This design comes from an exercise in tuning for small area, a short achievable clock period and few clock cycles on the open sky130 flow, not from production work. RTL that was checked went through simulation tests only; none was proved equivalent to the original. Not every run is shown, and edits may drop behaviour that the tests do not exercise. No functional check of the RTL was part of runs 2 to 9.

==> design/flow/design.v <==
module CVAE_top #(
    parameter ADDR_WIDTH = 16,
    parameter DATA_WIDTH = 32
)(
    input wire clk,
    input wire rst_n,
    input wire start,
    output reg finish,
    input wire [DATA_WIDTH-1:0] init_data,
    output reg sram_state_wea,
    output reg [ADDR_WIDTH-1:0] sram_state_addr,
    output wire [DATA_WIDTH-1:0] sram_state_wdata,
    output reg [ADDR_WIDTH-1:0] sram_weight_addr,
    input wire [DATA_WIDTH-1:0] sram_weight_rdata,
    output reg [ADDR_WIDTH-1:0] sram_bias_addr,
    input wire [DATA_WIDTH-1:0] sram_bias_rdata,
    output reg [5:0] seq_lens
);
    localparam PH_IDLE = 3'd0, PH_LOAD = 3'd1, PH_L2H = 3'd2, PH_NEUR = 3'd3,
               PH_TAIL = 3'd4, PH_CONF = 3'd5, PH_STATE = 3'd6, PH_DONE = 3'd7;
    localparam MS_HOLD = 3'd0, MS_X = 3'd1, MS_HA = 3'd2, MS_HB = 3'd3,
               MS_COR = 3'd5, MS_H = 3'd6;
    localparam BS_MEM = 2'd0, BS_A = 2'd1, BS_G = 2'd2;
    localparam TG_A = 2'd0, TG_B = 2'd1, TG_H = 2'd2, TG_R = 2'd3;
    reg rst_q;
    always @(posedge clk) rst_q <= rst_n;
    wire rst = !rst_q;
    reg [2:0] phase;
    reg [8:0] cnt;
    reg [4:0] j;
    reg [9:0] jx19;
    reg       cur;           
    reg [4:0] hidx;          
    reg [4:0] xidx;          
    reg [2:0] ts;            
    localparam P_HZ = 4'd0, P_IZ = 4'd1, P_TC = 4'd2, P_HR = 4'd3, P_IR = 4'd4,
               P_ZC = 4'd5, P_HN = 4'd6, P_IN = 4'd7, P_N = 4'd8;
    reg [3:0] part;
    reg [4:0] pcnt;
    reg       pfirst;
    wire      plast = (pcnt == 5'd0);
    reg [1:0] lp;            
    reg [5:0] lq;            
    reg       l2h_on;
    reg       tge2, tge43;
    reg [2:0] gcnt;
    reg       stop;
    reg [3:0] wrow;
    wire [4:0] hidx2 = hidx + 5'd2;
    wire [4:0] hidx4 = hidx + 5'd4;
    reg  [4:0] xidx2;        
    reg [15:0] row;          
    reg        row_x;        
    wire [15:0] row_addr = row + {11'd0, (row_x ? xidx2 : hidx2)};
    reg [19*32-1:0] xr;
    reg [32*32-1:0] ha;
    reg [32*32-1:0] hb;
    wire [31:0] x_head  = xr[31:0];
    wire [31:0] ha_head = ha[31:0];
    wire [31:0] hb_head = hb[31:0];
    wire [31:0] cur_head = cur ? hb_head : ha_head;
    reg [31:0] A, B, G, H;
    reg        o_valid;
    reg [2:0]  o_ms;
    reg [1:0]  o_bs;
    reg        o_bias;
    reg [1:0]  o_tg;
    reg        o_clr;
    reg        o_cun;     
    reg        o_gzm;     
    reg        o_clu;     
    reg        o_clt;     
    reg        o_hdn;     
    reg        o_rdn;     
    reg        o_cmp;     
    reg [15:0] o_wa;
    reg [15:0] o_ba;
    wire [2:0] ms_cur = cur ? MS_HB : MS_HA;
    wire [2:0] ms_new = cur ? MS_HA : MS_HB;
    always @(*) begin
        o_valid = 1'b0; o_ms = MS_HOLD; o_bs = BS_MEM; o_bias = 1'b0;
        o_tg = TG_A; o_clr = 1'b0; o_cun = 1'b0; o_gzm = 1'b0;
        o_clu = 1'b0; o_clt = 1'b0; o_hdn = 1'b0; o_rdn = 1'b0; o_cmp = 1'b0;
        o_wa = 16'd0; o_ba = 16'd0;
        case (phase)
        PH_L2H: begin
            if (l2h_on) begin
                if (lq == 6'd0) begin
                    o_ms = MS_HB;
                end else begin
                    o_valid = 1'b1; o_tg = TG_R; o_clr = (lp == 2'd0); o_bias = (lp == 2'd0);
                    o_wa = {(11'd1347 + {6'd0, hidx4}), lp};
                    o_ba = 16'd207 + {11'd0, hidx4};
                end
            end
        end
        PH_NEUR: begin
            o_valid = 1'b1;
            case (part)
            P_HZ: begin
                o_ms = ms_cur; o_tg = TG_A; o_clr = pfirst; o_bias = pfirst;
                o_wa = row_addr; o_ba = 16'd160 + {11'd0, j};
            end
            P_IZ: begin
                o_ms = MS_X; o_tg = TG_A; o_bias = pfirst; o_clu = plast;
                o_wa = row_addr; o_ba = 16'd64 + {11'd0, j};
            end
            P_TC: begin                          
                o_valid = (j != 5'd0);
                o_ms = MS_COR; o_bs = BS_G; o_tg = TG_H; o_hdn = (j != 5'd0);
            end
            P_HR: begin
                o_ms = ms_cur; o_tg = TG_A; o_clr = pfirst; o_bias = pfirst;
                o_wa = row_addr; o_ba = 16'd128 + {11'd0, j};
            end
            P_IR: begin
                o_ms = MS_X; o_tg = TG_A; o_bias = pfirst; o_clu = plast;
                o_wa = row_addr; o_ba = 16'd32 + {11'd0, j};
            end
            P_ZC: begin                          
                o_ms = MS_COR; o_bs = BS_G; o_tg = TG_H; o_clr = 1'b1; o_gzm = 1'b1;
            end
            P_HN: begin
                o_ms = ms_cur; o_tg = TG_A; o_clr = pfirst; o_bias = pfirst;
                o_wa = row_addr; o_ba = 16'd96 + {11'd0, j};
            end
            P_IN: begin
                o_ms = MS_X; o_tg = TG_B; o_clr = pfirst; o_bias = pfirst;
                o_wa = row_addr; o_ba = {11'd0, j};
            end
            default: begin                       
                o_ms = MS_COR; o_cun = 1'b1; o_bs = BS_A; o_tg = TG_B; o_clt = 1'b1;
            end
            endcase
        end
        PH_TAIL: begin
            case (ts)
            3'd0, 3'd2: if (tge2 && xidx2 == 5'd13) begin
                o_valid = 1'b1; o_ms = MS_X; o_tg = ts[1] ? TG_B : TG_A; o_clr = 1'b1; o_bias = 1'b1;
                o_wa = row_addr; o_ba = ts[1] ? 16'd206 : 16'd205;
            end
            3'd1, 3'd3: begin
                o_valid = 1'b1; o_ms = MS_X; o_tg = ts[1] ? TG_B : TG_A;
                o_wa = row_addr;
            end
            3'd4: if (tge43) begin
                o_valid = 1'b1; o_ms = MS_COR; o_bs = BS_G; o_tg = TG_H; o_hdn = 1'b1;
            end
            default: ;
            endcase
        end
        PH_CONF: begin
            o_valid = 1'b1; o_ms = (hidx2 == 5'd31) ? MS_H : ms_new;
            o_tg = cnt[5] ? TG_B : TG_A;
            o_wa = row_addr;
            o_cmp = (cnt == 9'd63);
        end
        PH_STATE: begin
            o_valid = 1'b1; o_ms = (hidx2 == 5'd31) ? MS_H : ms_new;
            o_tg = cnt[5] ? TG_A : TG_B;
            o_clr = (cnt[4:0] == 5'd0); o_bias = (cnt[4:0] == 5'd0);
            o_wa = row_addr;
            o_ba = 16'd192 + {12'd0, cnt[8:5]};
            o_rdn = (cnt[4:0] == 5'd31);
        end
        default: ;
        endcase
    end
    reg hpend; reg [4:0] hslot;
    reg xpend; reg [3:0] xslot; reg xsrc;
    wire h_ins = hpend && (hidx == hslot);
    wire x_ins = xpend && ({1'b0, xslot} == xidx);
    reg        t1_valid, t2_valid, t3_valid;
    reg [2:0]  t1_ms, t2_ms;
    reg [1:0]  t1_bs, t2_bs;
    reg        t1_bias, t2_bias;
    reg [1:0]  t1_tg, t2_tg, t3_tg;
    reg        t1_clr, t2_clr, t3_clr;
    reg        t1_cun, t2_cun;
    reg        t4_sa, t4_sb, t4_sh, t4_sr;       
    reg        t4_wa, t4_wb, t4_wh, t4_wr;       
    reg        t1_gzm, t2_gzm, t3_gzm;
    reg [4:0]  t1_ev, t2_ev, t3_ev, t4_ev, t5_ev;    
    always @(posedge clk) begin
        if (rst) begin
            t1_valid <= 1'b0; t2_valid <= 1'b0; t3_valid <= 1'b0;
            t1_ev <= 5'd0; t2_ev <= 5'd0; t3_ev <= 5'd0; t4_ev <= 5'd0; t5_ev <= 5'd0;
            t1_gzm <= 1'b0; t2_gzm <= 1'b0; t3_gzm <= 1'b0;
            t1_ms <= MS_HOLD; t2_ms <= MS_HOLD;
        end else begin
            t1_valid <= o_valid; t2_valid <= t1_valid; t3_valid <= t2_valid;
            t1_ev <= {o_cmp, o_rdn, o_hdn, o_clt, o_clu};
            t2_ev <= t1_ev; t3_ev <= t2_ev; t4_ev <= t3_ev; t5_ev <= t4_ev;
            t1_gzm <= o_gzm; t2_gzm <= t1_gzm; t3_gzm <= t2_gzm;
            t1_ms <= o_ms; t2_ms <= t1_ms;
        end
        t1_bs <= o_bs; t2_bs <= t1_bs;
        t1_bias <= o_bias; t2_bias <= t1_bias;
        t1_tg <= o_tg; t2_tg <= t1_tg; t3_tg <= t2_tg;
        t1_clr <= o_clr; t2_clr <= t1_clr; t3_clr <= t2_clr;
        t1_cun <= o_cun; t2_cun <= t1_cun;
        t4_sa <= !t3_clr && t3_tg == TG_A;
        t4_sb <= !t3_clr && t3_tg == TG_B;
        t4_sh <= !t3_clr && t3_tg == TG_H;
        t4_sr <= !t3_clr && t3_tg == TG_R;
        t4_wa <= t3_valid && t3_tg == TG_A;
        t4_wb <= t3_valid && t3_tg == TG_B;
        t4_wh <= t3_valid && t3_tg == TG_H;
        t4_wr <= t3_valid && t3_tg == TG_R;
    end
    reg [31:0] cx, cy, cz;
    reg [5:0]  cstep;       
    reg        ctanh;
    wire [23:0] c_t24  = cz[23:0];
    wire [31:0] zm_val = {24'h010000 - cz[23:0], 8'd0};
    reg [32:0] Mr;
    reg [15:0] bneg, bone, btwo;
    reg [31:0] biasr;
    reg [31:0] bsrc;
    always @(*) begin
        bsrc = ({32{t2_bs == BS_MEM}} & sram_weight_rdata) | ({32{t2_bs == BS_A}} & A) |
               ({32{t2_bs == BS_G}} & G);
    end
    wire [32:0] bsx = {bsrc, 1'b0};
    integer bi;
    always @(posedge clk) begin
        Mr <= ({33{t2_ms == MS_X}} & {x_head[31], x_head}) |
              ({33{t2_ms == MS_HA}} & {ha_head[31], ha_head}) |
              ({33{t2_ms == MS_HB}} & {hb_head[31], hb_head}) |
              ({33{t2_ms == MS_COR}} & {(~t2_cun & c_t24[23]), c_t24, 8'd0}) |
              ({33{t2_ms == MS_H}} & {H[31], H}) |
              ({33{t2_ms == MS_HOLD}} & Mr);
        for (bi = 0; bi < 16; bi = bi + 1) begin
            bneg[bi] <= bsx[2*bi+2];
            bone[bi] <= bsx[2*bi+1] ^ bsx[2*bi];
            btwo[bi] <= (bsx[2*bi+2] & ~bsx[2*bi+1] & ~bsx[2*bi]) | (~bsx[2*bi+2] & bsx[2*bi+1] & bsx[2*bi]);
        end
        biasr <= t2_bias ? sram_bias_rdata : 32'd0;
    end
    wire [55:0] tS, tC;
    mul_tree mt (.m(Mr), .neg(bneg), .one(bone), .two(btwo), .bias(biasr), .S(tS), .C(tC));
    wire [16:0] plo16 = {1'b0, tS[15:0]} + {1'b0, tC[15:0]};
    reg [55:16] pS, pC;
    reg         pc16;
    always @(posedge clk) begin
        pS <= tS[55:16];
        pC <= tC[55:16];
        pc16 <= plo16[16];
    end
    wire [31:0] acc_in = ({32{t4_sa}} & A) | ({32{t4_sb}} & B) | ({32{t4_sh}} & H) |
                         ({32{t4_sr}} & ha_head);
    wire [9:0] plo = {1'b0, pS[23:16], 1'b1} + {1'b0, pC[23:16], pc16};
    wire [31:0] q_s = acc_in ^ pS[55:24] ^ pC[55:24];
    wire [31:0] q_c = (acc_in & pS[55:24]) | (acc_in & pC[55:24]) | (pS[55:24] & pC[55:24]);
    wire [31:0] acc_out = q_s + {q_c[30:0], plo[9]};
    wire w_ring = t4_wr;
    always @(posedge clk) begin
        if (t4_wa) A <= acc_out;
        if (t4_wb) B <= acc_out;
        if (t4_wh) H <= acc_out;
    end
    wire g_cap = (phase == PH_NEUR) && ((part == P_HR && pcnt < 5'd30) || part == P_IR) && (hidx == j);
    always @(posedge clk) begin
        if (t3_gzm) G <= zm_val;
        else if (g_cap) G <= cur_head;
    end
    wire ld_x = (phase == PH_LOAD) && (cnt < 9'd19);
    wire ld_z = (phase == PH_LOAD) && (cnt >= 9'd19);
    wire [31:0] x_tail = ld_x ? init_data : x_ins ? (xsrc ? A : B) : x_head;
    wire [31:0] ha_tail = w_ring ? acc_out : (h_ins && cur) ? H : ha_head;
    wire [31:0] hb_tail = ld_z ? init_data : (h_ins && !cur) ? H : hb_head;
    always @(posedge clk) begin
        xr <= {x_tail, xr[19*32-1:32]};
        ha <= {ha_tail, ha[32*32-1:32]};
        hb <= {hb_tail, hb[32*32-1:32]};
    end
    assign sram_state_wdata = xr[19*32-1:18*32];
    function [37:0] cctl;    
        input [5:0] st;
        input tnh;
        reg [4:0] sh; reg [18:0] cn; reg [2:0] cl;
        begin
            sh = 5'd0; cn = 19'd0; cl = 3'd0;
            case (st)
                6'd1: begin cn = 19'd386121; cl = 3'd1; end
                6'd2: begin cn = 19'd204353; cl = 3'd1; end
                6'd3: begin cn = 19'd112524; cl = 3'd1; end
                6'd4: begin cn = 19'd63763;  cl = 3'd1; end
                6'd5: begin sh = 5'd1;  cn = 19'd35999; cl = 3'd2; end
                6'd6: begin sh = 5'd2;  cn = 19'd16738; cl = 3'd2; end
                6'd7: begin sh = 5'd3;  cn = 19'd8235;  cl = 3'd2; end
                6'd8: begin sh = 5'd4;  cn = 19'd4101;  cl = 3'd2; end
                6'd9: begin sh = 5'd4;  cn = 19'd4101;  cl = 3'd2; end
                6'd10: begin sh = 5'd5;  cn = 19'd2048; cl = 3'd2; end
                6'd11: begin sh = 5'd6;  cn = 19'd1024; cl = 3'd2; end
                6'd12: begin sh = 5'd7;  cn = 19'd512;  cl = 3'd2; end
                6'd13: begin sh = 5'd8;  cn = 19'd256;  cl = 3'd2; end
                6'd14: begin sh = 5'd9;  cn = 19'd128;  cl = 3'd2; end
                6'd15: begin sh = 5'd10; cn = 19'd64;   cl = 3'd2; end
                6'd16: begin sh = 5'd11; cn = 19'd32;   cl = 3'd2; end
                6'd17: begin sh = 5'd12; cn = 19'd16;   cl = 3'd2; end
                6'd18: begin sh = 5'd13; cn = 19'd8;    cl = 3'd2; end
                6'd19: begin sh = 5'd13; cn = 19'd8;    cl = 3'd2; end
                6'd20: begin sh = 5'd14; cn = 19'd4;    cl = 3'd2; end
                6'd21: begin sh = 5'd15; cn = 19'd2;    cl = 3'd2; end
                6'd22, 6'd23: begin cl = 3'd3; end
                default: if (st >= 6'd24 && st <= 6'd40) begin
                    cn = (tnh ? 19'd131072 : 19'd65536) >> (st[4:0] - 5'd24);
                    cl = 3'd4;
                end
            endcase
            cctl = {11'd0, sh, cn, cl};
        end
    endfunction
    reg [4:0]  csh;
    reg [18:0] ccon;
    reg [2:0]  ccl;       
    reg [2:0]  cdsr;      
    wire c_ld_u = t5_ev[0];
    wire c_ld_t = t5_ev[1];
    wire [37:0] cnext = cctl((c_ld_u || c_ld_t) ? 6'd1 : cstep + 6'd1, ctanh);
    wire cdz = cz[31];
    wire cdy = cy[31];
    reg c_np, c_rot, c_vec, c_x22;       
    wire       cx_sub = c_rot & cdz;
    wire       cy_sub = (c_rot & cdz) | (~c_rot & ~cdy);
    wire [31:0] csx = $signed(cx ^ {32{cy_sub}}) >>> csh;
    wire [31:0] csy = $signed(cy ^ {32{cx_sub}}) >>> csh;
    wire [32:0] cx_add_w = {cx, 1'b1} + {csy, cx_sub};
    wire [31:0] cx_add = cx_add_w[32:1];
    wire [32:0] cy_add_w = {cy, 1'b1} + {csx, cy_sub};
    wire [31:0] cy_add = cy_add_w[32:1];
    wire       cz_sub = (c_vec & (cdy ^ ctanh)) | (~c_vec & ~cdz);
    wire [32:0] cz_add_w = {cz, 1'b1} + {(cz_sub ? ~{13'd0, ccon} : {13'd0, ccon}), cz_sub};
    wire [31:0] cz_add = cz_add_w[32:1];
    reg [63:0] cnp;
    always @(*) begin
        case ({cdsr, cdz})
            4'd0:  cnp = {32'h5c52a2a0, 32'h5c52a2a0};
            4'd1:  cnp = {32'he89e173e, 32'he89e1738};
            4'd2:  cnp = {32'h092bf4c5, 32'h092bf4b1};
            4'd3:  cnp = {32'h014f6c61, 32'h014f6bd3};
            4'd4:  cnp = {32'h008e7130, 32'h008e6fe1};
            4'd5:  cnp = {32'h00145dce, 32'h001454a1};
            4'd6:  cnp = {32'h0004ac95, 32'h000483f8};
            4'd7:  cnp = {32'h00013631, 32'h000019e2};
            4'd8:  cnp = {32'h00013634, 32'hffffe620};
            4'd9:  cnp = {32'h0004ac96, 32'hfffb7c08};
            4'd10: cnp = {32'h00145dce, 32'hffebab5e};
            4'd11: cnp = {32'h008e7130, 32'hff71901e};
            4'd12: cnp = {32'h014f6c61, 32'hfeb0942c};
            4'd13: cnp = {32'h092bf4c5, 32'hf6d40b4e};
            4'd14: cnp = {32'he89e173d, 32'h1761e8c7};
            default: cnp = {32'h5c52a29d, 32'ha3ad5d63};
        endcase
    end
    wire [31:0] c_src = c_ld_t ? B : A;
    wire [31:0] c_d   = {{8{c_src[31]}}, c_src[31:8]};
    always @(posedge clk) begin
        if (rst) begin
            cstep <= 6'd0;
        end else if (c_ld_u || c_ld_t) begin
            cstep <= 6'd1;
        end else if (cstep != 6'd0) begin
            cstep <= (cstep == 6'd40) ? 6'd0 : cstep + 6'd1;
        end
        csh <= cnext[26:22];
        cx <= c_np ? cnp[63:32] : c_vec ? {cx[31], cx[31:1]} : cx_add;
        cy <= c_np ? cnp[31:0] : c_x22 ? 32'd65536 : cy_add;
        ccon <= cnext[21:3];
        ccl <= cnext[2:0];
        c_np  <= (cnext[2:0] == 3'd1);
        c_rot <= (cnext[2:0] == 3'd2);
        c_x22 <= (cnext[2:0] == 3'd3);
        c_vec <= (cnext[2:0] == 3'd4);
        if (c_ld_u || c_ld_t) begin
            cz <= c_ld_t ? {c_d[30:0], 1'b0} : (~c_d + 32'd1);
            ctanh <= c_ld_t;
        end else if (cstep != 6'd0) begin
            if (c_np) cdsr <= {cdsr[1:0], cdz};
            cz <= c_x22 ? {15'd0, ctanh, 16'd0} : cz_add;
        end
    end
    always @(posedge clk) begin
        sram_weight_addr <= o_wa;
        sram_bias_addr <= o_ba;
    end
    always @(posedge clk) begin
        if (rst) begin
            phase <= PH_IDLE; cnt <= 9'd0; j <= 5'd0; jx19 <= 10'd0; cur <= 1'b0;
            ts <= 3'd0; gcnt <= 3'd0; stop <= 1'b0; wrow <= 4'd0;
            l2h_on <= 1'b0; part <= P_HZ; pcnt <= 5'd31; pfirst <= 1'b1;
            hpend <= 1'b0; xpend <= 1'b0;
            finish <= 1'b0; sram_state_wea <= 1'b0; seq_lens <= 6'd0;
            hidx <= 5'd0; xidx <= 5'd0; xidx2 <= 5'd2;
        end else begin
            if (phase == PH_IDLE) begin
                hidx <= 5'd0; xidx <= 5'd0; xidx2 <= 5'd2;
            end else begin
                hidx <= hidx + 5'd1;
                xidx <= (xidx == 5'd18) ? 5'd0 : xidx + 5'd1;
                xidx2 <= (xidx2 == 5'd18) ? 5'd0 : xidx2 + 5'd1;
            end
            if (t5_ev[2]) begin
                hpend <= 1'b1;
                hslot <= (phase == PH_NEUR) ? j - 5'd1 : 5'd31;
            end else if (h_ins) hpend <= 1'b0;
            sram_state_wea <= x_ins;
            if (sram_state_wea) sram_state_addr <= sram_state_addr + 16'd1;
            if (t5_ev[3]) begin
                xpend <= 1'b1;
            end else if (x_ins) begin
                xpend <= 1'b0;
                xslot <= xslot + 4'd1;
                xsrc <= ~xsrc;
                wrow <= wrow + 4'd1;
            end
            if (t5_ev[4]) begin
                stop <= ($signed(A) < $signed(B));
                seq_lens <= seq_lens + 6'd1;
            end
            case (phase)
            PH_IDLE: begin
                cnt <= 9'd0;
                sram_state_addr <= 16'd13;
                if (start) phase <= PH_LOAD;
            end
            PH_LOAD: begin
                cnt <= cnt + 9'd1;
                if (cnt == 9'd22) begin phase <= PH_L2H; cnt <= 9'd0; end
            end
            PH_L2H: begin
                cnt <= cnt + 9'd1;
                row <= {11'd121, 5'd0}; row_x <= 1'b0;
                part <= P_HZ; pcnt <= 5'd31; pfirst <= 1'b1;
                if (cnt == 9'd25) begin l2h_on <= 1'b1; lp <= 2'd0; lq <= 6'd0; end
                if (l2h_on) begin
                    lq <= (lq == 6'd32) ? 6'd0 : lq + 6'd1;
                    if (lq == 6'd32) begin
                        lp <= lp + 2'd1;
                        if (lp == 2'd3) l2h_on <= 1'b0;
                    end
                end
                if (cnt == 9'd159) begin
                    phase <= PH_NEUR; cnt <= 9'd0; j <= 5'd0; jx19 <= 10'd0; cur <= 1'b0;
                end
            end
            PH_NEUR: begin
                pcnt <= pcnt - 5'd1;
                pfirst <= 1'b0;
                if (plast) begin
                    pfirst <= 1'b1;
                    case (part)
                    P_HZ: begin part <= P_IZ; pcnt <= 5'd18; row <= 16'd1216 + {6'd0, jx19}; row_x <= 1'b1; end
                    P_IZ: begin part <= (j == 5'd0) ? P_HR : P_TC; pcnt <= (j == 5'd0) ? 5'd31 : 5'd0; row <= {(11'd89 + {6'd0, j}), 5'd0}; row_x <= 1'b0; end
                    P_TC: begin part <= P_HR; pcnt <= 5'd31; end
                    P_HR: begin part <= P_IR; pcnt <= 5'd18; row <= 16'd608 + {6'd0, jx19}; row_x <= 1'b1; end
                    P_IR: begin part <= P_ZC; pcnt <= 5'd0; row <= {(11'd57 + {6'd0, j}), 5'd0}; row_x <= 1'b0; end
                    P_ZC: begin part <= P_HN; pcnt <= 5'd31; end
                    P_HN: begin part <= P_IN; pcnt <= 5'd18; row <= {6'd0, jx19}; row_x <= 1'b1; end
                    P_IN: begin part <= P_N; pcnt <= 5'd0;
                          row <= (j == 5'd31) ? 16'd5331 : {(11'd122 + {6'd0, j}), 5'd0}; row_x <= (j == 5'd31); end
                    default: begin
                        part <= P_HZ; pcnt <= 5'd31;
                        cnt <= 9'd0;
                        tge2 <= 1'b0; tge43 <= 1'b0;
                        if (j == 5'd31) begin
                            phase <= PH_TAIL; ts <= 3'd0;
                        end else begin
                            j <= j + 5'd1; jx19 <= jx19 + 10'd19;
                        end
                    end
                    endcase
                end
            end
            PH_TAIL: begin
                cnt <= cnt + 9'd1;
                if (cnt == 9'd1) tge2 <= 1'b1;
                if (cnt == 9'd42) tge43 <= 1'b1;
                case (ts)
                3'd0, 3'd2: if (cnt >= 9'd2 && xidx2 == 5'd13) begin ts <= ts + 3'd1; gcnt <= 3'd1; end
                3'd1, 3'd3: begin
                    gcnt <= gcnt + 3'd1;
                    if (gcnt == 3'd5) begin ts <= ts + 3'd1; row <= 16'd5369; end
                end
                3'd4: if (cnt >= 9'd43) begin ts <= 3'd5; gcnt <= 3'd0; end
                3'd5: if (gcnt != 3'd2) gcnt <= gcnt + 3'd1;
                      else begin
                    phase <= PH_CONF; cnt <= 9'd0; row <= 16'd5312; row_x <= 1'b0;
                end
                default: ;
                endcase
            end
            PH_CONF: begin
                cnt <= cnt + 9'd1;
                if (cnt == 9'd31) row <= 16'd5350;
                if (cnt == 9'd63) row <= {11'd153, 5'd0};
                if (cnt == 9'd63) begin
                    phase <= PH_STATE; cnt <= 9'd0;
                    wrow <= 4'd0; xslot <= 4'd0; xsrc <= 1'b0;
                end
            end
            PH_STATE: begin
                cnt <= cnt + 9'd1;
                if (cnt[4:0] == 5'd31) row <= row + 16'd32;
                if (cnt == 9'd415) begin
                    row <= {11'd121, 5'd0};
                    cnt <= 9'd0;
                    part <= P_HZ; pcnt <= 5'd31; pfirst <= 1'b1;
                    if (stop) begin
                        phase <= PH_DONE;
                    end else begin
                        phase <= PH_NEUR; j <= 5'd0; jx19 <= 10'd0; cur <= ~cur;
                    end
                end
            end
            PH_DONE: begin
                if (wrow == 4'd13) finish <= 1'b1;
            end
            default: phase <= PH_IDLE;
            endcase
        end
    end
endmodule
module mul_tree (
    input wire [32:0] m,
    input wire [15:0] neg, one, two,
    input wire [31:0] bias,
    output wire [55:0] S, C
);
    wire [33:0] mx = {m[32], m};
    wire [33:0] pp0 = (({34{one[0]}} & mx) | ({34{two[0]}} & {mx[32:0], 1'b0})) ^ {34{neg[0]}};
    wire [33:0] pp1 = (({34{one[1]}} & mx) | ({34{two[1]}} & {mx[32:0], 1'b0})) ^ {34{neg[1]}};
    wire [33:0] pp2 = (({34{one[2]}} & mx) | ({34{two[2]}} & {mx[32:0], 1'b0})) ^ {34{neg[2]}};
    wire [33:0] pp3 = (({34{one[3]}} & mx) | ({34{two[3]}} & {mx[32:0], 1'b0})) ^ {34{neg[3]}};
    wire [33:0] pp4 = (({34{one[4]}} & mx) | ({34{two[4]}} & {mx[32:0], 1'b0})) ^ {34{neg[4]}};
    wire [33:0] pp5 = (({34{one[5]}} & mx) | ({34{two[5]}} & {mx[32:0], 1'b0})) ^ {34{neg[5]}};
    wire [33:0] pp6 = (({34{one[6]}} & mx) | ({34{two[6]}} & {mx[32:0], 1'b0})) ^ {34{neg[6]}};
    wire [33:0] pp7 = (({34{one[7]}} & mx) | ({34{two[7]}} & {mx[32:0], 1'b0})) ^ {34{neg[7]}};
    wire [33:0] pp8 = (({34{one[8]}} & mx) | ({34{two[8]}} & {mx[32:0], 1'b0})) ^ {34{neg[8]}};
    wire [33:0] pp9 = (({34{one[9]}} & mx) | ({34{two[9]}} & {mx[32:0], 1'b0})) ^ {34{neg[9]}};
    wire [33:0] pp10 = (({34{one[10]}} & mx) | ({34{two[10]}} & {mx[32:0], 1'b0})) ^ {34{neg[10]}};
    wire [33:0] pp11 = (({34{one[11]}} & mx) | ({34{two[11]}} & {mx[32:0], 1'b0})) ^ {34{neg[11]}};
    wire [33:0] pp12 = (({34{one[12]}} & mx) | ({34{two[12]}} & {mx[32:0], 1'b0})) ^ {34{neg[12]}};
    wire [33:0] pp13 = (({34{one[13]}} & mx) | ({34{two[13]}} & {mx[32:0], 1'b0})) ^ {34{neg[13]}};
    wire [33:0] pp14 = (({34{one[14]}} & mx) | ({34{two[14]}} & {mx[32:0], 1'b0})) ^ {34{neg[14]}};
    wire [33:0] pp15 = (({34{one[15]}} & mx) | ({34{two[15]}} & {mx[32:0], 1'b0})) ^ {34{neg[15]}};
    wire hs1;
    wire hc1;
    wire hs2;
    wire hc2;
    wire hs3;
    wire hc3;
    wire fs4;
    wire fc4;
    wire hs5;
    wire hc5;
    wire fs6;
    wire fc6;
    wire hs7;
    wire hc7;
    wire fs8;
    wire fc8;
    wire fs9;
    wire fc9;
    wire hs10;
    wire hc10;
    wire fs11;
    wire fc11;
    wire fs12;
    wire fc12;
    wire hs13;
    wire hc13;
    wire fs14;
    wire fc14;
    wire fs15;
    wire fc15;
    wire fs16;
    wire fc16;
    wire hs17;
    wire hc17;
    wire fs18;
    wire fc18;
    wire fs19;
    wire fc19;
    wire fs20;
    wire fc20;
    wire hs21;
    wire hc21;
    wire fs22;
    wire fc22;
    wire fs23;
    wire fc23;
    wire fs24;
    wire fc24;
    wire fs25;
    wire fc25;
    wire hs26;
    wire hc26;
    wire fs27;
    wire fc27;
    wire fs28;
    wire fc28;
    wire fs29;
    wire fc29;
    wire fs30;
    wire fc30;
    wire hs31;
    wire hc31;
    wire fs32;
    wire fc32;
    wire fs33;
    wire fc33;
    wire fs34;
    wire fc34;
    wire fs35;
    wire fc35;
    wire fs36;
    wire fc36;
    wire hs37;
    wire hc37;
    wire fs38;
    wire fc38;
    wire fs39;
    wire fc39;
    wire fs40;
    wire fc40;
    wire fs41;
    wire fc41;
    wire fs42;
    wire fc42;
    wire hs43;
    wire hc43;
    wire fs44;
    wire fc44;
    wire fs45;
    wire fc45;
    wire fs46;
    wire fc46;
    wire fs47;
    wire fc47;
    wire fs48;
    wire fc48;
    wire fs49;
    wire fc49;
    wire hs50;
    wire hc50;
    wire fs51;
    wire fc51;
    wire fs52;
    wire fc52;
    wire fs53;
    wire fc53;
    wire fs54;
    wire fc54;
    wire fs55;
    wire fc55;
    wire fs56;
    wire fc56;
    wire hs57;
    wire hc57;
    wire fs58;
    wire fc58;
    wire fs59;
    wire fc59;
    wire fs60;
    wire fc60;
    wire fs61;
    wire fc61;
    wire fs62;
    wire fc62;
    wire fs63;
    wire fc63;
    wire fs64;
    wire fc64;
    wire hs65;
    wire hc65;
    wire fs66;
    wire fc66;
    wire fs67;
    wire fc67;
    wire fs68;
    wire fc68;
    wire fs69;
    wire fc69;
    wire fs70;
    wire fc70;
    wire fs71;
    wire fc71;
    wire fs72;
    wire fc72;
    wire hs73;
    wire hc73;
    wire fs74;
    wire fc74;
    wire fs75;
    wire fc75;
    wire fs76;
    wire fc76;
    wire fs77;
    wire fc77;
    wire fs78;
    wire fc78;
    wire fs79;
    wire fc79;
    wire fs80;
    wire fc80;
    wire fs81;
    wire fc81;
    wire hs82;
    wire hc82;
    wire fs83;
    wire fc83;
    wire fs84;
    wire fc84;
    wire fs85;
    wire fc85;
    wire fs86;
    wire fc86;
    wire fs87;
    wire fc87;
    wire fs88;
    wire fc88;
    wire fs89;
    wire fc89;
    wire fs90;
    wire fc90;
    wire hs91;
    wire hc91;
    wire fs92;
    wire fc92;
    wire fs93;
    wire fc93;
    wire fs94;
    wire fc94;
    wire fs95;
    wire fc95;
    wire fs96;
    wire fc96;
    wire fs97;
    wire fc97;
    wire fs98;
    wire fc98;
    wire fs99;
    wire fc99;
    wire fs100;
    wire fc100;
    wire hs101;
    wire hc101;
    wire fs102;
    wire fc102;
    wire fs103;
    wire fc103;
    wire fs104;
    wire fc104;
    wire fs105;
    wire fc105;
    wire fs106;
    wire fc106;
    wire fs107;
    wire fc107;
    wire fs108;
    wire fc108;
    wire fs109;
    wire fc109;
    wire fs110;
    wire fc110;
    wire hs111;
    wire hc111;
    wire fs112;
    wire fc112;
    wire fs113;
    wire fc113;
    wire fs114;
    wire fc114;
    wire fs115;
    wire fc115;
    wire fs116;
    wire fc116;
    wire fs117;
    wire fc117;
    wire fs118;
    wire fc118;
    wire fs119;
    wire fc119;
    wire fs120;
    wire fc120;
    wire fs121;
    wire fc121;
    wire hs122;
    wire hc122;
    wire fs123;
    wire fc123;
    wire fs124;
    wire fc124;
    wire fs125;
    wire fc125;
    wire fs126;
    wire fc126;
    wire fs127;
    wire fc127;
    wire fs128;
    wire fc128;
    wire fs129;
    wire fc129;
    wire fs130;
    wire fc130;
    wire fs131;
    wire fc131;
    wire fs132;
    wire fc132;
    wire fs133;
    wire fc133;
    wire fs134;
    wire fc134;
    wire fs135;
    wire fc135;
    wire fs136;
    wire fc136;
    wire fs137;
    wire fc137;
    wire fs138;
    wire fc138;
    wire fs139;
    wire fc139;
    wire fs140;
    wire fc140;
    wire fs141;
    wire fc141;
    wire fs142;
    wire fc142;
    wire fs143;
    wire fc143;
    wire fs144;
    wire fc144;
    wire fs145;
    wire fc145;
    wire fs146;
    wire fc146;
    wire fs147;
    wire fc147;
    wire fs148;
    wire fc148;
    wire fs149;
    wire fc149;
    wire fs150;
    wire fc150;
    wire fs151;
    wire fc151;
    wire fs152;
    wire fc152;
    wire fs153;
    wire fc153;
    wire fs154;
    wire fc154;
    wire fs155;
    wire fc155;
    wire fs156;
    wire fc156;
    wire fs157;
    wire fc157;
    wire fs158;
    wire fc158;
    wire fs159;
    wire fc159;
    wire fs160;
    wire fc160;
    wire fs161;
    wire fc161;
    wire fs162;
    wire fc162;
    wire fs163;
    wire fc163;
    wire fs164;
    wire fc164;
    wire fs165;
    wire fc165;
    wire fs166;
    wire fc166;
    wire fs167;
    wire fc167;
    wire fs168;
    wire fc168;
    wire fs169;
    wire fc169;
    wire fs170;
    wire fc170;
    wire fs171;
    wire fc171;
    wire fs172;
    wire fc172;
    wire fs173;
    wire fc173;
    wire fs174;
    wire fc174;
    wire fs175;
    wire fc175;
    wire fs176;
    wire fc176;
    wire fs177;
    wire fc177;
    wire fs178;
    wire fc178;
    wire fs179;
    wire fc179;
    wire fs180;
    wire fc180;
    wire fs181;
    wire fc181;
    wire fs182;
    wire fc182;
    wire fs183;
    wire fc183;
    wire fs184;
    wire fc184;
    wire fs185;
    wire fc185;
    wire fs186;
    wire fc186;
    wire fs187;
    wire fc187;
    wire fs188;
    wire fc188;
    wire fs189;
    wire fc189;
    wire fs190;
    wire fc190;
    wire fs191;
    wire fc191;
    wire fs192;
    wire fc192;
    wire fs193;
    wire fc193;
    wire fs194;
    wire fc194;
    wire fs195;
    wire fc195;
    wire fs196;
    wire fc196;
    wire fs197;
    wire fc197;
    wire fs198;
    wire fc198;
    wire fs199;
    wire fc199;
    wire fs200;
    wire fc200;
    wire fs201;
    wire fc201;
    wire fs202;
    wire fc202;
    wire fs203;
    wire fc203;
    wire fs204;
    wire fc204;
    wire fs205;
    wire fc205;
    wire fs206;
    wire fc206;
    wire fs207;
    wire fc207;
    wire fs208;
    wire fc208;
    wire fs209;
    wire fc209;
    wire fs210;
    wire fc210;
    wire fs211;
    wire fc211;
    wire fs212;
    wire fc212;
    wire fs213;
    wire fc213;
    wire fs214;
    wire fc214;
    wire fs215;
    wire fc215;
    wire fs216;
    wire fc216;
    wire fs217;
    wire fc217;
    wire fs218;
    wire fc218;
    wire fs219;
    wire fc219;
    wire fs220;
    wire fc220;
    wire fs221;
    wire fc221;
    wire fs222;
    wire fc222;
    wire fs223;
    wire fc223;
    wire fs224;
    wire fc224;
    wire fs225;
    wire fc225;
    wire fs226;
    wire fc226;
    wire fs227;
    wire fc227;
    wire fs228;
    wire fc228;
    wire fs229;
    wire fc229;
    wire fs230;
    wire fc230;
    wire fs231;
    wire fc231;
    wire fs232;
    wire fc232;
    wire fs233;
    wire fc233;
    wire fs234;
    wire fc234;
    wire fs235;
    wire fc235;
    wire fs236;
    wire fc236;
    wire fs237;
    wire fc237;
    wire fs238;
    wire fc238;
    wire fs239;
    wire fc239;
    wire fs240;
    wire fc240;
    wire fs241;
    wire fc241;
    wire fs242;
    wire fc242;
    wire fs243;
    wire fc243;
    wire fs244;
    wire fc244;
    wire fs245;
    wire fc245;
    wire fs246;
    wire fc246;
    wire fs247;
    wire fc247;
    wire fs248;
    wire fc248;
    wire fs249;
    wire fc249;
    wire fs250;
    wire fc250;
    wire fs251;
    wire fc251;
    wire fs252;
    wire fc252;
    wire fs253;
    wire fc253;
    wire fs254;
    wire fc254;
    wire fs255;
    wire fc255;
    wire hs256;
    wire hc256;
    wire fs257;
    wire fc257;
    wire fs258;
    wire fc258;
    wire fs259;
    wire fc259;
    wire fs260;
    wire fc260;
    wire fs261;
    wire fc261;
    wire fs262;
    wire fc262;
    wire fs263;
    wire fc263;
    wire fs264;
    wire fc264;
    wire fs265;
    wire fc265;
    wire fs266;
    wire fc266;
    wire fs267;
    wire fc267;
    wire fs268;
    wire fc268;
    wire fs269;
    wire fc269;
    wire fs270;
    wire fc270;
    wire fs271;
    wire fc271;
    wire hs272;
    wire hc272;
    wire fs273;
    wire fc273;
    wire fs274;
    wire fc274;
    wire fs275;
    wire fc275;
    wire fs276;
    wire fc276;
    wire fs277;
    wire fc277;
    wire fs278;
    wire fc278;
    wire fs279;
    wire fc279;
    wire fs280;
    wire fc280;
    wire fs281;
    wire fc281;
    wire fs282;
    wire fc282;
    wire fs283;
    wire fc283;
    wire fs284;
    wire fc284;
    wire fs285;
    wire fc285;
    wire fs286;
    wire fc286;
    wire fs287;
    wire fc287;
    wire fs288;
    wire fc288;
    wire fs289;
    wire fc289;
    wire fs290;
    wire fc290;
    wire fs291;
    wire fc291;
    wire fs292;
    wire fc292;
    wire fs293;
    wire fc293;
    wire fs294;
    wire fc294;
    wire fs295;
    wire fc295;
    wire fs296;
    wire fc296;
    wire fs297;
    wire fc297;
    wire fs298;
    wire fc298;
    wire fs299;
    wire fc299;
    wire fs300;
    wire fc300;
    wire fs301;
    wire fc301;
    wire fs302;
    wire fc302;
    wire hs303;
    wire hc303;
    wire fs304;
    wire fc304;
    wire fs305;
    wire fc305;
    wire fs306;
    wire fc306;
    wire fs307;
    wire fc307;
    wire fs308;
    wire fc308;
    wire fs309;
    wire fc309;
    wire fs310;
    wire fc310;
    wire fs311;
    wire fc311;
    wire fs312;
    wire fc312;
    wire fs313;
    wire fc313;
    wire fs314;
    wire fc314;
    wire fs315;
    wire fc315;
    wire fs316;
    wire fc316;
    wire fs317;
    wire fc317;
    wire fs318;
    wire fc318;
    wire fs319;
    wire fc319;
    wire fs320;
    wire fc320;
    wire fs321;
    wire fc321;
    wire fs322;
    wire fc322;
    wire fs323;
    wire fc323;
    wire fs324;
    wire fc324;
    wire fs325;
    wire fc325;
    wire fs326;
    wire fc326;
    wire fs327;
    wire fc327;
    wire fs328;
    wire fc328;
    wire fs329;
    wire fc329;
    wire fs330;
    wire fc330;
    wire fs331;
    wire fc331;
    wire hs332;
    wire hc332;
    wire fs333;
    wire fc333;
    wire fs334;
    wire fc334;
    wire fs335;
    wire fc335;
    wire fs336;
    wire fc336;
    wire fs337;
    wire fc337;
    wire fs338;
    wire fc338;
    wire fs339;
    wire fc339;
    wire fs340;
    wire fc340;
    wire fs341;
    wire fc341;
    wire fs342;
    wire fc342;
    wire fs343;
    wire fc343;
    wire fs344;
    wire fc344;
    wire fs345;
    wire fc345;
    wire fs346;
    wire fc346;
    wire fs347;
    wire fc347;
    wire fs348;
    wire fc348;
    wire fs349;
    wire fc349;
    wire fs350;
    wire fc350;
    wire fs351;
    wire fc351;
    wire fs352;
    wire fc352;
    wire fs353;
    wire fc353;
    wire fs354;
    wire fc354;
    wire fs355;
    wire fc355;
    wire fs356;
    wire fc356;
    wire fs357;
    wire fc357;
    wire fs358;
    wire fc358;
    wire hs359;
    wire hc359;
    wire fs360;
    wire fc360;
    wire fs361;
    wire fc361;
    wire fs362;
    wire fc362;
    wire fs363;
    wire fc363;
    wire fs364;
    wire fc364;
    wire fs365;
    wire fc365;
    wire fs366;
    wire fc366;
    wire fs367;
    wire fc367;
    wire fs368;
    wire fc368;
    wire fs369;
    wire fc369;
    wire fs370;
    wire fc370;
    wire fs371;
    wire fc371;
    wire fs372;
    wire fc372;
    wire fs373;
    wire fc373;
    wire fs374;
    wire fc374;
    wire fs375;
    wire fc375;
    wire fs376;
    wire fc376;
    wire fs377;
    wire fc377;
    wire fs378;
    wire fc378;
    wire fs379;
    wire fc379;
    wire fs380;
    wire fc380;
    wire fs381;
    wire fc381;
    wire fs382;
    wire fc382;
    wire fs383;
    wire fc383;
    wire hs384;
    wire hc384;
    wire fs385;
    wire fc385;
    wire fs386;
    wire fc386;
    wire fs387;
    wire fc387;
    wire fs388;
    wire fc388;
    wire fs389;
    wire fc389;
    wire fs390;
    wire fc390;
    wire fs391;
    wire fc391;
    wire fs392;
    wire fc392;
    wire fs393;
    wire fc393;
    wire fs394;
    wire fc394;
    wire fs395;
    wire fc395;
    wire fs396;
    wire fc396;
    wire fs397;
    wire fc397;
    wire fs398;
    wire fc398;
    wire fs399;
    wire fc399;
    wire fs400;
    wire fc400;
    wire fs401;
    wire fc401;
    wire fs402;
    wire fc402;
    wire fs403;
    wire fc403;
    wire fs404;
    wire fc404;
    wire fs405;
    wire fc405;
    wire fs406;
    wire fc406;
    wire hs407;
    wire hc407;
    wire fs408;
    wire fc408;
    wire fs409;
    wire fc409;
    wire fs410;
    wire fc410;
    wire fs411;
    wire fc411;
    wire fs412;
    wire fc412;
    wire fs413;
    wire fc413;
    wire fs414;
    wire fc414;
    wire fs415;
    wire fc415;
    wire fs416;
    wire fc416;
    wire fs417;
    wire fc417;
    wire fs418;
    wire fc418;
    wire fs419;
    wire fc419;
    wire fs420;
    wire fc420;
    wire fs421;
    wire fc421;
    wire fs422;
    wire fc422;
    wire fs423;
    wire fc423;
    wire fs424;
    wire fc424;
    wire fs425;
    wire fc425;
    wire fs426;
    wire fc426;
    wire fs427;
    wire fc427;
    wire hs428;
    wire hc428;
    wire fs429;
    wire fc429;
    wire fs430;
    wire fc430;
    wire fs431;
    wire fc431;
    wire fs432;
    wire fc432;
    wire fs433;
    wire fc433;
    wire fs434;
    wire fc434;
    wire fs435;
    wire fc435;
    wire fs436;
    wire fc436;
    wire fs437;
    wire fc437;
    wire fs438;
    wire fc438;
    wire fs439;
    wire fc439;
    wire fs440;
    wire fc440;
    wire fs441;
    wire fc441;
    wire fs442;
    wire fc442;
    wire fs443;
    wire fc443;
    wire fs444;
    wire fc444;
    wire fs445;
    wire fc445;
    wire fs446;
    wire fc446;
    wire hs447;
    wire hc447;
    wire fs448;
    wire fc448;
    wire fs449;
    wire fc449;
    wire fs450;
    wire fc450;
    wire fs451;
    wire fc451;
    wire fs452;
    wire fc452;
    wire fs453;
    wire fc453;
    wire fs454;
    wire fc454;
    wire fs455;
    wire fc455;
    wire fs456;
    wire fc456;
    wire fs457;
    wire fc457;
    wire fs458;
    wire fc458;
    wire fs459;
    wire fc459;
    wire fs460;
    wire fc460;
    wire fs461;
    wire fc461;
    wire fs462;
    wire fc462;
    wire fs463;
    wire fc463;
    wire hs464;
    wire hc464;
    wire fs465;
    wire fc465;
    wire fs466;
    wire fc466;
    wire fs467;
    wire fc467;
    wire fs468;
    wire fc468;
    wire fs469;
    wire fc469;
    wire fs470;
    wire fc470;
    wire fs471;
    wire fc471;
    wire fs472;
    wire fc472;
    wire fs473;
    wire fc473;
    wire fs474;
    wire fc474;
    wire fs475;
    wire fc475;
    wire fs476;
    wire fc476;
    wire fs477;
    wire fc477;
    wire fs478;
    wire fc478;
    wire hs479;
    wire hc479;
    wire fs480;
    wire fc480;
    wire fs481;
    wire fc481;
    wire fs482;
    wire fc482;
    wire fs483;
    wire fc483;
    wire fs484;
    wire fc484;
    wire fs485;
    wire fc485;
    wire fs486;
    wire fc486;
    wire fs487;
    wire fc487;
    wire fs488;
    wire fc488;
    wire fs489;
    wire fc489;
    wire fs490;
    wire fc490;
    wire fs491;
    wire fc491;
    wire hs492;
    wire hc492;
    wire fs493;
    wire fc493;
    wire fs494;
    wire fc494;
    wire fs495;
    wire fc495;
    wire fs496;
    wire fc496;
    wire fs497;
    wire fc497;
    wire fs498;
    wire fc498;
    wire fs499;
    wire fc499;
    wire fs500;
    wire fc500;
    wire fs501;
    wire fc501;
    wire fs502;
    wire fc502;
    assign hs1 = neg[1] ^ pp0[2];
    assign hc1 = neg[1] & pp0[2];
    assign hs2 = pp0[3] ^ pp1[1];
    assign hc2 = pp0[3] & pp1[1];
    assign hs3 = neg[2] ^ pp0[4];
    assign hc3 = neg[2] & pp0[4];
    assign fs4 = pp1[2] ^ pp2[0] ^ hc2;
    assign fc4 = (pp1[2] & pp2[0]) | (hc2 & (pp1[2] ^ pp2[0]));
    assign hs5 = pp0[5] ^ pp1[3];
    assign hc5 = pp0[5] & pp1[3];
    assign fs6 = pp2[1] ^ hc3 ^ hs5;
    assign fc6 = (pp2[1] & hc3) | (hs5 & (pp2[1] ^ hc3));
    assign hs7 = neg[3] ^ pp0[6];
    assign hc7 = neg[3] & pp0[6];
    assign fs8 = pp1[4] ^ pp2[2] ^ pp3[0];
    assign fc8 = (pp1[4] & pp2[2]) | (pp3[0] & (pp1[4] ^ pp2[2]));
    assign fs9 = hc5 ^ hs7 ^ fs8;
    assign fc9 = (hc5 & hs7) | (fs8 & (hc5 ^ hs7));
    assign hs10 = pp0[7] ^ pp1[5];
    assign hc10 = pp0[7] & pp1[5];
    assign fs11 = pp2[3] ^ pp3[1] ^ hc7;
    assign fc11 = (pp2[3] & pp3[1]) | (hc7 & (pp2[3] ^ pp3[1]));
    assign fs12 = hs10 ^ fc8 ^ fs11;
    assign fc12 = (hs10 & fc8) | (fs11 & (hs10 ^ fc8));
    assign hs13 = neg[4] ^ pp0[8];
    assign hc13 = neg[4] & pp0[8];
    assign fs14 = pp1[6] ^ pp2[4] ^ pp3[2];
    assign fc14 = (pp1[6] & pp2[4]) | (pp3[2] & (pp1[6] ^ pp2[4]));
    assign fs15 = pp4[0] ^ hc10 ^ hs13;
    assign fc15 = (pp4[0] & hc10) | (hs13 & (pp4[0] ^ hc10));
    assign fs16 = fs14 ^ fc11 ^ fs15;
    assign fc16 = (fs14 & fc11) | (fs15 & (fs14 ^ fc11));
    assign hs17 = pp0[9] ^ pp1[7];
    assign hc17 = pp0[9] & pp1[7];
    assign fs18 = pp2[5] ^ pp3[3] ^ pp4[1];
    assign fc18 = (pp2[5] & pp3[3]) | (pp4[1] & (pp2[5] ^ pp3[3]));
    assign fs19 = hc13 ^ hs17 ^ fc14;
    assign fc19 = (hc13 & hs17) | (fc14 & (hc13 ^ hs17));
    assign fs20 = fs18 ^ fc15 ^ fs19;
    assign fc20 = (fs18 & fc15) | (fs19 & (fs18 ^ fc15));
    assign hs21 = neg[5] ^ pp0[10];
    assign hc21 = neg[5] & pp0[10];
    assign fs22 = pp1[8] ^ pp2[6] ^ pp3[4];
    assign fc22 = (pp1[8] & pp2[6]) | (pp3[4] & (pp1[8] ^ pp2[6]));
    assign fs23 = pp4[2] ^ pp5[0] ^ hc17;
    assign fc23 = (pp4[2] & pp5[0]) | (hc17 & (pp4[2] ^ pp5[0]));
    assign fs24 = hs21 ^ fc18 ^ fs22;
    assign fc24 = (hs21 & fc18) | (fs22 & (hs21 ^ fc18));
    assign fs25 = fs23 ^ fc19 ^ fs24;
    assign fc25 = (fs23 & fc19) | (fs24 & (fs23 ^ fc19));
    assign hs26 = pp0[11] ^ pp1[9];
    assign hc26 = pp0[11] & pp1[9];
    assign fs27 = pp2[7] ^ pp3[5] ^ pp4[3];
    assign fc27 = (pp2[7] & pp3[5]) | (pp4[3] & (pp2[7] ^ pp3[5]));
    assign fs28 = pp5[1] ^ hc21 ^ hs26;
    assign fc28 = (pp5[1] & hc21) | (hs26 & (pp5[1] ^ hc21));
    assign fs29 = fc22 ^ fs27 ^ fc23;
    assign fc29 = (fc22 & fs27) | (fc23 & (fc22 ^ fs27));
    assign fs30 = fs28 ^ fc24 ^ fs29;
    assign fc30 = (fs28 & fc24) | (fs29 & (fs28 ^ fc24));
    assign hs31 = neg[6] ^ pp0[12];
    assign hc31 = neg[6] & pp0[12];
    assign fs32 = pp1[10] ^ pp2[8] ^ pp3[6];
    assign fc32 = (pp1[10] & pp2[8]) | (pp3[6] & (pp1[10] ^ pp2[8]));
    assign fs33 = pp4[4] ^ pp5[2] ^ pp6[0];
    assign fc33 = (pp4[4] & pp5[2]) | (pp6[0] & (pp4[4] ^ pp5[2]));
    assign fs34 = hc26 ^ hs31 ^ fc27;
    assign fc34 = (hc26 & hs31) | (fc27 & (hc26 ^ hs31));
    assign fs35 = fs32 ^ fs33 ^ fc28;
    assign fc35 = (fs32 & fs33) | (fc28 & (fs32 ^ fs33));
    assign fs36 = fs34 ^ fc29 ^ fs35;
    assign fc36 = (fs34 & fc29) | (fs35 & (fs34 ^ fc29));
    assign hs37 = pp0[13] ^ pp1[11];
    assign hc37 = pp0[13] & pp1[11];
    assign fs38 = pp2[9] ^ pp3[7] ^ pp4[5];
    assign fc38 = (pp2[9] & pp3[7]) | (pp4[5] & (pp2[9] ^ pp3[7]));
    assign fs39 = pp5[3] ^ pp6[1] ^ hc31;
    assign fc39 = (pp5[3] & pp6[1]) | (hc31 & (pp5[3] ^ pp6[1]));
    assign fs40 = hs37 ^ fc32 ^ fc33;
    assign fc40 = (hs37 & fc32) | (fc33 & (hs37 ^ fc32));
    assign fs41 = fs38 ^ fs39 ^ fc34;
    assign fc41 = (fs38 & fs39) | (fc34 & (fs38 ^ fs39));
    assign fs42 = fs40 ^ fc35 ^ fs41;
    assign fc42 = (fs40 & fc35) | (fs41 & (fs40 ^ fc35));
    assign hs43 = neg[7] ^ pp0[14];
    assign hc43 = neg[7] & pp0[14];
    assign fs44 = pp1[12] ^ pp2[10] ^ pp3[8];
    assign fc44 = (pp1[12] & pp2[10]) | (pp3[8] & (pp1[12] ^ pp2[10]));
    assign fs45 = pp4[6] ^ pp5[4] ^ pp6[2];
    assign fc45 = (pp4[6] & pp5[4]) | (pp6[2] & (pp4[6] ^ pp5[4]));
    assign fs46 = pp7[0] ^ hc37 ^ hs43;
    assign fc46 = (pp7[0] & hc37) | (hs43 & (pp7[0] ^ hc37));
    assign fs47 = fc38 ^ fs44 ^ fs45;
    assign fc47 = (fc38 & fs44) | (fs45 & (fc38 ^ fs44));
    assign fs48 = fc39 ^ fs46 ^ fc40;
    assign fc48 = (fc39 & fs46) | (fc40 & (fc39 ^ fs46));
    assign fs49 = fs47 ^ fc41 ^ fs48;
    assign fc49 = (fs47 & fc41) | (fs48 & (fs47 ^ fc41));
    assign hs50 = pp0[15] ^ pp1[13];
    assign hc50 = pp0[15] & pp1[13];
    assign fs51 = pp2[11] ^ pp3[9] ^ pp4[7];
    assign fc51 = (pp2[11] & pp3[9]) | (pp4[7] & (pp2[11] ^ pp3[9]));
    assign fs52 = pp5[5] ^ pp6[3] ^ pp7[1];
    assign fc52 = (pp5[5] & pp6[3]) | (pp7[1] & (pp5[5] ^ pp6[3]));
    assign fs53 = hc43 ^ hs50 ^ fc44;
    assign fc53 = (hc43 & hs50) | (fc44 & (hc43 ^ hs50));
    assign fs54 = fc45 ^ fs51 ^ fs52;
    assign fc54 = (fc45 & fs51) | (fs52 & (fc45 ^ fs51));
    assign fs55 = fc46 ^ fs53 ^ fc47;
    assign fc55 = (fc46 & fs53) | (fc47 & (fc46 ^ fs53));
    assign fs56 = fs54 ^ fc48 ^ fs55;
    assign fc56 = (fs54 & fc48) | (fs55 & (fs54 ^ fc48));
    assign hs57 = neg[8] ^ pp0[16];
    assign hc57 = neg[8] & pp0[16];
    assign fs58 = pp1[14] ^ pp2[12] ^ pp3[10];
    assign fc58 = (pp1[14] & pp2[12]) | (pp3[10] & (pp1[14] ^ pp2[12]));
    assign fs59 = pp4[8] ^ pp5[6] ^ pp6[4];
    assign fc59 = (pp4[8] & pp5[6]) | (pp6[4] & (pp4[8] ^ pp5[6]));
    assign fs60 = pp7[2] ^ pp8[0] ^ hc50;
    assign fc60 = (pp7[2] & pp8[0]) | (hc50 & (pp7[2] ^ pp8[0]));
    assign fs61 = hs57 ^ fc51 ^ fc52;
    assign fc61 = (hs57 & fc51) | (fc52 & (hs57 ^ fc51));
    assign fs62 = fs58 ^ fs59 ^ fs60;
    assign fc62 = (fs58 & fs59) | (fs60 & (fs58 ^ fs59));
    assign fs63 = fc53 ^ fc54 ^ fs61;
    assign fc63 = (fc53 & fc54) | (fs61 & (fc53 ^ fc54));
    assign fs64 = fs62 ^ fc55 ^ fs63;
    assign fc64 = (fs62 & fc55) | (fs63 & (fs62 ^ fc55));
    assign hs65 = pp0[17] ^ pp1[15];
    assign hc65 = pp0[17] & pp1[15];
    assign fs66 = pp2[13] ^ pp3[11] ^ pp4[9];
    assign fc66 = (pp2[13] & pp3[11]) | (pp4[9] & (pp2[13] ^ pp3[11]));
    assign fs67 = pp5[7] ^ pp6[5] ^ pp7[3];
    assign fc67 = (pp5[7] & pp6[5]) | (pp7[3] & (pp5[7] ^ pp6[5]));
    assign fs68 = pp8[1] ^ hc57 ^ hs65;
    assign fc68 = (pp8[1] & hc57) | (hs65 & (pp8[1] ^ hc57));
    assign fs69 = fc58 ^ fc59 ^ fs66;
    assign fc69 = (fc58 & fc59) | (fs66 & (fc58 ^ fc59));
    assign fs70 = fs67 ^ fc60 ^ fs68;
    assign fc70 = (fs67 & fc60) | (fs68 & (fs67 ^ fc60));
    assign fs71 = fc61 ^ fs69 ^ fc62;
    assign fc71 = (fc61 & fs69) | (fc62 & (fc61 ^ fs69));
    assign fs72 = fs70 ^ fc63 ^ fs71;
    assign fc72 = (fs70 & fc63) | (fs71 & (fs70 ^ fc63));
    assign hs73 = neg[9] ^ pp0[18];
    assign hc73 = neg[9] & pp0[18];
    assign fs74 = pp1[16] ^ pp2[14] ^ pp3[12];
    assign fc74 = (pp1[16] & pp2[14]) | (pp3[12] & (pp1[16] ^ pp2[14]));
    assign fs75 = pp4[10] ^ pp5[8] ^ pp6[6];
    assign fc75 = (pp4[10] & pp5[8]) | (pp6[6] & (pp4[10] ^ pp5[8]));
    assign fs76 = pp7[4] ^ pp8[2] ^ pp9[0];
    assign fc76 = (pp7[4] & pp8[2]) | (pp9[0] & (pp7[4] ^ pp8[2]));
    assign fs77 = hc65 ^ hs73 ^ fc66;
    assign fc77 = (hc65 & hs73) | (fc66 & (hc65 ^ hs73));
    assign fs78 = fc67 ^ fs74 ^ fs75;
    assign fc78 = (fc67 & fs74) | (fs75 & (fc67 ^ fs74));
    assign fs79 = fs76 ^ fc68 ^ fs77;
    assign fc79 = (fs76 & fc68) | (fs77 & (fs76 ^ fc68));
    assign fs80 = fc69 ^ fs78 ^ fc70;
    assign fc80 = (fc69 & fs78) | (fc70 & (fc69 ^ fs78));
    assign fs81 = fs79 ^ fc71 ^ fs80;
    assign fc81 = (fs79 & fc71) | (fs80 & (fs79 ^ fc71));
    assign hs82 = pp0[19] ^ pp1[17];
    assign hc82 = pp0[19] & pp1[17];
    assign fs83 = pp2[15] ^ pp3[13] ^ pp4[11];
    assign fc83 = (pp2[15] & pp3[13]) | (pp4[11] & (pp2[15] ^ pp3[13]));
    assign fs84 = pp5[9] ^ pp6[7] ^ pp7[5];
    assign fc84 = (pp5[9] & pp6[7]) | (pp7[5] & (pp5[9] ^ pp6[7]));
    assign fs85 = pp8[3] ^ pp9[1] ^ hc73;
    assign fc85 = (pp8[3] & pp9[1]) | (hc73 & (pp8[3] ^ pp9[1]));
    assign fs86 = hs82 ^ fc74 ^ fc75;
    assign fc86 = (hs82 & fc74) | (fc75 & (hs82 ^ fc74));
    assign fs87 = fc76 ^ fs83 ^ fs84;
    assign fc87 = (fc76 & fs83) | (fs84 & (fc76 ^ fs83));
    assign fs88 = fs85 ^ fc77 ^ fc78;
    assign fc88 = (fs85 & fc77) | (fc78 & (fs85 ^ fc77));
    assign fs89 = fs86 ^ fs87 ^ fc79;
    assign fc89 = (fs86 & fs87) | (fc79 & (fs86 ^ fs87));
    assign fs90 = fs88 ^ fc80 ^ fs89;
    assign fc90 = (fs88 & fc80) | (fs89 & (fs88 ^ fc80));
    assign hs91 = neg[10] ^ pp0[20];
    assign hc91 = neg[10] & pp0[20];
    assign fs92 = pp10[0] ^ pp1[18] ^ pp2[16];
    assign fc92 = (pp10[0] & pp1[18]) | (pp2[16] & (pp10[0] ^ pp1[18]));
    assign fs93 = pp3[14] ^ pp4[12] ^ pp5[10];
    assign fc93 = (pp3[14] & pp4[12]) | (pp5[10] & (pp3[14] ^ pp4[12]));
    assign fs94 = pp6[8] ^ pp7[6] ^ pp8[4];
    assign fc94 = (pp6[8] & pp7[6]) | (pp8[4] & (pp6[8] ^ pp7[6]));
    assign fs95 = pp9[2] ^ hc82 ^ hs91;
    assign fc95 = (pp9[2] & hc82) | (hs91 & (pp9[2] ^ hc82));
    assign fs96 = fc83 ^ fc84 ^ fs92;
    assign fc96 = (fc83 & fc84) | (fs92 & (fc83 ^ fc84));
    assign fs97 = fs93 ^ fs94 ^ fc85;
    assign fc97 = (fs93 & fs94) | (fc85 & (fs93 ^ fs94));
    assign fs98 = fs95 ^ fc86 ^ fc87;
    assign fc98 = (fs95 & fc86) | (fc87 & (fs95 ^ fc86));
    assign fs99 = fs96 ^ fs97 ^ fc88;
    assign fc99 = (fs96 & fs97) | (fc88 & (fs96 ^ fs97));
    assign fs100 = fs98 ^ fc89 ^ fs99;
    assign fc100 = (fs98 & fc89) | (fs99 & (fs98 ^ fc89));
    assign hs101 = pp0[21] ^ pp10[1];
    assign hc101 = pp0[21] & pp10[1];
    assign fs102 = pp1[19] ^ pp2[17] ^ pp3[15];
    assign fc102 = (pp1[19] & pp2[17]) | (pp3[15] & (pp1[19] ^ pp2[17]));
    assign fs103 = pp4[13] ^ pp5[11] ^ pp6[9];
    assign fc103 = (pp4[13] & pp5[11]) | (pp6[9] & (pp4[13] ^ pp5[11]));
    assign fs104 = pp7[7] ^ pp8[5] ^ pp9[3];
    assign fc104 = (pp7[7] & pp8[5]) | (pp9[3] & (pp7[7] ^ pp8[5]));
    assign fs105 = hc91 ^ hs101 ^ fc92;
    assign fc105 = (hc91 & hs101) | (fc92 & (hc91 ^ hs101));
    assign fs106 = fc93 ^ fc94 ^ fs102;
    assign fc106 = (fc93 & fc94) | (fs102 & (fc93 ^ fc94));
    assign fs107 = fs103 ^ fs104 ^ fc95;
    assign fc107 = (fs103 & fs104) | (fc95 & (fs103 ^ fs104));
    assign fs108 = fs105 ^ fc96 ^ fc97;
    assign fc108 = (fs105 & fc96) | (fc97 & (fs105 ^ fc96));
    assign fs109 = fs106 ^ fs107 ^ fc98;
    assign fc109 = (fs106 & fs107) | (fc98 & (fs106 ^ fs107));
    assign fs110 = fs108 ^ fc99 ^ fs109;
    assign fc110 = (fs108 & fc99) | (fs109 & (fs108 ^ fc99));
    assign hs111 = neg[11] ^ pp0[22];
    assign hc111 = neg[11] & pp0[22];
    assign fs112 = pp10[2] ^ pp11[0] ^ pp1[20];
    assign fc112 = (pp10[2] & pp11[0]) | (pp1[20] & (pp10[2] ^ pp11[0]));
    assign fs113 = pp2[18] ^ pp3[16] ^ pp4[14];
    assign fc113 = (pp2[18] & pp3[16]) | (pp4[14] & (pp2[18] ^ pp3[16]));
    assign fs114 = pp5[12] ^ pp6[10] ^ pp7[8];
    assign fc114 = (pp5[12] & pp6[10]) | (pp7[8] & (pp5[12] ^ pp6[10]));
    assign fs115 = pp8[6] ^ pp9[4] ^ hc101;
    assign fc115 = (pp8[6] & pp9[4]) | (hc101 & (pp8[6] ^ pp9[4]));
    assign fs116 = hs111 ^ fc102 ^ fc103;
    assign fc116 = (hs111 & fc102) | (fc103 & (hs111 ^ fc102));
    assign fs117 = fc104 ^ fs112 ^ fs113;
    assign fc117 = (fc104 & fs112) | (fs113 & (fc104 ^ fs112));
    assign fs118 = fs114 ^ fs115 ^ fc105;
    assign fc118 = (fs114 & fs115) | (fc105 & (fs114 ^ fs115));
    assign fs119 = fc106 ^ fs116 ^ fs117;
    assign fc119 = (fc106 & fs116) | (fs117 & (fc106 ^ fs116));
    assign fs120 = fc107 ^ fs118 ^ fc108;
    assign fc120 = (fc107 & fs118) | (fc108 & (fc107 ^ fs118));
    assign fs121 = fs119 ^ fc109 ^ fs120;
    assign fc121 = (fs119 & fc109) | (fs120 & (fs119 ^ fc109));
    assign hs122 = pp0[23] ^ pp10[3];
    assign hc122 = pp0[23] & pp10[3];
    assign fs123 = pp11[1] ^ pp1[21] ^ pp2[19];
    assign fc123 = (pp11[1] & pp1[21]) | (pp2[19] & (pp11[1] ^ pp1[21]));
    assign fs124 = pp3[17] ^ pp4[15] ^ pp5[13];
    assign fc124 = (pp3[17] & pp4[15]) | (pp5[13] & (pp3[17] ^ pp4[15]));
    assign fs125 = pp6[11] ^ pp7[9] ^ pp8[7];
    assign fc125 = (pp6[11] & pp7[9]) | (pp8[7] & (pp6[11] ^ pp7[9]));
    assign fs126 = pp9[5] ^ hc111 ^ hs122;
    assign fc126 = (pp9[5] & hc111) | (hs122 & (pp9[5] ^ hc111));
    assign fs127 = fc112 ^ fc113 ^ fc114;
    assign fc127 = (fc112 & fc113) | (fc114 & (fc112 ^ fc113));
    assign fs128 = fs123 ^ fs124 ^ fs125;
    assign fc128 = (fs123 & fs124) | (fs125 & (fs123 ^ fs124));
    assign fs129 = fc115 ^ fs126 ^ fc116;
    assign fc129 = (fc115 & fs126) | (fc116 & (fc115 ^ fs126));
    assign fs130 = fc117 ^ fs127 ^ fs128;
    assign fc130 = (fc117 & fs127) | (fs128 & (fc117 ^ fs127));
    assign fs131 = fc118 ^ fs129 ^ fc119;
    assign fc131 = (fc118 & fs129) | (fc119 & (fc118 ^ fs129));
    assign fs132 = fs130 ^ fc120 ^ fs131;
    assign fc132 = (fs130 & fc120) | (fs131 & (fs130 ^ fc120));
    assign fs133 = bias[0] ^ neg[12] ^ pp0[24];
    assign fc133 = (bias[0] & neg[12]) | (pp0[24] & (bias[0] ^ neg[12]));
    assign fs134 = pp10[4] ^ pp11[2] ^ pp12[0];
    assign fc134 = (pp10[4] & pp11[2]) | (pp12[0] & (pp10[4] ^ pp11[2]));
    assign fs135 = pp1[22] ^ pp2[20] ^ pp3[18];
    assign fc135 = (pp1[22] & pp2[20]) | (pp3[18] & (pp1[22] ^ pp2[20]));
    assign fs136 = pp4[16] ^ pp5[14] ^ pp6[12];
    assign fc136 = (pp4[16] & pp5[14]) | (pp6[12] & (pp4[16] ^ pp5[14]));
    assign fs137 = pp7[10] ^ pp8[8] ^ pp9[6];
    assign fc137 = (pp7[10] & pp8[8]) | (pp9[6] & (pp7[10] ^ pp8[8]));
    assign fs138 = hc122 ^ fs133 ^ fc123;
    assign fc138 = (hc122 & fs133) | (fc123 & (hc122 ^ fs133));
    assign fs139 = fc124 ^ fc125 ^ fs134;
    assign fc139 = (fc124 & fc125) | (fs134 & (fc124 ^ fc125));
    assign fs140 = fs135 ^ fs136 ^ fs137;
    assign fc140 = (fs135 & fs136) | (fs137 & (fs135 ^ fs136));
    assign fs141 = fc126 ^ fs138 ^ fc127;
    assign fc141 = (fc126 & fs138) | (fc127 & (fc126 ^ fs138));
    assign fs142 = fc128 ^ fs139 ^ fs140;
    assign fc142 = (fc128 & fs139) | (fs140 & (fc128 ^ fs139));
    assign fs143 = fc129 ^ fs141 ^ fc130;
    assign fc143 = (fc129 & fs141) | (fc130 & (fc129 ^ fs141));
    assign fs144 = fs142 ^ fc131 ^ fs143;
    assign fc144 = (fs142 & fc131) | (fs143 & (fs142 ^ fc131));
    assign fs145 = bias[1] ^ pp0[25] ^ pp10[5];
    assign fc145 = (bias[1] & pp0[25]) | (pp10[5] & (bias[1] ^ pp0[25]));
    assign fs146 = pp11[3] ^ pp12[1] ^ pp1[23];
    assign fc146 = (pp11[3] & pp12[1]) | (pp1[23] & (pp11[3] ^ pp12[1]));
    assign fs147 = pp2[21] ^ pp3[19] ^ pp4[17];
    assign fc147 = (pp2[21] & pp3[19]) | (pp4[17] & (pp2[21] ^ pp3[19]));
    assign fs148 = pp5[15] ^ pp6[13] ^ pp7[11];
    assign fc148 = (pp5[15] & pp6[13]) | (pp7[11] & (pp5[15] ^ pp6[13]));
    assign fs149 = pp8[9] ^ pp9[7] ^ fc133;
    assign fc149 = (pp8[9] & pp9[7]) | (fc133 & (pp8[9] ^ pp9[7]));
    assign fs150 = fc134 ^ fc135 ^ fc136;
    assign fc150 = (fc134 & fc135) | (fc136 & (fc134 ^ fc135));
    assign fs151 = fc137 ^ fs145 ^ fs146;
    assign fc151 = (fc137 & fs145) | (fs146 & (fc137 ^ fs145));
    assign fs152 = fs147 ^ fs148 ^ fs149;
    assign fc152 = (fs147 & fs148) | (fs149 & (fs147 ^ fs148));
    assign fs153 = fc138 ^ fc139 ^ fc140;
    assign fc153 = (fc138 & fc139) | (fc140 & (fc138 ^ fc139));
    assign fs154 = fs150 ^ fs151 ^ fs152;
    assign fc154 = (fs150 & fs151) | (fs152 & (fs150 ^ fs151));
    assign fs155 = fc141 ^ fc142 ^ fs153;
    assign fc155 = (fc141 & fc142) | (fs153 & (fc141 ^ fc142));
    assign fs156 = fs154 ^ fc143 ^ fs155;
    assign fc156 = (fs154 & fc143) | (fs155 & (fs154 ^ fc143));
    assign fs157 = bias[2] ^ neg[13] ^ pp0[26];
    assign fc157 = (bias[2] & neg[13]) | (pp0[26] & (bias[2] ^ neg[13]));
    assign fs158 = pp10[6] ^ pp11[4] ^ pp12[2];
    assign fc158 = (pp10[6] & pp11[4]) | (pp12[2] & (pp10[6] ^ pp11[4]));
    assign fs159 = pp13[0] ^ pp1[24] ^ pp2[22];
    assign fc159 = (pp13[0] & pp1[24]) | (pp2[22] & (pp13[0] ^ pp1[24]));
    assign fs160 = pp3[20] ^ pp4[18] ^ pp5[16];
    assign fc160 = (pp3[20] & pp4[18]) | (pp5[16] & (pp3[20] ^ pp4[18]));
    assign fs161 = pp6[14] ^ pp7[12] ^ pp8[10];
    assign fc161 = (pp6[14] & pp7[12]) | (pp8[10] & (pp6[14] ^ pp7[12]));
    assign fs162 = pp9[8] ^ fs157 ^ fc145;
    assign fc162 = (pp9[8] & fs157) | (fc145 & (pp9[8] ^ fs157));
    assign fs163 = fc146 ^ fc147 ^ fc148;
    assign fc163 = (fc146 & fc147) | (fc148 & (fc146 ^ fc147));
    assign fs164 = fs158 ^ fs159 ^ fs160;
    assign fc164 = (fs158 & fs159) | (fs160 & (fs158 ^ fs159));
    assign fs165 = fs161 ^ fc149 ^ fs162;
    assign fc165 = (fs161 & fc149) | (fs162 & (fs161 ^ fc149));
    assign fs166 = fc150 ^ fc151 ^ fs163;
    assign fc166 = (fc150 & fc151) | (fs163 & (fc150 ^ fc151));
    assign fs167 = fs164 ^ fc152 ^ fs165;
    assign fc167 = (fs164 & fc152) | (fs165 & (fs164 ^ fc152));
    assign fs168 = fc153 ^ fc154 ^ fs166;
    assign fc168 = (fc153 & fc154) | (fs166 & (fc153 ^ fc154));
    assign fs169 = fs167 ^ fc155 ^ fs168;
    assign fc169 = (fs167 & fc155) | (fs168 & (fs167 ^ fc155));
    assign fs170 = bias[3] ^ pp0[27] ^ pp10[7];
    assign fc170 = (bias[3] & pp0[27]) | (pp10[7] & (bias[3] ^ pp0[27]));
    assign fs171 = pp11[5] ^ pp12[3] ^ pp13[1];
    assign fc171 = (pp11[5] & pp12[3]) | (pp13[1] & (pp11[5] ^ pp12[3]));
    assign fs172 = pp1[25] ^ pp2[23] ^ pp3[21];
    assign fc172 = (pp1[25] & pp2[23]) | (pp3[21] & (pp1[25] ^ pp2[23]));
    assign fs173 = pp4[19] ^ pp5[17] ^ pp6[15];
    assign fc173 = (pp4[19] & pp5[17]) | (pp6[15] & (pp4[19] ^ pp5[17]));
    assign fs174 = pp7[13] ^ pp8[11] ^ pp9[9];
    assign fc174 = (pp7[13] & pp8[11]) | (pp9[9] & (pp7[13] ^ pp8[11]));
    assign fs175 = fc157 ^ fc158 ^ fc159;
    assign fc175 = (fc157 & fc158) | (fc159 & (fc157 ^ fc158));
    assign fs176 = fc160 ^ fc161 ^ fs170;
    assign fc176 = (fc160 & fc161) | (fs170 & (fc160 ^ fc161));
    assign fs177 = fs171 ^ fs172 ^ fs173;
    assign fc177 = (fs171 & fs172) | (fs173 & (fs171 ^ fs172));
    assign fs178 = fs174 ^ fc162 ^ fc163;
    assign fc178 = (fs174 & fc162) | (fc163 & (fs174 ^ fc162));
    assign fs179 = fc164 ^ fs175 ^ fs176;
    assign fc179 = (fc164 & fs175) | (fs176 & (fc164 ^ fs175));
    assign fs180 = fs177 ^ fc165 ^ fs178;
    assign fc180 = (fs177 & fc165) | (fs178 & (fs177 ^ fc165));
    assign fs181 = fc166 ^ fs179 ^ fc167;
    assign fc181 = (fc166 & fs179) | (fc167 & (fc166 ^ fs179));
    assign fs182 = fs180 ^ fc168 ^ fs181;
    assign fc182 = (fs180 & fc168) | (fs181 & (fs180 ^ fc168));
    assign fs183 = bias[4] ^ neg[14] ^ pp0[28];
    assign fc183 = (bias[4] & neg[14]) | (pp0[28] & (bias[4] ^ neg[14]));
    assign fs184 = pp10[8] ^ pp11[6] ^ pp12[4];
    assign fc184 = (pp10[8] & pp11[6]) | (pp12[4] & (pp10[8] ^ pp11[6]));
    assign fs185 = pp13[2] ^ pp14[0] ^ pp1[26];
    assign fc185 = (pp13[2] & pp14[0]) | (pp1[26] & (pp13[2] ^ pp14[0]));
    assign fs186 = pp2[24] ^ pp3[22] ^ pp4[20];
    assign fc186 = (pp2[24] & pp3[22]) | (pp4[20] & (pp2[24] ^ pp3[22]));
    assign fs187 = pp5[18] ^ pp6[16] ^ pp7[14];
    assign fc187 = (pp5[18] & pp6[16]) | (pp7[14] & (pp5[18] ^ pp6[16]));
    assign fs188 = pp8[12] ^ pp9[10] ^ fs183;
    assign fc188 = (pp8[12] & pp9[10]) | (fs183 & (pp8[12] ^ pp9[10]));
    assign fs189 = fc170 ^ fc171 ^ fc172;
    assign fc189 = (fc170 & fc171) | (fc172 & (fc170 ^ fc171));
    assign fs190 = fc173 ^ fc174 ^ fs184;
    assign fc190 = (fc173 & fc174) | (fs184 & (fc173 ^ fc174));
    assign fs191 = fs185 ^ fs186 ^ fs187;
    assign fc191 = (fs185 & fs186) | (fs187 & (fs185 ^ fs186));
    assign fs192 = fs188 ^ fc175 ^ fc176;
    assign fc192 = (fs188 & fc175) | (fc176 & (fs188 ^ fc175));
    assign fs193 = fc177 ^ fs189 ^ fs190;
    assign fc193 = (fc177 & fs189) | (fs190 & (fc177 ^ fs189));
    assign fs194 = fs191 ^ fc178 ^ fc179;
    assign fc194 = (fs191 & fc178) | (fc179 & (fs191 ^ fc178));
    assign fs195 = fs192 ^ fs193 ^ fc180;
    assign fc195 = (fs192 & fs193) | (fc180 & (fs192 ^ fs193));
    assign fs196 = fs194 ^ fc181 ^ fs195;
    assign fc196 = (fs194 & fc181) | (fs195 & (fs194 ^ fc181));
    assign fs197 = bias[5] ^ pp0[29] ^ pp10[9];
    assign fc197 = (bias[5] & pp0[29]) | (pp10[9] & (bias[5] ^ pp0[29]));
    assign fs198 = pp11[7] ^ pp12[5] ^ pp13[3];
    assign fc198 = (pp11[7] & pp12[5]) | (pp13[3] & (pp11[7] ^ pp12[5]));
    assign fs199 = pp14[1] ^ pp1[27] ^ pp2[25];
    assign fc199 = (pp14[1] & pp1[27]) | (pp2[25] & (pp14[1] ^ pp1[27]));
    assign fs200 = pp3[23] ^ pp4[21] ^ pp5[19];
    assign fc200 = (pp3[23] & pp4[21]) | (pp5[19] & (pp3[23] ^ pp4[21]));
    assign fs201 = pp6[17] ^ pp7[15] ^ pp8[13];
    assign fc201 = (pp6[17] & pp7[15]) | (pp8[13] & (pp6[17] ^ pp7[15]));
    assign fs202 = pp9[11] ^ fc183 ^ fc184;
    assign fc202 = (pp9[11] & fc183) | (fc184 & (pp9[11] ^ fc183));
    assign fs203 = fc185 ^ fc186 ^ fc187;
    assign fc203 = (fc185 & fc186) | (fc187 & (fc185 ^ fc186));
    assign fs204 = fs197 ^ fs198 ^ fs199;
    assign fc204 = (fs197 & fs198) | (fs199 & (fs197 ^ fs198));
    assign fs205 = fs200 ^ fs201 ^ fc188;
    assign fc205 = (fs200 & fs201) | (fc188 & (fs200 ^ fs201));
    assign fs206 = fs202 ^ fc189 ^ fc190;
    assign fc206 = (fs202 & fc189) | (fc190 & (fs202 ^ fc189));
    assign fs207 = fc191 ^ fs203 ^ fs204;
    assign fc207 = (fc191 & fs203) | (fs204 & (fc191 ^ fs203));
    assign fs208 = fs205 ^ fc192 ^ fc193;
    assign fc208 = (fs205 & fc192) | (fc193 & (fs205 ^ fc192));
    assign fs209 = fs206 ^ fs207 ^ fc194;
    assign fc209 = (fs206 & fs207) | (fc194 & (fs206 ^ fs207));
    assign fs210 = fs208 ^ fc195 ^ fs209;
    assign fc210 = (fs208 & fc195) | (fs209 & (fs208 ^ fc195));
    assign fs211 = bias[6] ^ neg[15] ^ pp0[30];
    assign fc211 = (bias[6] & neg[15]) | (pp0[30] & (bias[6] ^ neg[15]));
    assign fs212 = pp10[10] ^ pp11[8] ^ pp12[6];
    assign fc212 = (pp10[10] & pp11[8]) | (pp12[6] & (pp10[10] ^ pp11[8]));
    assign fs213 = pp13[4] ^ pp14[2] ^ pp15[0];
    assign fc213 = (pp13[4] & pp14[2]) | (pp15[0] & (pp13[4] ^ pp14[2]));
    assign fs214 = pp1[28] ^ pp2[26] ^ pp3[24];
    assign fc214 = (pp1[28] & pp2[26]) | (pp3[24] & (pp1[28] ^ pp2[26]));
    assign fs215 = pp4[22] ^ pp5[20] ^ pp6[18];
    assign fc215 = (pp4[22] & pp5[20]) | (pp6[18] & (pp4[22] ^ pp5[20]));
    assign fs216 = pp7[16] ^ pp8[14] ^ pp9[12];
    assign fc216 = (pp7[16] & pp8[14]) | (pp9[12] & (pp7[16] ^ pp8[14]));
    assign fs217 = fs211 ^ fc197 ^ fc198;
    assign fc217 = (fs211 & fc197) | (fc198 & (fs211 ^ fc197));
    assign fs218 = fc199 ^ fc200 ^ fc201;
    assign fc218 = (fc199 & fc200) | (fc201 & (fc199 ^ fc200));
    assign fs219 = fs212 ^ fs213 ^ fs214;
    assign fc219 = (fs212 & fs213) | (fs214 & (fs212 ^ fs213));
    assign fs220 = fs215 ^ fs216 ^ fc202;
    assign fc220 = (fs215 & fs216) | (fc202 & (fs215 ^ fs216));
    assign fs221 = fc203 ^ fc204 ^ fs217;
    assign fc221 = (fc203 & fc204) | (fs217 & (fc203 ^ fc204));
    assign fs222 = fs218 ^ fs219 ^ fc205;
    assign fc222 = (fs218 & fs219) | (fc205 & (fs218 ^ fs219));
    assign fs223 = fs220 ^ fc206 ^ fc207;
    assign fc223 = (fs220 & fc206) | (fc207 & (fs220 ^ fc206));
    assign fs224 = fs221 ^ fs222 ^ fc208;
    assign fc224 = (fs221 & fs222) | (fc208 & (fs221 ^ fs222));
    assign fs225 = fs223 ^ fc209 ^ fs224;
    assign fc225 = (fs223 & fc209) | (fs224 & (fs223 ^ fc209));
    assign fs226 = bias[7] ^ pp0[31] ^ pp10[11];
    assign fc226 = (bias[7] & pp0[31]) | (pp10[11] & (bias[7] ^ pp0[31]));
    assign fs227 = pp11[9] ^ pp12[7] ^ pp13[5];
    assign fc227 = (pp11[9] & pp12[7]) | (pp13[5] & (pp11[9] ^ pp12[7]));
    assign fs228 = pp14[3] ^ pp15[1] ^ pp1[29];
    assign fc228 = (pp14[3] & pp15[1]) | (pp1[29] & (pp14[3] ^ pp15[1]));
    assign fs229 = pp2[27] ^ pp3[25] ^ pp4[23];
    assign fc229 = (pp2[27] & pp3[25]) | (pp4[23] & (pp2[27] ^ pp3[25]));
    assign fs230 = pp5[21] ^ pp6[19] ^ pp7[17];
    assign fc230 = (pp5[21] & pp6[19]) | (pp7[17] & (pp5[21] ^ pp6[19]));
    assign fs231 = pp8[15] ^ pp9[13] ^ fc211;
    assign fc231 = (pp8[15] & pp9[13]) | (fc211 & (pp8[15] ^ pp9[13]));
    assign fs232 = fc212 ^ fc213 ^ fc214;
    assign fc232 = (fc212 & fc213) | (fc214 & (fc212 ^ fc213));
    assign fs233 = fc215 ^ fc216 ^ fs226;
    assign fc233 = (fc215 & fc216) | (fs226 & (fc215 ^ fc216));
    assign fs234 = fs227 ^ fs228 ^ fs229;
    assign fc234 = (fs227 & fs228) | (fs229 & (fs227 ^ fs228));
    assign fs235 = fs230 ^ fs231 ^ fc217;
    assign fc235 = (fs230 & fs231) | (fc217 & (fs230 ^ fs231));
    assign fs236 = fc218 ^ fc219 ^ fs232;
    assign fc236 = (fc218 & fc219) | (fs232 & (fc218 ^ fc219));
    assign fs237 = fs233 ^ fs234 ^ fc220;
    assign fc237 = (fs233 & fs234) | (fc220 & (fs233 ^ fs234));
    assign fs238 = fs235 ^ fc221 ^ fc222;
    assign fc238 = (fs235 & fc221) | (fc222 & (fs235 ^ fc221));
    assign fs239 = fs236 ^ fs237 ^ fc223;
    assign fc239 = (fs236 & fs237) | (fc223 & (fs236 ^ fs237));
    assign fs240 = fs238 ^ fc224 ^ fs239;
    assign fc240 = (fs238 & fc224) | (fs239 & (fs238 ^ fc224));
    assign fs241 = bias[8] ^ pp0[32] ^ pp10[12];
    assign fc241 = (bias[8] & pp0[32]) | (pp10[12] & (bias[8] ^ pp0[32]));
    assign fs242 = pp11[10] ^ pp12[8] ^ pp13[6];
    assign fc242 = (pp11[10] & pp12[8]) | (pp13[6] & (pp11[10] ^ pp12[8]));
    assign fs243 = pp14[4] ^ pp15[2] ^ pp1[30];
    assign fc243 = (pp14[4] & pp15[2]) | (pp1[30] & (pp14[4] ^ pp15[2]));
    assign fs244 = pp2[28] ^ pp3[26] ^ pp4[24];
    assign fc244 = (pp2[28] & pp3[26]) | (pp4[24] & (pp2[28] ^ pp3[26]));
    assign fs245 = pp5[22] ^ pp6[20] ^ pp7[18];
    assign fc245 = (pp5[22] & pp6[20]) | (pp7[18] & (pp5[22] ^ pp6[20]));
    assign fs246 = pp8[16] ^ pp9[14] ^ fc226;
    assign fc246 = (pp8[16] & pp9[14]) | (fc226 & (pp8[16] ^ pp9[14]));
    assign fs247 = fc227 ^ fc228 ^ fc229;
    assign fc247 = (fc227 & fc228) | (fc229 & (fc227 ^ fc228));
    assign fs248 = fc230 ^ fs241 ^ fs242;
    assign fc248 = (fc230 & fs241) | (fs242 & (fc230 ^ fs241));
    assign fs249 = fs243 ^ fs244 ^ fs245;
    assign fc249 = (fs243 & fs244) | (fs245 & (fs243 ^ fs244));
    assign fs250 = fc231 ^ fs246 ^ fc232;
    assign fc250 = (fc231 & fs246) | (fc232 & (fc231 ^ fs246));
    assign fs251 = fc233 ^ fc234 ^ fs247;
    assign fc251 = (fc233 & fc234) | (fs247 & (fc233 ^ fc234));
    assign fs252 = fs248 ^ fs249 ^ fc235;
    assign fc252 = (fs248 & fs249) | (fc235 & (fs248 ^ fs249));
    assign fs253 = fs250 ^ fc236 ^ fc237;
    assign fc253 = (fs250 & fc236) | (fc237 & (fs250 ^ fc236));
    assign fs254 = fs251 ^ fs252 ^ fc238;
    assign fc254 = (fs251 & fs252) | (fc238 & (fs251 ^ fs252));
    assign fs255 = fs253 ^ fc239 ^ fs254;
    assign fc255 = (fs253 & fc239) | (fs254 & (fs253 ^ fc239));
    assign hs256 = 1'b1 ^ bias[9];
    assign hc256 = 1'b1 & bias[9];
    assign fs257 = hs256 ^ pp10[13] ^ pp11[11];
    assign fc257 = (hs256 & pp10[13]) | (pp11[11] & (hs256 ^ pp10[13]));
    assign fs258 = pp12[9] ^ pp13[7] ^ pp14[5];
    assign fc258 = (pp12[9] & pp13[7]) | (pp14[5] & (pp12[9] ^ pp13[7]));
    assign fs259 = pp15[3] ^ pp1[31] ^ pp2[29];
    assign fc259 = (pp15[3] & pp1[31]) | (pp2[29] & (pp15[3] ^ pp1[31]));
    assign fs260 = pp3[27] ^ pp4[25] ^ pp5[23];
    assign fc260 = (pp3[27] & pp4[25]) | (pp5[23] & (pp3[27] ^ pp4[25]));
    assign fs261 = pp6[21] ^ pp7[19] ^ pp8[17];
    assign fc261 = (pp6[21] & pp7[19]) | (pp8[17] & (pp6[21] ^ pp7[19]));
    assign fs262 = pp9[15] ^ ~pp0[33] ^ fc241;
    assign fc262 = (pp9[15] & ~pp0[33]) | (fc241 & (pp9[15] ^ ~pp0[33]));
    assign fs263 = fc242 ^ fc243 ^ fc244;
    assign fc263 = (fc242 & fc243) | (fc244 & (fc242 ^ fc243));
    assign fs264 = fc245 ^ fs257 ^ fs258;
    assign fc264 = (fc245 & fs257) | (fs258 & (fc245 ^ fs257));
    assign fs265 = fs259 ^ fs260 ^ fs261;
    assign fc265 = (fs259 & fs260) | (fs261 & (fs259 ^ fs260));
    assign fs266 = fc246 ^ fs262 ^ fc247;
    assign fc266 = (fc246 & fs262) | (fc247 & (fc246 ^ fs262));
    assign fs267 = fc248 ^ fc249 ^ fs263;
    assign fc267 = (fc248 & fc249) | (fs263 & (fc248 ^ fc249));
    assign fs268 = fs264 ^ fs265 ^ fc250;
    assign fc268 = (fs264 & fs265) | (fc250 & (fs264 ^ fs265));
    assign fs269 = fs266 ^ fc251 ^ fs267;
    assign fc269 = (fs266 & fc251) | (fs267 & (fs266 ^ fc251));
    assign fs270 = fc252 ^ fs268 ^ fc253;
    assign fc270 = (fc252 & fs268) | (fc253 & (fc252 ^ fs268));
    assign fs271 = fs269 ^ fc254 ^ fs270;
    assign fc271 = (fs269 & fc254) | (fs270 & (fs269 ^ fc254));
    assign hs272 = 1'b1 ^ bias[10];
    assign hc272 = 1'b1 & bias[10];
    assign fs273 = hc256 ^ hs272 ^ pp10[14];
    assign fc273 = (hc256 & hs272) | (pp10[14] & (hc256 ^ hs272));
    assign fs274 = pp11[12] ^ pp12[10] ^ pp13[8];
    assign fc274 = (pp11[12] & pp12[10]) | (pp13[8] & (pp11[12] ^ pp12[10]));
    assign fs275 = pp14[6] ^ pp15[4] ^ pp1[32];
    assign fc275 = (pp14[6] & pp15[4]) | (pp1[32] & (pp14[6] ^ pp15[4]));
    assign fs276 = pp2[30] ^ pp3[28] ^ pp4[26];
    assign fc276 = (pp2[30] & pp3[28]) | (pp4[26] & (pp2[30] ^ pp3[28]));
    assign fs277 = pp5[24] ^ pp6[22] ^ pp7[20];
    assign fc277 = (pp5[24] & pp6[22]) | (pp7[20] & (pp5[24] ^ pp6[22]));
    assign fs278 = pp8[18] ^ pp9[16] ^ fs273;
    assign fc278 = (pp8[18] & pp9[16]) | (fs273 & (pp8[18] ^ pp9[16]));
    assign fs279 = fc257 ^ fc258 ^ fc259;
    assign fc279 = (fc257 & fc258) | (fc259 & (fc257 ^ fc258));
    assign fs280 = fc260 ^ fc261 ^ fs274;
    assign fc280 = (fc260 & fc261) | (fs274 & (fc260 ^ fc261));
    assign fs281 = fs275 ^ fs276 ^ fs277;
    assign fc281 = (fs275 & fs276) | (fs277 & (fs275 ^ fs276));
    assign fs282 = fs278 ^ fc262 ^ fc263;
    assign fc282 = (fs278 & fc262) | (fc263 & (fs278 ^ fc262));
    assign fs283 = fc264 ^ fc265 ^ fs279;
    assign fc283 = (fc264 & fc265) | (fs279 & (fc264 ^ fc265));
    assign fs284 = fs280 ^ fs281 ^ fc266;
    assign fc284 = (fs280 & fs281) | (fc266 & (fs280 ^ fs281));
    assign fs285 = fs282 ^ fc267 ^ fs283;
    assign fc285 = (fs282 & fc267) | (fs283 & (fs282 ^ fc267));
    assign fs286 = fc268 ^ fs284 ^ fc269;
    assign fc286 = (fc268 & fs284) | (fc269 & (fc268 ^ fs284));
    assign fs287 = fs285 ^ fc270 ^ fs286;
    assign fc287 = (fs285 & fc270) | (fs286 & (fs285 ^ fc270));
    assign fs288 = bias[11] ^ hc272 ^ pp10[15];
    assign fc288 = (bias[11] & hc272) | (pp10[15] & (bias[11] ^ hc272));
    assign fs289 = pp11[13] ^ pp12[11] ^ pp13[9];
    assign fc289 = (pp11[13] & pp12[11]) | (pp13[9] & (pp11[13] ^ pp12[11]));
    assign fs290 = pp14[7] ^ pp15[5] ^ pp2[31];
    assign fc290 = (pp14[7] & pp15[5]) | (pp2[31] & (pp14[7] ^ pp15[5]));
    assign fs291 = pp3[29] ^ pp4[27] ^ pp5[25];
    assign fc291 = (pp3[29] & pp4[27]) | (pp5[25] & (pp3[29] ^ pp4[27]));
    assign fs292 = pp6[23] ^ pp7[21] ^ pp8[19];
    assign fc292 = (pp6[23] & pp7[21]) | (pp8[19] & (pp6[23] ^ pp7[21]));
    assign fs293 = pp9[17] ^ ~pp1[33] ^ fc273;
    assign fc293 = (pp9[17] & ~pp1[33]) | (fc273 & (pp9[17] ^ ~pp1[33]));
    assign fs294 = fs288 ^ fc274 ^ fc275;
    assign fc294 = (fs288 & fc274) | (fc275 & (fs288 ^ fc274));
    assign fs295 = fc276 ^ fc277 ^ fs289;
    assign fc295 = (fc276 & fc277) | (fs289 & (fc276 ^ fc277));
    assign fs296 = fs290 ^ fs291 ^ fs292;
    assign fc296 = (fs290 & fs291) | (fs292 & (fs290 ^ fs291));
    assign fs297 = fc278 ^ fs293 ^ fc279;
    assign fc297 = (fc278 & fs293) | (fc279 & (fc278 ^ fs293));
    assign fs298 = fc280 ^ fc281 ^ fs294;
    assign fc298 = (fc280 & fc281) | (fs294 & (fc280 ^ fc281));
    assign fs299 = fs295 ^ fs296 ^ fc282;
    assign fc299 = (fs295 & fs296) | (fc282 & (fs295 ^ fs296));
    assign fs300 = fs297 ^ fc283 ^ fs298;
    assign fc300 = (fs297 & fc283) | (fs298 & (fs297 ^ fc283));
    assign fs301 = fc284 ^ fs299 ^ fc285;
    assign fc301 = (fc284 & fs299) | (fc285 & (fc284 ^ fs299));
    assign fs302 = fs300 ^ fc286 ^ fs301;
    assign fc302 = (fs300 & fc286) | (fs301 & (fs300 ^ fc286));
    assign hs303 = 1'b1 ^ bias[12];
    assign hc303 = 1'b1 & bias[12];
    assign fs304 = hs303 ^ pp10[16] ^ pp11[14];
    assign fc304 = (hs303 & pp10[16]) | (pp11[14] & (hs303 ^ pp10[16]));
    assign fs305 = pp12[12] ^ pp13[10] ^ pp14[8];
    assign fc305 = (pp12[12] & pp13[10]) | (pp14[8] & (pp12[12] ^ pp13[10]));
    assign fs306 = pp15[6] ^ pp2[32] ^ pp3[30];
    assign fc306 = (pp15[6] & pp2[32]) | (pp3[30] & (pp15[6] ^ pp2[32]));
    assign fs307 = pp4[28] ^ pp5[26] ^ pp6[24];
    assign fc307 = (pp4[28] & pp5[26]) | (pp6[24] & (pp4[28] ^ pp5[26]));
    assign fs308 = pp7[22] ^ pp8[20] ^ pp9[18];
    assign fc308 = (pp7[22] & pp8[20]) | (pp9[18] & (pp7[22] ^ pp8[20]));
    assign fs309 = fc288 ^ fc289 ^ fc290;
    assign fc309 = (fc288 & fc289) | (fc290 & (fc288 ^ fc289));
    assign fs310 = fc291 ^ fc292 ^ fs304;
    assign fc310 = (fc291 & fc292) | (fs304 & (fc291 ^ fc292));
    assign fs311 = fs305 ^ fs306 ^ fs307;
    assign fc311 = (fs305 & fs306) | (fs307 & (fs305 ^ fs306));
    assign fs312 = fs308 ^ fc293 ^ fc294;
    assign fc312 = (fs308 & fc293) | (fc294 & (fs308 ^ fc293));
    assign fs313 = fc295 ^ fc296 ^ fs309;
    assign fc313 = (fc295 & fc296) | (fs309 & (fc295 ^ fc296));
    assign fs314 = fs310 ^ fs311 ^ fc297;
    assign fc314 = (fs310 & fs311) | (fc297 & (fs310 ^ fs311));
    assign fs315 = fs312 ^ fc298 ^ fs313;
    assign fc315 = (fs312 & fc298) | (fs313 & (fs312 ^ fc298));
    assign fs316 = fc299 ^ fs314 ^ fc300;
    assign fc316 = (fc299 & fs314) | (fc300 & (fc299 ^ fs314));
    assign fs317 = fs315 ^ fc301 ^ fs316;
    assign fc317 = (fs315 & fc301) | (fs316 & (fs315 ^ fc301));
    assign fs318 = bias[13] ^ hc303 ^ pp10[17];
    assign fc318 = (bias[13] & hc303) | (pp10[17] & (bias[13] ^ hc303));
    assign fs319 = pp11[15] ^ pp12[13] ^ pp13[11];
    assign fc319 = (pp11[15] & pp12[13]) | (pp13[11] & (pp11[15] ^ pp12[13]));
    assign fs320 = pp14[9] ^ pp15[7] ^ pp3[31];
    assign fc320 = (pp14[9] & pp15[7]) | (pp3[31] & (pp14[9] ^ pp15[7]));
    assign fs321 = pp4[29] ^ pp5[27] ^ pp6[25];
    assign fc321 = (pp4[29] & pp5[27]) | (pp6[25] & (pp4[29] ^ pp5[27]));
    assign fs322 = pp7[23] ^ pp8[21] ^ pp9[19];
    assign fc322 = (pp7[23] & pp8[21]) | (pp9[19] & (pp7[23] ^ pp8[21]));
    assign fs323 = ~pp2[33] ^ fs318 ^ fc304;
    assign fc323 = (~pp2[33] & fs318) | (fc304 & (~pp2[33] ^ fs318));
    assign fs324 = fc305 ^ fc306 ^ fc307;
    assign fc324 = (fc305 & fc306) | (fc307 & (fc305 ^ fc306));
    assign fs325 = fc308 ^ fs319 ^ fs320;
    assign fc325 = (fc308 & fs319) | (fs320 & (fc308 ^ fs319));
    assign fs326 = fs321 ^ fs322 ^ fs323;
    assign fc326 = (fs321 & fs322) | (fs323 & (fs321 ^ fs322));
    assign fs327 = fc309 ^ fc310 ^ fc311;
    assign fc327 = (fc309 & fc310) | (fc311 & (fc309 ^ fc310));
    assign fs328 = fs324 ^ fs325 ^ fc312;
    assign fc328 = (fs324 & fs325) | (fc312 & (fs324 ^ fs325));
    assign fs329 = fs326 ^ fc313 ^ fs327;
    assign fc329 = (fs326 & fc313) | (fs327 & (fs326 ^ fc313));
    assign fs330 = fc314 ^ fs328 ^ fc315;
    assign fc330 = (fc314 & fs328) | (fc315 & (fc314 ^ fs328));
    assign fs331 = fs329 ^ fc316 ^ fs330;
    assign fc331 = (fs329 & fc316) | (fs330 & (fs329 ^ fc316));
    assign hs332 = 1'b1 ^ bias[14];
    assign hc332 = 1'b1 & bias[14];
    assign fs333 = hs332 ^ pp10[18] ^ pp11[16];
    assign fc333 = (hs332 & pp10[18]) | (pp11[16] & (hs332 ^ pp10[18]));
    assign fs334 = pp12[14] ^ pp13[12] ^ pp14[10];
    assign fc334 = (pp12[14] & pp13[12]) | (pp14[10] & (pp12[14] ^ pp13[12]));
    assign fs335 = pp15[8] ^ pp3[32] ^ pp4[30];
    assign fc335 = (pp15[8] & pp3[32]) | (pp4[30] & (pp15[8] ^ pp3[32]));
    assign fs336 = pp5[28] ^ pp6[26] ^ pp7[24];
    assign fc336 = (pp5[28] & pp6[26]) | (pp7[24] & (pp5[28] ^ pp6[26]));
    assign fs337 = pp8[22] ^ pp9[20] ^ fc318;
    assign fc337 = (pp8[22] & pp9[20]) | (fc318 & (pp8[22] ^ pp9[20]));
    assign fs338 = fc319 ^ fc320 ^ fc321;
    assign fc338 = (fc319 & fc320) | (fc321 & (fc319 ^ fc320));
    assign fs339 = fc322 ^ fs333 ^ fs334;
    assign fc339 = (fc322 & fs333) | (fs334 & (fc322 ^ fs333));
    assign fs340 = fs335 ^ fs336 ^ fs337;
    assign fc340 = (fs335 & fs336) | (fs337 & (fs335 ^ fs336));
    assign fs341 = fc323 ^ fc324 ^ fc325;
    assign fc341 = (fc323 & fc324) | (fc325 & (fc323 ^ fc324));
    assign fs342 = fs338 ^ fs339 ^ fs340;
    assign fc342 = (fs338 & fs339) | (fs340 & (fs338 ^ fs339));
    assign fs343 = fc326 ^ fc327 ^ fs341;
    assign fc343 = (fc326 & fc327) | (fs341 & (fc326 ^ fc327));
    assign fs344 = fs342 ^ fc328 ^ fc329;
    assign fc344 = (fs342 & fc328) | (fc329 & (fs342 ^ fc328));
    assign fs345 = fs343 ^ fc330 ^ fs344;
    assign fc345 = (fs343 & fc330) | (fs344 & (fs343 ^ fc330));
    assign fs346 = bias[15] ^ hc332 ^ pp10[19];
    assign fc346 = (bias[15] & hc332) | (pp10[19] & (bias[15] ^ hc332));
    assign fs347 = pp11[17] ^ pp12[15] ^ pp13[13];
    assign fc347 = (pp11[17] & pp12[15]) | (pp13[13] & (pp11[17] ^ pp12[15]));
    assign fs348 = pp14[11] ^ pp15[9] ^ pp4[31];
    assign fc348 = (pp14[11] & pp15[9]) | (pp4[31] & (pp14[11] ^ pp15[9]));
    assign fs349 = pp5[29] ^ pp6[27] ^ pp7[25];
    assign fc349 = (pp5[29] & pp6[27]) | (pp7[25] & (pp5[29] ^ pp6[27]));
    assign fs350 = pp8[23] ^ pp9[21] ^ ~pp3[33];
    assign fc350 = (pp8[23] & pp9[21]) | (~pp3[33] & (pp8[23] ^ pp9[21]));
    assign fs351 = fs346 ^ fc333 ^ fc334;
    assign fc351 = (fs346 & fc333) | (fc334 & (fs346 ^ fc333));
    assign fs352 = fc335 ^ fc336 ^ fs347;
    assign fc352 = (fc335 & fc336) | (fs347 & (fc335 ^ fc336));
    assign fs353 = fs348 ^ fs349 ^ fs350;
    assign fc353 = (fs348 & fs349) | (fs350 & (fs348 ^ fs349));
    assign fs354 = fc337 ^ fc338 ^ fc339;
    assign fc354 = (fc337 & fc338) | (fc339 & (fc337 ^ fc338));
    assign fs355 = fs351 ^ fs352 ^ fs353;
    assign fc355 = (fs351 & fs352) | (fs353 & (fs351 ^ fs352));
    assign fs356 = fc340 ^ fc341 ^ fs354;
    assign fc356 = (fc340 & fc341) | (fs354 & (fc340 ^ fc341));
    assign fs357 = fc342 ^ fs355 ^ fc343;
    assign fc357 = (fc342 & fs355) | (fc343 & (fc342 ^ fs355));
    assign fs358 = fs356 ^ fc344 ^ fs357;
    assign fc358 = (fs356 & fc344) | (fs357 & (fs356 ^ fc344));
    assign hs359 = 1'b1 ^ bias[16];
    assign hc359 = 1'b1 & bias[16];
    assign fs360 = hs359 ^ pp10[20] ^ pp11[18];
    assign fc360 = (hs359 & pp10[20]) | (pp11[18] & (hs359 ^ pp10[20]));
    assign fs361 = pp12[16] ^ pp13[14] ^ pp14[12];
    assign fc361 = (pp12[16] & pp13[14]) | (pp14[12] & (pp12[16] ^ pp13[14]));
    assign fs362 = pp15[10] ^ pp4[32] ^ pp5[30];
    assign fc362 = (pp15[10] & pp4[32]) | (pp5[30] & (pp15[10] ^ pp4[32]));
    assign fs363 = pp6[28] ^ pp7[26] ^ pp8[24];
    assign fc363 = (pp6[28] & pp7[26]) | (pp8[24] & (pp6[28] ^ pp7[26]));
    assign fs364 = pp9[22] ^ fc346 ^ fc347;
    assign fc364 = (pp9[22] & fc346) | (fc347 & (pp9[22] ^ fc346));
    assign fs365 = fc348 ^ fc349 ^ fc350;
    assign fc365 = (fc348 & fc349) | (fc350 & (fc348 ^ fc349));
    assign fs366 = fs360 ^ fs361 ^ fs362;
    assign fc366 = (fs360 & fs361) | (fs362 & (fs360 ^ fs361));
    assign fs367 = fs363 ^ fs364 ^ fc351;
    assign fc367 = (fs363 & fs364) | (fc351 & (fs363 ^ fs364));
    assign fs368 = fc352 ^ fc353 ^ fs365;
    assign fc368 = (fc352 & fc353) | (fs365 & (fc352 ^ fc353));
    assign fs369 = fs366 ^ fc354 ^ fs367;
    assign fc369 = (fs366 & fc354) | (fs367 & (fs366 ^ fc354));
    assign fs370 = fc355 ^ fs368 ^ fc356;
    assign fc370 = (fc355 & fs368) | (fc356 & (fc355 ^ fs368));
    assign fs371 = fs369 ^ fc357 ^ fs370;
    assign fc371 = (fs369 & fc357) | (fs370 & (fs369 ^ fc357));
    assign fs372 = bias[17] ^ hc359 ^ pp10[21];
    assign fc372 = (bias[17] & hc359) | (pp10[21] & (bias[17] ^ hc359));
    assign fs373 = pp11[19] ^ pp12[17] ^ pp13[15];
    assign fc373 = (pp11[19] & pp12[17]) | (pp13[15] & (pp11[19] ^ pp12[17]));
    assign fs374 = pp14[13] ^ pp15[11] ^ pp5[31];
    assign fc374 = (pp14[13] & pp15[11]) | (pp5[31] & (pp14[13] ^ pp15[11]));
    assign fs375 = pp6[29] ^ pp7[27] ^ pp8[25];
    assign fc375 = (pp6[29] & pp7[27]) | (pp8[25] & (pp6[29] ^ pp7[27]));
    assign fs376 = pp9[23] ^ ~pp4[33] ^ fs372;
    assign fc376 = (pp9[23] & ~pp4[33]) | (fs372 & (pp9[23] ^ ~pp4[33]));
    assign fs377 = fc360 ^ fc361 ^ fc362;
    assign fc377 = (fc360 & fc361) | (fc362 & (fc360 ^ fc361));
    assign fs378 = fc363 ^ fs373 ^ fs374;
    assign fc378 = (fc363 & fs373) | (fs374 & (fc363 ^ fs373));
    assign fs379 = fs375 ^ fs376 ^ fc364;
    assign fc379 = (fs375 & fs376) | (fc364 & (fs375 ^ fs376));
    assign fs380 = fc365 ^ fc366 ^ fs377;
    assign fc380 = (fc365 & fc366) | (fs377 & (fc365 ^ fc366));
    assign fs381 = fs378 ^ fs379 ^ fc367;
    assign fc381 = (fs378 & fs379) | (fc367 & (fs378 ^ fs379));
    assign fs382 = fc368 ^ fs380 ^ fc369;
    assign fc382 = (fc368 & fs380) | (fc369 & (fc368 ^ fs380));
    assign fs383 = fs381 ^ fc370 ^ fs382;
    assign fc383 = (fs381 & fc370) | (fs382 & (fs381 ^ fc370));
    assign hs384 = 1'b1 ^ bias[18];
    assign hc384 = 1'b1 & bias[18];
    assign fs385 = hs384 ^ pp10[22] ^ pp11[20];
    assign fc385 = (hs384 & pp10[22]) | (pp11[20] & (hs384 ^ pp10[22]));
    assign fs386 = pp12[18] ^ pp13[16] ^ pp14[14];
    assign fc386 = (pp12[18] & pp13[16]) | (pp14[14] & (pp12[18] ^ pp13[16]));
    assign fs387 = pp15[12] ^ pp5[32] ^ pp6[30];
    assign fc387 = (pp15[12] & pp5[32]) | (pp6[30] & (pp15[12] ^ pp5[32]));
    assign fs388 = pp7[28] ^ pp8[26] ^ pp9[24];
    assign fc388 = (pp7[28] & pp8[26]) | (pp9[24] & (pp7[28] ^ pp8[26]));
    assign fs389 = fc372 ^ fc373 ^ fc374;
    assign fc389 = (fc372 & fc373) | (fc374 & (fc372 ^ fc373));
    assign fs390 = fc375 ^ fs385 ^ fs386;
    assign fc390 = (fc375 & fs385) | (fs386 & (fc375 ^ fs385));
    assign fs391 = fs387 ^ fs388 ^ fc376;
    assign fc391 = (fs387 & fs388) | (fc376 & (fs387 ^ fs388));
    assign fs392 = fc377 ^ fc378 ^ fs389;
    assign fc392 = (fc377 & fc378) | (fs389 & (fc377 ^ fc378));
    assign fs393 = fs390 ^ fs391 ^ fc379;
    assign fc393 = (fs390 & fs391) | (fc379 & (fs390 ^ fs391));
    assign fs394 = fc380 ^ fs392 ^ fs393;
    assign fc394 = (fc380 & fs392) | (fs393 & (fc380 ^ fs392));
    assign fs395 = fc381 ^ fs394 ^ fc382;
    assign fc395 = (fc381 & fs394) | (fc382 & (fc381 ^ fs394));
    assign fs396 = bias[19] ^ hc384 ^ pp10[23];
    assign fc396 = (bias[19] & hc384) | (pp10[23] & (bias[19] ^ hc384));
    assign fs397 = pp11[21] ^ pp12[19] ^ pp13[17];
    assign fc397 = (pp11[21] & pp12[19]) | (pp13[17] & (pp11[21] ^ pp12[19]));
    assign fs398 = pp14[15] ^ pp15[13] ^ pp6[31];
    assign fc398 = (pp14[15] & pp15[13]) | (pp6[31] & (pp14[15] ^ pp15[13]));
    assign fs399 = pp7[29] ^ pp8[27] ^ pp9[25];
    assign fc399 = (pp7[29] & pp8[27]) | (pp9[25] & (pp7[29] ^ pp8[27]));
    assign fs400 = ~pp5[33] ^ fs396 ^ fc385;
    assign fc400 = (~pp5[33] & fs396) | (fc385 & (~pp5[33] ^ fs396));
    assign fs401 = fc386 ^ fc387 ^ fc388;
    assign fc401 = (fc386 & fc387) | (fc388 & (fc386 ^ fc387));
    assign fs402 = fs397 ^ fs398 ^ fs399;
    assign fc402 = (fs397 & fs398) | (fs399 & (fs397 ^ fs398));
    assign fs403 = fs400 ^ fc389 ^ fc390;
    assign fc403 = (fs400 & fc389) | (fc390 & (fs400 ^ fc389));
    assign fs404 = fs401 ^ fs402 ^ fc391;
    assign fc404 = (fs401 & fs402) | (fc391 & (fs401 ^ fs402));
    assign fs405 = fc392 ^ fs403 ^ fs404;
    assign fc405 = (fc392 & fs403) | (fs404 & (fc392 ^ fs403));
    assign fs406 = fc393 ^ fs405 ^ fc394;
    assign fc406 = (fc393 & fs405) | (fc394 & (fc393 ^ fs405));
    assign hs407 = 1'b1 ^ bias[20];
    assign hc407 = 1'b1 & bias[20];
    assign fs408 = hs407 ^ pp10[24] ^ pp11[22];
    assign fc408 = (hs407 & pp10[24]) | (pp11[22] & (hs407 ^ pp10[24]));
    assign fs409 = pp12[20] ^ pp13[18] ^ pp14[16];
    assign fc409 = (pp12[20] & pp13[18]) | (pp14[16] & (pp12[20] ^ pp13[18]));
    assign fs410 = pp15[14] ^ pp6[32] ^ pp7[30];
    assign fc410 = (pp15[14] & pp6[32]) | (pp7[30] & (pp15[14] ^ pp6[32]));
    assign fs411 = pp8[28] ^ pp9[26] ^ fc396;
    assign fc411 = (pp8[28] & pp9[26]) | (fc396 & (pp8[28] ^ pp9[26]));
    assign fs412 = fc397 ^ fc398 ^ fc399;
    assign fc412 = (fc397 & fc398) | (fc399 & (fc397 ^ fc398));
    assign fs413 = fs408 ^ fs409 ^ fs410;
    assign fc413 = (fs408 & fs409) | (fs410 & (fs408 ^ fs409));
    assign fs414 = fs411 ^ fc400 ^ fc401;
    assign fc414 = (fs411 & fc400) | (fc401 & (fs411 ^ fc400));
    assign fs415 = fc402 ^ fs412 ^ fs413;
    assign fc415 = (fc402 & fs412) | (fs413 & (fc402 ^ fs412));
    assign fs416 = fs414 ^ fc403 ^ fc404;
    assign fc416 = (fs414 & fc403) | (fc404 & (fs414 ^ fc403));
    assign fs417 = fs415 ^ fc405 ^ fs416;
    assign fc417 = (fs415 & fc405) | (fs416 & (fs415 ^ fc405));
    assign fs418 = bias[21] ^ hc407 ^ pp10[25];
    assign fc418 = (bias[21] & hc407) | (pp10[25] & (bias[21] ^ hc407));
    assign fs419 = pp11[23] ^ pp12[21] ^ pp13[19];
    assign fc419 = (pp11[23] & pp12[21]) | (pp13[19] & (pp11[23] ^ pp12[21]));
    assign fs420 = pp14[17] ^ pp15[15] ^ pp7[31];
    assign fc420 = (pp14[17] & pp15[15]) | (pp7[31] & (pp14[17] ^ pp15[15]));
    assign fs421 = pp8[29] ^ pp9[27] ^ ~pp6[33];
    assign fc421 = (pp8[29] & pp9[27]) | (~pp6[33] & (pp8[29] ^ pp9[27]));
    assign fs422 = fs418 ^ fc408 ^ fc409;
    assign fc422 = (fs418 & fc408) | (fc409 & (fs418 ^ fc408));
    assign fs423 = fc410 ^ fs419 ^ fs420;
    assign fc423 = (fc410 & fs419) | (fs420 & (fc410 ^ fs419));
    assign fs424 = fs421 ^ fc411 ^ fc412;
    assign fc424 = (fs421 & fc411) | (fc412 & (fs421 ^ fc411));
    assign fs425 = fc413 ^ fs422 ^ fs423;
    assign fc425 = (fc413 & fs422) | (fs423 & (fc413 ^ fs422));
    assign fs426 = fc414 ^ fs424 ^ fc415;
    assign fc426 = (fc414 & fs424) | (fc415 & (fc414 ^ fs424));
    assign fs427 = fs425 ^ fc416 ^ fs426;
    assign fc427 = (fs425 & fc416) | (fs426 & (fs425 ^ fc416));
    assign hs428 = 1'b1 ^ bias[22];
    assign hc428 = 1'b1 & bias[22];
    assign fs429 = hs428 ^ pp10[26] ^ pp11[24];
    assign fc429 = (hs428 & pp10[26]) | (pp11[24] & (hs428 ^ pp10[26]));
    assign fs430 = pp12[22] ^ pp13[20] ^ pp14[18];
    assign fc430 = (pp12[22] & pp13[20]) | (pp14[18] & (pp12[22] ^ pp13[20]));
    assign fs431 = pp15[16] ^ pp7[32] ^ pp8[30];
    assign fc431 = (pp15[16] & pp7[32]) | (pp8[30] & (pp15[16] ^ pp7[32]));
    assign fs432 = pp9[28] ^ fc418 ^ fc419;
    assign fc432 = (pp9[28] & fc418) | (fc419 & (pp9[28] ^ fc418));
    assign fs433 = fc420 ^ fc421 ^ fs429;
    assign fc433 = (fc420 & fc421) | (fs429 & (fc420 ^ fc421));
    assign fs434 = fs430 ^ fs431 ^ fs432;
    assign fc434 = (fs430 & fs431) | (fs432 & (fs430 ^ fs431));
    assign fs435 = fc422 ^ fc423 ^ fs433;
    assign fc435 = (fc422 & fc423) | (fs433 & (fc422 ^ fc423));
    assign fs436 = fc424 ^ fs434 ^ fc425;
    assign fc436 = (fc424 & fs434) | (fc425 & (fc424 ^ fs434));
    assign fs437 = fs435 ^ fc426 ^ fs436;
    assign fc437 = (fs435 & fc426) | (fs436 & (fs435 ^ fc426));
    assign fs438 = bias[23] ^ hc428 ^ pp10[27];
    assign fc438 = (bias[23] & hc428) | (pp10[27] & (bias[23] ^ hc428));
    assign fs439 = pp11[25] ^ pp12[23] ^ pp13[21];
    assign fc439 = (pp11[25] & pp12[23]) | (pp13[21] & (pp11[25] ^ pp12[23]));
    assign fs440 = pp14[19] ^ pp15[17] ^ pp8[31];
    assign fc440 = (pp14[19] & pp15[17]) | (pp8[31] & (pp14[19] ^ pp15[17]));
    assign fs441 = pp9[29] ^ ~pp7[33] ^ fs438;
    assign fc441 = (pp9[29] & ~pp7[33]) | (fs438 & (pp9[29] ^ ~pp7[33]));
    assign fs442 = fc429 ^ fc430 ^ fc431;
    assign fc442 = (fc429 & fc430) | (fc431 & (fc429 ^ fc430));
    assign fs443 = fs439 ^ fs440 ^ fs441;
    assign fc443 = (fs439 & fs440) | (fs441 & (fs439 ^ fs440));
    assign fs444 = fc432 ^ fc433 ^ fs442;
    assign fc444 = (fc432 & fc433) | (fs442 & (fc432 ^ fc433));
    assign fs445 = fs443 ^ fc434 ^ fc435;
    assign fc445 = (fs443 & fc434) | (fc435 & (fs443 ^ fc434));
    assign fs446 = fs444 ^ fc436 ^ fs445;
    assign fc446 = (fs444 & fc436) | (fs445 & (fs444 ^ fc436));
    assign hs447 = 1'b1 ^ bias[24];
    assign hc447 = 1'b1 & bias[24];
    assign fs448 = hs447 ^ pp10[28] ^ pp11[26];
    assign fc448 = (hs447 & pp10[28]) | (pp11[26] & (hs447 ^ pp10[28]));
    assign fs449 = pp12[24] ^ pp13[22] ^ pp14[20];
    assign fc449 = (pp12[24] & pp13[22]) | (pp14[20] & (pp12[24] ^ pp13[22]));
    assign fs450 = pp15[18] ^ pp8[32] ^ pp9[30];
    assign fc450 = (pp15[18] & pp8[32]) | (pp9[30] & (pp15[18] ^ pp8[32]));
    assign fs451 = fc438 ^ fc439 ^ fc440;
    assign fc451 = (fc438 & fc439) | (fc440 & (fc438 ^ fc439));
    assign fs452 = fs448 ^ fs449 ^ fs450;
    assign fc452 = (fs448 & fs449) | (fs450 & (fs448 ^ fs449));
    assign fs453 = fc441 ^ fc442 ^ fs451;
    assign fc453 = (fc441 & fc442) | (fs451 & (fc441 ^ fc442));
    assign fs454 = fs452 ^ fc443 ^ fc444;
    assign fc454 = (fs452 & fc443) | (fc444 & (fs452 ^ fc443));
    assign fs455 = fs453 ^ fc445 ^ fs454;
    assign fc455 = (fs453 & fc445) | (fs454 & (fs453 ^ fc445));
    assign fs456 = bias[25] ^ hc447 ^ pp10[29];
    assign fc456 = (bias[25] & hc447) | (pp10[29] & (bias[25] ^ hc447));
    assign fs457 = pp11[27] ^ pp12[25] ^ pp13[23];
    assign fc457 = (pp11[27] & pp12[25]) | (pp13[23] & (pp11[27] ^ pp12[25]));
    assign fs458 = pp14[21] ^ pp15[19] ^ pp9[31];
    assign fc458 = (pp14[21] & pp15[19]) | (pp9[31] & (pp14[21] ^ pp15[19]));
    assign fs459 = ~pp8[33] ^ fs456 ^ fc448;
    assign fc459 = (~pp8[33] & fs456) | (fc448 & (~pp8[33] ^ fs456));
    assign fs460 = fc449 ^ fc450 ^ fs457;
    assign fc460 = (fc449 & fc450) | (fs457 & (fc449 ^ fc450));
    assign fs461 = fs458 ^ fs459 ^ fc451;
    assign fc461 = (fs458 & fs459) | (fc451 & (fs458 ^ fs459));
    assign fs462 = fc452 ^ fs460 ^ fc453;
    assign fc462 = (fc452 & fs460) | (fc453 & (fc452 ^ fs460));
    assign fs463 = fs461 ^ fc454 ^ fs462;
    assign fc463 = (fs461 & fc454) | (fs462 & (fs461 ^ fc454));
    assign hs464 = 1'b1 ^ bias[26];
    assign hc464 = 1'b1 & bias[26];
    assign fs465 = hs464 ^ pp10[30] ^ pp11[28];
    assign fc465 = (hs464 & pp10[30]) | (pp11[28] & (hs464 ^ pp10[30]));
    assign fs466 = pp12[26] ^ pp13[24] ^ pp14[22];
    assign fc466 = (pp12[26] & pp13[24]) | (pp14[22] & (pp12[26] ^ pp13[24]));
    assign fs467 = pp15[20] ^ pp9[32] ^ fc456;
    assign fc467 = (pp15[20] & pp9[32]) | (fc456 & (pp15[20] ^ pp9[32]));
    assign fs468 = fc457 ^ fc458 ^ fs465;
    assign fc468 = (fc457 & fc458) | (fs465 & (fc457 ^ fc458));
    assign fs469 = fs466 ^ fs467 ^ fc459;
    assign fc469 = (fs466 & fs467) | (fc459 & (fs466 ^ fs467));
    assign fs470 = fc460 ^ fs468 ^ fs469;
    assign fc470 = (fc460 & fs468) | (fs469 & (fc460 ^ fs468));
    assign fs471 = fc461 ^ fs470 ^ fc462;
    assign fc471 = (fc461 & fs470) | (fc462 & (fc461 ^ fs470));
    assign fs472 = bias[27] ^ hc464 ^ pp10[31];
    assign fc472 = (bias[27] & hc464) | (pp10[31] & (bias[27] ^ hc464));
    assign fs473 = pp11[29] ^ pp12[27] ^ pp13[25];
    assign fc473 = (pp11[29] & pp12[27]) | (pp13[25] & (pp11[29] ^ pp12[27]));
    assign fs474 = pp14[23] ^ pp15[21] ^ ~pp9[33];
    assign fc474 = (pp14[23] & pp15[21]) | (~pp9[33] & (pp14[23] ^ pp15[21]));
    assign fs475 = fs472 ^ fc465 ^ fc466;
    assign fc475 = (fs472 & fc465) | (fc466 & (fs472 ^ fc465));
    assign fs476 = fs473 ^ fs474 ^ fc467;
    assign fc476 = (fs473 & fs474) | (fc467 & (fs473 ^ fs474));
    assign fs477 = fc468 ^ fs475 ^ fs476;
    assign fc477 = (fc468 & fs475) | (fs476 & (fc468 ^ fs475));
    assign fs478 = fc469 ^ fs477 ^ fc470;
    assign fc478 = (fc469 & fs477) | (fc470 & (fc469 ^ fs477));
    assign hs479 = 1'b1 ^ bias[28];
    assign hc479 = 1'b1 & bias[28];
    assign fs480 = hs479 ^ pp10[32] ^ pp11[30];
    assign fc480 = (hs479 & pp10[32]) | (pp11[30] & (hs479 ^ pp10[32]));
    assign fs481 = pp12[28] ^ pp13[26] ^ pp14[24];
    assign fc481 = (pp12[28] & pp13[26]) | (pp14[24] & (pp12[28] ^ pp13[26]));
    assign fs482 = pp15[22] ^ fc472 ^ fc473;
    assign fc482 = (pp15[22] & fc472) | (fc473 & (pp15[22] ^ fc472));
    assign fs483 = fc474 ^ fs480 ^ fs481;
    assign fc483 = (fc474 & fs480) | (fs481 & (fc474 ^ fs480));
    assign fs484 = fs482 ^ fc475 ^ fs483;
    assign fc484 = (fs482 & fc475) | (fs483 & (fs482 ^ fc475));
    assign fs485 = fc476 ^ fc477 ^ fs484;
    assign fc485 = (fc476 & fc477) | (fs484 & (fc476 ^ fc477));
    assign fs486 = bias[29] ^ hc479 ^ pp11[31];
    assign fc486 = (bias[29] & hc479) | (pp11[31] & (bias[29] ^ hc479));
    assign fs487 = pp12[29] ^ pp13[27] ^ pp14[25];
    assign fc487 = (pp12[29] & pp13[27]) | (pp14[25] & (pp12[29] ^ pp13[27]));
    assign fs488 = pp15[23] ^ ~pp10[33] ^ fs486;
    assign fc488 = (pp15[23] & ~pp10[33]) | (fs486 & (pp15[23] ^ ~pp10[33]));
    assign fs489 = fc480 ^ fc481 ^ fs487;
    assign fc489 = (fc480 & fc481) | (fs487 & (fc480 ^ fc481));
    assign fs490 = fs488 ^ fc482 ^ fc483;
    assign fc490 = (fs488 & fc482) | (fc483 & (fs488 ^ fc482));
    assign fs491 = fs489 ^ fc484 ^ fs490;
    assign fc491 = (fs489 & fc484) | (fs490 & (fs489 ^ fc484));
    assign hs492 = 1'b1 ^ bias[30];
    assign hc492 = 1'b1 & bias[30];
    assign fs493 = hs492 ^ pp11[32] ^ pp12[30];
    assign fc493 = (hs492 & pp11[32]) | (pp12[30] & (hs492 ^ pp11[32]));
    assign fs494 = pp13[28] ^ pp14[26] ^ pp15[24];
    assign fc494 = (pp13[28] & pp14[26]) | (pp15[24] & (pp13[28] ^ pp14[26]));
    assign fs495 = fc486 ^ fc487 ^ fs493;
    assign fc495 = (fc486 & fc487) | (fs493 & (fc486 ^ fc487));
    assign fs496 = fs494 ^ fc488 ^ fc489;
    assign fc496 = (fs494 & fc488) | (fc489 & (fs494 ^ fc488));
    assign fs497 = fs495 ^ fc490 ^ fs496;
    assign fc497 = (fs495 & fc490) | (fs496 & (fs495 ^ fc490));
    assign fs498 = bias[31] ^ hc492 ^ pp12[31];
    assign fc498 = (bias[31] & hc492) | (pp12[31] & (bias[31] ^ hc492));
    assign fs499 = pp13[29] ^ pp14[27] ^ pp15[25];
    assign fc499 = (pp13[29] & pp14[27]) | (pp15[25] & (pp13[29] ^ pp14[27]));
    assign fs500 = ~pp11[33] ^ fs498 ^ fc493;
    assign fc500 = (~pp11[33] & fs498) | (fc493 & (~pp11[33] ^ fs498));
    assign fs501 = fc494 ^ fs499 ^ fs500;
    assign fc501 = (fc494 & fs499) | (fs500 & (fc494 ^ fs499));
    assign fs502 = fc495 ^ fc496 ^ fs501;
    assign fc502 = (fc495 & fc496) | (fs501 & (fc495 ^ fc496));
    assign S = {fc497, fc491, fc485, fc478, fs478, fc463, fc455, fc446, fc437, fc427, fc417, fc406, fs406, fs395, fc371, fc358, fc345, fc331, fc317, fc302, fc287, fc271, fc255, fc240, fc225, fc210, fc196, fc182, fc169, fc156, fc144, fc132, fc121, fc110, fc100, fc90, fc81, fc72, fc64, fc56, fc49, fc42, fc36, fc30, fc25, fc20, fc16, fc12, fc9, fc6, fc4, hs3, hc1, pp1[0], pp0[1], neg[0]};
    assign C = {fs502, fs497, fs491, fs485, fc471, fs471, fs463, fs455, fs446, fs437, fs427, fs417, fc395, fc383, fs383, fs371, fs358, fs345, fs331, fs317, fs302, fs287, fs271, fs255, fs240, fs225, fs210, fs196, fs182, fs169, fs156, fs144, fs132, fs121, fs110, fs100, fs90, fs81, fs72, fs64, fs56, fs49, fs42, fs36, fs30, fs25, fs20, fs16, fs12, fs9, fs6, fs4, hs2, hs1, 1'b0, pp0[0]};
endmodule
==> design/flow/flow/run.sh <==
#!/bin/bash
# Standard layout (standard.sh, all steps unchanged) with a larger
# setup-slack target for the resizer's repair_timing passes, so that it
# works on paths well inside the clock period. The SDC is not touched.
set -euo pipefail
bash standard.sh SETUP_SLACK_MARGIN=8.6 finish > standard_make.log 2>&1
==> design/flow/standard.sh <==
#!/bin/bash
# synth_recipe.tcl (not shown) runs the flow's synth.tcl, then flattens the netlist and writes it again
# the make line also repeats each setting of config.mk as NAME=value (left out here)
make -C /OpenROAD-flow-scripts/flow DESIGN_CONFIG=/design/flow/config.mk WORK_HOME=/design/flow/orfs CLKGATE_MAP_FILE= SYNTH_SCRIPT=/design/flow/synth_recipe.tcl "${@:-finish}"
==> design/flow/config.mk <==
export PLATFORM = sky130hd
export DESIGN_NAME = CVAE_top
export DESIGN_NICKNAME = CVAE_top
export VERILOG_FILES = /design/flow/design.v
export SDC_FILE = /design/flow/constraint.sdc
export NUM_CORES = 8
export LEC_CHECK = 0
export CAP_MARGIN = 20
export CORE_MARGIN = 2
export CORE_UTILIZATION = 40
export CTS_CLUSTER_DIAMETER = 60
export CTS_CLUSTER_SIZE = 24
export SLEW_MARGIN = 20
==> design/flow/constraint.sdc <==
create_clock -name core_clock -period 13.0 [get_ports {clk}]
set_input_delay 2.6000 -clock core_clock [delete_from_list [all_inputs] [get_ports {clk}]]
set_output_delay 2.6000 -clock core_clock [all_outputs]
set_load 0.01 [all_outputs]
==> run_1/io_placement.png <==
Scale bar: 200 µm. Pins as bars across the die edge, other pins in grey.
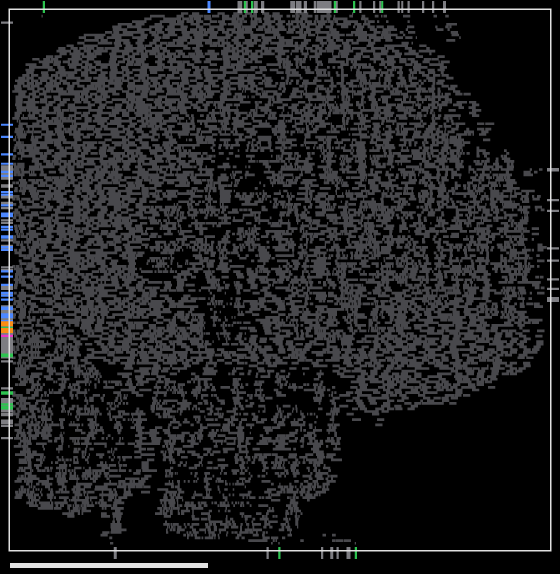
orange -> `seq_lens`  # pins 6, direction output, edge left
magenta -> `sram_state_wea`  # pins 1, direction output, edge left
blue -> `sram_state_wdata`  # pins 32, direction output, edge 30 left, 2 top
green -> `sram_bias_addr`  # pins 16, direction output, edge 8 left, 6 top, 2 bottom
all pins by edge = 111 left, 53 top, 12 bottom, 11 right
Die Span X: 546 µm
port buffer count: 178
die height: 546 µm

==> run_1/layout.png <==
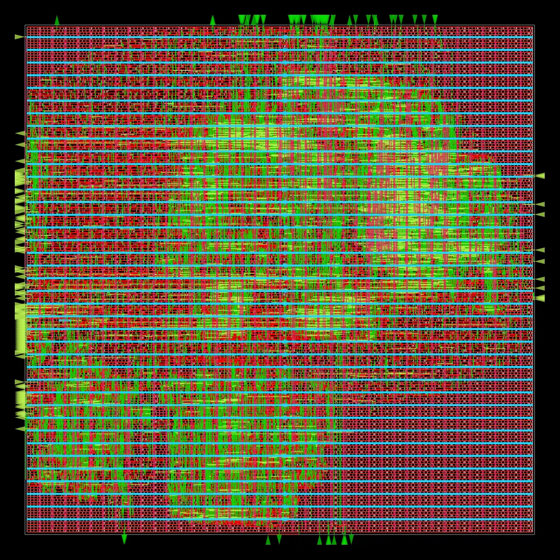
fin area: 132000 µm²
fin util: 0.451
Total Wirelength: 331000 µm
Finished Layout Cells: 13882
die area: 298000 µm²

==> run_1/clk_routes.png <==
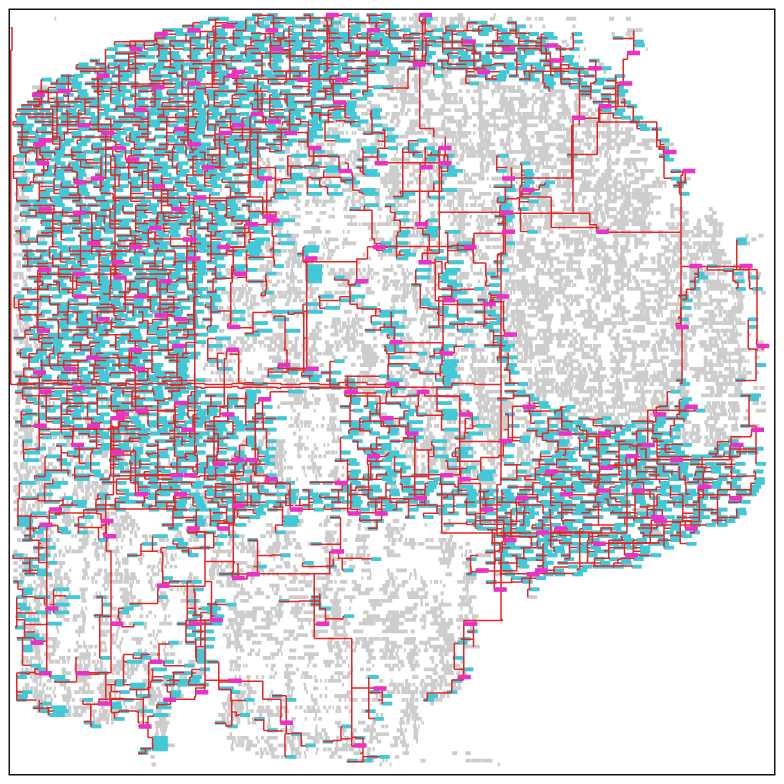
magenta -> clock drivers  # count 213
red -> clock wires  # length 32.8 mm
cyan -> flip-flops  # count 3326
flops lie = widely spread

==> reports/results.ini, run 1 <==
[yosys]
synthArstFlopShare=0
yosys-top-cells-count=3116 x dfxtp_1, 601 x a22oi_1, 564 x inv_1
synthCells=9838
synth_area_leaders=dfxtp_1 53%, fa_1 8.5%, edfxtp_1 5.4%, a22oi_1 3.8%, xor2_1 3.6%
yosysTopAreaCellShare=0.531
synth_cell_types=86
syn-cell-area_um2=118000
synth.avg_cell_area_um2=12.0
synth_flop_cell=dfxtp_1
synth_edf_count=210
seq_area_frac_synth=0.584
ys_ff_latch=3326
synth-warning-count=1
synth.most_common_cell=dfxtp_1

[floorplanning]
io-pin-count=187
row_count=199
start_util=0.401
core_um2=293000

[clock_tree]
path_clk_slew_ns=0.08
cts_made_buffers=213
cts.sinks=3326
insertion_delay_ns=0.94
cts_setup_buffers=22
cts_max_level=4
cts_buffer_depth=4
tritoncts=done
ctsRootBufferMaster=clkbuf_16
hold_buffers=0

[sta]
setup_viol=0
hold_viol=0
fin_skew_ns=0.128
period_needed_ns=4.42
slew_viol_final=0
worst_slack_ns=8.58
tightest_slew_ns=1.21
max_freq_mhz=226
fin_crit_sh=0.340
hold_ws_ns=0.301
rsz0062_at_grt=yes

[detailed_routing]
wl_met2_um=141000
wire_per_inst_um=23.8
num_vias=72849
post_drt_via_cell_ratio=5.25
drtIter0Drc=7258
routed.top_layer=met5
route.met3.wl_um=30200
route.layer.met1.wl_um=145000
drc=0
detail-route-antenna-nets=0
drt_first_pass_iters=7

[final_layout]
nets=10717
nFillCells=26897
synthToLayoutAreaGrowth_pct=12.6

[global_routing]
grt_max_degree=71
busiest_layer=met2
antenna_found_initial=23
grt_pass1_wl_um=484000
grt_use_met2=0.323
use_met3=0.0493
first_global_vias=73064
grt_use_met1=0.301

[hold_path]
hold_path_depth=0
hold_start=ha[142]
hp-class=reg2reg
min_to=ha[110]

[worst_setup_path]
reg2reg_from=csh[0]
path_max_fanout=6
crit_path_start_kind=flop
worst-r2r-cell-count=17
r2r_slack_ns=8.58
r2r_end=cy[27]
crit_type=reg2reg
crit_required_ns=13.87
endpoint_kind=flop
critPathArrivalTime_ns=5.29

[flow_run]
drv_cap=0

[place]
dp_slack_ns=7.08
place_congestion=0.945
dp.final_hpwl_um=223000
post-place-cells=13460
post_dp_cell_area_um2=123000

[run_status]
status=complete, no violations

Testbench counts for the RTL of run 1, summed over its fixed seeds: cycles 9,131,180.
run 1: sequential cells by signal, indices dropped and copies added (netlist names), 19 cells and up:
name,count
cx,32
pS,40
B,32
ccon,19
xr,608
cz,32
H,32
hb,1024
pC,40
ha,1024
Mr,33
cy,32
A,32
G,32
biasr,32
run 1: placed cells by master (no fill, tap or decap), types with 210 or more instances in the layout:
cell	synthesis	layout
clkbuf_16	0	219
a21oi_1	324	311
xnor2_1	424	393
inv_1	564	563
mux2i_1	239	221
dfxtp_1	3116	3040
fa_1	498	494
a22oi_1	601	601
ha_1	286	268
o21ai_0	393	368
xor2_1	477	475
nand2_1	487	485
nor2_1	402	392
edfxtp_1	210	210
run 1: cells by family after synthesis:
group | count (synthesis) | synth area share
DFF | 3326 | 0.584
AOI/OAI and AO/OA | 1876 | 0.105
and+or+nand+nor | 1450 | 0.0570
buffers and inverters | 1196 | 0.0395
xor gates and xnor gates | 901 | 0.0671
adders and majority gates | 784 | 0.115
muxes | 304 | 0.0315
other | 1 | 0.0000319
run 1: layout make-up:
cell class	count	area (µm²)	share of cell area
clock buffer	223	5410	0.0409
timing repair buffer	394	3980	0.0301
inverter	576	2190	0.0165
clock inverter	112	1730	0.0131
multi-input combinational	5323	45300	0.342
tap	3919	4900	0.0370
sequential	3326	68800	0.520
antenna	9	22.5	0.000170
run 1: worst max-delay path, stage by stage, from the launching register on:
cell      delay (ns)
dfxtp_4         0.44
buf_16          0.15
mux4_2          0.53
xnor2_2         0.23
mux2i_1         0.13
nand2_1         0.11
o21a_1          0.16
inv_1           0.07
fa_2            0.36
nand3b_1        0.25
a31oi_4         0.28
o221ai_4        0.16
o211ai_1        0.25
nand3_2         0.19
nor3_4          0.21
o22ai_2         0.11
or4b_2          0.64
nand3_1         0.08
run 1: how the worst max path moves through the flow:
stage / endpoint / start / cells after the start
CTS: cy[27] / csh[0] / 17
finish: cy[27] / csh[0] / 17
floorplan: cy[27] / csh[0] / 17
detailed placement: cy[27] / csh[0] / 17
global route: cy[27] / csh[0] / 17
global placement: cy[27] / csh[0] / 17
==> run_1/routing.png <==
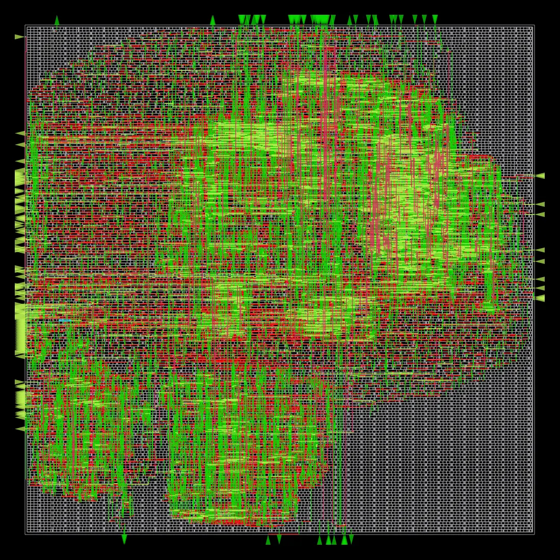

==> run 2: changes to the inputs <==
--- a/design/flow/design.v
+++ b/design/flow/design.v
@@ -324,13 +324,2 @@
     reg c_np, c_rot, c_vec, c_x22;       
-    wire       cx_sub = c_rot & cdz;
-    wire       cy_sub = (c_rot & cdz) | (~c_rot & ~cdy);
-    wire [31:0] csx = $signed(cx ^ {32{cy_sub}}) >>> csh;
-    wire [31:0] csy = $signed(cy ^ {32{cx_sub}}) >>> csh;
-    wire [32:0] cx_add_w = {cx, 1'b1} + {csy, cx_sub};
-    wire [31:0] cx_add = cx_add_w[32:1];
-    wire [32:0] cy_add_w = {cy, 1'b1} + {csx, cy_sub};
-    wire [31:0] cy_add = cy_add_w[32:1];
-    wire       cz_sub = (c_vec & (cdy ^ ctanh)) | (~c_vec & ~cdz);
-    wire [32:0] cz_add_w = {cz, 1'b1} + {(cz_sub ? ~{13'd0, ccon} : {13'd0, ccon}), cz_sub};
-    wire [31:0] cz_add = cz_add_w[32:1];
     reg [63:0] cnp;
@@ -356,2 +345,17 @@
     end
+    wire       cx_sub = c_rot & cdz;
+    wire       cx_en  = c_rot | c_x22;
+    wire       cy_sub = (c_rot & cdz) | (c_vec & ~cdy);
+    wire       cy_en  = c_rot | c_vec;
+    wire [31:0] csx = $signed((cx ^ {32{cy_sub}}) & {32{cy_en}}) >>> csh;
+    wire [31:0] csy = $signed((cy ^ {32{cx_sub}}) & {32{cx_en}}) >>> csh;
+    wire [31:0] cx_a = c_np ? cnp[63:32] : cx;
+    wire [31:0] cy_a = c_np ? cnp[31:0] : c_x22 ? 32'd65536 : cy;
+    wire [32:0] cx_add_w = {cx_a, 1'b1} + {csy, cx_sub};
+    wire [31:0] cx_add = cx_add_w[32:1];
+    wire [32:0] cy_add_w = {cy_a, 1'b1} + {csx, cy_sub};
+    wire [31:0] cy_add = cy_add_w[32:1];
+    wire       cz_sub = (c_vec & (cdy ^ ctanh)) | (~c_vec & ~cdz);
+    wire [32:0] cz_add_w = {cz, 1'b1} + {(cz_sub ? ~{13'd0, ccon} : {13'd0, ccon}), cz_sub};
+    wire [31:0] cz_add = cz_add_w[32:1];
     wire [31:0] c_src = c_ld_t ? B : A;
@@ -367,4 +371,4 @@
         csh <= cnext[26:22];
-        cx <= c_np ? cnp[63:32] : c_vec ? {cx[31], cx[31:1]} : cx_add;
-        cy <= c_np ? cnp[31:0] : c_x22 ? 32'd65536 : cy_add;
+        cx <= c_vec ? {cx[31], cx[31:1]} : cx_add;
+        cy <= cy_add;
         ccon <= cnext[21:3];
--- a/design/flow/flow/run.sh
+++ b/design/flow/flow/run.sh
@@ -5,2 +5,2 @@
 set -euo pipefail
-bash standard.sh SETUP_SLACK_MARGIN=8.6 finish > standard_make.log 2>&1
+bash standard.sh SETUP_SLACK_MARGIN=8.8 finish > standard_make.log 2>&1
==> run_2/routing.png <==
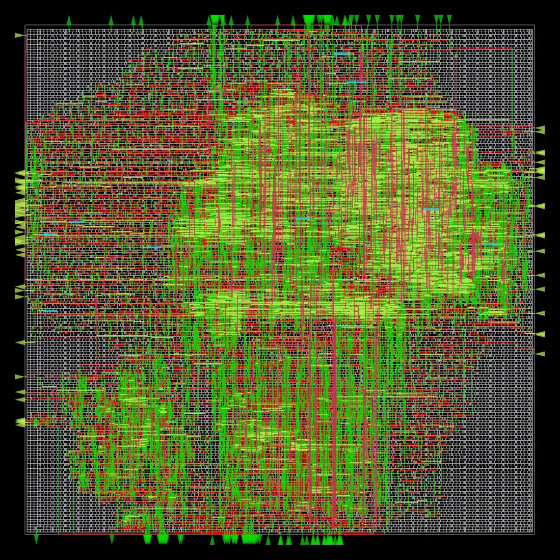
Top Layer Used: met5
wire length on met3: 39200 µm
GRT Total Usage: 0.235
routed wire length per instance: 25.9 µm
met1 wire length: 151000 µm

==> run_2/io_placement.png <==
Scale bar: 200 µm. Pins as bars across the die edge, other pins in grey.
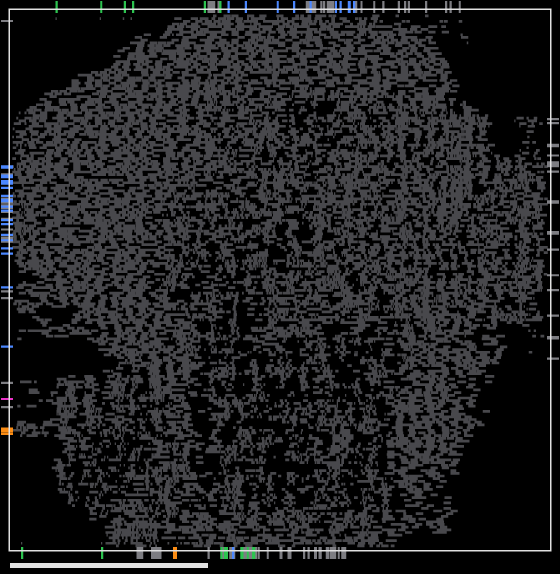
blue -> `sram_state_wdata`  # pins 32, direction output, edge 21 left, 10 top, 1 bottom
green -> `sram_bias_addr`  # pins 16, direction output, edge 10 bottom, 6 top
magenta -> `sram_state_wea`  # pins 1, direction output, edge left
orange -> `seq_lens`  # pins 6, direction output, edge 4 left, 2 bottom
all pins by edge = 70 bottom, 54 top, 42 left, 21 right
Die Span X: 546 µm
die height: 546 µm

==> run 2 against run 1 <==
Critical path depth rose by 5. Via count rose by 5.1%. Highest routed layer unchanged. Register-to-register slack got worse by 0.16 ns. Flip-flop and latch count did not move.
==> reports/results.ini, run 2 <==
[detailed_routing]
post_drt_via_cell_ratio=5.36  ; was 5.25
drc=0  ; unchanged
detail-route-antenna-nets=0  ; unchanged
num_vias=76543  ; was 72849
drt_first_pass_iters=7  ; unchanged
routed_wl_um=369000  ; was 331000 µm
drtIter0Drc=8644  ; was 7258

[yosys]
synthArstFlopShare=0  ; unchanged
synth.most_common_cell=dfxtp_1  ; unchanged
synth_area_leaders=dfxtp_1 53%, fa_1 8.5%, edfxtp_1 5.4%, a22oi_1 3.8%, xor2_1 3.5%  ; was dfxtp_1 53%, fa_1 8.5%, edfxtp_1 5.4%, a22oi_1 3.8%, xor2_1 3.6%
synth_cell_types=91  ; was 86
seq_area_frac_synth=0.585  ; was 0.584
syn-cell-area_um2=117000  ; was 118000 µm²
synth-warning-count=1  ; unchanged
yosys-top-cells-count=3116 x dfxtp_1, 600 x a22oi_1, 590 x inv_1  ; was 3116 x dfxtp_1, 601 x a22oi_1, 564 x inv_1
ys_ff_latch=3326  ; unchanged
synthCells=9995  ; was 9838

[floorplanning]
io-pin-count=187  ; unchanged
dieArea_um2=298000  ; about the same

[worst_setup_path]
path_delay_family=compound AO/OA/AOI/OAI gates  ; was simple AND/OR/NAND/NOR gates
endpoint_kind=flop  ; unchanged
crit_top_cell=a21oi_2
cp_cell_sequence=buf_12 > nand2_8 > buf_4 > o21ai_4 > buf_6 > nor2_2 > a21oi_2 > nand2_1 > o21ai_2 > mux4_2 > inv_2 > ha_4 > and3_4 > a31oi_2 > o21a_1 > o31ai_4 > a211oi_2 > a21oi_2 > a221o_1 > a2111oi_2 > o21ai_1 > xnor2_1  ; was buf_16 > mux4_2 > xnor2_2 > mux2i_1 > nand2_1 > o21a_1 > inv_1 > fa_2 > nand3b_1 > a31oi_4 > o221ai_4 > o211ai_1 > nand3_2 > nor3_4 > o22ai_2 > or4b_2 > nand3_1
crit_type=reg2reg  ; unchanged
crit_path_start_kind=flop  ; unchanged
path_max_fanout=7  ; was 6
crit_slowest_cell=mux4_2  ; was or4b_2
critPathArrivalTime_ns=5.20  ; was 5.29 ns
crit_required_ns=13.62  ; was 13.87 ns

[global_routing]
grt_max_degree=70  ; was 71
grt_pass1_wl_um=521000  ; was 484000 µm
antenna_found_initial=47  ; was 23

[place]
post_dp_cell_area_um2=123000  ; about the same
dp.final_hpwl_um=238000  ; was 223000 µm
io_buffers=178  ; unchanged
dp_slack_ns=7.18  ; was 7.08 ns
place_congestion=0.949  ; was 0.945

[sta]
rsz0062_at_grt=yes  ; unchanged
period_needed_ns=4.58  ; was 4.42 ns
setup_viol=0  ; unchanged
fin_skew_ns=0.114  ; was 0.128 ns
hold_viol=0  ; unchanged
max_freq_mhz=218  ; was 226 MHz
tightest_slew_ns=1.11  ; was 1.21 ns

[final_layout]
synthToLayoutAreaGrowth_pct=16.3  ; was 12.6%
fin_area_um2=137000  ; was 132000 µm²
final_common_cell=dfxtp_1  ; unchanged
final_cell_mix=3016 x dfxtp_1, 575 x inv_1, 561 x nand2_1  ; was 3040 x dfxtp_1, 601 x a22oi_1, 563 x inv_1
largest_registers=ha: 1024 flops, hb: 1024 flops, xr: 608 flops  ; unchanged
nets=11071  ; was 10717

[clock_tree]
insertion_delay_ns=0.96  ; was 0.94 ns
cts_max_level=4  ; unchanged
tritoncts=done  ; unchanged
ctsRootBufferMaster=clkbuf_16  ; unchanged
cts_made_buffers=223  ; was 213
cts.sinks=3326  ; unchanged
path_clk_slew_ns=0.09  ; was 0.08 ns

[hold_path]
hp-class=reg2reg  ; unchanged

[run_status]
status=complete, no violations  ; unchanged

[flow_run]
drv_cap=0  ; unchanged

==> run_2/cell_density.png <==
Scale bar: 200 µm. The die is cut into 27 by 27 equal tiles; dark blue is low, red is high, 0 to 100% covered.
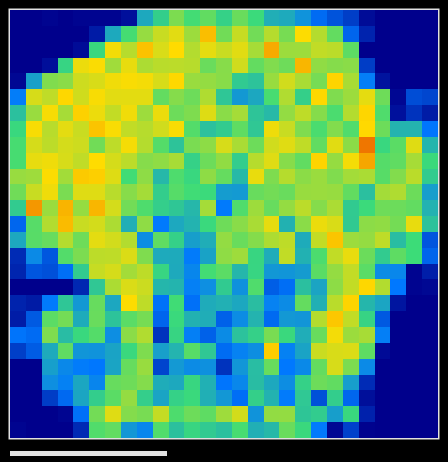
mean over tiles = 44%
fullest tile = 87%
tiles over 75% full = 3.7%
emptiest ninth of the die = bottom right
Initial Util: 0.403
Core Area: 292000 µm²

## run 2: through the flow
| step | hold slack, ns | cells |
|---|---|---|
| finish | 0.265 | 14270 |
| CTS | 0.246 | 14105 |
| global placement | 0.309 | 13589 |
| floorplan | 0.310 | 10002 |
| global route | 0.244 | 14257 |
| detailed placement | 0.312 | 13589 |
## run 2: timing repair
action / 4_1_cts / 5_1_grt
cloned: 21 / 21
buffers inserted: 135 / 109
setup endpoints to repair: 296 / 149
pin swaps: 93 / 151
gates resized for setup: 672 / 390
hold buffers: 0 / 0
## run 2: area by class of cell
type	instances	area (µm²)
multi-input combinational	5459	46200
tap	3900	4880
antenna	35	87.6
timing repair buffer	591	6630
timing repair inverter	2	15.0
clock inverter	124	1930
inverter	597	2280
fill	26324	155000
clock buffer	236	5690
sequential	3326	68900
## run 2: path summary, 6_finish.rpt
path | startpoint | cells after the start | to | slack, ns
setup / recovery | cz[31] | 22 | cx[31] | 8.42
hold / removal | hb[93] | 0 | hb[61] | 0.26
setup reg to reg | cz[31] | 22 | cx[31] | 8.42
hold reg to reg | hb[93] | 0 | hb[61] | 0.26
## run 2: worst reg2reg max path, stage by stage (launching register included)
cell       delay (ns)
edfxtp_1         0.43
buf_12           0.17
nand2_8          0.13
buf_4            0.14
o21ai_4          0.10
buf_6            0.17
nor2_2           0.11
a21oi_2          0.05
nand2_1          0.10
o21ai_2          0.08
mux4_2           0.52
inv_2            0.10
ha_4             0.22
and3_4           0.18
a31oi_2          0.17
o21a_1           0.20
o31ai_4          0.10
a211oi_2         0.35
a21oi_2          0.12
a221o_1          0.36
a2111oi_2        0.29
o21ai_1          0.12
xnor2_1          0.14
## run 2: cell families (layout without fill, tap and decap cells)
logic type,count (synthesis),count (layout),share of synthesized area
fa+ha+maj,772,772,0.114
mux,290,290,0.0262
simple gates,1590,1591,0.0619
buf+inv,1220,1550,0.0404
xor+xnor,855,855,0.0638
flops,3326,3326,0.585
other cells,1,43,0.0000319
compound gates,1941,1943,0.109
## run 2: per-layer routing
layer | vias to the layer above | global-route usage | part of all wire
li1 | 33865 | - | -
met1 | 37358 | 0.311 | 0.41
met2 | 4153 | 0.351 | 0.42
met3 | 1149 | 0.0614 | 0.11
met4 | 18 | 0.129 | 0.066
met5 | - | 0 | 0.00034
==> run_2/flops_by_reg.png <==
Other sequential cells in the stronger grey, the rest of the logic in the fainter grey.
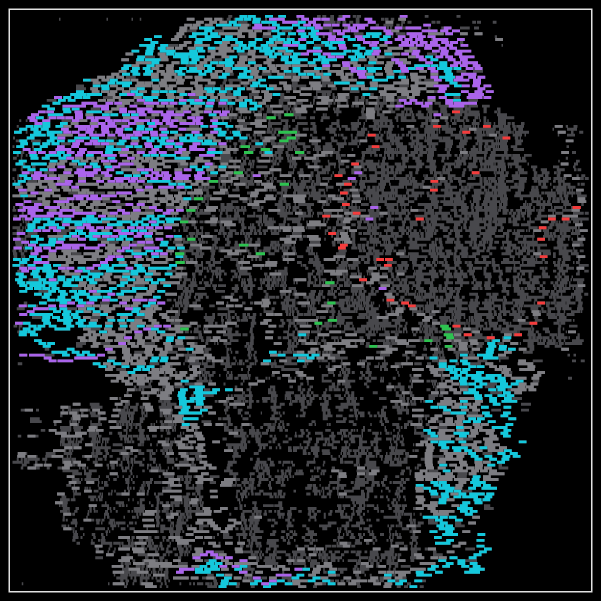

==> run 3: changes to the inputs <==
--- a/design/flow/flow/run.sh
+++ b/design/flow/flow/run.sh
@@ -5,2 +5,2 @@
 set -euo pipefail
-bash standard.sh SETUP_SLACK_MARGIN=8.8 finish > standard_make.log 2>&1
+bash standard.sh SETUP_SLACK_MARGIN=9.0 finish > standard_make.log 2>&1
--- a/design/flow/config.mk
+++ b/design/flow/config.mk
@@ -13 +13,2 @@
 export SLEW_MARGIN = 20
+export TNS_END_PERCENT = 10
==> run_3/flops_by_reg.png <==
Other sequential cells in the stronger grey, the rest of the logic in the fainter grey.
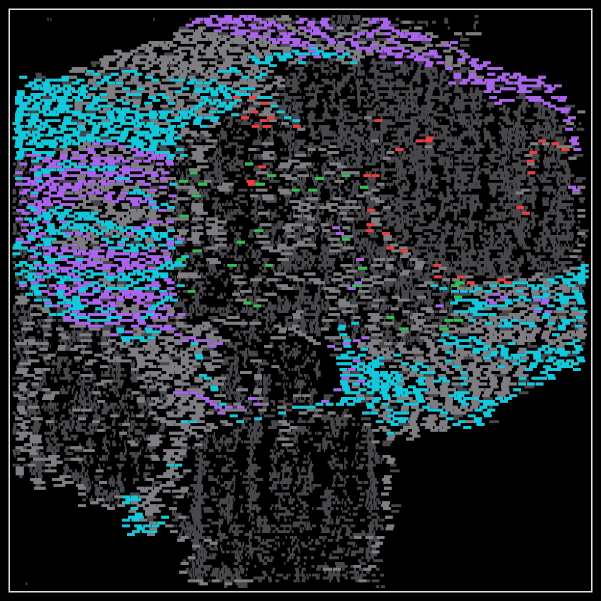
cyan -> `hb`  # placed flops 1024
purple -> `xr`  # placed flops 608
red -> `pC`  # placed flops 40
green -> `Mr`  # placed flops 33
not coloured = 1621
Register Area: 68900 µm²
sequential share of cell area: 0.513
fin util: 0.461

==> run_3/io_placement.png <==
Scale bar: 200 µm. Pins as bars across the die edge, other pins in grey.
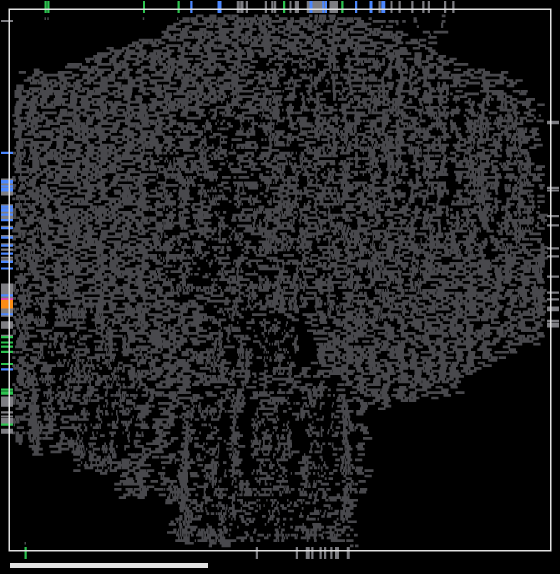
green -> `sram_bias_addr`  # pins 16, direction output, edge 9 left, 6 top, 1 bottom
orange -> `seq_lens`  # pins 6, direction output, edge left
blue -> `sram_state_wdata`  # pins 32, direction output, edge 20 left, 12 top
magenta -> `sram_state_wea`  # pins 1, direction output, edge left
all pins by edge = 94 left, 60 top, 18 right, 15 bottom

==> run 3 against run 2 <==
Highest routed layer unchanged. Final cell count shrank 0.82%. Critical path depth is the same. Routed wire length decreased by 5.0%. First-iteration DRC count is 3.4% lower. Non-clock buffer count down 49. Critical path type unchanged. Via count down 1.4%. Synthesized cell count is the same.
==> reports/results.ini, run 3 <==
[run_status]
status=complete, no violations  ; unchanged

[sta]
fin_skew_ns=0.121  ; was 0.114 ns
fin_setup_tns_ns=0  ; unchanged
hold_viol=0  ; unchanged
slew_headroom=0.0999  ; was 0.250
tightest_slew_ns=1.34  ; was 1.11 ns
fin_crit_sh=0.341  ; was 0.352
rsz0062_at_grt=yes  ; unchanged
max_freq_mhz=225  ; was 218 MHz
period_needed_ns=4.44  ; was 4.58 ns
setup_viol=0  ; unchanged
hold_ws_ns=0.262  ; was 0.265 ns
slew_viol_final=0  ; unchanged

[detailed_routing]
drc=0  ; unchanged
route.met3.wl_um=36200  ; was 39200 µm
detail-route-antenna-nets=0  ; unchanged
wire_per_inst_um=24.8  ; was 25.9 µm
drt_first_pass_iters=8  ; was 7
routed_wl_um=351000  ; was 369000 µm
post_drt_via_cell_ratio=5.33  ; was 5.36
num_vias=75505  ; was 76543
routed.top_layer=met5  ; unchanged
route.layer.met1.wl_um=148000  ; was 151000 µm
drtIter0Drc=8352  ; was 8644
wl_met2_um=147000  ; was 155000 µm

[global_routing]
track_usage=0.221  ; was 0.235
globalRoute.totalOverflow=0  ; unchanged
antenna_found_initial=34  ; was 47
grt_max_degree=76  ; was 70
grt_pass1_wl_um=496000  ; was 521000 µm
first_global_vias=74550  ; was 75798

[final_layout]
final_common_cell=dfxtp_1  ; unchanged
nFillCells=26598  ; was 26324
largest_registers=ha: 1024 flops, hb: 1024 flops, xr: 608 flops  ; unchanged
final_cell_mix=3031 x dfxtp_1, 586 x a22oi_1, 582 x inv_1  ; was 3016 x dfxtp_1, 575 x inv_1, 561 x nand2_1
synthToLayoutAreaGrowth_pct=14.4  ; was 16.3%
drive_above_1_share=0.103  ; was 0.133
nets=11002  ; was 11071

[yosys]
yosysTopAreaCellShare=0.531  ; unchanged
synth_flop_cell=dfxtp_1  ; unchanged
synthCells=9995  ; unchanged
seq_area_frac_synth=0.585  ; unchanged
syn-cell-area_um2=117000  ; unchanged
synth_edf_count=210  ; unchanged
yosysTopAreaCell=dfxtp_1  ; unchanged
synth.avg_cell_area_um2=11.8  ; unchanged
synth-warning-count=1  ; unchanged
synth_cell_types=91  ; unchanged
synthArstFlopShare=0  ; unchanged
yosys-top-cells-count=3116 x dfxtp_1, 600 x a22oi_1, 590 x inv_1  ; unchanged
synth_area_leaders=dfxtp_1 53%, fa_1 8.5%, edfxtp_1 5.4%, a22oi_1 3.8%, xor2_1 3.5%  ; unchanged
ys_ff_latch=3326  ; unchanged
synth.most_common_cell=dfxtp_1  ; unchanged

[clock_tree]
cts_buffer_depth=4  ; unchanged
cts_made_buffers=205  ; was 223
path_clk_slew_ns=0.09  ; about the same
ctsRootBufferMaster=clkbuf_16  ; unchanged
cts_max_level=4  ; unchanged
insertion_delay_ns=0.94  ; was 0.96 ns
cts.sinks=3326  ; unchanged
hold_buffers=0  ; unchanged
tritoncts=done  ; unchanged

[floorplanning]
core_um2=292000  ; unchanged
die_h_um=546  ; unchanged
start_util=0.403  ; unchanged
die_w_um=546  ; unchanged

[worst_setup_path]
critPathMaxStageDelay_ns=0.47  ; was 0.52 ns
critPathArrivalTime_ns=5.08  ; was 5.20 ns
endpoint_kind=flop  ; unchanged
crit_path_start_kind=flop  ; unchanged
cp_cell_sequence=buf_12 > buf_16 > buf_12 > mux2i_2 > nand2_1 > o21ai_1 > mux2i_1 > buf_4 > o21ai_2 > nand2_1 > o21ai_0 > ha_1 > and3_4 > a31oi_1 > o21a_1 > o31ai_4 > a211oi_2 > a21oi_2 > a221o_1 > a2111oi_2 > o21ai_1 > xnor2_1  ; was buf_12 > nand2_8 > buf_4 > o21ai_4 > buf_6 > nor2_2 > a21oi_2 > nand2_1 > o21ai_2 > mux4_2 > inv_2 > ha_4 > and3_4 > a31oi_2 > o21a_1 > o31ai_4 > a211oi_2 > a21oi_2 > a221o_1 > a2111oi_2 > o21ai_1 > xnor2_1
r2r_slack_ns=8.56  ; was 8.42 ns
crit_slowest_cell=dfxtp_4  ; was mux4_2
crit_type=reg2reg  ; unchanged
path_max_fanout=12  ; was 7
crit_required_ns=13.64  ; was 13.62 ns

[hold_path]
hp-class=reg2reg  ; unchanged

[place]
place_congestion=0.940  ; was 0.949
io_buffers=178  ; unchanged
post-place-cells=13597  ; was 13589
dp.final_hpwl_um=226000  ; was 238000 µm

[flow_run]
drv_cap=0  ; unchanged

==> run_3/layout.png <==
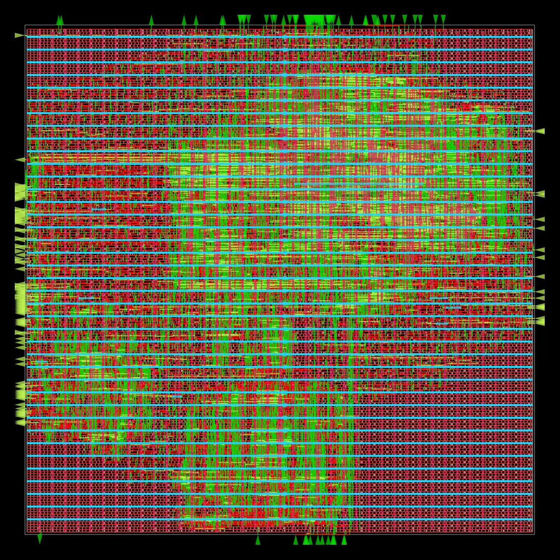
cell row count: 198
die area: 298000 µm²
Finished Layout Cells: 14153
I/O pins: 187
fin area: 134000 µm²

-- run 3: area by class of cell --
class / count / area, µm² / area share
inverters: 597 / 2250 / 0.0168
diodes: 15 / 37.5 / 0.000279
repair inverters: 1 / 7.51 / 0.0000559
clock inverters: 87 / 1360 / 0.0101
well taps: 3900 / 4880 / 0.0363
flip-flops and latches: 3326 / 68900 / 0.513
multi-input cells: 5458 / 45400 / 0.338
repair buffers: 542 / 6160 / 0.0458
clock buffers: 227 / 5390 / 0.0401
-- run 3: worst paths after layout --
path	start	endpoint	depth (start not counted)
worst min register to register	xr[426]	xr[394]	0
worst max-delay path	csh[0]	cx[31]	22
worst min-delay path	xr[426]	xr[394]	0
worst max register to register	csh[0]	cx[31]	22
-- run 3: worst max-delay path: cells and delay by family (launching register included) --
family,cells,cell delay (ns)
buffers and inverters,4,0.59
adders and majority gates,1,0.29
and+or+nand+nor,3,0.31
AOI/OAI and AO/OA,11,2.04
xor gates and xnor gates,1,0.14
muxes,2,0.36
DFF,1,0.47
-- run 3: cell families (layout without fill, tap and decap cells) --
| kind of cell | Yosys count | in the layout | synth area share |
|---|---|---|---|
| compound gates | 1941 | 1943 | 0.109 |
| xor+xnor | 855 | 855 | 0.0638 |
| fa+ha+maj | 772 | 772 | 0.114 |
| buf+inv | 1220 | 1454 | 0.0404 |
| flops | 3326 | 3326 | 0.585 |
| mux | 290 | 290 | 0.0262 |
| other cells | 1 | 23 | 0.0000319 |
| simple gates | 1590 | 1590 | 0.0619 |
-- run 3: through the flow --
stage	instance area (µm²)	setup WS, ns
finish	134000	8.56
global route	134000	8.40
CTS	132000	8.62
detailed placement	123000	7.08
global placement	123000	7.01
floorplan	118000	8.94
-- run 3: layer usage --
| layer | vias up | track usage |
|---|---|---|
| li1 | 33686 | - |
| met1 | 37184 | 0.303 |
| met2 | 3669 | 0.328 |
| met3 | 950 | 0.0536 |
| met4 | 16 | 0.106 |
| met5 | - | 0.000801 |
-- run 3: repair_timing --
action | 4_1_cts | 5_1_grt
gates cloned | 11 | 27
endpoints found under the setup margin | 307 | 284
pin swaps | 88 | 64
setup buffers | 98 | 90
resized for setup | 340 | 349
==> run_3/routing.png <==
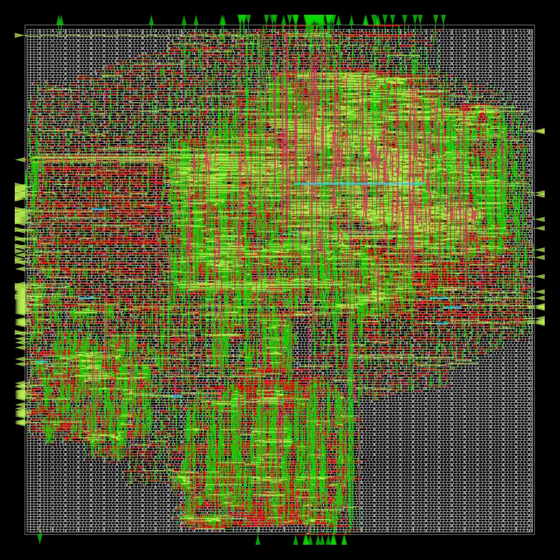

==> run 4: changes to the inputs <==
--- a/design/flow/flow/run.sh
+++ b/design/flow/flow/run.sh
@@ -5,2 +5,2 @@
 set -euo pipefail
-bash standard.sh SETUP_SLACK_MARGIN=9.0 finish > standard_make.log 2>&1
+bash standard.sh SETUP_SLACK_MARGIN=8.6 finish > standard_make.log 2>&1
--- a/design/flow/config.mk
+++ b/design/flow/config.mk
@@ -7,2 +7,3 @@
 export LEC_CHECK = 0
+export ABC_AREA = 1
 export CAP_MARGIN = 20
@@ -13,2 +14 @@
 export SLEW_MARGIN = 20
-export TNS_END_PERCENT = 10
==> run_4/routing.png <==
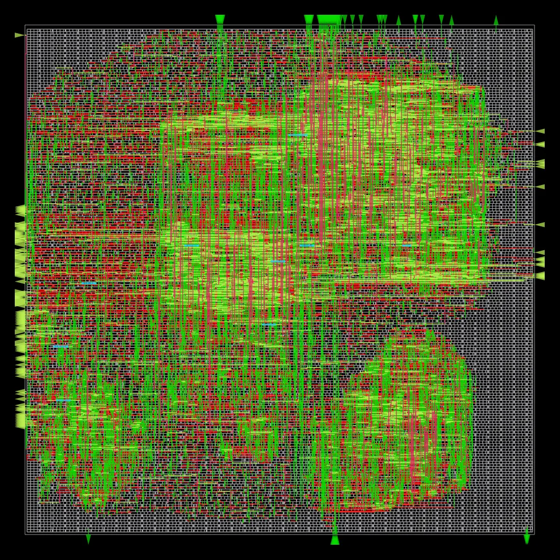
routed wire length per instance: 24.8 µm
WL met2: 162000 µm

==> run_4/flops_by_reg.png <==
Other sequential cells in the stronger grey, the rest of the logic in the fainter grey.
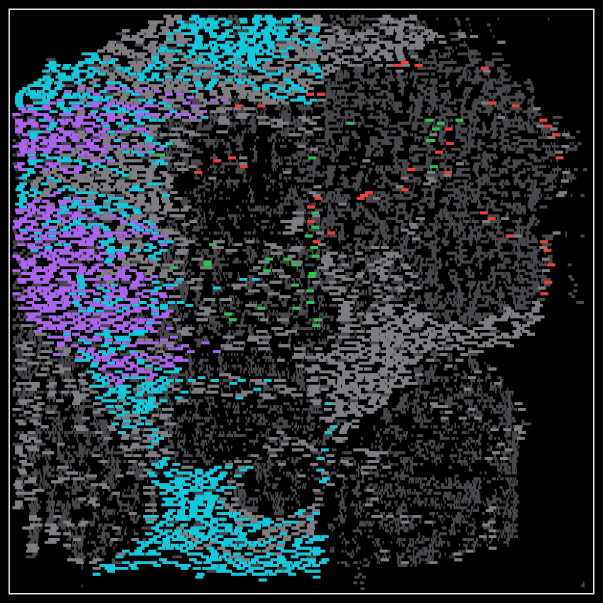
red -> `pC`  # placed flops 40
cyan -> `hb`  # placed flops 1024
green -> `Mr`  # placed flops 33, where middle
purple -> `xr`  # placed flops 608
not coloured = 1621

==> run 4 against run 3 <==
Routed wire length is 8.6% higher. Critical path depth is 9 lower. Critical path type unchanged. Cell area is 1.2% lower. Die area is 0.95% higher. Utilization is 1.0 points lower. Setup slack better by 0.085 ns. Still clean on timing, DRC and antenna. Clock skew is 0.046 ns lower.
==> reports/results.ini, run 4 <==
[run_status]
status=complete, no violations  ; unchanged

[global_routing]
grt_pass1_wl_um=548000  ; was 496000 µm
grt_use_met2=0.374  ; was 0.328
antenna_found_initial=29  ; was 34
globalRoute.totalOverflow=0  ; unchanged
busiest_layer=met2  ; unchanged
track_usage=0.247  ; was 0.221
use_met3=0.0627  ; was 0.0536
grt_use_met1=0.330  ; was 0.303
first_global_vias=79961  ; was 74550
grt_max_degree=65  ; was 76

[yosys]
synth_area_leaders=dfxtp_1 53%, fa_1 8.4%, edfxtp_1 5.3%, nand2_1 4.6%, xor2_1 4.6%  ; was dfxtp_1 53%, fa_1 8.5%, edfxtp_1 5.4%, a22oi_1 3.8%, xor2_1 3.5%
syn-cell-area_um2=119000  ; was 117000 µm²
synth_flop_cell=dfxtp_1  ; unchanged
yosys-top-cells-count=3116 x dfxtp_1, 1451 x nand2_1, 1261 x inv_1  ; was 3116 x dfxtp_1, 600 x a22oi_1, 590 x inv_1
ys_ff_latch=3326  ; unchanged
synth-warning-count=1  ; unchanged
synthCells=11270  ; was 9995
yosysTopAreaCell=dfxtp_1  ; unchanged
synth_edf_count=210  ; unchanged
synth_cell_types=70  ; was 91
synth.avg_cell_area_um2=10.5  ; was 11.8 µm²
synthArstFlopShare=0  ; unchanged
synth.most_common_cell=dfxtp_1  ; unchanged
yosysTopAreaCellShare=0.526  ; was 0.531
seq_area_frac_synth=0.579  ; was 0.585

[clock_tree]
insertion_delay_ns=0.92  ; was 0.94 ns
cts_made_buffers=211  ; was 205
cts_max_level=4  ; unchanged
tritoncts=done  ; unchanged
cts.sinks=3326  ; unchanged
path_clk_slew_ns=0.09  ; about the same
ctsRootBufferMaster=clkbuf_16  ; unchanged
cts_buffer_depth=4  ; unchanged
hold_buffers=0  ; unchanged

[floorplanning]
dieArea_um2=301000  ; was 298000 µm²
start_util=0.403  ; about the same
core_um2=295000  ; was 292000 µm²
row_count=199  ; was 198
io-pin-count=187  ; unchanged

[detailed_routing]
drc=0  ; unchanged
detail-route-antenna-nets=0  ; unchanged
drt_first_pass_iters=6  ; was 8
post_drt_via_cell_ratio=5.27  ; was 5.33
drtIter0Drc=8614  ; was 8352
routed_wl_um=381000  ; was 351000 µm
num_vias=81235  ; was 75505

[worst_setup_path]
critPathMaxStageDelay_ns=0.52  ; was 0.47 ns
crit_path_start_kind=flop  ; unchanged
crit_slowest_cell=fa_1  ; was dfxtp_4
critPathArrivalTime_ns=5.09  ; was 5.08 ns
crit_type=reg2reg  ; unchanged
crit_top_cell=fa_1
path_max_fanout=19  ; was 12
endpoint_kind=flop  ; unchanged
cp_cell_sequence=inv_4 > buf_6 > o22ai_1 > xor2_1 > fa_1 > fa_1 > fa_1 > inv_1 > fa_1 > fa_1 > inv_1 > fa_1 > inv_1  ; was buf_12 > buf_16 > buf_12 > mux2i_2 > nand2_1 > o21ai_1 > mux2i_1 > buf_4 > o21ai_2 > nand2_1 > o21ai_0 > ha_1 > and3_4 > a31oi_1 > o21a_1 > o31ai_4 > a211oi_2 > a21oi_2 > a221o_1 > a2111oi_2 > o21ai_1 > xnor2_1
crit_required_ns=13.74  ; was 13.64 ns

[sta]
slew_headroom=0.112  ; was 0.0999
rsz0062_at_grt=yes  ; unchanged
fin_crit_sh=0.335  ; was 0.341
max_freq_mhz=230  ; was 225 MHz
hold_viol=0  ; unchanged
period_needed_ns=4.35  ; was 4.44 ns
fin_skew_ns=0.0748  ; was 0.121 ns
setup_viol=0  ; unchanged
slew_viol_final=0  ; unchanged
tightest_slew_ns=1.33  ; was 1.34 ns
fin_setup_tns_ns=0  ; unchanged

[place]
post_dp_cell_area_um2=124000  ; was 123000 µm²
dp.final_hpwl_um=270000  ; was 226000 µm
io_buffers=178  ; unchanged
place_congestion=0.990  ; was 0.940

[final_layout]
seqCellArea_um2=68700  ; was 68900 µm²
synthToLayoutAreaGrowth_pct=12.0  ; was 14.4%
nets=12230  ; was 11002
final_common_cell=dfxtp_1  ; unchanged
largest_registers=ha: 1024 flops, hb: 1024 flops, xr: 608 flops  ; unchanged
drive_above_1_share=0.0636  ; was 0.103
final_cell_mix=3096 x dfxtp_1, 1446 x nand2_1, 1220 x inv_1  ; was 3031 x dfxtp_1, 586 x a22oi_1, 582 x inv_1
nFillCells=27501  ; was 26598
multi_input_area_um2=43400  ; was 45400 µm²
fin_area_um2=133000  ; was 134000 µm²

[flow_run]
drv_cap=0  ; unchanged

[hold_path]
hp-class=reg2reg  ; unchanged

==> run_4/io_placement.png <==
Scale bar: 200 µm. Pins as bars across the die edge, other pins in grey.
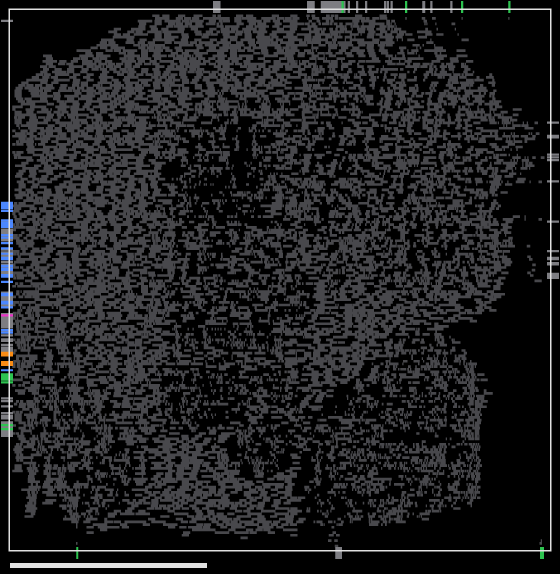
magenta -> `sram_state_wea`  # pins 1, direction output, edge left
green -> `sram_bias_addr`  # pins 16, direction output, edge 8 left, 4 top, 4 bottom
orange -> `seq_lens`  # pins 6, direction output, edge left
blue -> `sram_state_wdata`  # pins 32, direction output, edge left
Die Span X: 549 µm
die height: 549 µm

==> run 4: changes by cell type in the layout (fill, tap and decap cells not counted), sizes merged, moves of 157 or more <==
cell	before	now
nand3	142	335
o211ai	28	185
o22ai	23	591
inv	646	1324
xnor2	387	53
a22oi	601	3
mux2i	266	37
nand2	577	1458
==> run 4: timing repair <==
item | CTS | global route
cloned | 3 | 6
buffers inserted | 21 | 22
setup endpoints to repair | 260 | 132
pin swaps | 2 | 10
gates resized for setup | 188 | 160
==> run 4: metrics by stage <==
step           utilization  hold WS [ns]  cells  worst slack [ns]
6_report             0.451         0.280  15406              8.65
5_1_grt              0.451         0.259  15392              8.54
4_1_cts              0.448         0.247  15360              8.60
3_5_place_dp         0.422         0.312  15011              7.97
3_3_place_gp         0.422         0.310  15010              7.92
2_1_floorplan            -         0.310  11277              8.75
==> run 4: cell type report <==
cell class / instances / area share
flip-flops and latches: 3326 / 0.517
multi-input cells: 6146 / 0.327
repair inverters: 1 / 0.0000377
diodes: 16 / 0.000302
well taps: 3919 / 0.0369
inverters: 1302 / 0.0377
repair buffers: 371 / 0.0288
clock inverters: 91 / 0.0102
clock buffers: 234 / 0.0420
==> run 4: cell families (layout without fill, tap and decap cells) <==
family | after synthesis | count (layout) | share of synthesized area
flip-flops | 3326 | 3326 | 0.579
multiplexers | 38 | 38 | 0.00322
adder cells (fa/ha/maj) | 772 | 772 | 0.113
XOR/XNOR | 672 | 672 | 0.0496
AO/OA/AOI/OAI | 2021 | 2021 | 0.103
other | 1 | 24 | 0.0000316
buffers and inverters | 1806 | 1999 | 0.0589
AND/OR/NAND/NOR | 2634 | 2635 | 0.0930
==> run 4: worst paths after layout <==
kind,endpoint,startpoint,cells past startpoint,slack [ns]
worst max-delay path,pC[28],Mr[13],13,8.65
worst min-delay path,hb[103],hb[135],0,0.28
worst max register to register,pC[28],Mr[13],13,8.65
worst min register to register,hb[103],hb[135],0,0.28
==> run 4: critical path, delay by kind of cell, from the launching register on <==
family                     cells  cell delay (ns)
adders and majority gates      6             2.79
buffers and inverters          5             0.75
DFF                            1             0.34
xor gates and xnor gates       1             0.19
AOI/OAI and AO/OA              1             0.13
==> run 4: layer usage <==
metal / part of all wire / up-vias
li1: - / 36914
met5: 0.00032 / -
met2: 0.43 / 3862
met3: 0.097 / 995
met4: 0.056 / 18
met1: 0.42 / 39446
==> run_4/cell_density.png <==
Scale bar: 200 µm. The die is cut into 27 by 27 equal tiles; dark blue is low, red is high, 0 to 100% covered.
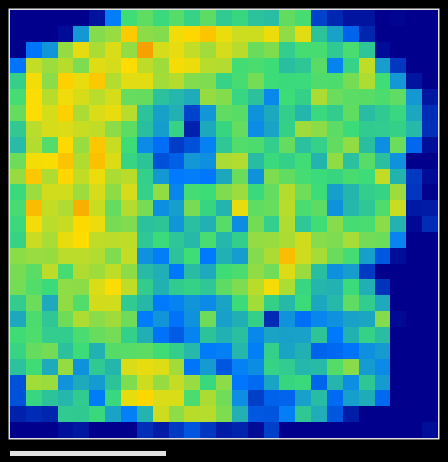

## Run 5: files that changed since run 4, shown whole
removed: design/flow/flow/run.sh
removed: design/flow/standard.sh
==> design/flow/design.v <==
module CVAE_top #(
    parameter ADDR_WIDTH = 16,
    parameter DATA_WIDTH = 32
)(
    input wire clk,
    input wire rst_n,
    input wire start,
    output reg finish,
    input wire [DATA_WIDTH-1:0] init_data,
    output reg sram_state_wea,
    output reg [ADDR_WIDTH-1:0] sram_state_addr,
    output wire [DATA_WIDTH-1:0] sram_state_wdata,
    output reg [ADDR_WIDTH-1:0] sram_weight_addr,
    input wire [DATA_WIDTH-1:0] sram_weight_rdata,
    output reg [ADDR_WIDTH-1:0] sram_bias_addr,
    input wire [DATA_WIDTH-1:0] sram_bias_rdata,
    output reg [5:0] seq_lens
);
    localparam PH_IDLE = 3'd0, PH_LOAD = 3'd1, PH_L2H = 3'd2, PH_NEUR = 3'd3,
               PH_TAIL = 3'd4, PH_CONF = 3'd5, PH_STATE = 3'd6, PH_DONE = 3'd7;
    localparam MS_HOLD = 3'd0, MS_X = 3'd1, MS_HA = 3'd2, MS_HB = 3'd3,
               MS_COR = 3'd5;
    localparam BS_MEM = 2'd0, BS_A = 2'd1, BS_G = 2'd2;
    localparam TG_A = 2'd0, TG_B = 2'd1, TG_H = 2'd2, TG_R = 2'd3;
    reg rst_q;
    always @(posedge clk) rst_q <= rst_n;
    wire rst = !rst_q;
    reg [2:0] phase;
    reg [8:0] cnt;
    reg [4:0] j;
    reg [9:0] jx19;
    reg       cur;           
    reg [4:0] hidx;          
    reg [4:0] xidx;          
    reg [2:0] ts;            
    reg [2:0] gcnt;
    reg       stop;
    reg [3:0] wrow;
    wire [4:0] hidx2 = hidx + 5'd2;
    wire [4:0] hidx4 = hidx + 5'd4;
    wire [4:0] xidx2 = (xidx >= 5'd17) ? xidx - 5'd17 : xidx + 5'd2;
    reg [19*32-1:0] xr;
    reg [32*32-1:0] ha;
    reg [32*32-1:0] hb;
    wire [31:0] x_head  = xr[31:0];
    wire [31:0] ha_head = ha[31:0];
    wire [31:0] hb_head = hb[31:0];
    wire [31:0] cur_head = cur ? hb_head : ha_head;
    reg [31:0] A, B, G, H;
    reg        o_valid;
    reg [2:0]  o_ms;
    reg [1:0]  o_bs;
    reg        o_bias;
    reg [1:0]  o_tg;
    reg        o_clr;
    reg        o_ctm;     
    reg        o_cun;     
    reg        o_gzm;     
    reg        o_clu;     
    reg        o_clt;     
    reg        o_hdn;     
    reg        o_rdn;     
    reg        o_cmp;     
    reg [15:0] o_wa;
    reg [15:0] o_ba;
    wire [2:0] ms_cur = cur ? MS_HB : MS_HA;
    wire [2:0] ms_new = cur ? MS_HA : MS_HB;
    wire [7:0] l2h_q = cnt[7:0] - 8'd26;
    wire [1:0] l2h_p = (l2h_q < 8'd33) ? 2'd0 : (l2h_q < 8'd66) ? 2'd1 : (l2h_q < 8'd99) ? 2'd2 : 2'd3;
    wire [5:0] l2h_r = l2h_q[5:0] - {l2h_p, 5'd0} - {4'd0, l2h_p};
    always @(*) begin
        o_valid = 1'b0; o_ms = MS_HOLD; o_bs = BS_MEM; o_bias = 1'b0;
        o_tg = TG_A; o_clr = 1'b0; o_ctm = 1'b0; o_cun = 1'b0; o_gzm = 1'b0;
        o_clu = 1'b0; o_clt = 1'b0; o_hdn = 1'b0; o_rdn = 1'b0; o_cmp = 1'b0;
        o_wa = 16'd0; o_ba = 16'd0;
        case (phase)
        PH_L2H: begin
            if (cnt <= 9'd157 && cnt >= 9'd26) begin
                if (l2h_r == 6'd0) begin
                    o_ms = MS_HB;
                end else begin
                    o_valid = 1'b1; o_tg = TG_R; o_clr = (l2h_p == 2'd0); o_bias = (l2h_p == 2'd0);
                    o_wa = {(11'd1347 + {6'd0, hidx4}), l2h_p};
                    o_ba = 16'd207 + {11'd0, hidx4};
                end
            end
        end
        PH_NEUR: begin
            o_valid = 1'b1;
            if (cnt < 9'd32) begin               
                o_ms = ms_cur; o_tg = TG_A; o_clr = (cnt == 9'd0); o_bias = (cnt == 9'd0);
                o_wa = {(11'd121 + {6'd0, j}), hidx2}; o_ba = 16'd160 + {11'd0, j};
            end else if (cnt < 9'd51) begin      
                o_ms = MS_X; o_tg = TG_A; o_bias = (cnt == 9'd32); o_clu = (cnt == 9'd50);
                o_wa = 16'd1216 + {6'd0, jx19} + {11'd0, xidx2}; o_ba = 16'd64 + {11'd0, j};
            end else if (cnt == 9'd51) begin     
                o_valid = (j != 5'd0);
                o_ms = MS_COR; o_ctm = 1'b1; o_bs = BS_G; o_tg = TG_H; o_hdn = (j != 5'd0);
            end else if (cnt < 9'd84) begin      
                o_ms = ms_cur; o_tg = TG_A; o_clr = (cnt == 9'd52); o_bias = (cnt == 9'd52);
                o_wa = {(11'd89 + {6'd0, j}), hidx2}; o_ba = 16'd128 + {11'd0, j};
            end else if (cnt < 9'd103) begin     
                o_ms = MS_X; o_tg = TG_A; o_bias = (cnt == 9'd84); o_clu = (cnt == 9'd102);
                o_wa = 16'd608 + {6'd0, jx19} + {11'd0, xidx2}; o_ba = 16'd32 + {11'd0, j};
            end else if (cnt == 9'd103) begin    
                o_ms = MS_COR; o_bs = BS_G; o_tg = TG_H; o_clr = 1'b1; o_gzm = 1'b1;
            end else if (cnt < 9'd136) begin     
                o_ms = ms_cur; o_tg = TG_A; o_clr = (cnt == 9'd104); o_bias = (cnt == 9'd104);
                o_wa = {(11'd57 + {6'd0, j}), hidx2}; o_ba = 16'd96 + {11'd0, j};
            end else if (cnt < 9'd155) begin     
                o_ms = MS_X; o_tg = TG_B; o_clr = (cnt == 9'd136); o_bias = (cnt == 9'd136);
                o_wa = {6'd0, jx19} + {11'd0, xidx2}; o_ba = {11'd0, j};
            end else begin                       
                o_ms = MS_COR; o_cun = 1'b1; o_bs = BS_A; o_tg = TG_B; o_clt = 1'b1;
            end
        end
        PH_TAIL: begin
            case (ts)
            3'd0, 3'd2: if (cnt >= 9'd2 && xidx2 == 5'd13) begin
                o_valid = 1'b1; o_ms = MS_X; o_tg = ts[1] ? TG_B : TG_A; o_clr = 1'b1; o_bias = 1'b1;
                o_wa = ts[1] ? 16'd5382 : 16'd5344; o_ba = ts[1] ? 16'd206 : 16'd205;
            end
            3'd1, 3'd3: begin
                o_valid = 1'b1; o_ms = MS_X; o_tg = ts[1] ? TG_B : TG_A;
                o_wa = (ts[1] ? 16'd5369 : 16'd5331) + {11'd0, xidx2};
            end
            3'd4: if (cnt >= 9'd42) begin
                o_valid = 1'b1; o_ms = MS_COR; o_ctm = 1'b1; o_bs = BS_G; o_tg = TG_H; o_hdn = 1'b1;
            end
            default: ;
            endcase
        end
        PH_CONF: begin
            o_valid = 1'b1; o_ms = ms_new;
            o_tg = cnt[5] ? TG_B : TG_A;
            o_wa = (cnt[5] ? 16'd5350 : 16'd5312) + {11'd0, hidx2};
            o_cmp = (cnt == 9'd63);
        end
        PH_STATE: begin
            o_valid = 1'b1; o_ms = ms_new;
            o_tg = cnt[5] ? TG_A : TG_B;
            o_clr = (cnt[4:0] == 5'd0); o_bias = (cnt[4:0] == 5'd0);
            o_wa = {(11'd153 + {7'd0, cnt[8:5]}), hidx2};
            o_ba = 16'd192 + {12'd0, cnt[8:5]};
            o_rdn = (cnt[4:0] == 5'd31);
        end
        default: ;
        endcase
    end
    reg hpend; reg [4:0] hslot;
    reg xpend; reg [3:0] xslot; reg xsrc;
    wire h_ins = hpend && (hidx == hslot);
    wire x_ins = xpend && ({1'b0, xslot} == xidx);
    reg        t1_valid, t2_valid, t3_valid, t4_valid;
    reg [2:0]  t1_ms, t2_ms;
    reg [1:0]  t1_bs, t2_bs;
    reg        t1_bias, t2_bias;
    reg [1:0]  t1_tg, t2_tg, t3_tg, t4_tg;
    reg        t1_clr, t2_clr, t3_clr, t4_clr;
    reg        t1_ctm, t2_ctm, t1_cun, t2_cun;
    reg        t1_gzm, t2_gzm, t3_gzm;
    reg [4:0]  t1_ev, t2_ev, t3_ev, t4_ev, t5_ev;    
    always @(posedge clk) begin
        if (rst) begin
            t1_valid <= 1'b0; t2_valid <= 1'b0; t3_valid <= 1'b0; t4_valid <= 1'b0;
            t1_ev <= 5'd0; t2_ev <= 5'd0; t3_ev <= 5'd0; t4_ev <= 5'd0; t5_ev <= 5'd0;
            t1_gzm <= 1'b0; t2_gzm <= 1'b0; t3_gzm <= 1'b0;
            t1_ms <= MS_HOLD; t2_ms <= MS_HOLD;
        end else begin
            t1_valid <= o_valid; t2_valid <= t1_valid; t3_valid <= t2_valid; t4_valid <= t3_valid;
            t1_ev <= {o_cmp, o_rdn, o_hdn, o_clt, o_clu};
            t2_ev <= t1_ev; t3_ev <= t2_ev; t4_ev <= t3_ev; t5_ev <= t4_ev;
            t1_gzm <= o_gzm; t2_gzm <= t1_gzm; t3_gzm <= t2_gzm;
            t1_ms <= o_ms; t2_ms <= t1_ms;
        end
        t1_bs <= o_bs; t2_bs <= t1_bs;
        t1_bias <= o_bias; t2_bias <= t1_bias;
        t1_tg <= o_tg; t2_tg <= t1_tg; t3_tg <= t2_tg; t4_tg <= t3_tg;
        t1_clr <= o_clr; t2_clr <= t1_clr; t3_clr <= t2_clr; t4_clr <= t3_clr;
        t1_ctm <= o_ctm; t2_ctm <= t1_ctm; t1_cun <= o_cun; t2_cun <= t1_cun;
    end
    reg [31:0] cx, cy, cz;
    reg [5:0]  cstep;       
    reg        ctanh;
    wire [23:0] csub_in  = ctanh ? {cz[22:0], 1'b0} : cz[23:0];
    wire [23:0] csub_out = 24'h010000 - csub_in;
    wire [23:0] c_t24    = ctanh ? csub_out : cz[23:0];
    wire [31:0] zm_val   = {csub_out, 8'd0};
    reg [32:0] Mr;
    reg [31:0] Br;
    reg [31:0] biasr;
    always @(posedge clk) begin
        case (t2_ms)
            MS_X:   Mr <= {x_head[31], x_head};
            MS_HA:  Mr <= {ha_head[31], ha_head};
            MS_HB:  Mr <= {hb_head[31], hb_head};
            MS_COR: Mr <= {(t2_cun ? 1'b0 : c_t24[23]), c_t24, 8'd0};
            default: Mr <= Mr;
        endcase
        case (t2_bs)
            BS_A:    Br <= A;
            BS_G:    Br <= G;
            default: Br <= sram_weight_rdata;
        endcase
        biasr <= t2_bias ? sram_bias_rdata : 32'd0;
    end
    wire signed [65:0] prod = $signed(Mr) * $signed(Br);
    reg [31:0] phi;
    always @(posedge clk) phi <= prod[55:24] + biasr;
    reg [31:0] acc_in;
    always @(*) begin
        if (t4_clr) acc_in = 32'd0;
        else case (t4_tg)
            TG_A: acc_in = A;
            TG_B: acc_in = B;
            TG_H: acc_in = H;
            default: acc_in = ha_head;
        endcase
    end
    wire [31:0] acc_out = acc_in + phi;
    wire w_ring = t4_valid && (t4_tg == TG_R);
    always @(posedge clk) begin
        if (t4_valid && t4_tg == TG_A) A <= acc_out;
        if (t4_valid && t4_tg == TG_B) B <= acc_out;
        if (t4_valid && t4_tg == TG_H) H <= acc_out;
    end
    wire g_cap = (phase == PH_NEUR) && (cnt >= 9'd54) && (cnt <= 9'd104) && (hidx == j);
    always @(posedge clk) begin
        if (t3_gzm) G <= zm_val;
        else if (g_cap) G <= cur_head;
    end
    wire ld_x = (phase == PH_LOAD) && (cnt < 9'd19);
    wire ld_z = (phase == PH_LOAD) && (cnt >= 9'd19);
    wire [31:0] x_tail = ld_x ? init_data : x_ins ? (xsrc ? A : B) : x_head;
    wire [31:0] ha_tail = w_ring ? acc_out : (h_ins && cur) ? H : ha_head;
    wire [31:0] hb_tail = ld_z ? init_data : (h_ins && !cur) ? H : hb_head;
    always @(posedge clk) begin
        xr <= {x_tail, xr[19*32-1:32]};
        ha <= {ha_tail, ha[32*32-1:32]};
        hb <= {hb_tail, hb[32*32-1:32]};
    end
    assign sram_state_wdata = xr[19*32-1:18*32];
    reg [4:0]  csh;
    reg [31:0] ccon;
    always @(*) begin
        csh = 5'd0; ccon = 32'd0;
        case (cstep)
            6'd1: begin csh = 5'd16; ccon = 32'd386121; end
            6'd2: begin csh = 5'd8;  ccon = 32'd204353; end
            6'd3: begin csh = 5'd4;  ccon = 32'd112524; end
            6'd4: begin csh = 5'd2;  ccon = 32'd63763;  end
            6'd5: begin csh = 5'd1;  ccon = 32'd35999;  end
            6'd6: begin csh = 5'd2;  ccon = 32'd16738;  end
            6'd7: begin csh = 5'd3;  ccon = 32'd8235;   end
            6'd8: begin csh = 5'd4;  ccon = 32'd4101;   end
            6'd9: begin csh = 5'd4;  ccon = 32'd4101;   end
            6'd10: begin csh = 5'd5;  ccon = 32'd2048; end
            6'd11: begin csh = 5'd6;  ccon = 32'd1024; end
            6'd12: begin csh = 5'd7;  ccon = 32'd512;  end
            6'd13: begin csh = 5'd8;  ccon = 32'd256;  end
            6'd14: begin csh = 5'd9;  ccon = 32'd128;  end
            6'd15: begin csh = 5'd10; ccon = 32'd64;   end
            6'd16: begin csh = 5'd11; ccon = 32'd32;   end
            6'd17: begin csh = 5'd12; ccon = 32'd16;   end
            6'd18: begin csh = 5'd13; ccon = 32'd8;    end
            6'd19: begin csh = 5'd13; ccon = 32'd8;    end
            6'd20: begin csh = 5'd14; ccon = 32'd4;    end
            6'd21: begin csh = 5'd15; ccon = 32'd2;    end
            default: begin
                csh = cstep[4:0] - 5'd23;                   
                ccon = 32'd65536 >> (cstep[4:0] - 5'd23);
            end
        endcase
    end
    wire [31:0] csx = $signed(cx) >>> csh;
    wire [31:0] csy = $signed(cy) >>> csh;
    wire c_np  = (cstep >= 6'd1) && (cstep <= 6'd4);
    wire c_p   = (cstep >= 6'd5) && (cstep <= 6'd21);
    wire c_x22 = (cstep == 6'd22);
    wire c_vlc = (cstep >= 6'd23);
    wire cdz = cz[31];
    wire cdy = cy[31];
    reg [31:0] cxn, cyn, czn;
    always @(*) begin
        cxn = cx; cyn = cy; czn = cz;
        if (c_np) begin
            cxn = cdz ? cx - (cy - csy) : cx + (cy - csy);
            cyn = cdz ? cy - (cx - csx) : cy + (cx - csx);
            czn = cdz ? cz + ccon : cz - ccon;
        end else if (c_p) begin
            cxn = cdz ? cx - csy : cx + csy;
            cyn = cdz ? cy - csx : cy + csx;
            czn = cdz ? cz + ccon : cz - ccon;
        end else if (c_x22) begin
            cxn = cx + cy + 32'd65536;
            cyn = 32'd65536;
            czn = 32'd0;
        end else if (c_vlc) begin
            cyn = cdy ? cy + csx : cy - csx;
            czn = cdy ? cz - ccon : cz + ccon;
        end
    end
    wire c_ld_u = t5_ev[0];
    wire c_ld_t = t5_ev[1];
    wire [31:0] c_src = c_ld_t ? B : A;
    wire [31:0] c_d   = {{8{c_src[31]}}, c_src[31:8]};
    always @(posedge clk) begin
        if (rst) begin
            cstep <= 6'd0;
        end else if (c_ld_u || c_ld_t) begin
            cstep <= 6'd1;
        end else if (cstep != 6'd0) begin
            cstep <= (cstep == 6'd39) ? 6'd0 : cstep + 6'd1;
        end
        if (c_ld_u || c_ld_t) begin
            cx <= 32'd704813465;
            cy <= 32'd0;
            cz <= c_ld_t ? {c_d[30:0], 1'b0} : (~c_d + 32'd1);
            ctanh <= c_ld_t;
        end else if (cstep != 6'd0) begin
            cx <= cxn; cy <= cyn; cz <= czn;
        end
    end
    always @(posedge clk) begin
        sram_weight_addr <= o_wa;
        sram_bias_addr <= o_ba;
    end
    always @(posedge clk) begin
        if (rst) begin
            phase <= PH_IDLE; cnt <= 9'd0; j <= 5'd0; jx19 <= 10'd0; cur <= 1'b0;
            ts <= 3'd0; gcnt <= 3'd0; stop <= 1'b0; wrow <= 4'd0;
            hpend <= 1'b0; xpend <= 1'b0;
            finish <= 1'b0; sram_state_wea <= 1'b0; seq_lens <= 6'd0;
            hidx <= 5'd0; xidx <= 5'd0;
        end else begin
            if (phase == PH_IDLE) begin
                hidx <= 5'd0; xidx <= 5'd0;
            end else begin
                hidx <= hidx + 5'd1;
                xidx <= (xidx == 5'd18) ? 5'd0 : xidx + 5'd1;
            end
            if (t5_ev[2]) begin
                hpend <= 1'b1;
                hslot <= (phase == PH_TAIL) ? j : j - 5'd1;
            end else if (h_ins) hpend <= 1'b0;
            sram_state_wea <= x_ins;
            if (sram_state_wea) sram_state_addr <= sram_state_addr + 16'd1;
            if (t5_ev[3]) begin
                xpend <= 1'b1;
            end else if (x_ins) begin
                xpend <= 1'b0;
                xslot <= xslot + 4'd1;
                xsrc <= ~xsrc;
                wrow <= wrow + 4'd1;
            end
            if (t5_ev[4]) begin
                stop <= ($signed(A) < $signed(B));
                seq_lens <= seq_lens + 6'd1;
            end
            case (phase)
            PH_IDLE: if (start) begin
                phase <= PH_LOAD; cnt <= 9'd0;
                sram_state_addr <= 16'd13;
            end
            PH_LOAD: begin
                cnt <= cnt + 9'd1;
                if (cnt == 9'd22) begin phase <= PH_L2H; cnt <= 9'd0; end
            end
            PH_L2H: begin
                cnt <= cnt + 9'd1;
                if (cnt == 9'd159) begin
                    phase <= PH_NEUR; cnt <= 9'd0; j <= 5'd0; jx19 <= 10'd0; cur <= 1'b0;
                end
            end
            PH_NEUR: begin
                cnt <= cnt + 9'd1;
                if (cnt == 9'd155) begin
                    cnt <= 9'd0;
                    if (j == 5'd31) begin
                        phase <= PH_TAIL; ts <= 3'd0;
                    end else begin
                        j <= j + 5'd1; jx19 <= jx19 + 10'd19;
                    end
                end
            end
            PH_TAIL: begin
                cnt <= cnt + 9'd1;
                case (ts)
                3'd0, 3'd2: if (cnt >= 9'd2 && xidx2 == 5'd13) begin ts <= ts + 3'd1; gcnt <= 3'd1; end
                3'd1, 3'd3: begin
                    gcnt <= gcnt + 3'd1;
                    if (gcnt == 3'd5) ts <= ts + 3'd1;
                end
                3'd4: if (cnt >= 9'd42) begin ts <= 3'd5; gcnt <= 3'd0; end
                3'd5: if (gcnt != 3'd7) gcnt <= gcnt + 3'd1;
                      else if (!hpend) begin
                    phase <= PH_CONF; cnt <= 9'd0;
                end
                default: ;
                endcase
            end
            PH_CONF: begin
                cnt <= cnt + 9'd1;
                if (cnt == 9'd63) begin
                    phase <= PH_STATE; cnt <= 9'd0;
                    wrow <= 4'd0; xslot <= 4'd0; xsrc <= 1'b0;
                end
            end
            PH_STATE: begin
                cnt <= cnt + 9'd1;
                if (cnt == 9'd415) begin
                    cnt <= 9'd0;
                    if (stop) begin
                        phase <= PH_DONE;
                    end else begin
                        phase <= PH_NEUR; j <= 5'd0; jx19 <= 10'd0; cur <= ~cur;
                    end
                end
            end
            PH_DONE: begin
                if (wrow == 4'd13) finish <= 1'b1;
            end
            default: phase <= PH_IDLE;
            endcase
        end
    end
endmodule
==> design/flow/run.sh <==
#!/bin/bash
# synth_recipe.tcl (not shown) runs the flow's synth.tcl, then flattens the netlist and writes it again
# the make line also repeats each setting of config.mk as NAME=value (left out here)
make -C /OpenROAD-flow-scripts/flow DESIGN_CONFIG=/design/flow/config.mk WORK_HOME=/design/flow/orfs CLKGATE_MAP_FILE= SYNTH_SCRIPT=/design/flow/synth_recipe.tcl finish
==> design/flow/config.mk <==
export PLATFORM = sky130hd
export DESIGN_NAME = CVAE_top
export DESIGN_NICKNAME = CVAE_top
export VERILOG_FILES = /design/flow/design.v
export SDC_FILE = /design/flow/constraint.sdc
export NUM_CORES = 8
export LEC_CHECK = 0
export CAP_MARGIN = 20
export CORE_MARGIN = 2
export CORE_UTILIZATION = 40
export SLEW_MARGIN = 20
==> run_5/cell_density.png <==
Scale bar: 200 µm. The die is cut into 30 by 30 equal tiles; dark blue is low, red is high, 0 to 100% covered.
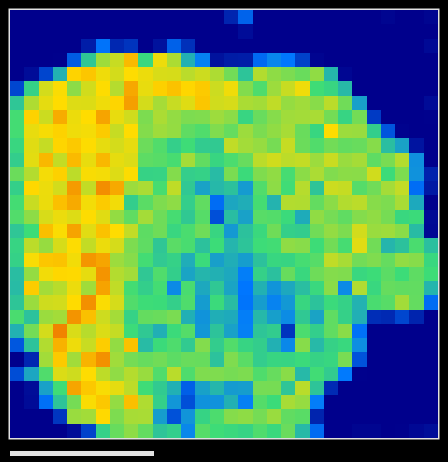
fullest tile = 85%
mean over tiles = 43%
nearly empty tiles = 20%
tiles over 75% full = 6.3%
densest ninth of the die = left middle

==> run_5/clk_routes.png <==
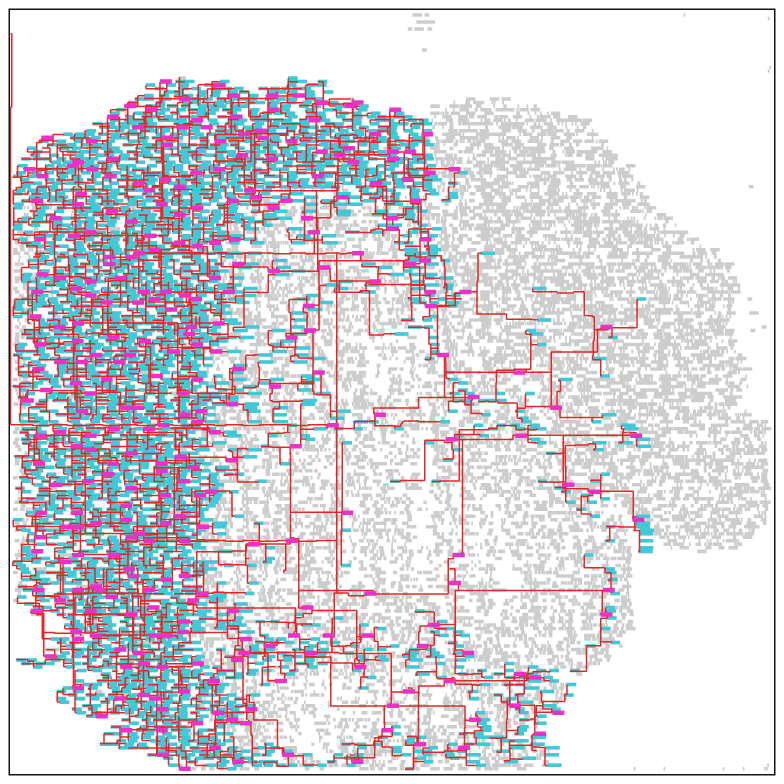
cyan -> flip-flops  # count 3179
magenta -> clock drivers  # count 304
red -> clock wires  # length 33.4 mm
routed clock nets = 305
later-pin clock latency in the skew report: 0.87 ns
clock skew: 0.0786 ns

==> run_5/routing.png <==
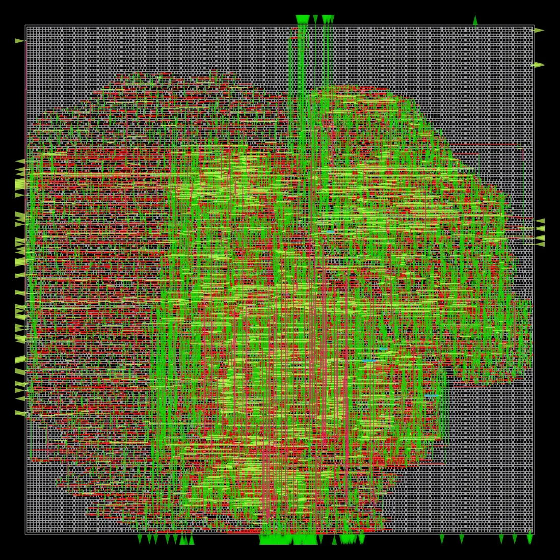
Total Wirelength: 372000 µm
GRT Total Usage: 0.211
Vias: 90389

==> run 5 against run 4 <==
Still clean. Count of clock-buffer cells in the layout grew 204. Die area grew 17%. Routed wire length shrank 2.4%. Global-route usage shrank 3.7 points. Register-to-register slack lost 7.5 ns. Critical path depth grew 26. Hold slack gained 0.0091 ns. Clock skew grew 0.0038 ns.
==> reports/results.ini, run 5 <==
[yosys]
synth-warning-count=1  ; unchanged
yosysTopAreaCellShare=0.428  ; was 0.526
yosys-mux-area-fraction=0.0292  ; was 0.00322
yosys-top-cells-count=2967 x dfxtp_1, 1201 x inv_1, 1113 x nand2_1  ; was 3116 x dfxtp_1, 1451 x nand2_1, 1261 x inv_1
syn-cell-area_um2=139000  ; was 119000 µm²
synth_fa_ha_area_frac=0.206  ; was 0.113
synth.most_common_cell=dfxtp_1  ; unchanged
synth_compound_area_frac=0.0975  ; was 0.103
synth.avg_cell_area_um2=10.9  ; was 10.5 µm²
synth_top_family_by_area=adder cells  ; unchanged
synth_area_leaders=dfxtp_1 43%, fa_1 15%, ha_1 6.0%, edfxtp_1 4.6%, inv_1 3.3%  ; was dfxtp_1 53%, fa_1 8.4%, edfxtp_1 5.3%, nand2_1 4.6%, xor2_1 4.6%
yosysTopAreaCell=dfxtp_1  ; unchanged

[global_routing]
grt_max_degree=93  ; was 65
first_global_vias=88961  ; was 79961
grt_pass1_wl_um=561000  ; was 548000 µm
globalRoute.totalOverflow=0  ; unchanged

[detailed_routing]
wire_per_inst_um=21.0  ; was 24.8 µm
drtIter0Drc=7890  ; was 8614
drc=0  ; unchanged

[clock_tree]
cts_setup_buffers=0  ; was 21
cts.sinks=3179  ; was 3326
cts_made_buffers=304  ; was 211
hold_buffers=0  ; unchanged
ctsRootBufferMaster=clkbuf_16  ; unchanged

[sta]
rsz0062_at_grt=no  ; was yes
hold_viol=0  ; unchanged
fin_setup_tns_ns=0  ; unchanged
setup_viol=0  ; unchanged
tightest_slew_ns=1.18  ; was 1.33 ns
hold_ws_ns=0.289  ; was 0.280 ns
slew_viol_final=0  ; unchanged
max_freq_mhz=84.4  ; was 230 MHz

[floorplanning]
row_count=216  ; was 199
die_h_um=593  ; was 549 µm
core_um2=346000  ; was 295000 µm²

[final_layout]
largest_registers=ha: 1024 flops, hb: 1024 flops, xr: 608 flops  ; unchanged
nets=14639  ; was 12230
synthToLayoutAreaGrowth_pct=12.3  ; was 12.0%

[worst_setup_path]
path_delay_family=simple AND/OR/NAND/NOR gates  ; was adder cells
path_buf_inv=2  ; was 5
endpoint_kind=flop  ; unchanged
path_max_fanout=31  ; was 19
crit_path_start_kind=flop  ; unchanged
crit_slowest_cell=mux2_2  ; was fa_1

[place]
dp.final_hpwl_um=286000  ; was 270000 µm
io_buffers=175  ; was 178

[run_status]
status=complete, no violations  ; unchanged

-- run 5: through the flow --
stage	worst slack, ns	area, µm²	utilization
detailed placement	1.38	146000	0.421
floorplan	3.21	139000	-
finish	1.15	156000	0.451
global route	0.522	156000	0.450
global placement	1.50	146000	0.421
CTS	1.35	156000	0.450
-- run 5: worst register-to-register path: cells and delay by family (launching register included) --
kind	cells	cell delay [ns]
AO/OA/AOI/OAI	14	3.56
XOR/XNOR	2	0.33
adder cells (fa/ha/maj)	3	1.09
buffers and inverters	2	0.50
flip-flops	1	0.60
multiplexers	1	0.90
AND/OR/NAND/NOR	17	4.79
-- run 5: kinds of logic (layout without fill, tap and decap cells) --
logic type                 count (synthesis)  count (layout)
other                                      1              46
buffers and inverters                   1776            2132
AOI/OAI and AO/OA                       2062            2062
adders and majority gates               1674            1674
muxes                                    357             357
xor gates and xnor gates                 527             527
and+or+nand+nor                         3162            3162
DFF                                     3179            3179
-- run 5: path summary, 6_finish.rpt --
check                               from     end  slack (ns)  cells after the start
worst min-delay path             ha[113]  ha[81]        0.29                      0
worst min register to register   ha[113]  ha[81]        0.29                      0
worst max-delay path            cstep[0]  cx[31]        1.15                     39
worst max register to register  cstep[0]  cx[31]        1.15                     39
-- run 5: layer usage --
layer | part of all wire | global-route usage | vias up
met2 | 0.41 | 0.304 | 3098
met4 | 0.040 | 0.0831 | 8
met5 | 0.00011 | 0 | -
li1 | - | - | 42348
met1 | 0.47 | 0.310 | 44383
met3 | 0.079 | 0.0392 | 552
-- run 5: area by class of cell --
cell class / instances / area (µm²)
fillers: 32091 / 190000
multi-input cells: 7793 / 66200
well taps: 4578 / 5730
repair buffers: 384 / 3360
clock inverters: 106 / 1160
clock buffers: 438 / 8910
diodes: 35 / 87.6
flip-flops and latches: 3179 / 65800
inverters: 1204 / 4520
==> run_5/io_placement.png <==
Scale bar: 200 µm. Pins as bars across the die edge, other pins in grey.
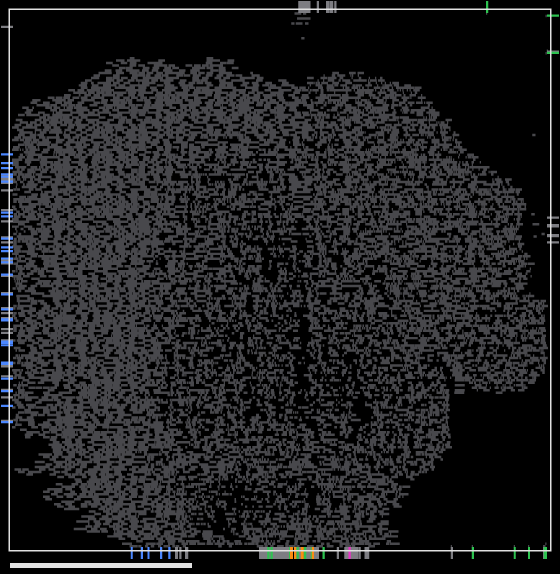

==> run 6: too many edits to list; what changed since run 5 <==
design/flow/design.v: 427 -> 2505 lines; modules unchanged: 0
  CVAE_top: edited, 427 -> 471 lines
  mul_tree: new, 2034 lines
==> run_6/io_placement.png <==
Scale bar: 200 µm. Pins as bars across the die edge, other pins in grey.
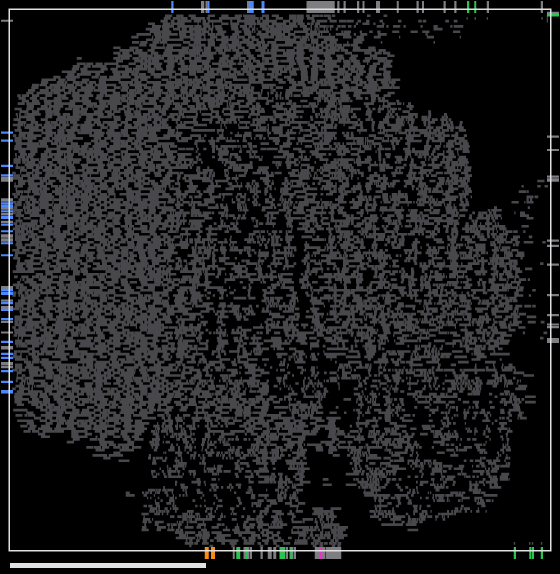
blue -> `sram_state_wdata`  # pins 32, direction output, edge 26 left, 6 top
orange -> `seq_lens`  # pins 6, direction output, edge bottom
green -> `sram_bias_addr`  # pins 16, direction output, edge 12 bottom, 2 top, 2 right
magenta -> `sram_state_wea`  # pins 1, direction output, edge bottom
port buffer count: 175
Die Span X: 551 µm
die height: 551 µm

==> run_6/routing.png <==
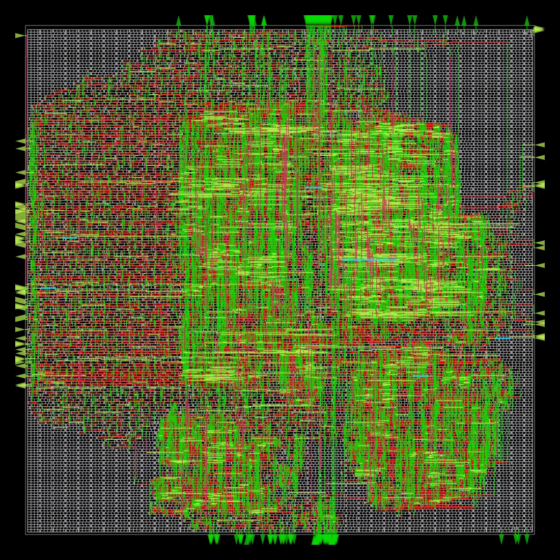
Total Wirelength: 328000 µm
met1 wire length: 147000 µm

==> run_6/cell_density.png <==
Scale bar: 200 µm. The die is cut into 28 by 28 equal tiles; dark blue is low, red is high, 0 to 100% covered.
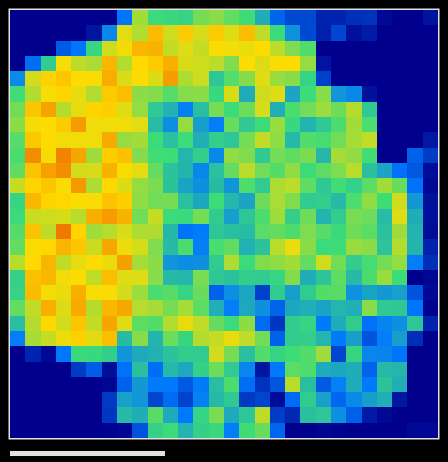
densest ninth of the die = left middle
emptiest ninth of the die = top right
tiles over 75% full = 9.1%
mean over tiles = 43%
fullest tile = 86%

==> run 6 against run 5 <==
Global-route usage up 0.16 points. Sequential share of layout area grew 8.7 points. Still clean on timing, DRC and antenna. Cell area decreased by 13%. Routed wire length fell by 12%. Critical path depth fell by 21. Flip-flop and latch count grew 127.
==> reports/results.ini, run 6 <==
[detailed_routing]
drtIter0Drc=7289  ; was 7890
wl_met2_um=145000  ; was 153000 µm
wire_per_inst_um=22.9  ; was 21.0 µm
drt_first_pass_iters=7  ; was 6
route.met3.wl_um=25300  ; was 29200 µm
routed.top_layer=met5  ; unchanged
num_vias=74931  ; was 90389
drc=0  ; unchanged
post_drt_via_cell_ratio=5.23  ; was 5.10

[worst_setup_path]
crit_path_start_kind=flop  ; unchanged
path_buf_inv=2  ; unchanged
critPathMaxStageDelay_ns=0.81  ; was 0.90 ns
path_max_fanout=37  ; was 31
crit_type=reg2reg  ; unchanged
cp_cell_sequence=buf_4 > inv_2 > mux2i_1 > mux4_2 > nand2_1 > o21ai_0 > xnor2_1 > ha_1 > and3_1 > and2_1 > or4_1 > o211ai_1 > and3_1 > o31ai_1 > a41o_1 > o41ai_1 > xor2_1 > o21ai_0
endpoint_kind=flop  ; unchanged
path_delay_family=simple AND/OR/NAND/NOR gates  ; unchanged
crit_slowest_cell=dfxtp_2  ; was mux2_2
critPathArrivalTime_ns=6.75  ; was 12.63 ns
crit_required_ns=13.57  ; was 13.78 ns

[sta]
setup_viol=0  ; unchanged
tightest_slew_ns=1.23  ; was 1.18 ns
fin_skew_ns=0.0887  ; was 0.0786 ns
fin_setup_tns_ns=0  ; unchanged
hold_ws_ns=0.270  ; was 0.289 ns
slew_viol_final=0  ; unchanged
period_needed_ns=6.18  ; was 11.85 ns
max_freq_mhz=162  ; was 84.4 MHz
hold_viol=0  ; unchanged
slew_headroom=0.182  ; was 0.202
rsz0062_at_grt=no  ; unchanged

[hold_path]
hp-class=reg2reg  ; unchanged

[floorplanning]
start_util=0.403  ; was 0.401
io-pin-count=187  ; unchanged
core_um2=298000  ; was 346000 µm²

[place]
post_dp_cell_area_um2=125000  ; was 146000 µm²
place_congestion=0.915  ; was 0.972
dp.final_hpwl_um=223000  ; was 286000 µm

[yosys]
syn-cell-area_um2=120000  ; was 139000 µm²
synth_flop_cell=dfxtp_1  ; unchanged
yosysTopAreaCell=dfxtp_1  ; unchanged
synth_cell_types=94  ; was 113
ys_ff_latch=3306  ; was 3179
synth.most_common_cell=dfxtp_1  ; unchanged
yosysTopAreaCellShare=0.506  ; was 0.428
synth_area_leaders=dfxtp_1 51%, fa_1 8.0%, edfxtp_1 7.0%, a22oi_1 3.5%, xor2_1 3.3%  ; was dfxtp_1 43%, fa_1 15%, ha_1 6.0%, edfxtp_1 4.6%, inv_1 3.3%
synthArstFlopShare=0  ; unchanged
synth.avg_cell_area_um2=11.8  ; was 10.9 µm²
synth_edf_count=279  ; was 212
synthCells=10129  ; was 12738
synth-warning-count=1  ; unchanged
seq_area_frac_synth=0.576  ; was 0.474
yosys-top-cells-count=3027 x dfxtp_1, 617 x inv_1, 560 x a22oi_1  ; was 2967 x dfxtp_1, 1201 x inv_1, 1113 x nand2_1

[clock_tree]
tritoncts=done  ; unchanged
ctsRootBufferMaster=clkbuf_16  ; unchanged
post_cts_resized=0  ; unchanged
cts.sinks=3306  ; was 3179
cts_setup_buffers=0  ; unchanged
cts_made_buffers=318  ; was 304
path_clk_slew_ns=0.06  ; about the same
cts_buffer_depth=4  ; unchanged
cts_max_level=5  ; unchanged
insertion_delay_ns=0.93  ; was 0.87 ns

[final_layout]
fin_area_um2=136000  ; was 156000 µm²
final_common_cell=dfxtp_1  ; unchanged
multi_input_area_um2=46000  ; was 66200 µm²
synthToLayoutAreaGrowth_pct=13.3  ; was 12.3%
nets=11013  ; was 14639
drive_above_1_share=0.0812  ; was 0.0675
final_cell_mix=2982 x dfxtp_1, 617 x inv_1, 560 x a22oi_1  ; was 2959 x dfxtp_1, 1201 x inv_1, 1110 x nand2_1
seqCellArea_um2=69000  ; was 65800 µm²
nFillCells=26788  ; was 32091
largest_registers=ha: 1024 flops, hb: 1024 flops, xr: 608 flops  ; unchanged

[flow_run]
drv_cap=0  ; unchanged

[run_status]
status=complete, no violations  ; unchanged

[global_routing]
antenna_found_initial=26  ; was 39
grt_pass1_wl_um=486000  ; was 561000 µm
track_usage=0.212  ; was 0.211
globalRoute.totalOverflow=0  ; unchanged
grt_max_degree=85  ; was 93
first_global_vias=75151  ; was 88961

[run 6: final cells by class]
class	count	share of cell area
diodes	11	0.000203
multi-input cells	5566	0.339
clock buffers	462	0.0689
inverters	623	0.0172
clock inverters	108	0.00884
repair buffers	311	0.0204
well taps	3939	0.0363
flip-flops and latches	3306	0.509
[run 6: stage by stage]
| step | setup WS (ns) | cells |
|---|---|---|
| after CTS | 6.85 | 14314 |
| after detailed placement | 6.89 | 13744 |
| after floorplan | 7.76 | 10139 |
| final | 6.82 | 14326 |
| after global routing | 6.28 | 14317 |
| after global placement | 6.79 | 13744 |
[run 6: path summary, 6_finish.rpt]
| path | cells after the start | endpoint | from |
|---|---|---|---|
| worst min-delay path | 0 | xr[106] | xr[138] |
| worst max register to register | 18 | cy[30] | csh[0] |
| worst max-delay path | 18 | cy[30] | csh[0] |
| worst min register to register | 0 | xr[106] | xr[138] |
[run 6: logic make-up after synthesis]
group | after synthesis | synth area share
flops | 3306 | 0.576
fa+ha+maj | 788 | 0.112
xor+xnor | 879 | 0.0643
mux | 348 | 0.0366
compound gates | 1997 | 0.109
other cells | 1 | 0.0000313
buf+inv | 1267 | 0.0412
simple gates | 1543 | 0.0607
[run 6: per-layer routing]
metal,vias to the layer above,track usage
li1,34236,-
met1,36869,0.297
met2,3111,0.326
met3,703,0.0445
met4,12,0.0731
met5,-,0.00141
==> run_6/flops_by_reg.png <==
Other sequential cells in the stronger grey, the rest of the logic in the fainter grey.
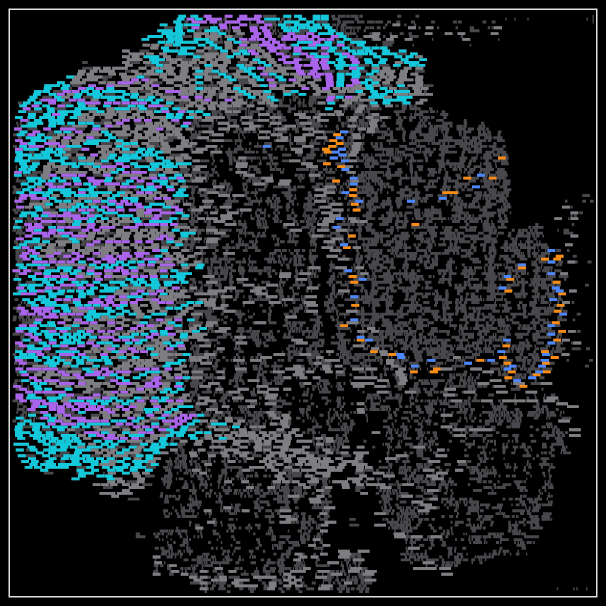

## Run 7: large edit since run 6, in outline
design/flow/design.v: 2505 -> 2425 lines; modules unchanged: 0
  CVAE_top: edited, 471 -> 550 lines
  mul_tree: edited, 2034 -> 1875 lines
==> design/flow/flow/run.sh (new file) <==
#!/bin/bash
# Standard layout (standard.sh, all steps unchanged) with a larger
# setup-slack target for the resizer's repair_timing passes, so that it
# works on paths well inside the clock period. The SDC is not touched.
set -euo pipefail
bash standard.sh SETUP_SLACK_MARGIN=9.0 finish > standard_make.log 2>&1
==> design/flow/standard.sh (new file) <==
#!/bin/bash
# synth_recipe.tcl (not shown) runs the flow's synth.tcl, then flattens the netlist and writes it again
# the make line also repeats each setting of config.mk as NAME=value (left out here)
make -C /OpenROAD-flow-scripts/flow DESIGN_CONFIG=/design/flow/config.mk WORK_HOME=/design/flow/orfs CLKGATE_MAP_FILE= SYNTH_SCRIPT=/design/flow/synth_recipe.tcl "${@:-finish}"
--- a/design/flow/config.mk
+++ b/design/flow/config.mk
@@ -9,3 +9,5 @@
 export CORE_MARGIN = 2
 export CORE_UTILIZATION = 40
+export CTS_CLUSTER_DIAMETER = 60
+export CTS_CLUSTER_SIZE = 24
 export SLEW_MARGIN = 20
removed: design/flow/run.sh
==> run_7/flops_by_reg.png <==
Other sequential cells in the stronger grey, the rest of the logic in the fainter grey.
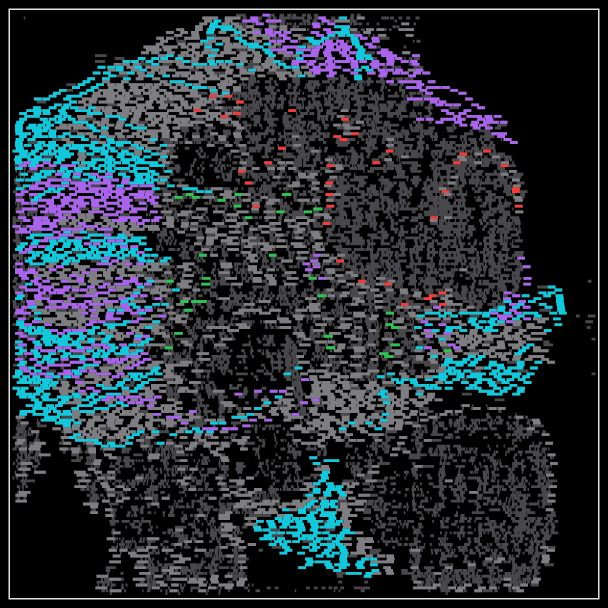
green -> `Mr`  # placed flops 33
red -> `pC`  # placed flops 40
cyan -> `hb`  # placed flops 1024, where widely spread
purple -> `xr`  # placed flops 608
not coloured = 1733
fin util: 0.458
Register Area: 71200 µm²

==> run_7/cell_density.png <==
Scale bar: 200 µm. The die is cut into 28 by 28 equal tiles; dark blue is low, red is high, 0 to 100% covered.
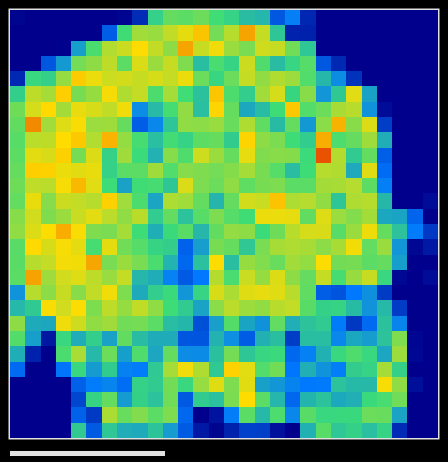
tiles over 75% full = 3.4%
densest ninth of the die = left middle
nearly empty tiles = 16%
mean over tiles = 43%
Initial Util: 0.402
Core Area: 300000 µm²

==> run 7 against run 6 <==
Still clean. Setup slack improved by 1.9 ns. Final cell count grew 0.31%. Highest routed layer unchanged.
==> reports/results.ini, run 7 <==
[flow_run]
drv_cap=0  ; unchanged

[floorplanning]
row_count=201  ; was 200
io-pin-count=187  ; unchanged
tap-cell-count=3958  ; was 3939
dieArea_um2=306000  ; was 304000 µm²

[final_layout]
multi_input_area_um2=46400  ; was 46000 µm²
sh_seq_area=0.518  ; was 0.509
seq_cells=3438  ; was 3306
largest_registers=ha: 1024 flops, hb: 1024 flops, xr: 608 flops  ; unchanged
inverters_excl_clock=535  ; was 623
final_common_cell=dfxtp_1  ; unchanged
nets=11169  ; was 11013
clockBufferCount=246  ; was 462
largest_class=registers  ; unchanged
fin_area_um2=137000  ; was 136000 µm²
clock_area_frac=0.0520  ; was 0.0777

[global_routing]
grt_use_met2=0.346  ; was 0.326
grt_max_degree=69  ; was 85
busiest_layer=met2  ; unchanged
grt_use_met1=0.293  ; was 0.297
grt_pass1_wl_um=513000  ; was 486000 µm
antenna_found_initial=29  ; was 26
use_met3=0.0441  ; was 0.0445

[worst_setup_path]
crit_type=reg2reg  ; unchanged
crit_path_start_kind=flop  ; unchanged

[yosys]
yosys-top-cells-count=3228 x dfxtp_1, 618 x a22oi_1, 590 x nand2_1  ; was 3027 x dfxtp_1, 617 x inv_1, 560 x a22oi_1
synth_edf_count=210  ; was 279
synth_cell_types=90  ; was 94
synth_flop_cell=dfxtp_1  ; unchanged
ys_ff_latch=3438  ; was 3306
yosysTopAreaCell=dfxtp_1  ; unchanged
synthCells=10138  ; was 10129
syn-cell-area_um2=121000  ; was 120000 µm²
synthArstFlopShare=0  ; unchanged
synth_area_leaders=dfxtp_1 54%, fa_1 8.8%, edfxtp_1 5.2%, a22oi_1 3.8%, xor2_1 3.5%  ; was dfxtp_1 51%, fa_1 8.0%, edfxtp_1 7.0%, a22oi_1 3.5%, xor2_1 3.3%
synth-warning-count=1  ; unchanged
yosysTopAreaCellShare=0.536  ; was 0.506
seq_area_frac_synth=0.588  ; was 0.576

[place]
place_congestion=0.917  ; was 0.915
post_dp_cell_area_um2=126000  ; was 125000 µm²
dp.final_hpwl_um=232000  ; was 223000 µm

[detailed_routing]
wire_per_inst_um=24.7  ; was 22.9 µm
num_vias=76301  ; was 74931
drc=0  ; unchanged
post_drt_via_cell_ratio=5.31  ; was 5.23
drt_first_pass_iters=9  ; was 7

[sta]
tightest_slew_ns=1.27  ; was 1.23 ns
rsz0062_at_grt=yes  ; was no
fin_skew_ns=0.111  ; was 0.0887 ns
hold_viol=0  ; unchanged
worst_slack_ns=8.72  ; was 6.82 ns

[clock_tree]
ctsRootBufferMaster=clkbuf_16  ; unchanged
path_clk_slew_ns=0.09  ; was 0.06 ns
insertion_delay_ns=0.97  ; was 0.93 ns
cts.sinks=3438  ; was 3306
hold_buffers=0  ; unchanged
cts_made_buffers=216  ; was 318
cts_max_level=4  ; was 5

[hold_path]
hp-class=reg2reg  ; unchanged

[run_status]
status=complete, no violations  ; unchanged

==> run_7/io_placement.png <==
Scale bar: 200 µm. Pins as bars across the die edge, other pins in grey.
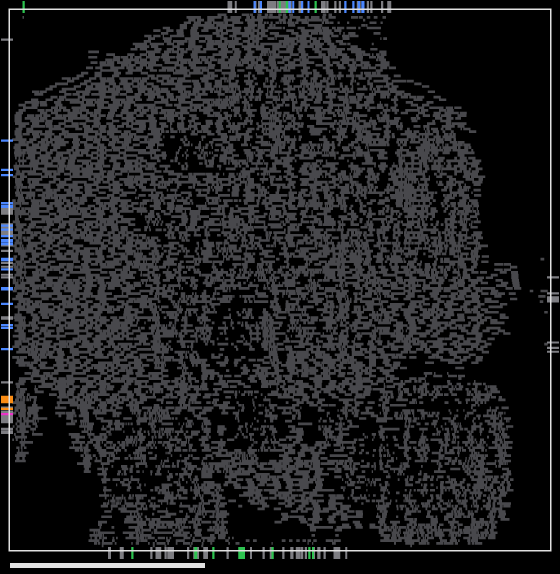
green -> `sram_bias_addr`  # pins 16, direction output, edge 12 bottom, 4 top
magenta -> `sram_state_wea`  # pins 1, direction output, edge left
orange -> `seq_lens`  # pins 6, direction output, edge left
blue -> `sram_state_wdata`  # pins 32, direction output, edge 21 left, 11 top
all pins by edge = 62 left, 59 top, 57 bottom, 9 right
die height: 553 µm
Die Span X: 553 µm
port buffer count: 178

run 7: changes by cell type after synthesis, moves of 44 or more:
cell,previous run,this run
inv_1,617,525
dfxtp_1,3027,3228
fa_1,480,529
a22oi_1,560,618
o21ai_0,440,396
nor2_1,394,449
edfxtp_1,279,210
mux4_2,69,7
nand2b_1,88,44
nand2_1,518,590
xnor2_1,431,384
run 7: per-stage QoR:
step	cells	hold slack [ns]
2_1_floorplan	10145	0.310
3_3_place_gp	13794	0.310
3_5_place_dp	13794	0.312
4_1_cts	14275	0.282
5_1_grt	14366	0.281
6_report	14371	0.246
run 7: cell families after synthesis:
logic type,share of synthesized area
compound gates,0.106
xor+xnor,0.0626
fa+ha+maj,0.115
buf+inv,0.0374
flops,0.588
mux,0.0272
other cells,0.0000311
simple gates,0.0625
run 7: how the worst max path moves through the flow:
stage	end	cells past startpoint	slack (ns)
after global routing	cx[27]	19	8.54
after floorplan	cx[27]	20	8.95
after global placement	cx[27]	21	7.25
final	cx[27]	17	8.72
after detailed placement	cx[27]	21	7.26
after CTS	cx[27]	20	8.64
run 7: worst max-delay path, delay by kind of cell, from the launching register on:
family / cells / cell delay (ns)
AO/OA/AOI/OAI: 8 / 1.63
adder cells (fa/ha/maj): 1 / 0.29
buffers and inverters: 3 / 0.53
flip-flops: 1 / 0.44
multiplexers: 2 / 0.71
AND/OR/NAND/NOR: 3 / 0.54
run 7: timing repair:
| action | in CTS | in global routing |
|---|---|---|
| cloned | 21 | 10 |
| endpoints found under the setup margin | 222 | 147 |
| gates resized for setup | 713 | 159 |
| hold endpoints to repair | 0 | 0 |
| buffers inserted | 121 | 69 |
| pin swaps | 61 | 65 |
run 7: layer usage:
metal | part of all wire | up-vias
met5 | 0.00015 | -
met4 | 0.067 | 8
met3 | 0.084 | 1018
met1 | 0.41 | 37588
met2 | 0.44 | 3385
li1 | - | 34302
==> run_7/layout.png <==
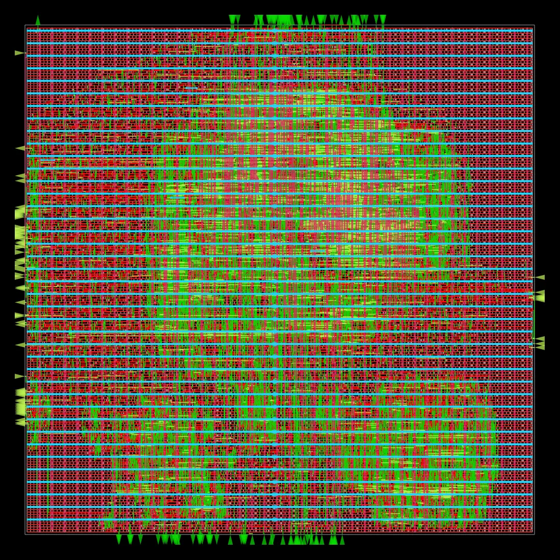

==> run 8: changes to the inputs <==
--- a/design/flow/flow/run.sh
+++ b/design/flow/flow/run.sh
@@ -5,2 +5,2 @@
 set -euo pipefail
-bash standard.sh SETUP_SLACK_MARGIN=9.0 finish > standard_make.log 2>&1
+bash standard.sh SETUP_SLACK_MARGIN=8.8 finish > standard_make.log 2>&1
==> run_8/layout.png <==
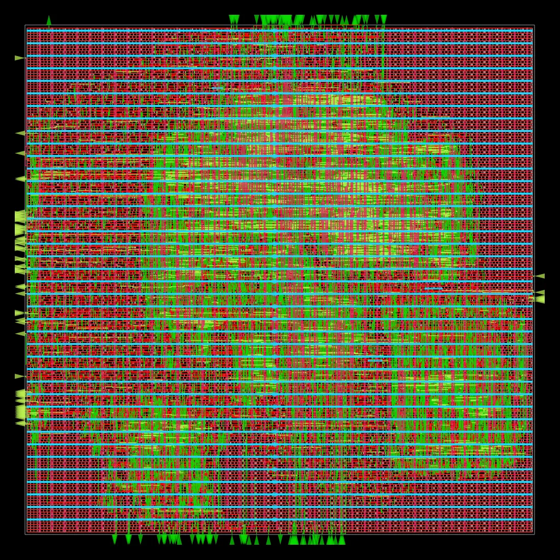
Finished Layout Cells: 14329
fin area: 137000 µm²

==> run_8/cell_density.png <==
Scale bar: 200 µm. The die is cut into 28 by 28 equal tiles; dark blue is low, red is high, 0 to 100% covered.
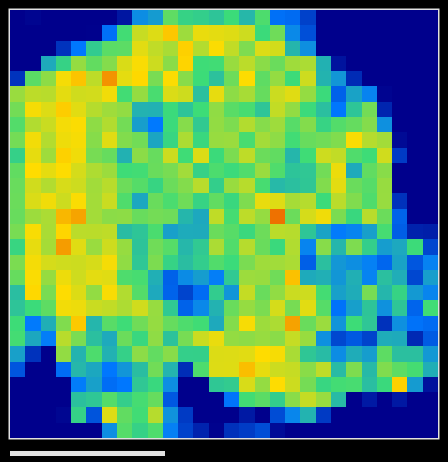
emptiest ninth of the die = top right
tiles over 75% full = 2.6%
mean over tiles = 43%
densest ninth of the die = left middle

==> run 8 against run 7 <==
Still clean. Cell area shrank 0.30%. Clock skew grew 0.0090 ns. Register-to-register slack lost 0.09 ns. Routed wire length shrank 0.21%. Critical endpoint is now cx[31].
==> reports/results.ini, run 8 <==
[sta]
hold_ws_ns=0.250  ; was 0.246 ns
fin_crit_sh=0.336  ; was 0.329
rsz0062_at_grt=yes  ; unchanged
period_needed_ns=4.37  ; was 4.28 ns
slew_viol_final=0  ; unchanged
max_freq_mhz=229  ; was 234 MHz
fin_setup_tns_ns=0  ; unchanged
fin_skew_ns=0.120  ; was 0.111 ns
tightest_slew_ns=1.19  ; was 1.27 ns
slew_headroom=0.198  ; was 0.153
hold_viol=0  ; unchanged
setup_viol=0  ; unchanged

[worst_setup_path]
crit_type=reg2reg  ; unchanged
worst-r2r-cell-count=16  ; was 17
endpoint_kind=flop  ; unchanged
crit_path_start_kind=flop  ; unchanged
crit_required_ns=13.59  ; was 13.79 ns
r2r_slack_ns=8.63  ; was 8.72 ns
path_max_fanout=7  ; was 8
reg2reg_from=cz[31]  ; unchanged
critPathArrivalTime_ns=4.96  ; was 5.06 ns
r2r_end=cx[31]  ; was cx[27]

[detailed_routing]
drt_first_pass_iters=9  ; unchanged
routed_wl_um=353000  ; was 354000 µm
detail-route-antenna-nets=0  ; unchanged
drtIter0Drc=7535  ; was 7965
post_drt_via_cell_ratio=5.30  ; was 5.31
drc=0  ; unchanged

[place]
dp.final_hpwl_um=233000  ; was 232000 µm
place_congestion=0.924  ; was 0.917
post-place-cells=13794  ; unchanged
io_buffers=178  ; unchanged

[global_routing]
first_global_vias=76630  ; was 76466
grt_pass1_wl_um=511000  ; was 513000 µm
grt_max_degree=67  ; was 69
globalRoute.totalOverflow=0  ; unchanged
antenna_found_initial=27  ; was 29
track_usage=0.224  ; about the same

[floorplanning]
start_util=0.402  ; unchanged
io-pin-count=187  ; unchanged
row_count=201  ; unchanged
core_um2=300000  ; unchanged
dieArea_um2=306000  ; unchanged
die_w_um=553  ; unchanged
die_h_um=553  ; unchanged

[flow_run]
drv_cap=0  ; unchanged

[yosys]
synthArstFlopShare=0  ; unchanged
yosysTopAreaCell=dfxtp_1  ; unchanged
synth_fa_ha_area_frac=0.115  ; unchanged
syn-cell-area_um2=121000  ; unchanged
synth_flop_cell=dfxtp_1  ; unchanged
synth-warning-count=1  ; unchanged
synth_edf_count=210  ; unchanged
synth_top_family_by_area=adder cells  ; unchanged
seq_area_frac_synth=0.588  ; unchanged
synth_cell_types=90  ; unchanged
yosys.area_share.simple=0.0625  ; unchanged
synth.avg_cell_area_um2=11.9  ; unchanged
synthCells=10138  ; unchanged
yosysTopAreaCellShare=0.536  ; unchanged
synth_compound_area_frac=0.106  ; unchanged
synth_area_leaders=dfxtp_1 54%, fa_1 8.8%, edfxtp_1 5.2%, a22oi_1 3.8%, xor2_1 3.5%  ; unchanged
yosys-mux-area-fraction=0.0272  ; unchanged
synth.most_common_cell=dfxtp_1  ; unchanged
ys_ff_latch=3438  ; unchanged
yosys-top-cells-count=3228 x dfxtp_1, 618 x a22oi_1, 590 x nand2_1  ; unchanged

[clock_tree]
tritoncts=done  ; unchanged
cts_buffer_depth=4  ; unchanged
cts_made_buffers=223  ; was 216
ctsRootBufferMaster=clkbuf_16  ; unchanged
insertion_delay_ns=0.97  ; about the same
hold_buffers=0  ; unchanged
cts.sinks=3438  ; unchanged
path_clk_slew_ns=0.09  ; about the same

[hold_path]
hp-class=reg2reg  ; unchanged
hold_path_depth=0  ; unchanged
hold_start=xr[490]  ; was hb[486]
min_to=xr[458]  ; was hb[454]

[final_layout]
largest_registers=ha: 1024 flops, hb: 1024 flops, xr: 608 flops  ; unchanged
synthToLayoutAreaGrowth_pct=13.5  ; was 13.9%
final_common_cell=dfxtp_1  ; unchanged
final_cell_mix=3130 x dfxtp_1, 612 x a22oi_1, 586 x nand2_1  ; was 3100 x dfxtp_1, 607 x a22oi_1, 581 x nand2_1

[run_status]
status=complete, no violations  ; unchanged

==> run_8/routing.png <==
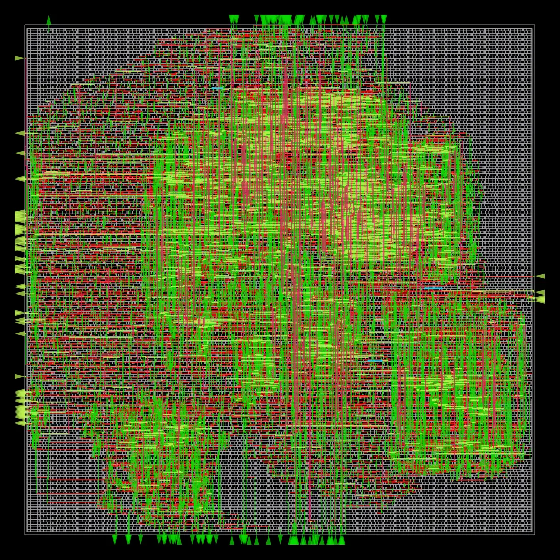
wire length on met3: 28400 µm
routed wire length per instance: 24.7 µm
WL met2: 157000 µm
Vias: 75948

-- run 8: routing by layer --
layer  global-route usage  routed length (µm)
met4                0.133               24700
met1                0.283              144000
met2                0.351              157000
met5                    0                  41
met3               0.0481               28400
-- run 8: worst max path at each step --
stage | cells after the start | end | slack [ns] | start
6_report | 16 | cx[31] | 8.63 | cz[31]
5_1_grt | 20 | cx[27] | 8.51 | cz[31]
4_1_cts | 16 | cx[27] | 8.71 | csh[0]
3_5_place_dp | 21 | cx[31] | 7.04 | cz[31]
3_3_place_gp | 21 | cx[31] | 6.94 | cz[31]
2_1_floorplan | 20 | cx[27] | 8.77 | cz[31]
-- run 8: critical path: stages (launching register included) --
cell,delay (ns)
edfxtp_1,0.40
buf_12,0.16
buf_4,0.14
clkinvlp_4,0.14
ha_2,0.28
a211oi_2,0.53
a211oi_1,0.17
ha_2,0.25
a2111oi_4,0.42
o31ai_4,0.15
a31o_4,0.29
a21oi_4,0.17
nor3_4,0.06
o221a_4,0.24
o22a_1,0.24
a211oi_2,0.26
xnor2_1,0.11
-- run 8: timing repair --
action	4_1_cts	5_1_grt
endpoints found under the setup margin	168	75
resized for setup	480	197
pin swaps	33	50
gates cloned	13	12
buffers inserted	69	56
-- run 8: cells by family after synthesis --
logic type,after synthesis
buf+inv,1159
xor+xnor,862
other cells,1
simple gates,1646
compound gates,1921
fa+ha+maj,795
mux,316
flops,3438
-- run 8: layout make-up --
cell class              instances  area (µm²)
well taps                    3958        4950
inverters                     532        2020
fillers                     27134      163000
repair buffers                463        4820
repair inverters                2        15.0
clock buffers                 253        5860
clock inverters               108        1720
flip-flops and latches       3438       71100
multi-input cells            5551       46300
diodes                         24        60.1
-- run 8: metrics by stage --
stage	setup WS [ns]	util	cell area, µm²
2_1_floorplan	8.77	-	121000
3_3_place_gp	6.94	0.420	126000
3_5_place_dp	7.04	0.420	126000
4_1_cts	8.71	0.452	135000
5_1_grt	8.51	0.456	137000
6_report	8.63	0.457	137000
==> run_8/clk_routes.png <==
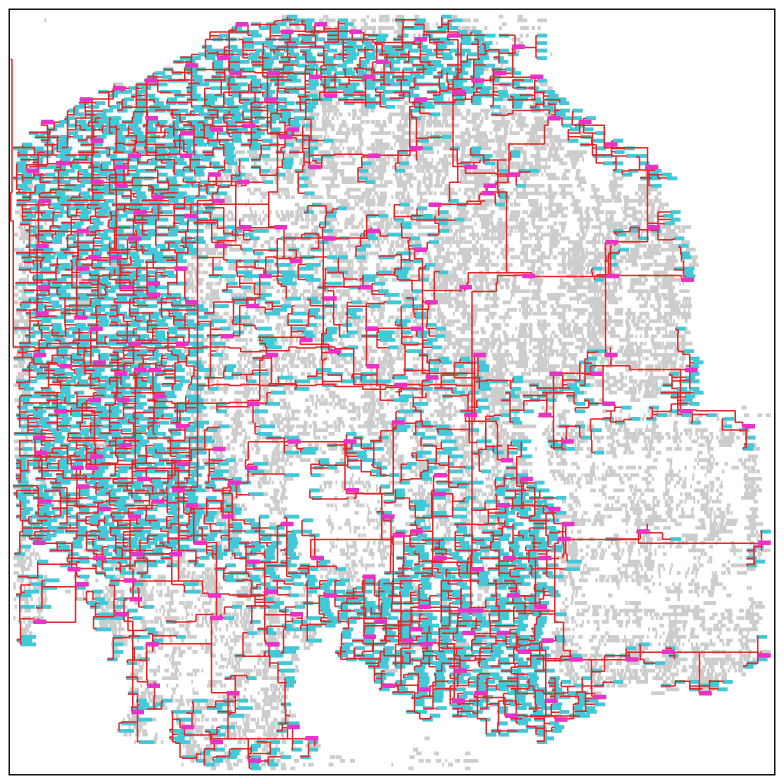

--- run 9: outline of the changes from run 8 ---
design/flow/design.v: 2425 -> 2409 lines; modules unchanged: 0
  CVAE_top: edited, 550 -> 550 lines
  mul_tree: edited, 1875 -> 1859 lines
==> design/flow/flow/run.sh (replaced) <==
#!/bin/bash
# Standard layout (standard.sh, all steps unchanged) with a larger
# setup-slack target for the resizer's repair_timing passes, so that it
# works on paths well inside the clock period. The SDC is not touched.
set -euo pipefail
bash standard.sh SETUP_SLACK_MARGIN=8.9 finish > standard_make.log 2>&1
--- a/design/flow/config.mk
+++ b/design/flow/config.mk
@@ -6,4 +6,5 @@
 export NUM_CORES = 8
 export LEC_CHECK = 0
+export ABC_AREA = 1
 export CAP_MARGIN = 20
 export CORE_MARGIN = 2
==> run_9/clk_routes.png <==
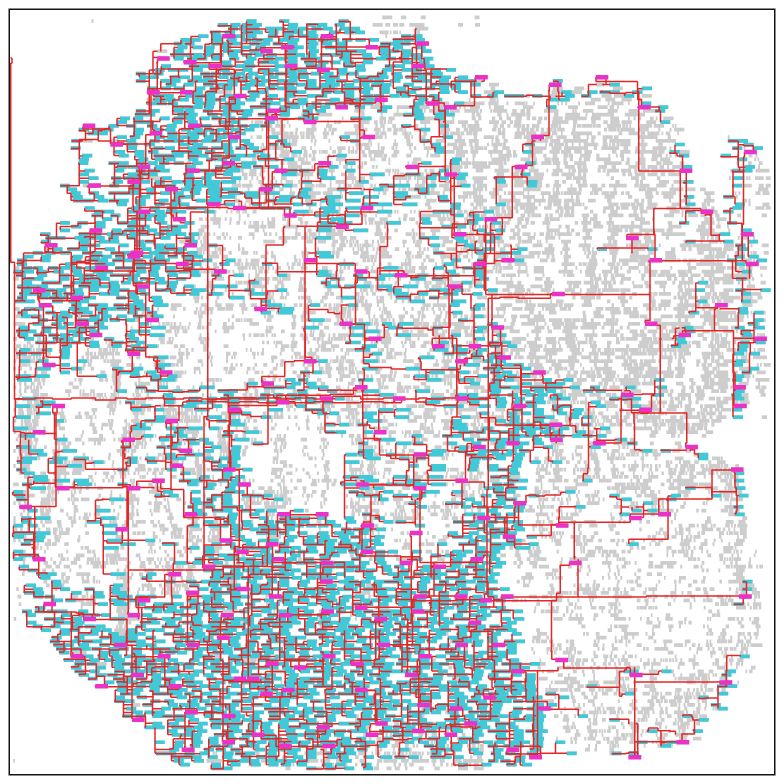
red -> clock wires  # length 34.5 mm
magenta -> clock drivers  # count 229
cyan -> flip-flops  # count 3450
routed clock nets = 230

==> run_9/routing.png <==
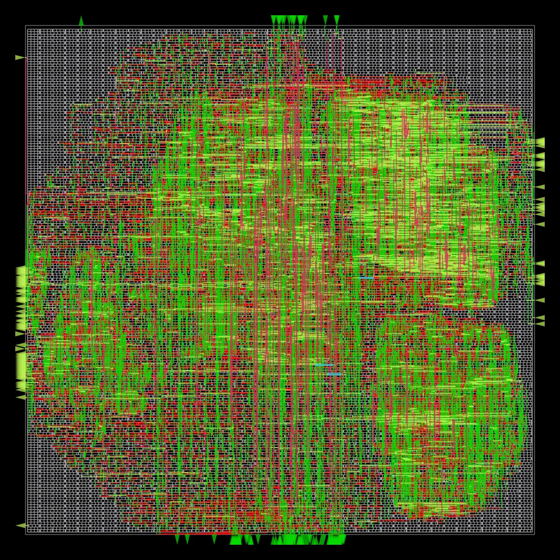
wire length on met3: 32800 µm
WL met2: 177000 µm

==> run 9 against run 8 <==
Still clean on timing, DRC and antenna. Clock skew decreased by 0.038 ns. Routed wire length is 13% higher. Cell area increased by 0.63%. Critical path type unchanged.
==> reports/results.ini, run 9 <==
[run_status]
status=complete, no violations  ; unchanged

[yosys]
syn-cell-area_um2=122000  ; was 121000 µm²
synth-warning-count=1  ; unchanged
synth_edf_count=210  ; unchanged
ys_ff_latch=3450  ; was 3438
synth.avg_cell_area_um2=10.6  ; was 11.9 µm²
yosysTopAreaCellShare=0.532  ; was 0.536
seq_area_frac_synth=0.583  ; was 0.588
yosys-top-cells-count=3240 x dfxtp_1, 1554 x nand2_1, 1235 x inv_1  ; was 3228 x dfxtp_1, 618 x a22oi_1, 590 x nand2_1
synth.most_common_cell=dfxtp_1  ; unchanged
yosysTopAreaCell=dfxtp_1  ; unchanged
synth_cell_types=70  ; was 90
synthCells=11513  ; was 10138
synth_area_leaders=dfxtp_1 53%, fa_1 8.7%, edfxtp_1 5.2%, nand2_1 4.8%, xor2_1 4.5%  ; was dfxtp_1 54%, fa_1 8.8%, edfxtp_1 5.2%, a22oi_1 3.8%, xor2_1 3.5%
synth_flop_cell=dfxtp_1  ; unchanged
synthArstFlopShare=0  ; unchanged

[detailed_routing]
detail-route-antenna-nets=0  ; unchanged
drc=0  ; unchanged
num_vias=83064  ; was 75948
drt_first_pass_iters=6  ; was 9
post_drt_via_cell_ratio=5.26  ; was 5.30
routed_wl_um=399000  ; was 353000 µm
wire_per_inst_um=25.3  ; was 24.7 µm
routed.top_layer=met5  ; unchanged
route.layer.met1.wl_um=164000  ; was 144000 µm
drtIter0Drc=8263  ; was 7535

[clock_tree]
cts_max_level=4  ; unchanged
ctsRootBufferMaster=clkbuf_16  ; unchanged
path_clk_slew_ns=0.08  ; was 0.09 ns
cts_made_buffers=229  ; was 223
insertion_delay_ns=0.95  ; was 0.97 ns
hold_buffers=0  ; unchanged
cts_buffer_depth=4  ; unchanged
cts.sinks=3450  ; was 3438
tritoncts=done  ; unchanged

[worst_setup_path]
crit_required_ns=13.61  ; was 13.59 ns
crit_type=reg2reg  ; unchanged
path_max_fanout=64  ; was 7
crit_path_start_kind=flop  ; unchanged
endpoint_kind=flop  ; unchanged
critPathArrivalTime_ns=4.78  ; was 4.96 ns

[sta]
tightest_slew_ns=1.32  ; was 1.19 ns
slew_headroom=0.113  ; was 0.198
setup_viol=0  ; unchanged
max_freq_mhz=240  ; was 229 MHz
fin_setup_tns_ns=0  ; unchanged
fin_crit_sh=0.321  ; was 0.336
fin_skew_ns=0.0818  ; was 0.120 ns
slew_viol_final=0  ; unchanged
period_needed_ns=4.17  ; was 4.37 ns
hold_viol=0  ; unchanged
rsz0062_at_grt=yes  ; unchanged

[final_layout]
final_common_cell=dfxtp_1  ; unchanged
synthToLayoutAreaGrowth_pct=12.9  ; was 13.5%
largest_registers=ha: 1024 flops, hb: 1024 flops, xr: 608 flops  ; unchanged
nets=12567  ; was 11105
final_cell_mix=3190 x dfxtp_1, 1536 x nand2_1, 1196 x inv_1  ; was 3130 x dfxtp_1, 612 x a22oi_1, 586 x nand2_1
multi_input_area_um2=44800  ; was 46300 µm²
drive_above_1_share=0.0888  ; was 0.102
nFillCells=28283  ; was 27134

[floorplanning]
die_h_um=556  ; was 553 µm
core_um2=303000  ; was 300000 µm²
dieArea_um2=309000  ; was 306000 µm²
die_w_um=556  ; was 553 µm
start_util=0.403  ; was 0.402
io-pin-count=187  ; unchanged
row_count=202  ; was 201

[global_routing]
grt_max_degree=68  ; was 67
grt_pass1_wl_um=574000  ; was 511000 µm
grt_use_met1=0.328  ; was 0.283
first_global_vias=83096  ; was 76630
grt_use_met2=0.400  ; was 0.351
globalRoute.totalOverflow=0  ; unchanged
busiest_layer=met2  ; unchanged
antenna_found_initial=18  ; was 27
use_met3=0.0508  ; was 0.0481
track_usage=0.254  ; was 0.224

[place]
io_buffers=178  ; unchanged
dp.final_hpwl_um=286000  ; was 233000 µm
place_congestion=0.975  ; was 0.924

[flow_run]
drv_cap=0  ; unchanged

[hold_path]
hp-class=reg2reg  ; unchanged

==> run_9/flops_by_reg.png <==
Other sequential cells in the stronger grey, the rest of the logic in the fainter grey.
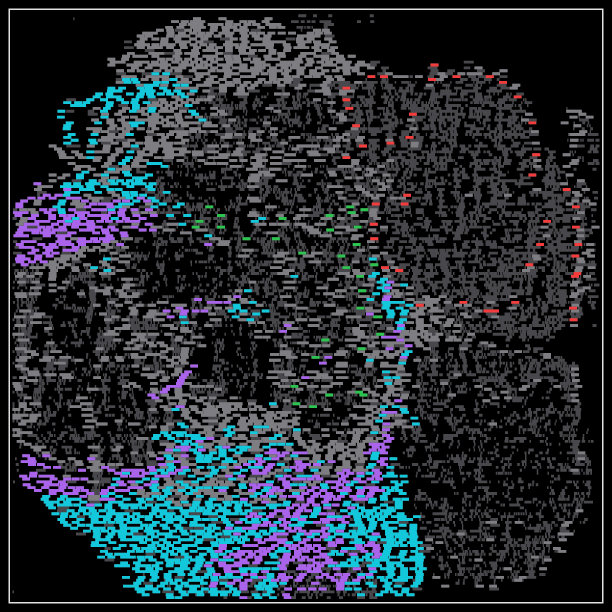
green -> `Mr`  # placed flops 33
cyan -> `hb`  # placed flops 1024
purple -> `xr`  # placed flops 608
red -> `pC`  # placed flops 44
fin util: 0.454
Register Area: 71300 µm²
sequential share of cell area: 0.517

==> run 9: kinds of logic (layout without fill, tap and decap cells) <==
group | Yosys count | after routing | share of synthesized area
AO/OA/AOI/OAI | 2050 | 2050 | 0.102
XOR/XNOR | 670 | 670 | 0.0481
adder cells (fa/ha/maj) | 796 | 796 | 0.114
buffers and inverters | 1782 | 2074 | 0.0566
flip-flops | 3450 | 3450 | 0.583
multiplexers | 36 | 36 | 0.00295
other | 1 | 21 | 0.0000307
AND/OR/NAND/NOR | 2728 | 2729 | 0.0930
==> run 9: worst max-delay path, cell delays in order, from the launching register on <==
cell	delay [ns]
dfxtp_1	0.67
inv_1	0.20
nand2_1	0.11
nand4_1	0.11
nor4_2	0.57
nand3_2	0.12
buf_4	0.34
o211ai_1	1.08
o21ai_1	0.52
==> run 9: path summary, 6_finish.rpt <==
path	from	to	slack (ns)	cells after the start
max	hidx[0]	hb[1012]	8.83	8
min	hb[835]	hb[803]	0.26	0
max reg2reg	hidx[0]	hb[1012]	8.83	8
min reg2reg	hb[835]	hb[803]	0.26	0
==> run 9: per-stage QoR <==
| step | worst slack, ns | utilization | std cells | instance area (µm²) | hold WS (ns) |
|---|---|---|---|---|---|
| final | 8.83 | 0.454 | 15804 | 138000 | 0.260 |
| after global routing | 8.80 | 0.454 | 15793 | 138000 | 0.259 |
| after CTS | 8.79 | 0.450 | 15750 | 137000 | 0.251 |
| after detailed placement | 7.79 | 0.422 | 15318 | 128000 | 0.312 |
| after global placement | 7.38 | 0.422 | 15317 | 128000 | 0.310 |
| after floorplan | 9.16 | - | 11520 | 122000 | 0.310 |
==> run 9: layout make-up <==
cell class,instances,area share
inverter,1279,0.0356
antenna,13,0.000236
tap,3978,0.0361
multi-input combinational,6289,0.326
timing repair buffer,423,0.0273
clock buffer,243,0.0424
clock inverter,129,0.0152
sequential,3450,0.517
==> run 9: repair_timing <==
action / in CTS / in global routing
pin swaps: 10 / 35
setup buffers: 55 / 40
gates cloned: 5 / 0
gates resized for setup: 501 / 254
setup endpoints to repair: 254 / 99
==> run_9/io_placement.png <==
Scale bar: 200 µm. Pins as bars across the die edge, other pins in grey.
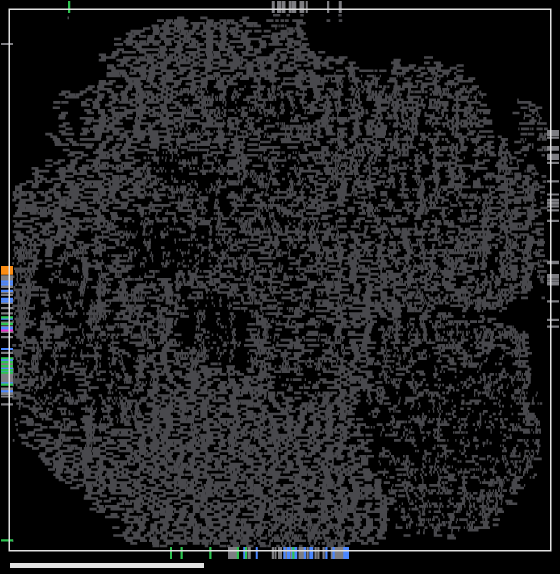

==> run 10: changes to the inputs <==
--- a/design/flow/design.v
+++ b/design/flow/design.v
@@ -49,3 +49,3 @@
     wire [4:0] hidx2 = hidx + 5'd2;
-    wire [4:0] hidx5 = hidx + 5'd5;
+    wire [4:0] hidx4 = hidx + 5'd4;
     reg  [4:0] xidx2;        
@@ -91,4 +91,4 @@
                     o_valid = 1'b1; o_tg = TG_R; o_clr = (lp == 2'd0); o_bias = (lp == 2'd0);
-                    o_wa = {(11'd1347 + {6'd0, hidx5}), lp};
-                    o_ba = 16'd207 + {11'd0, hidx5};
+                    o_wa = {(11'd1347 + {6'd0, hidx4}), lp};
+                    o_ba = 16'd207 + {11'd0, hidx4};
                 end
@@ -179,8 +179,6 @@
     reg        t1_cun, t2_cun;
-    reg        t4_valid;
-    reg [1:0]  t4_tg;
-    reg        t4_sl, t4_sa, t4_sb, t4_sh, t4_sr;    
-    reg        t5_wa, t5_wb, t5_wh, t5_wr;           
+    reg        t4_sa, t4_sb, t4_sh, t4_sr;       
+    reg        t4_wa, t4_wb, t4_wh, t4_wr;       
     reg        t1_gzm, t2_gzm, t3_gzm;
-    reg [4:0]  t1_ev, t2_ev, t3_ev, t4_ev, t5_ev, t6_ev;    
+    reg [4:0]  t1_ev, t2_ev, t3_ev, t4_ev, t5_ev;    
     always @(posedge clk) begin
@@ -188,5 +186,3 @@
             t1_valid <= 1'b0; t2_valid <= 1'b0; t3_valid <= 1'b0;
-            t1_ev <= 5'd0; t2_ev <= 5'd0; t3_ev <= 5'd0; t4_ev <= 5'd0; t5_ev <= 5'd0; t6_ev <= 5'd0;
-            t4_valid <= 1'b0;
-            t5_wa <= 1'b0; t5_wb <= 1'b0; t5_wh <= 1'b0; t5_wr <= 1'b0;
+            t1_ev <= 5'd0; t2_ev <= 5'd0; t3_ev <= 5'd0; t4_ev <= 5'd0; t5_ev <= 5'd0;
             t1_gzm <= 1'b0; t2_gzm <= 1'b0; t3_gzm <= 1'b0;
@@ -196,8 +192,3 @@
             t1_ev <= {o_cmp, o_rdn, o_hdn, o_clt, o_clu};
-            t2_ev <= t1_ev; t3_ev <= t2_ev; t4_ev <= t3_ev; t5_ev <= t4_ev; t6_ev <= t5_ev;
-            t4_valid <= t3_valid;
-            t5_wa <= t4_valid && t4_tg == TG_A;
-            t5_wb <= t4_valid && t4_tg == TG_B;
-            t5_wh <= t4_valid && t4_tg == TG_H;
-            t5_wr <= t4_valid && t4_tg == TG_R;
+            t2_ev <= t1_ev; t3_ev <= t2_ev; t4_ev <= t3_ev; t5_ev <= t4_ev;
             t1_gzm <= o_gzm; t2_gzm <= t1_gzm; t3_gzm <= t2_gzm;
@@ -210,8 +201,10 @@
         t1_cun <= o_cun; t2_cun <= t1_cun;
-        t4_tg <= t3_tg;
-        t4_sl <= !t3_clr && t4_valid && t4_tg == t3_tg && t3_tg != TG_R;
-        t4_sa <= !t3_clr && !(t4_valid && t4_tg == t3_tg) && t3_tg == TG_A;
-        t4_sb <= !t3_clr && !(t4_valid && t4_tg == t3_tg) && t3_tg == TG_B;
-        t4_sh <= !t3_clr && !(t4_valid && t4_tg == t3_tg) && t3_tg == TG_H;
+        t4_sa <= !t3_clr && t3_tg == TG_A;
+        t4_sb <= !t3_clr && t3_tg == TG_B;
+        t4_sh <= !t3_clr && t3_tg == TG_H;
         t4_sr <= !t3_clr && t3_tg == TG_R;
+        t4_wa <= t3_valid && t3_tg == TG_A;
+        t4_wb <= t3_valid && t3_tg == TG_B;
+        t4_wh <= t3_valid && t3_tg == TG_H;
+        t4_wr <= t3_valid && t3_tg == TG_R;
     end
@@ -257,6 +250,7 @@
     end
-    reg [31:0] Ls, Lc;
+    wire [31:0] acc_in = ({32{t4_sa}} & A) | ({32{t4_sb}} & B) | ({32{t4_sh}} & H) |
+                         ({32{t4_sr}} & ha_head);
     wire [23:12] l3s = pS[23:12] ^ pC[23:12] ^ pT[23:12];
     wire [23:12] l3c = (pS[23:12] & pC[23:12]) | (pT[23:12] & (pS[23:12] ^ pC[23:12]));
-    wire [13:0] l8  = {1'b0, l3s, 1'b1} + {1'b0, l3c[22:12], 1'b0, pc12};
+    wire [13:0] l12 = {1'b0, l3s, 1'b1} + {1'b0, l3c[22:12], 1'b0, pc12};
     wire [31:0] h1s = pS[55:24] ^ pC[55:24] ^ pT[55:24];
@@ -264,20 +258,10 @@
     wire [31:0] h1k = {h1c[30:0], l3c[23]};
-    wire [31:0] src_s = ({32{t4_sl}} & Ls) | ({32{t4_sa}} & A) | ({32{t4_sb}} & B) |
-                        ({32{t4_sh}} & H) | ({32{t4_sr}} & ha[63:32]);
-    wire [31:0] src_c = {32{t4_sl}} & Lc;
-    wire [31:0] h2s = h1s ^ h1k ^ src_s;
-    wire [31:0] h2c = (h1s & h1k) | (src_s & (h1s ^ h1k));
-    wire [31:0] h2k = {h2c[30:0], l8[13]};
-    wire [31:0] h3s = h2s ^ h2k ^ src_c;
-    wire [31:0] h3c = (h2s & h2k) | (src_c & (h2s ^ h2k));
+    wire [31:0] q_s = h1s ^ h1k ^ acc_in;
+    wire [31:0] q_c = (h1s & h1k) | (acc_in & (h1s ^ h1k));
+    wire [31:0] acc_out = q_s + {q_c[30:0], l12[13]};
+    wire w_ring = t4_wr;
     always @(posedge clk) begin
-        Ls <= h3s;
-        Lc <= {h3c[30:0], 1'b0};
-    end
-    wire [31:0] acc_out = Ls + Lc;
-    wire w_ring = t5_wr;
-    always @(posedge clk) begin
-        if (t5_wa) A <= acc_out;
-        if (t5_wb) B <= acc_out;
-        if (t5_wh) H <= acc_out;
+        if (t4_wa) A <= acc_out;
+        if (t4_wb) B <= acc_out;
+        if (t4_wh) H <= acc_out;
     end
@@ -340,4 +324,4 @@
     reg [2:0]  cdsr;      
-    wire c_ld_u = t6_ev[0];
-    wire c_ld_t = t6_ev[1];
+    wire c_ld_u = t5_ev[0];
+    wire c_ld_t = t5_ev[1];
     wire [37:0] cnext = cctl((c_ld_u || c_ld_t) ? 6'd1 : cstep + 6'd1, ctanh);
@@ -429,3 +413,3 @@
             end
-            if (t6_ev[2]) begin
+            if (t5_ev[2]) begin
                 hpend <= 1'b1;
@@ -435,3 +419,3 @@
             if (sram_state_wea) sram_state_addr <= sram_state_addr + 16'd1;
-            if (t6_ev[3]) begin
+            if (t5_ev[3]) begin
                 xpend <= 1'b1;
@@ -443,3 +427,3 @@
             end
-            if (t6_ev[4]) begin
+            if (t5_ev[4]) begin
                 stop <= ($signed(A) < $signed(B));
@@ -469,3 +453,3 @@
                 end
-                if (cnt == 9'd160) begin
+                if (cnt == 9'd159) begin
                     phase <= PH_NEUR; cnt <= 9'd0; j <= 5'd0; jx19 <= 10'd0; cur <= 1'b0;
@@ -504,3 +488,3 @@
                 if (cnt == 9'd1) tge2 <= 1'b1;
-                if (cnt == 9'd43) tge43 <= 1'b1;
+                if (cnt == 9'd42) tge43 <= 1'b1;
                 case (ts)
@@ -511,3 +495,3 @@
                 end
-                3'd4: if (tge43) begin ts <= 3'd5; gcnt <= 3'd0; end
+                3'd4: if (cnt >= 9'd43) begin ts <= 3'd5; gcnt <= 3'd0; end
                 3'd5: if (gcnt != 3'd2) gcnt <= gcnt + 3'd1;
--- a/design/flow/config.mk
+++ b/design/flow/config.mk
@@ -11,4 +11,4 @@
 export CORE_UTILIZATION = 40
-export CTS_CLUSTER_DIAMETER = 60
-export CTS_CLUSTER_SIZE = 24
+export CTS_CLUSTER_DIAMETER = 70
+export CTS_CLUSTER_SIZE = 30
 export SLEW_MARGIN = 20
==> run_10/io_placement.png <==
Scale bar: 200 µm. Pins as bars across the die edge, other pins in grey.
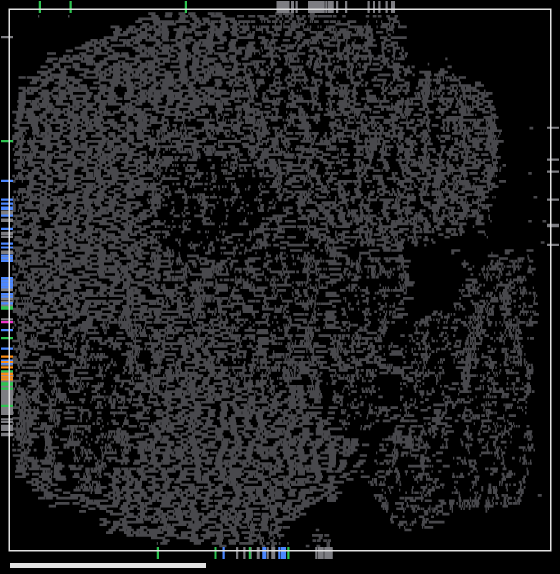
orange -> `seq_lens`  # pins 6, direction output, edge left
green -> `sram_bias_addr`  # pins 16, direction output, edge 9 left, 4 bottom, 3 top
blue -> `sram_state_wdata`  # pins 32, direction output, edge 25 left, 7 bottom
magenta -> `sram_state_wea`  # pins 1, direction output, edge left
all pins by edge = 99 left, 46 top, 35 bottom, 7 right
die height: 552 µm
Die Span X: 552 µm

==> run_10/cell_density.png <==
Scale bar: 200 µm. The die is cut into 28 by 28 equal tiles; dark blue is low, red is high, 0 to 100% covered.
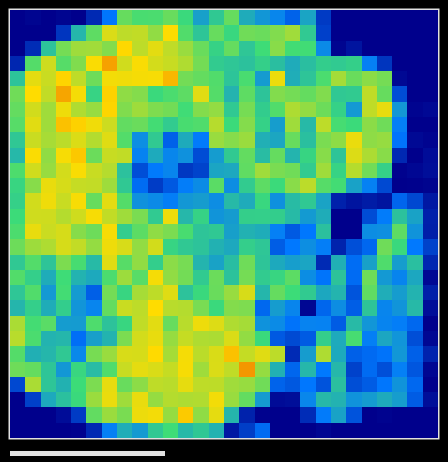
emptiest ninth of the die = bottom right
mean over tiles = 42%
fullest tile = 83%
tiles over 75% full = 1.9%

==> run_10/routing.png <==
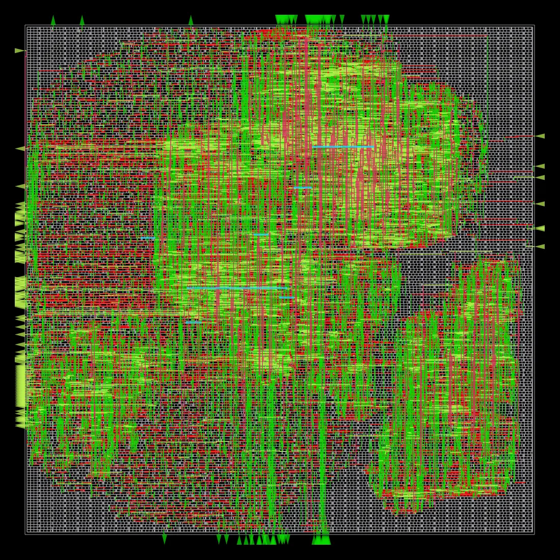
met1 wire length: 157000 µm
Total Wirelength: 388000 µm

==> run 10 against run 9 <==
Still clean. Final cell count shrank 1.6%. Routed wire length decreased by 2.9%. Hold slack improved by 0.031 ns.
==> reports/results.ini, run 10 <==
[clock_tree]
cts.sinks=3378  ; was 3450
ctsRootBufferMaster=clkbuf_16  ; unchanged
insertion_delay_ns=0.94  ; was 0.95 ns

[run_status]
status=complete, no violations  ; unchanged

[yosys]
synth_area_leaders=dfxtp_1 53%, fa_1 8.3%, edfxtp_1 5.3%, xor2_1 4.6%, nand2_1 4.5%  ; was dfxtp_1 53%, fa_1 8.7%, edfxtp_1 5.2%, nand2_1 4.8%, xor2_1 4.5%
ys_ff_latch=3378  ; was 3450
yosysTopAreaCell=dfxtp_1  ; unchanged
synth_flop_cell=dfxtp_1  ; unchanged
yosysTopAreaCellShare=0.528  ; was 0.532
seq_area_frac_synth=0.581  ; was 0.583
synthCells=11412  ; was 11513
synth.avg_cell_area_um2=10.5  ; was 10.6 µm²

[place]
post_dp_cell_area_um2=126000  ; was 128000 µm²
place_congestion=0.996  ; was 0.975

[flow_run]
drv_cap=0  ; unchanged

[worst_setup_path]
endpoint_kind=flop  ; unchanged
crit_path_start_kind=flop  ; unchanged
reg2reg_from=t4_sh  ; was hidx[0]
worst-r2r-cell-count=17  ; was 8
crit_required_ns=13.67  ; was 13.61 ns

[final_layout]
final_common_cell=dfxtp_1  ; unchanged
drive_above_1_share=0.0835  ; was 0.0888
fin_cells=15550  ; was 15804
synthToLayoutAreaGrowth_pct=11.2  ; was 12.9%
nFillCells=28157  ; was 28283
fin_area_um2=133000  ; was 138000 µm²
final_cell_mix=3098 x dfxtp_1, 1416 x nand2_1, 1211 x inv_1  ; was 3190 x dfxtp_1, 1536 x nand2_1, 1196 x inv_1
multi_input_area_um2=44200  ; was 44800 µm²
largest_registers=ha: 1024 flops, hb: 1024 flops, xr: 608 flops  ; unchanged

[sta]
fin_skew_ns=0.138  ; was 0.0818 ns
hold_ws_ns=0.291  ; was 0.260 ns
setup_viol=0  ; unchanged
slew_viol_final=0  ; unchanged
period_needed_ns=4.15  ; was 4.17 ns
max_freq_mhz=241  ; was 240 MHz

[detailed_routing]
post_drt_via_cell_ratio=5.24  ; was 5.26
drtIter0Drc=8071  ; was 8263
drc=0  ; unchanged
drt_first_pass_iters=6  ; unchanged

[floorplanning]
row_count=201  ; was 202
io-pin-count=187  ; unchanged
core_um2=299000  ; was 303000 µm²
start_util=0.401  ; was 0.403

[global_routing]
globalRoute.totalOverflow=0  ; unchanged
grt_pass1_wl_um=557000  ; was 574000 µm
grt_max_degree=74  ; was 68
first_global_vias=80836  ; was 83096
antenna_found_initial=13  ; was 18

[hold_path]
min_to=hb[231]  ; was hb[803]
hold_start=hb[263]  ; was hb[835]
hp-class=reg2reg  ; unchanged

Testbench counts for the RTL of run 10, summed over its fixed seeds: cycles 9,131,180.
[run 10: area by class of cell]
type | count | share of cell area
antenna | 13 | 0.000244
clock buffer | 195 | 0.0351
clock inverter | 74 | 0.00943
inverter | 1307 | 0.0377
multi-input combinational | 6226 | 0.331
sequential | 3378 | 0.523
tap | 3958 | 0.0371
timing repair buffer | 398 | 0.0265
timing repair inverter | 1 | 0.0000562
[run 10: per-layer routing]
layer / up-vias / wire, µm / track usage
met5: - / 244 / 0.00422
met4: 14 / 24600 / 0.133
met3: 1041 / 34900 / 0.0558
met2: 4003 / 171000 / 0.392
met1: 39289 / 157000 / 0.323
li1: 37196 / - / -
[run 10: worst max path at each step]
stage / from / end / slack [ns] / cells past startpoint
after floorplan: t4_sr / A[28] / 9.08 / 20
after global placement: c_vec / cy[21] / 7.38 / 18
after detailed placement: cz[31] / cy[21] / 7.76 / 19
after CTS: sram_state_addr[1] / sram_state_addr[1] / 8.79 / 1
after global routing: t4_sh / ha[1019] / 8.76 / 18
final: t4_sh / ha[1019] / 8.85 / 17
[run 10: cell families after synthesis]
group,after synthesis,synth area share
fa+ha+maj,779,0.112
mux,37,0.00309
compound gates,2054,0.102
buf+inv,1816,0.0587
simple gates,2671,0.0937
xor+xnor,676,0.0495
other cells,1,0.0000312
flops,3378,0.581
[run 10: repair_timing]
item                                    4_1_cts  5_1_grt
pin swaps                                    19       24
hold buffers                                  0        0
gates cloned                                  4        3
hold endpoints to repair                      0        0
gates resized for setup                     561      215
setup buffers                                54       20
endpoints found under the setup margin      314      169
[run 10: through the flow]
stage,setup WS [ns],util
2_1_floorplan,9.08,-
3_3_place_gp,7.38,0.420
3_5_place_dp,7.76,0.420
4_1_cts,8.79,0.443
5_1_grt,8.76,0.446
6_report,8.85,0.446
[run 10: critical path, stage by stage, from the launching register on]
cell      delay, ns
dfxtp_1        0.31
buf_4          0.20
clkinv_1       0.10
buf_12         0.20
o22ai_1        0.18
a21oi_2        0.28
o21ai_1        0.16
fa_1           0.44
ha_1           0.38
inv_1          0.20
o21ai_1        0.15
a31oi_1        0.28
buf_4          0.17
o21ai_1        0.09
a21oi_2        0.25
nand3_1        0.13
nand3_1        0.10
o21ai_0        0.25

==> screenshots <==
Register map, names as in the netlist.
Other sequential cells in the stronger grey, the rest of the logic in the fainter grey.
image #1
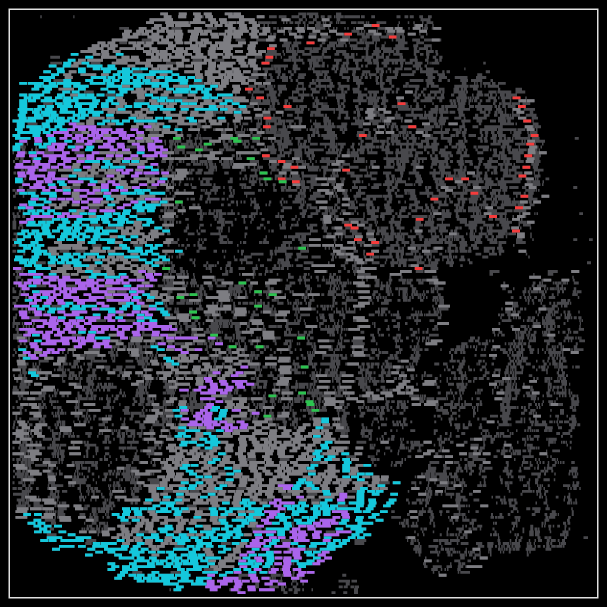
image #2
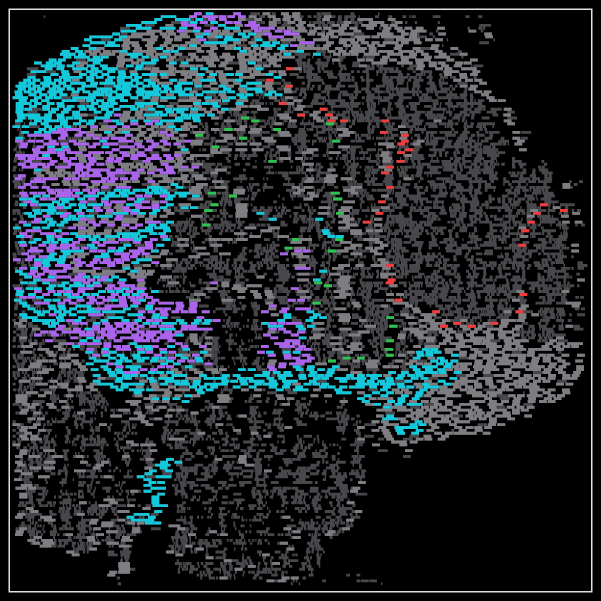
image #3
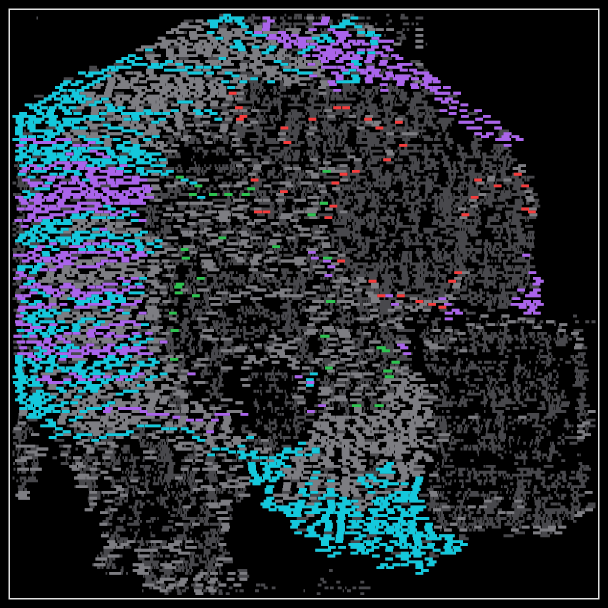
image #4
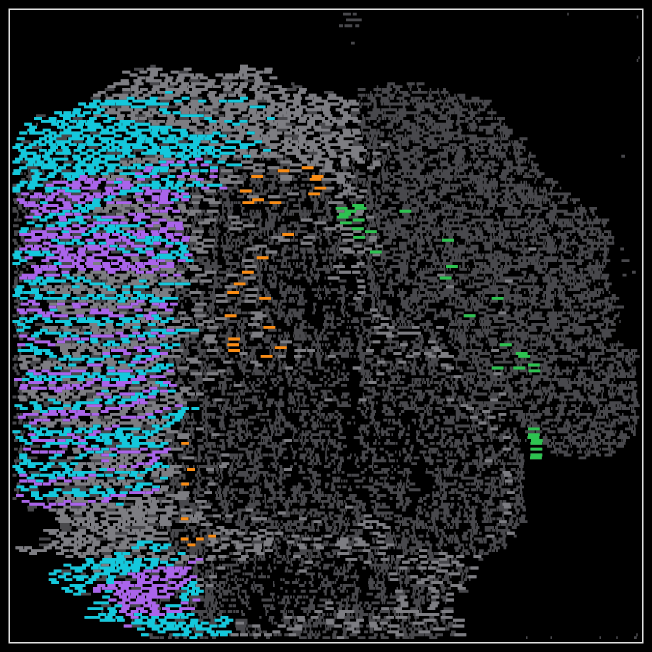
run 10 -> image #1
run 5 -> image #4
run 1 -> image #2
run 8 -> image #3

Key to image #4:
cyan -> `hb`  # placed flops 1024, where a column on the left
purple -> `xr`  # placed flops 608, where a column on the left
orange -> `G`  # placed flops 32
green -> `Mr`  # placed flops 33


## Gallery

Clock wires, drivers and flops.
picture 1
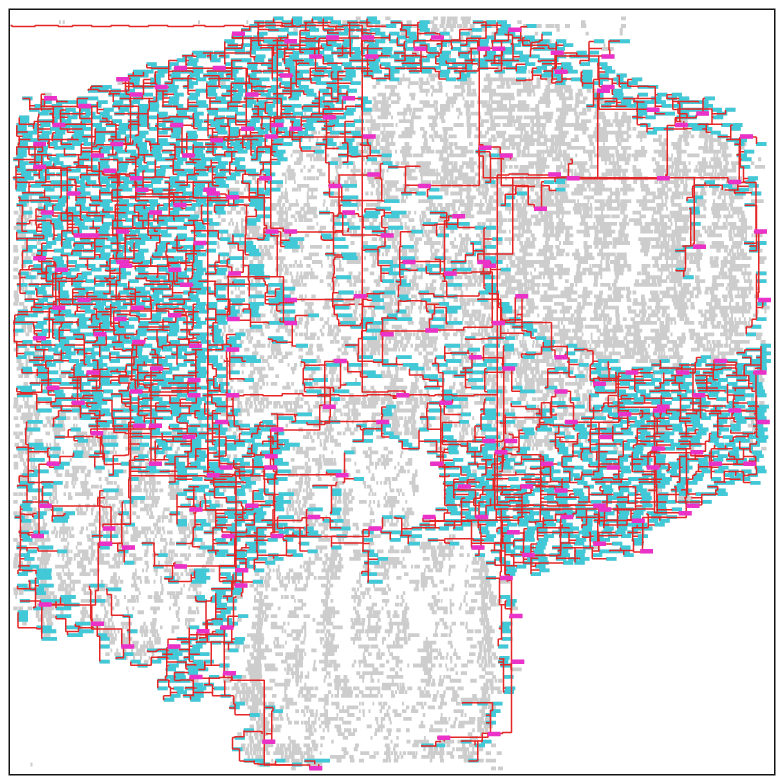
picture 2
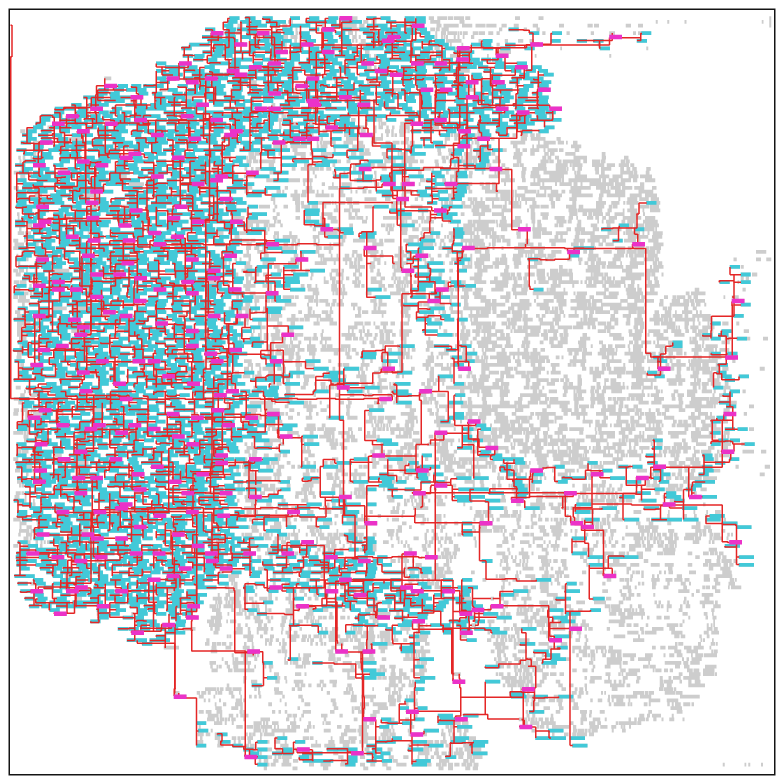
| from | picture |
|---|---|
| run 3 | picture 1 |
| run 6 | picture 2 |

Key to picture 2:
red -> clock wires  # length 34.9 mm
cyan -> flip-flops  # count 3306
magenta -> clock drivers  # count 318
routed clock nets = 319

## port drivers added, routing unchanged
The results above use ideal ports. As a check the final layouts listed here were re-extracted and re-timed, cells and wires unchanged.
Step 1, drivers: a clkbuf_16 drives clk and a buf_2 each remaining input, both assumed.
Step 2 adds t to the input delays and takes it off the output delays; t is the mean of the earliest and latest rising clock arrival at the registers after step 1. Input paths then give back, and output paths get back, about the clock's delay inside the block.
Slacks: no drivers / after step 1 / after step 2; pairs: no drivers / after step 1.
| run | t, ns | setup slack, ns | slew at the worst register clock pin (ns) | worst data-port slew with drivers (ns) |
|---|---|---|---|---|
| run 1 | 0.976 | 8.584 / 8.584 / 8.583 | 0.10 / 0.10 | 0.10 |
| run 2 | 1.000 | 8.420 / 8.420 / 8.384 | 0.10 / 0.10 | 0.21 |
| run 3 | 1.000 | 8.565 / 8.565 / 8.385 | 0.10 / 0.10 | 0.24 |
| run 4 | 0.985 | 8.650 / 8.626 / 8.374 | 0.10 / 0.10 | 0.11 |
| run 5 | 0.933 | 1.147 / 1.147 / 1.147 | 0.07 / 0.07 | 0.18 |
| run 6 | 0.982 | 6.818 / 6.818 / 6.818 | 0.07 / 0.07 | 0.13 |
| run 7 | 1.010 | 8.722 / 8.722 / 8.585 | 0.10 / 0.10 | 0.19 |
| run 8 | 1.004 | 8.630 / 8.630 / 8.520 | 0.10 / 0.10 | 0.16 |
| run 9 | 1.022 | 8.829 / 8.763 / 8.251 | 0.09 / 0.09 | 0.12 |
| run 10 | 0.973 | 8.850 / 8.781 / 8.287 | 0.12 / 0.12 | 0.11 |
After both steps every run listed still meets setup and hold. For run 9, which loses most, drivers alone change the setup slack by -0.066 ns; drivers and shift together by -0.578 ns.
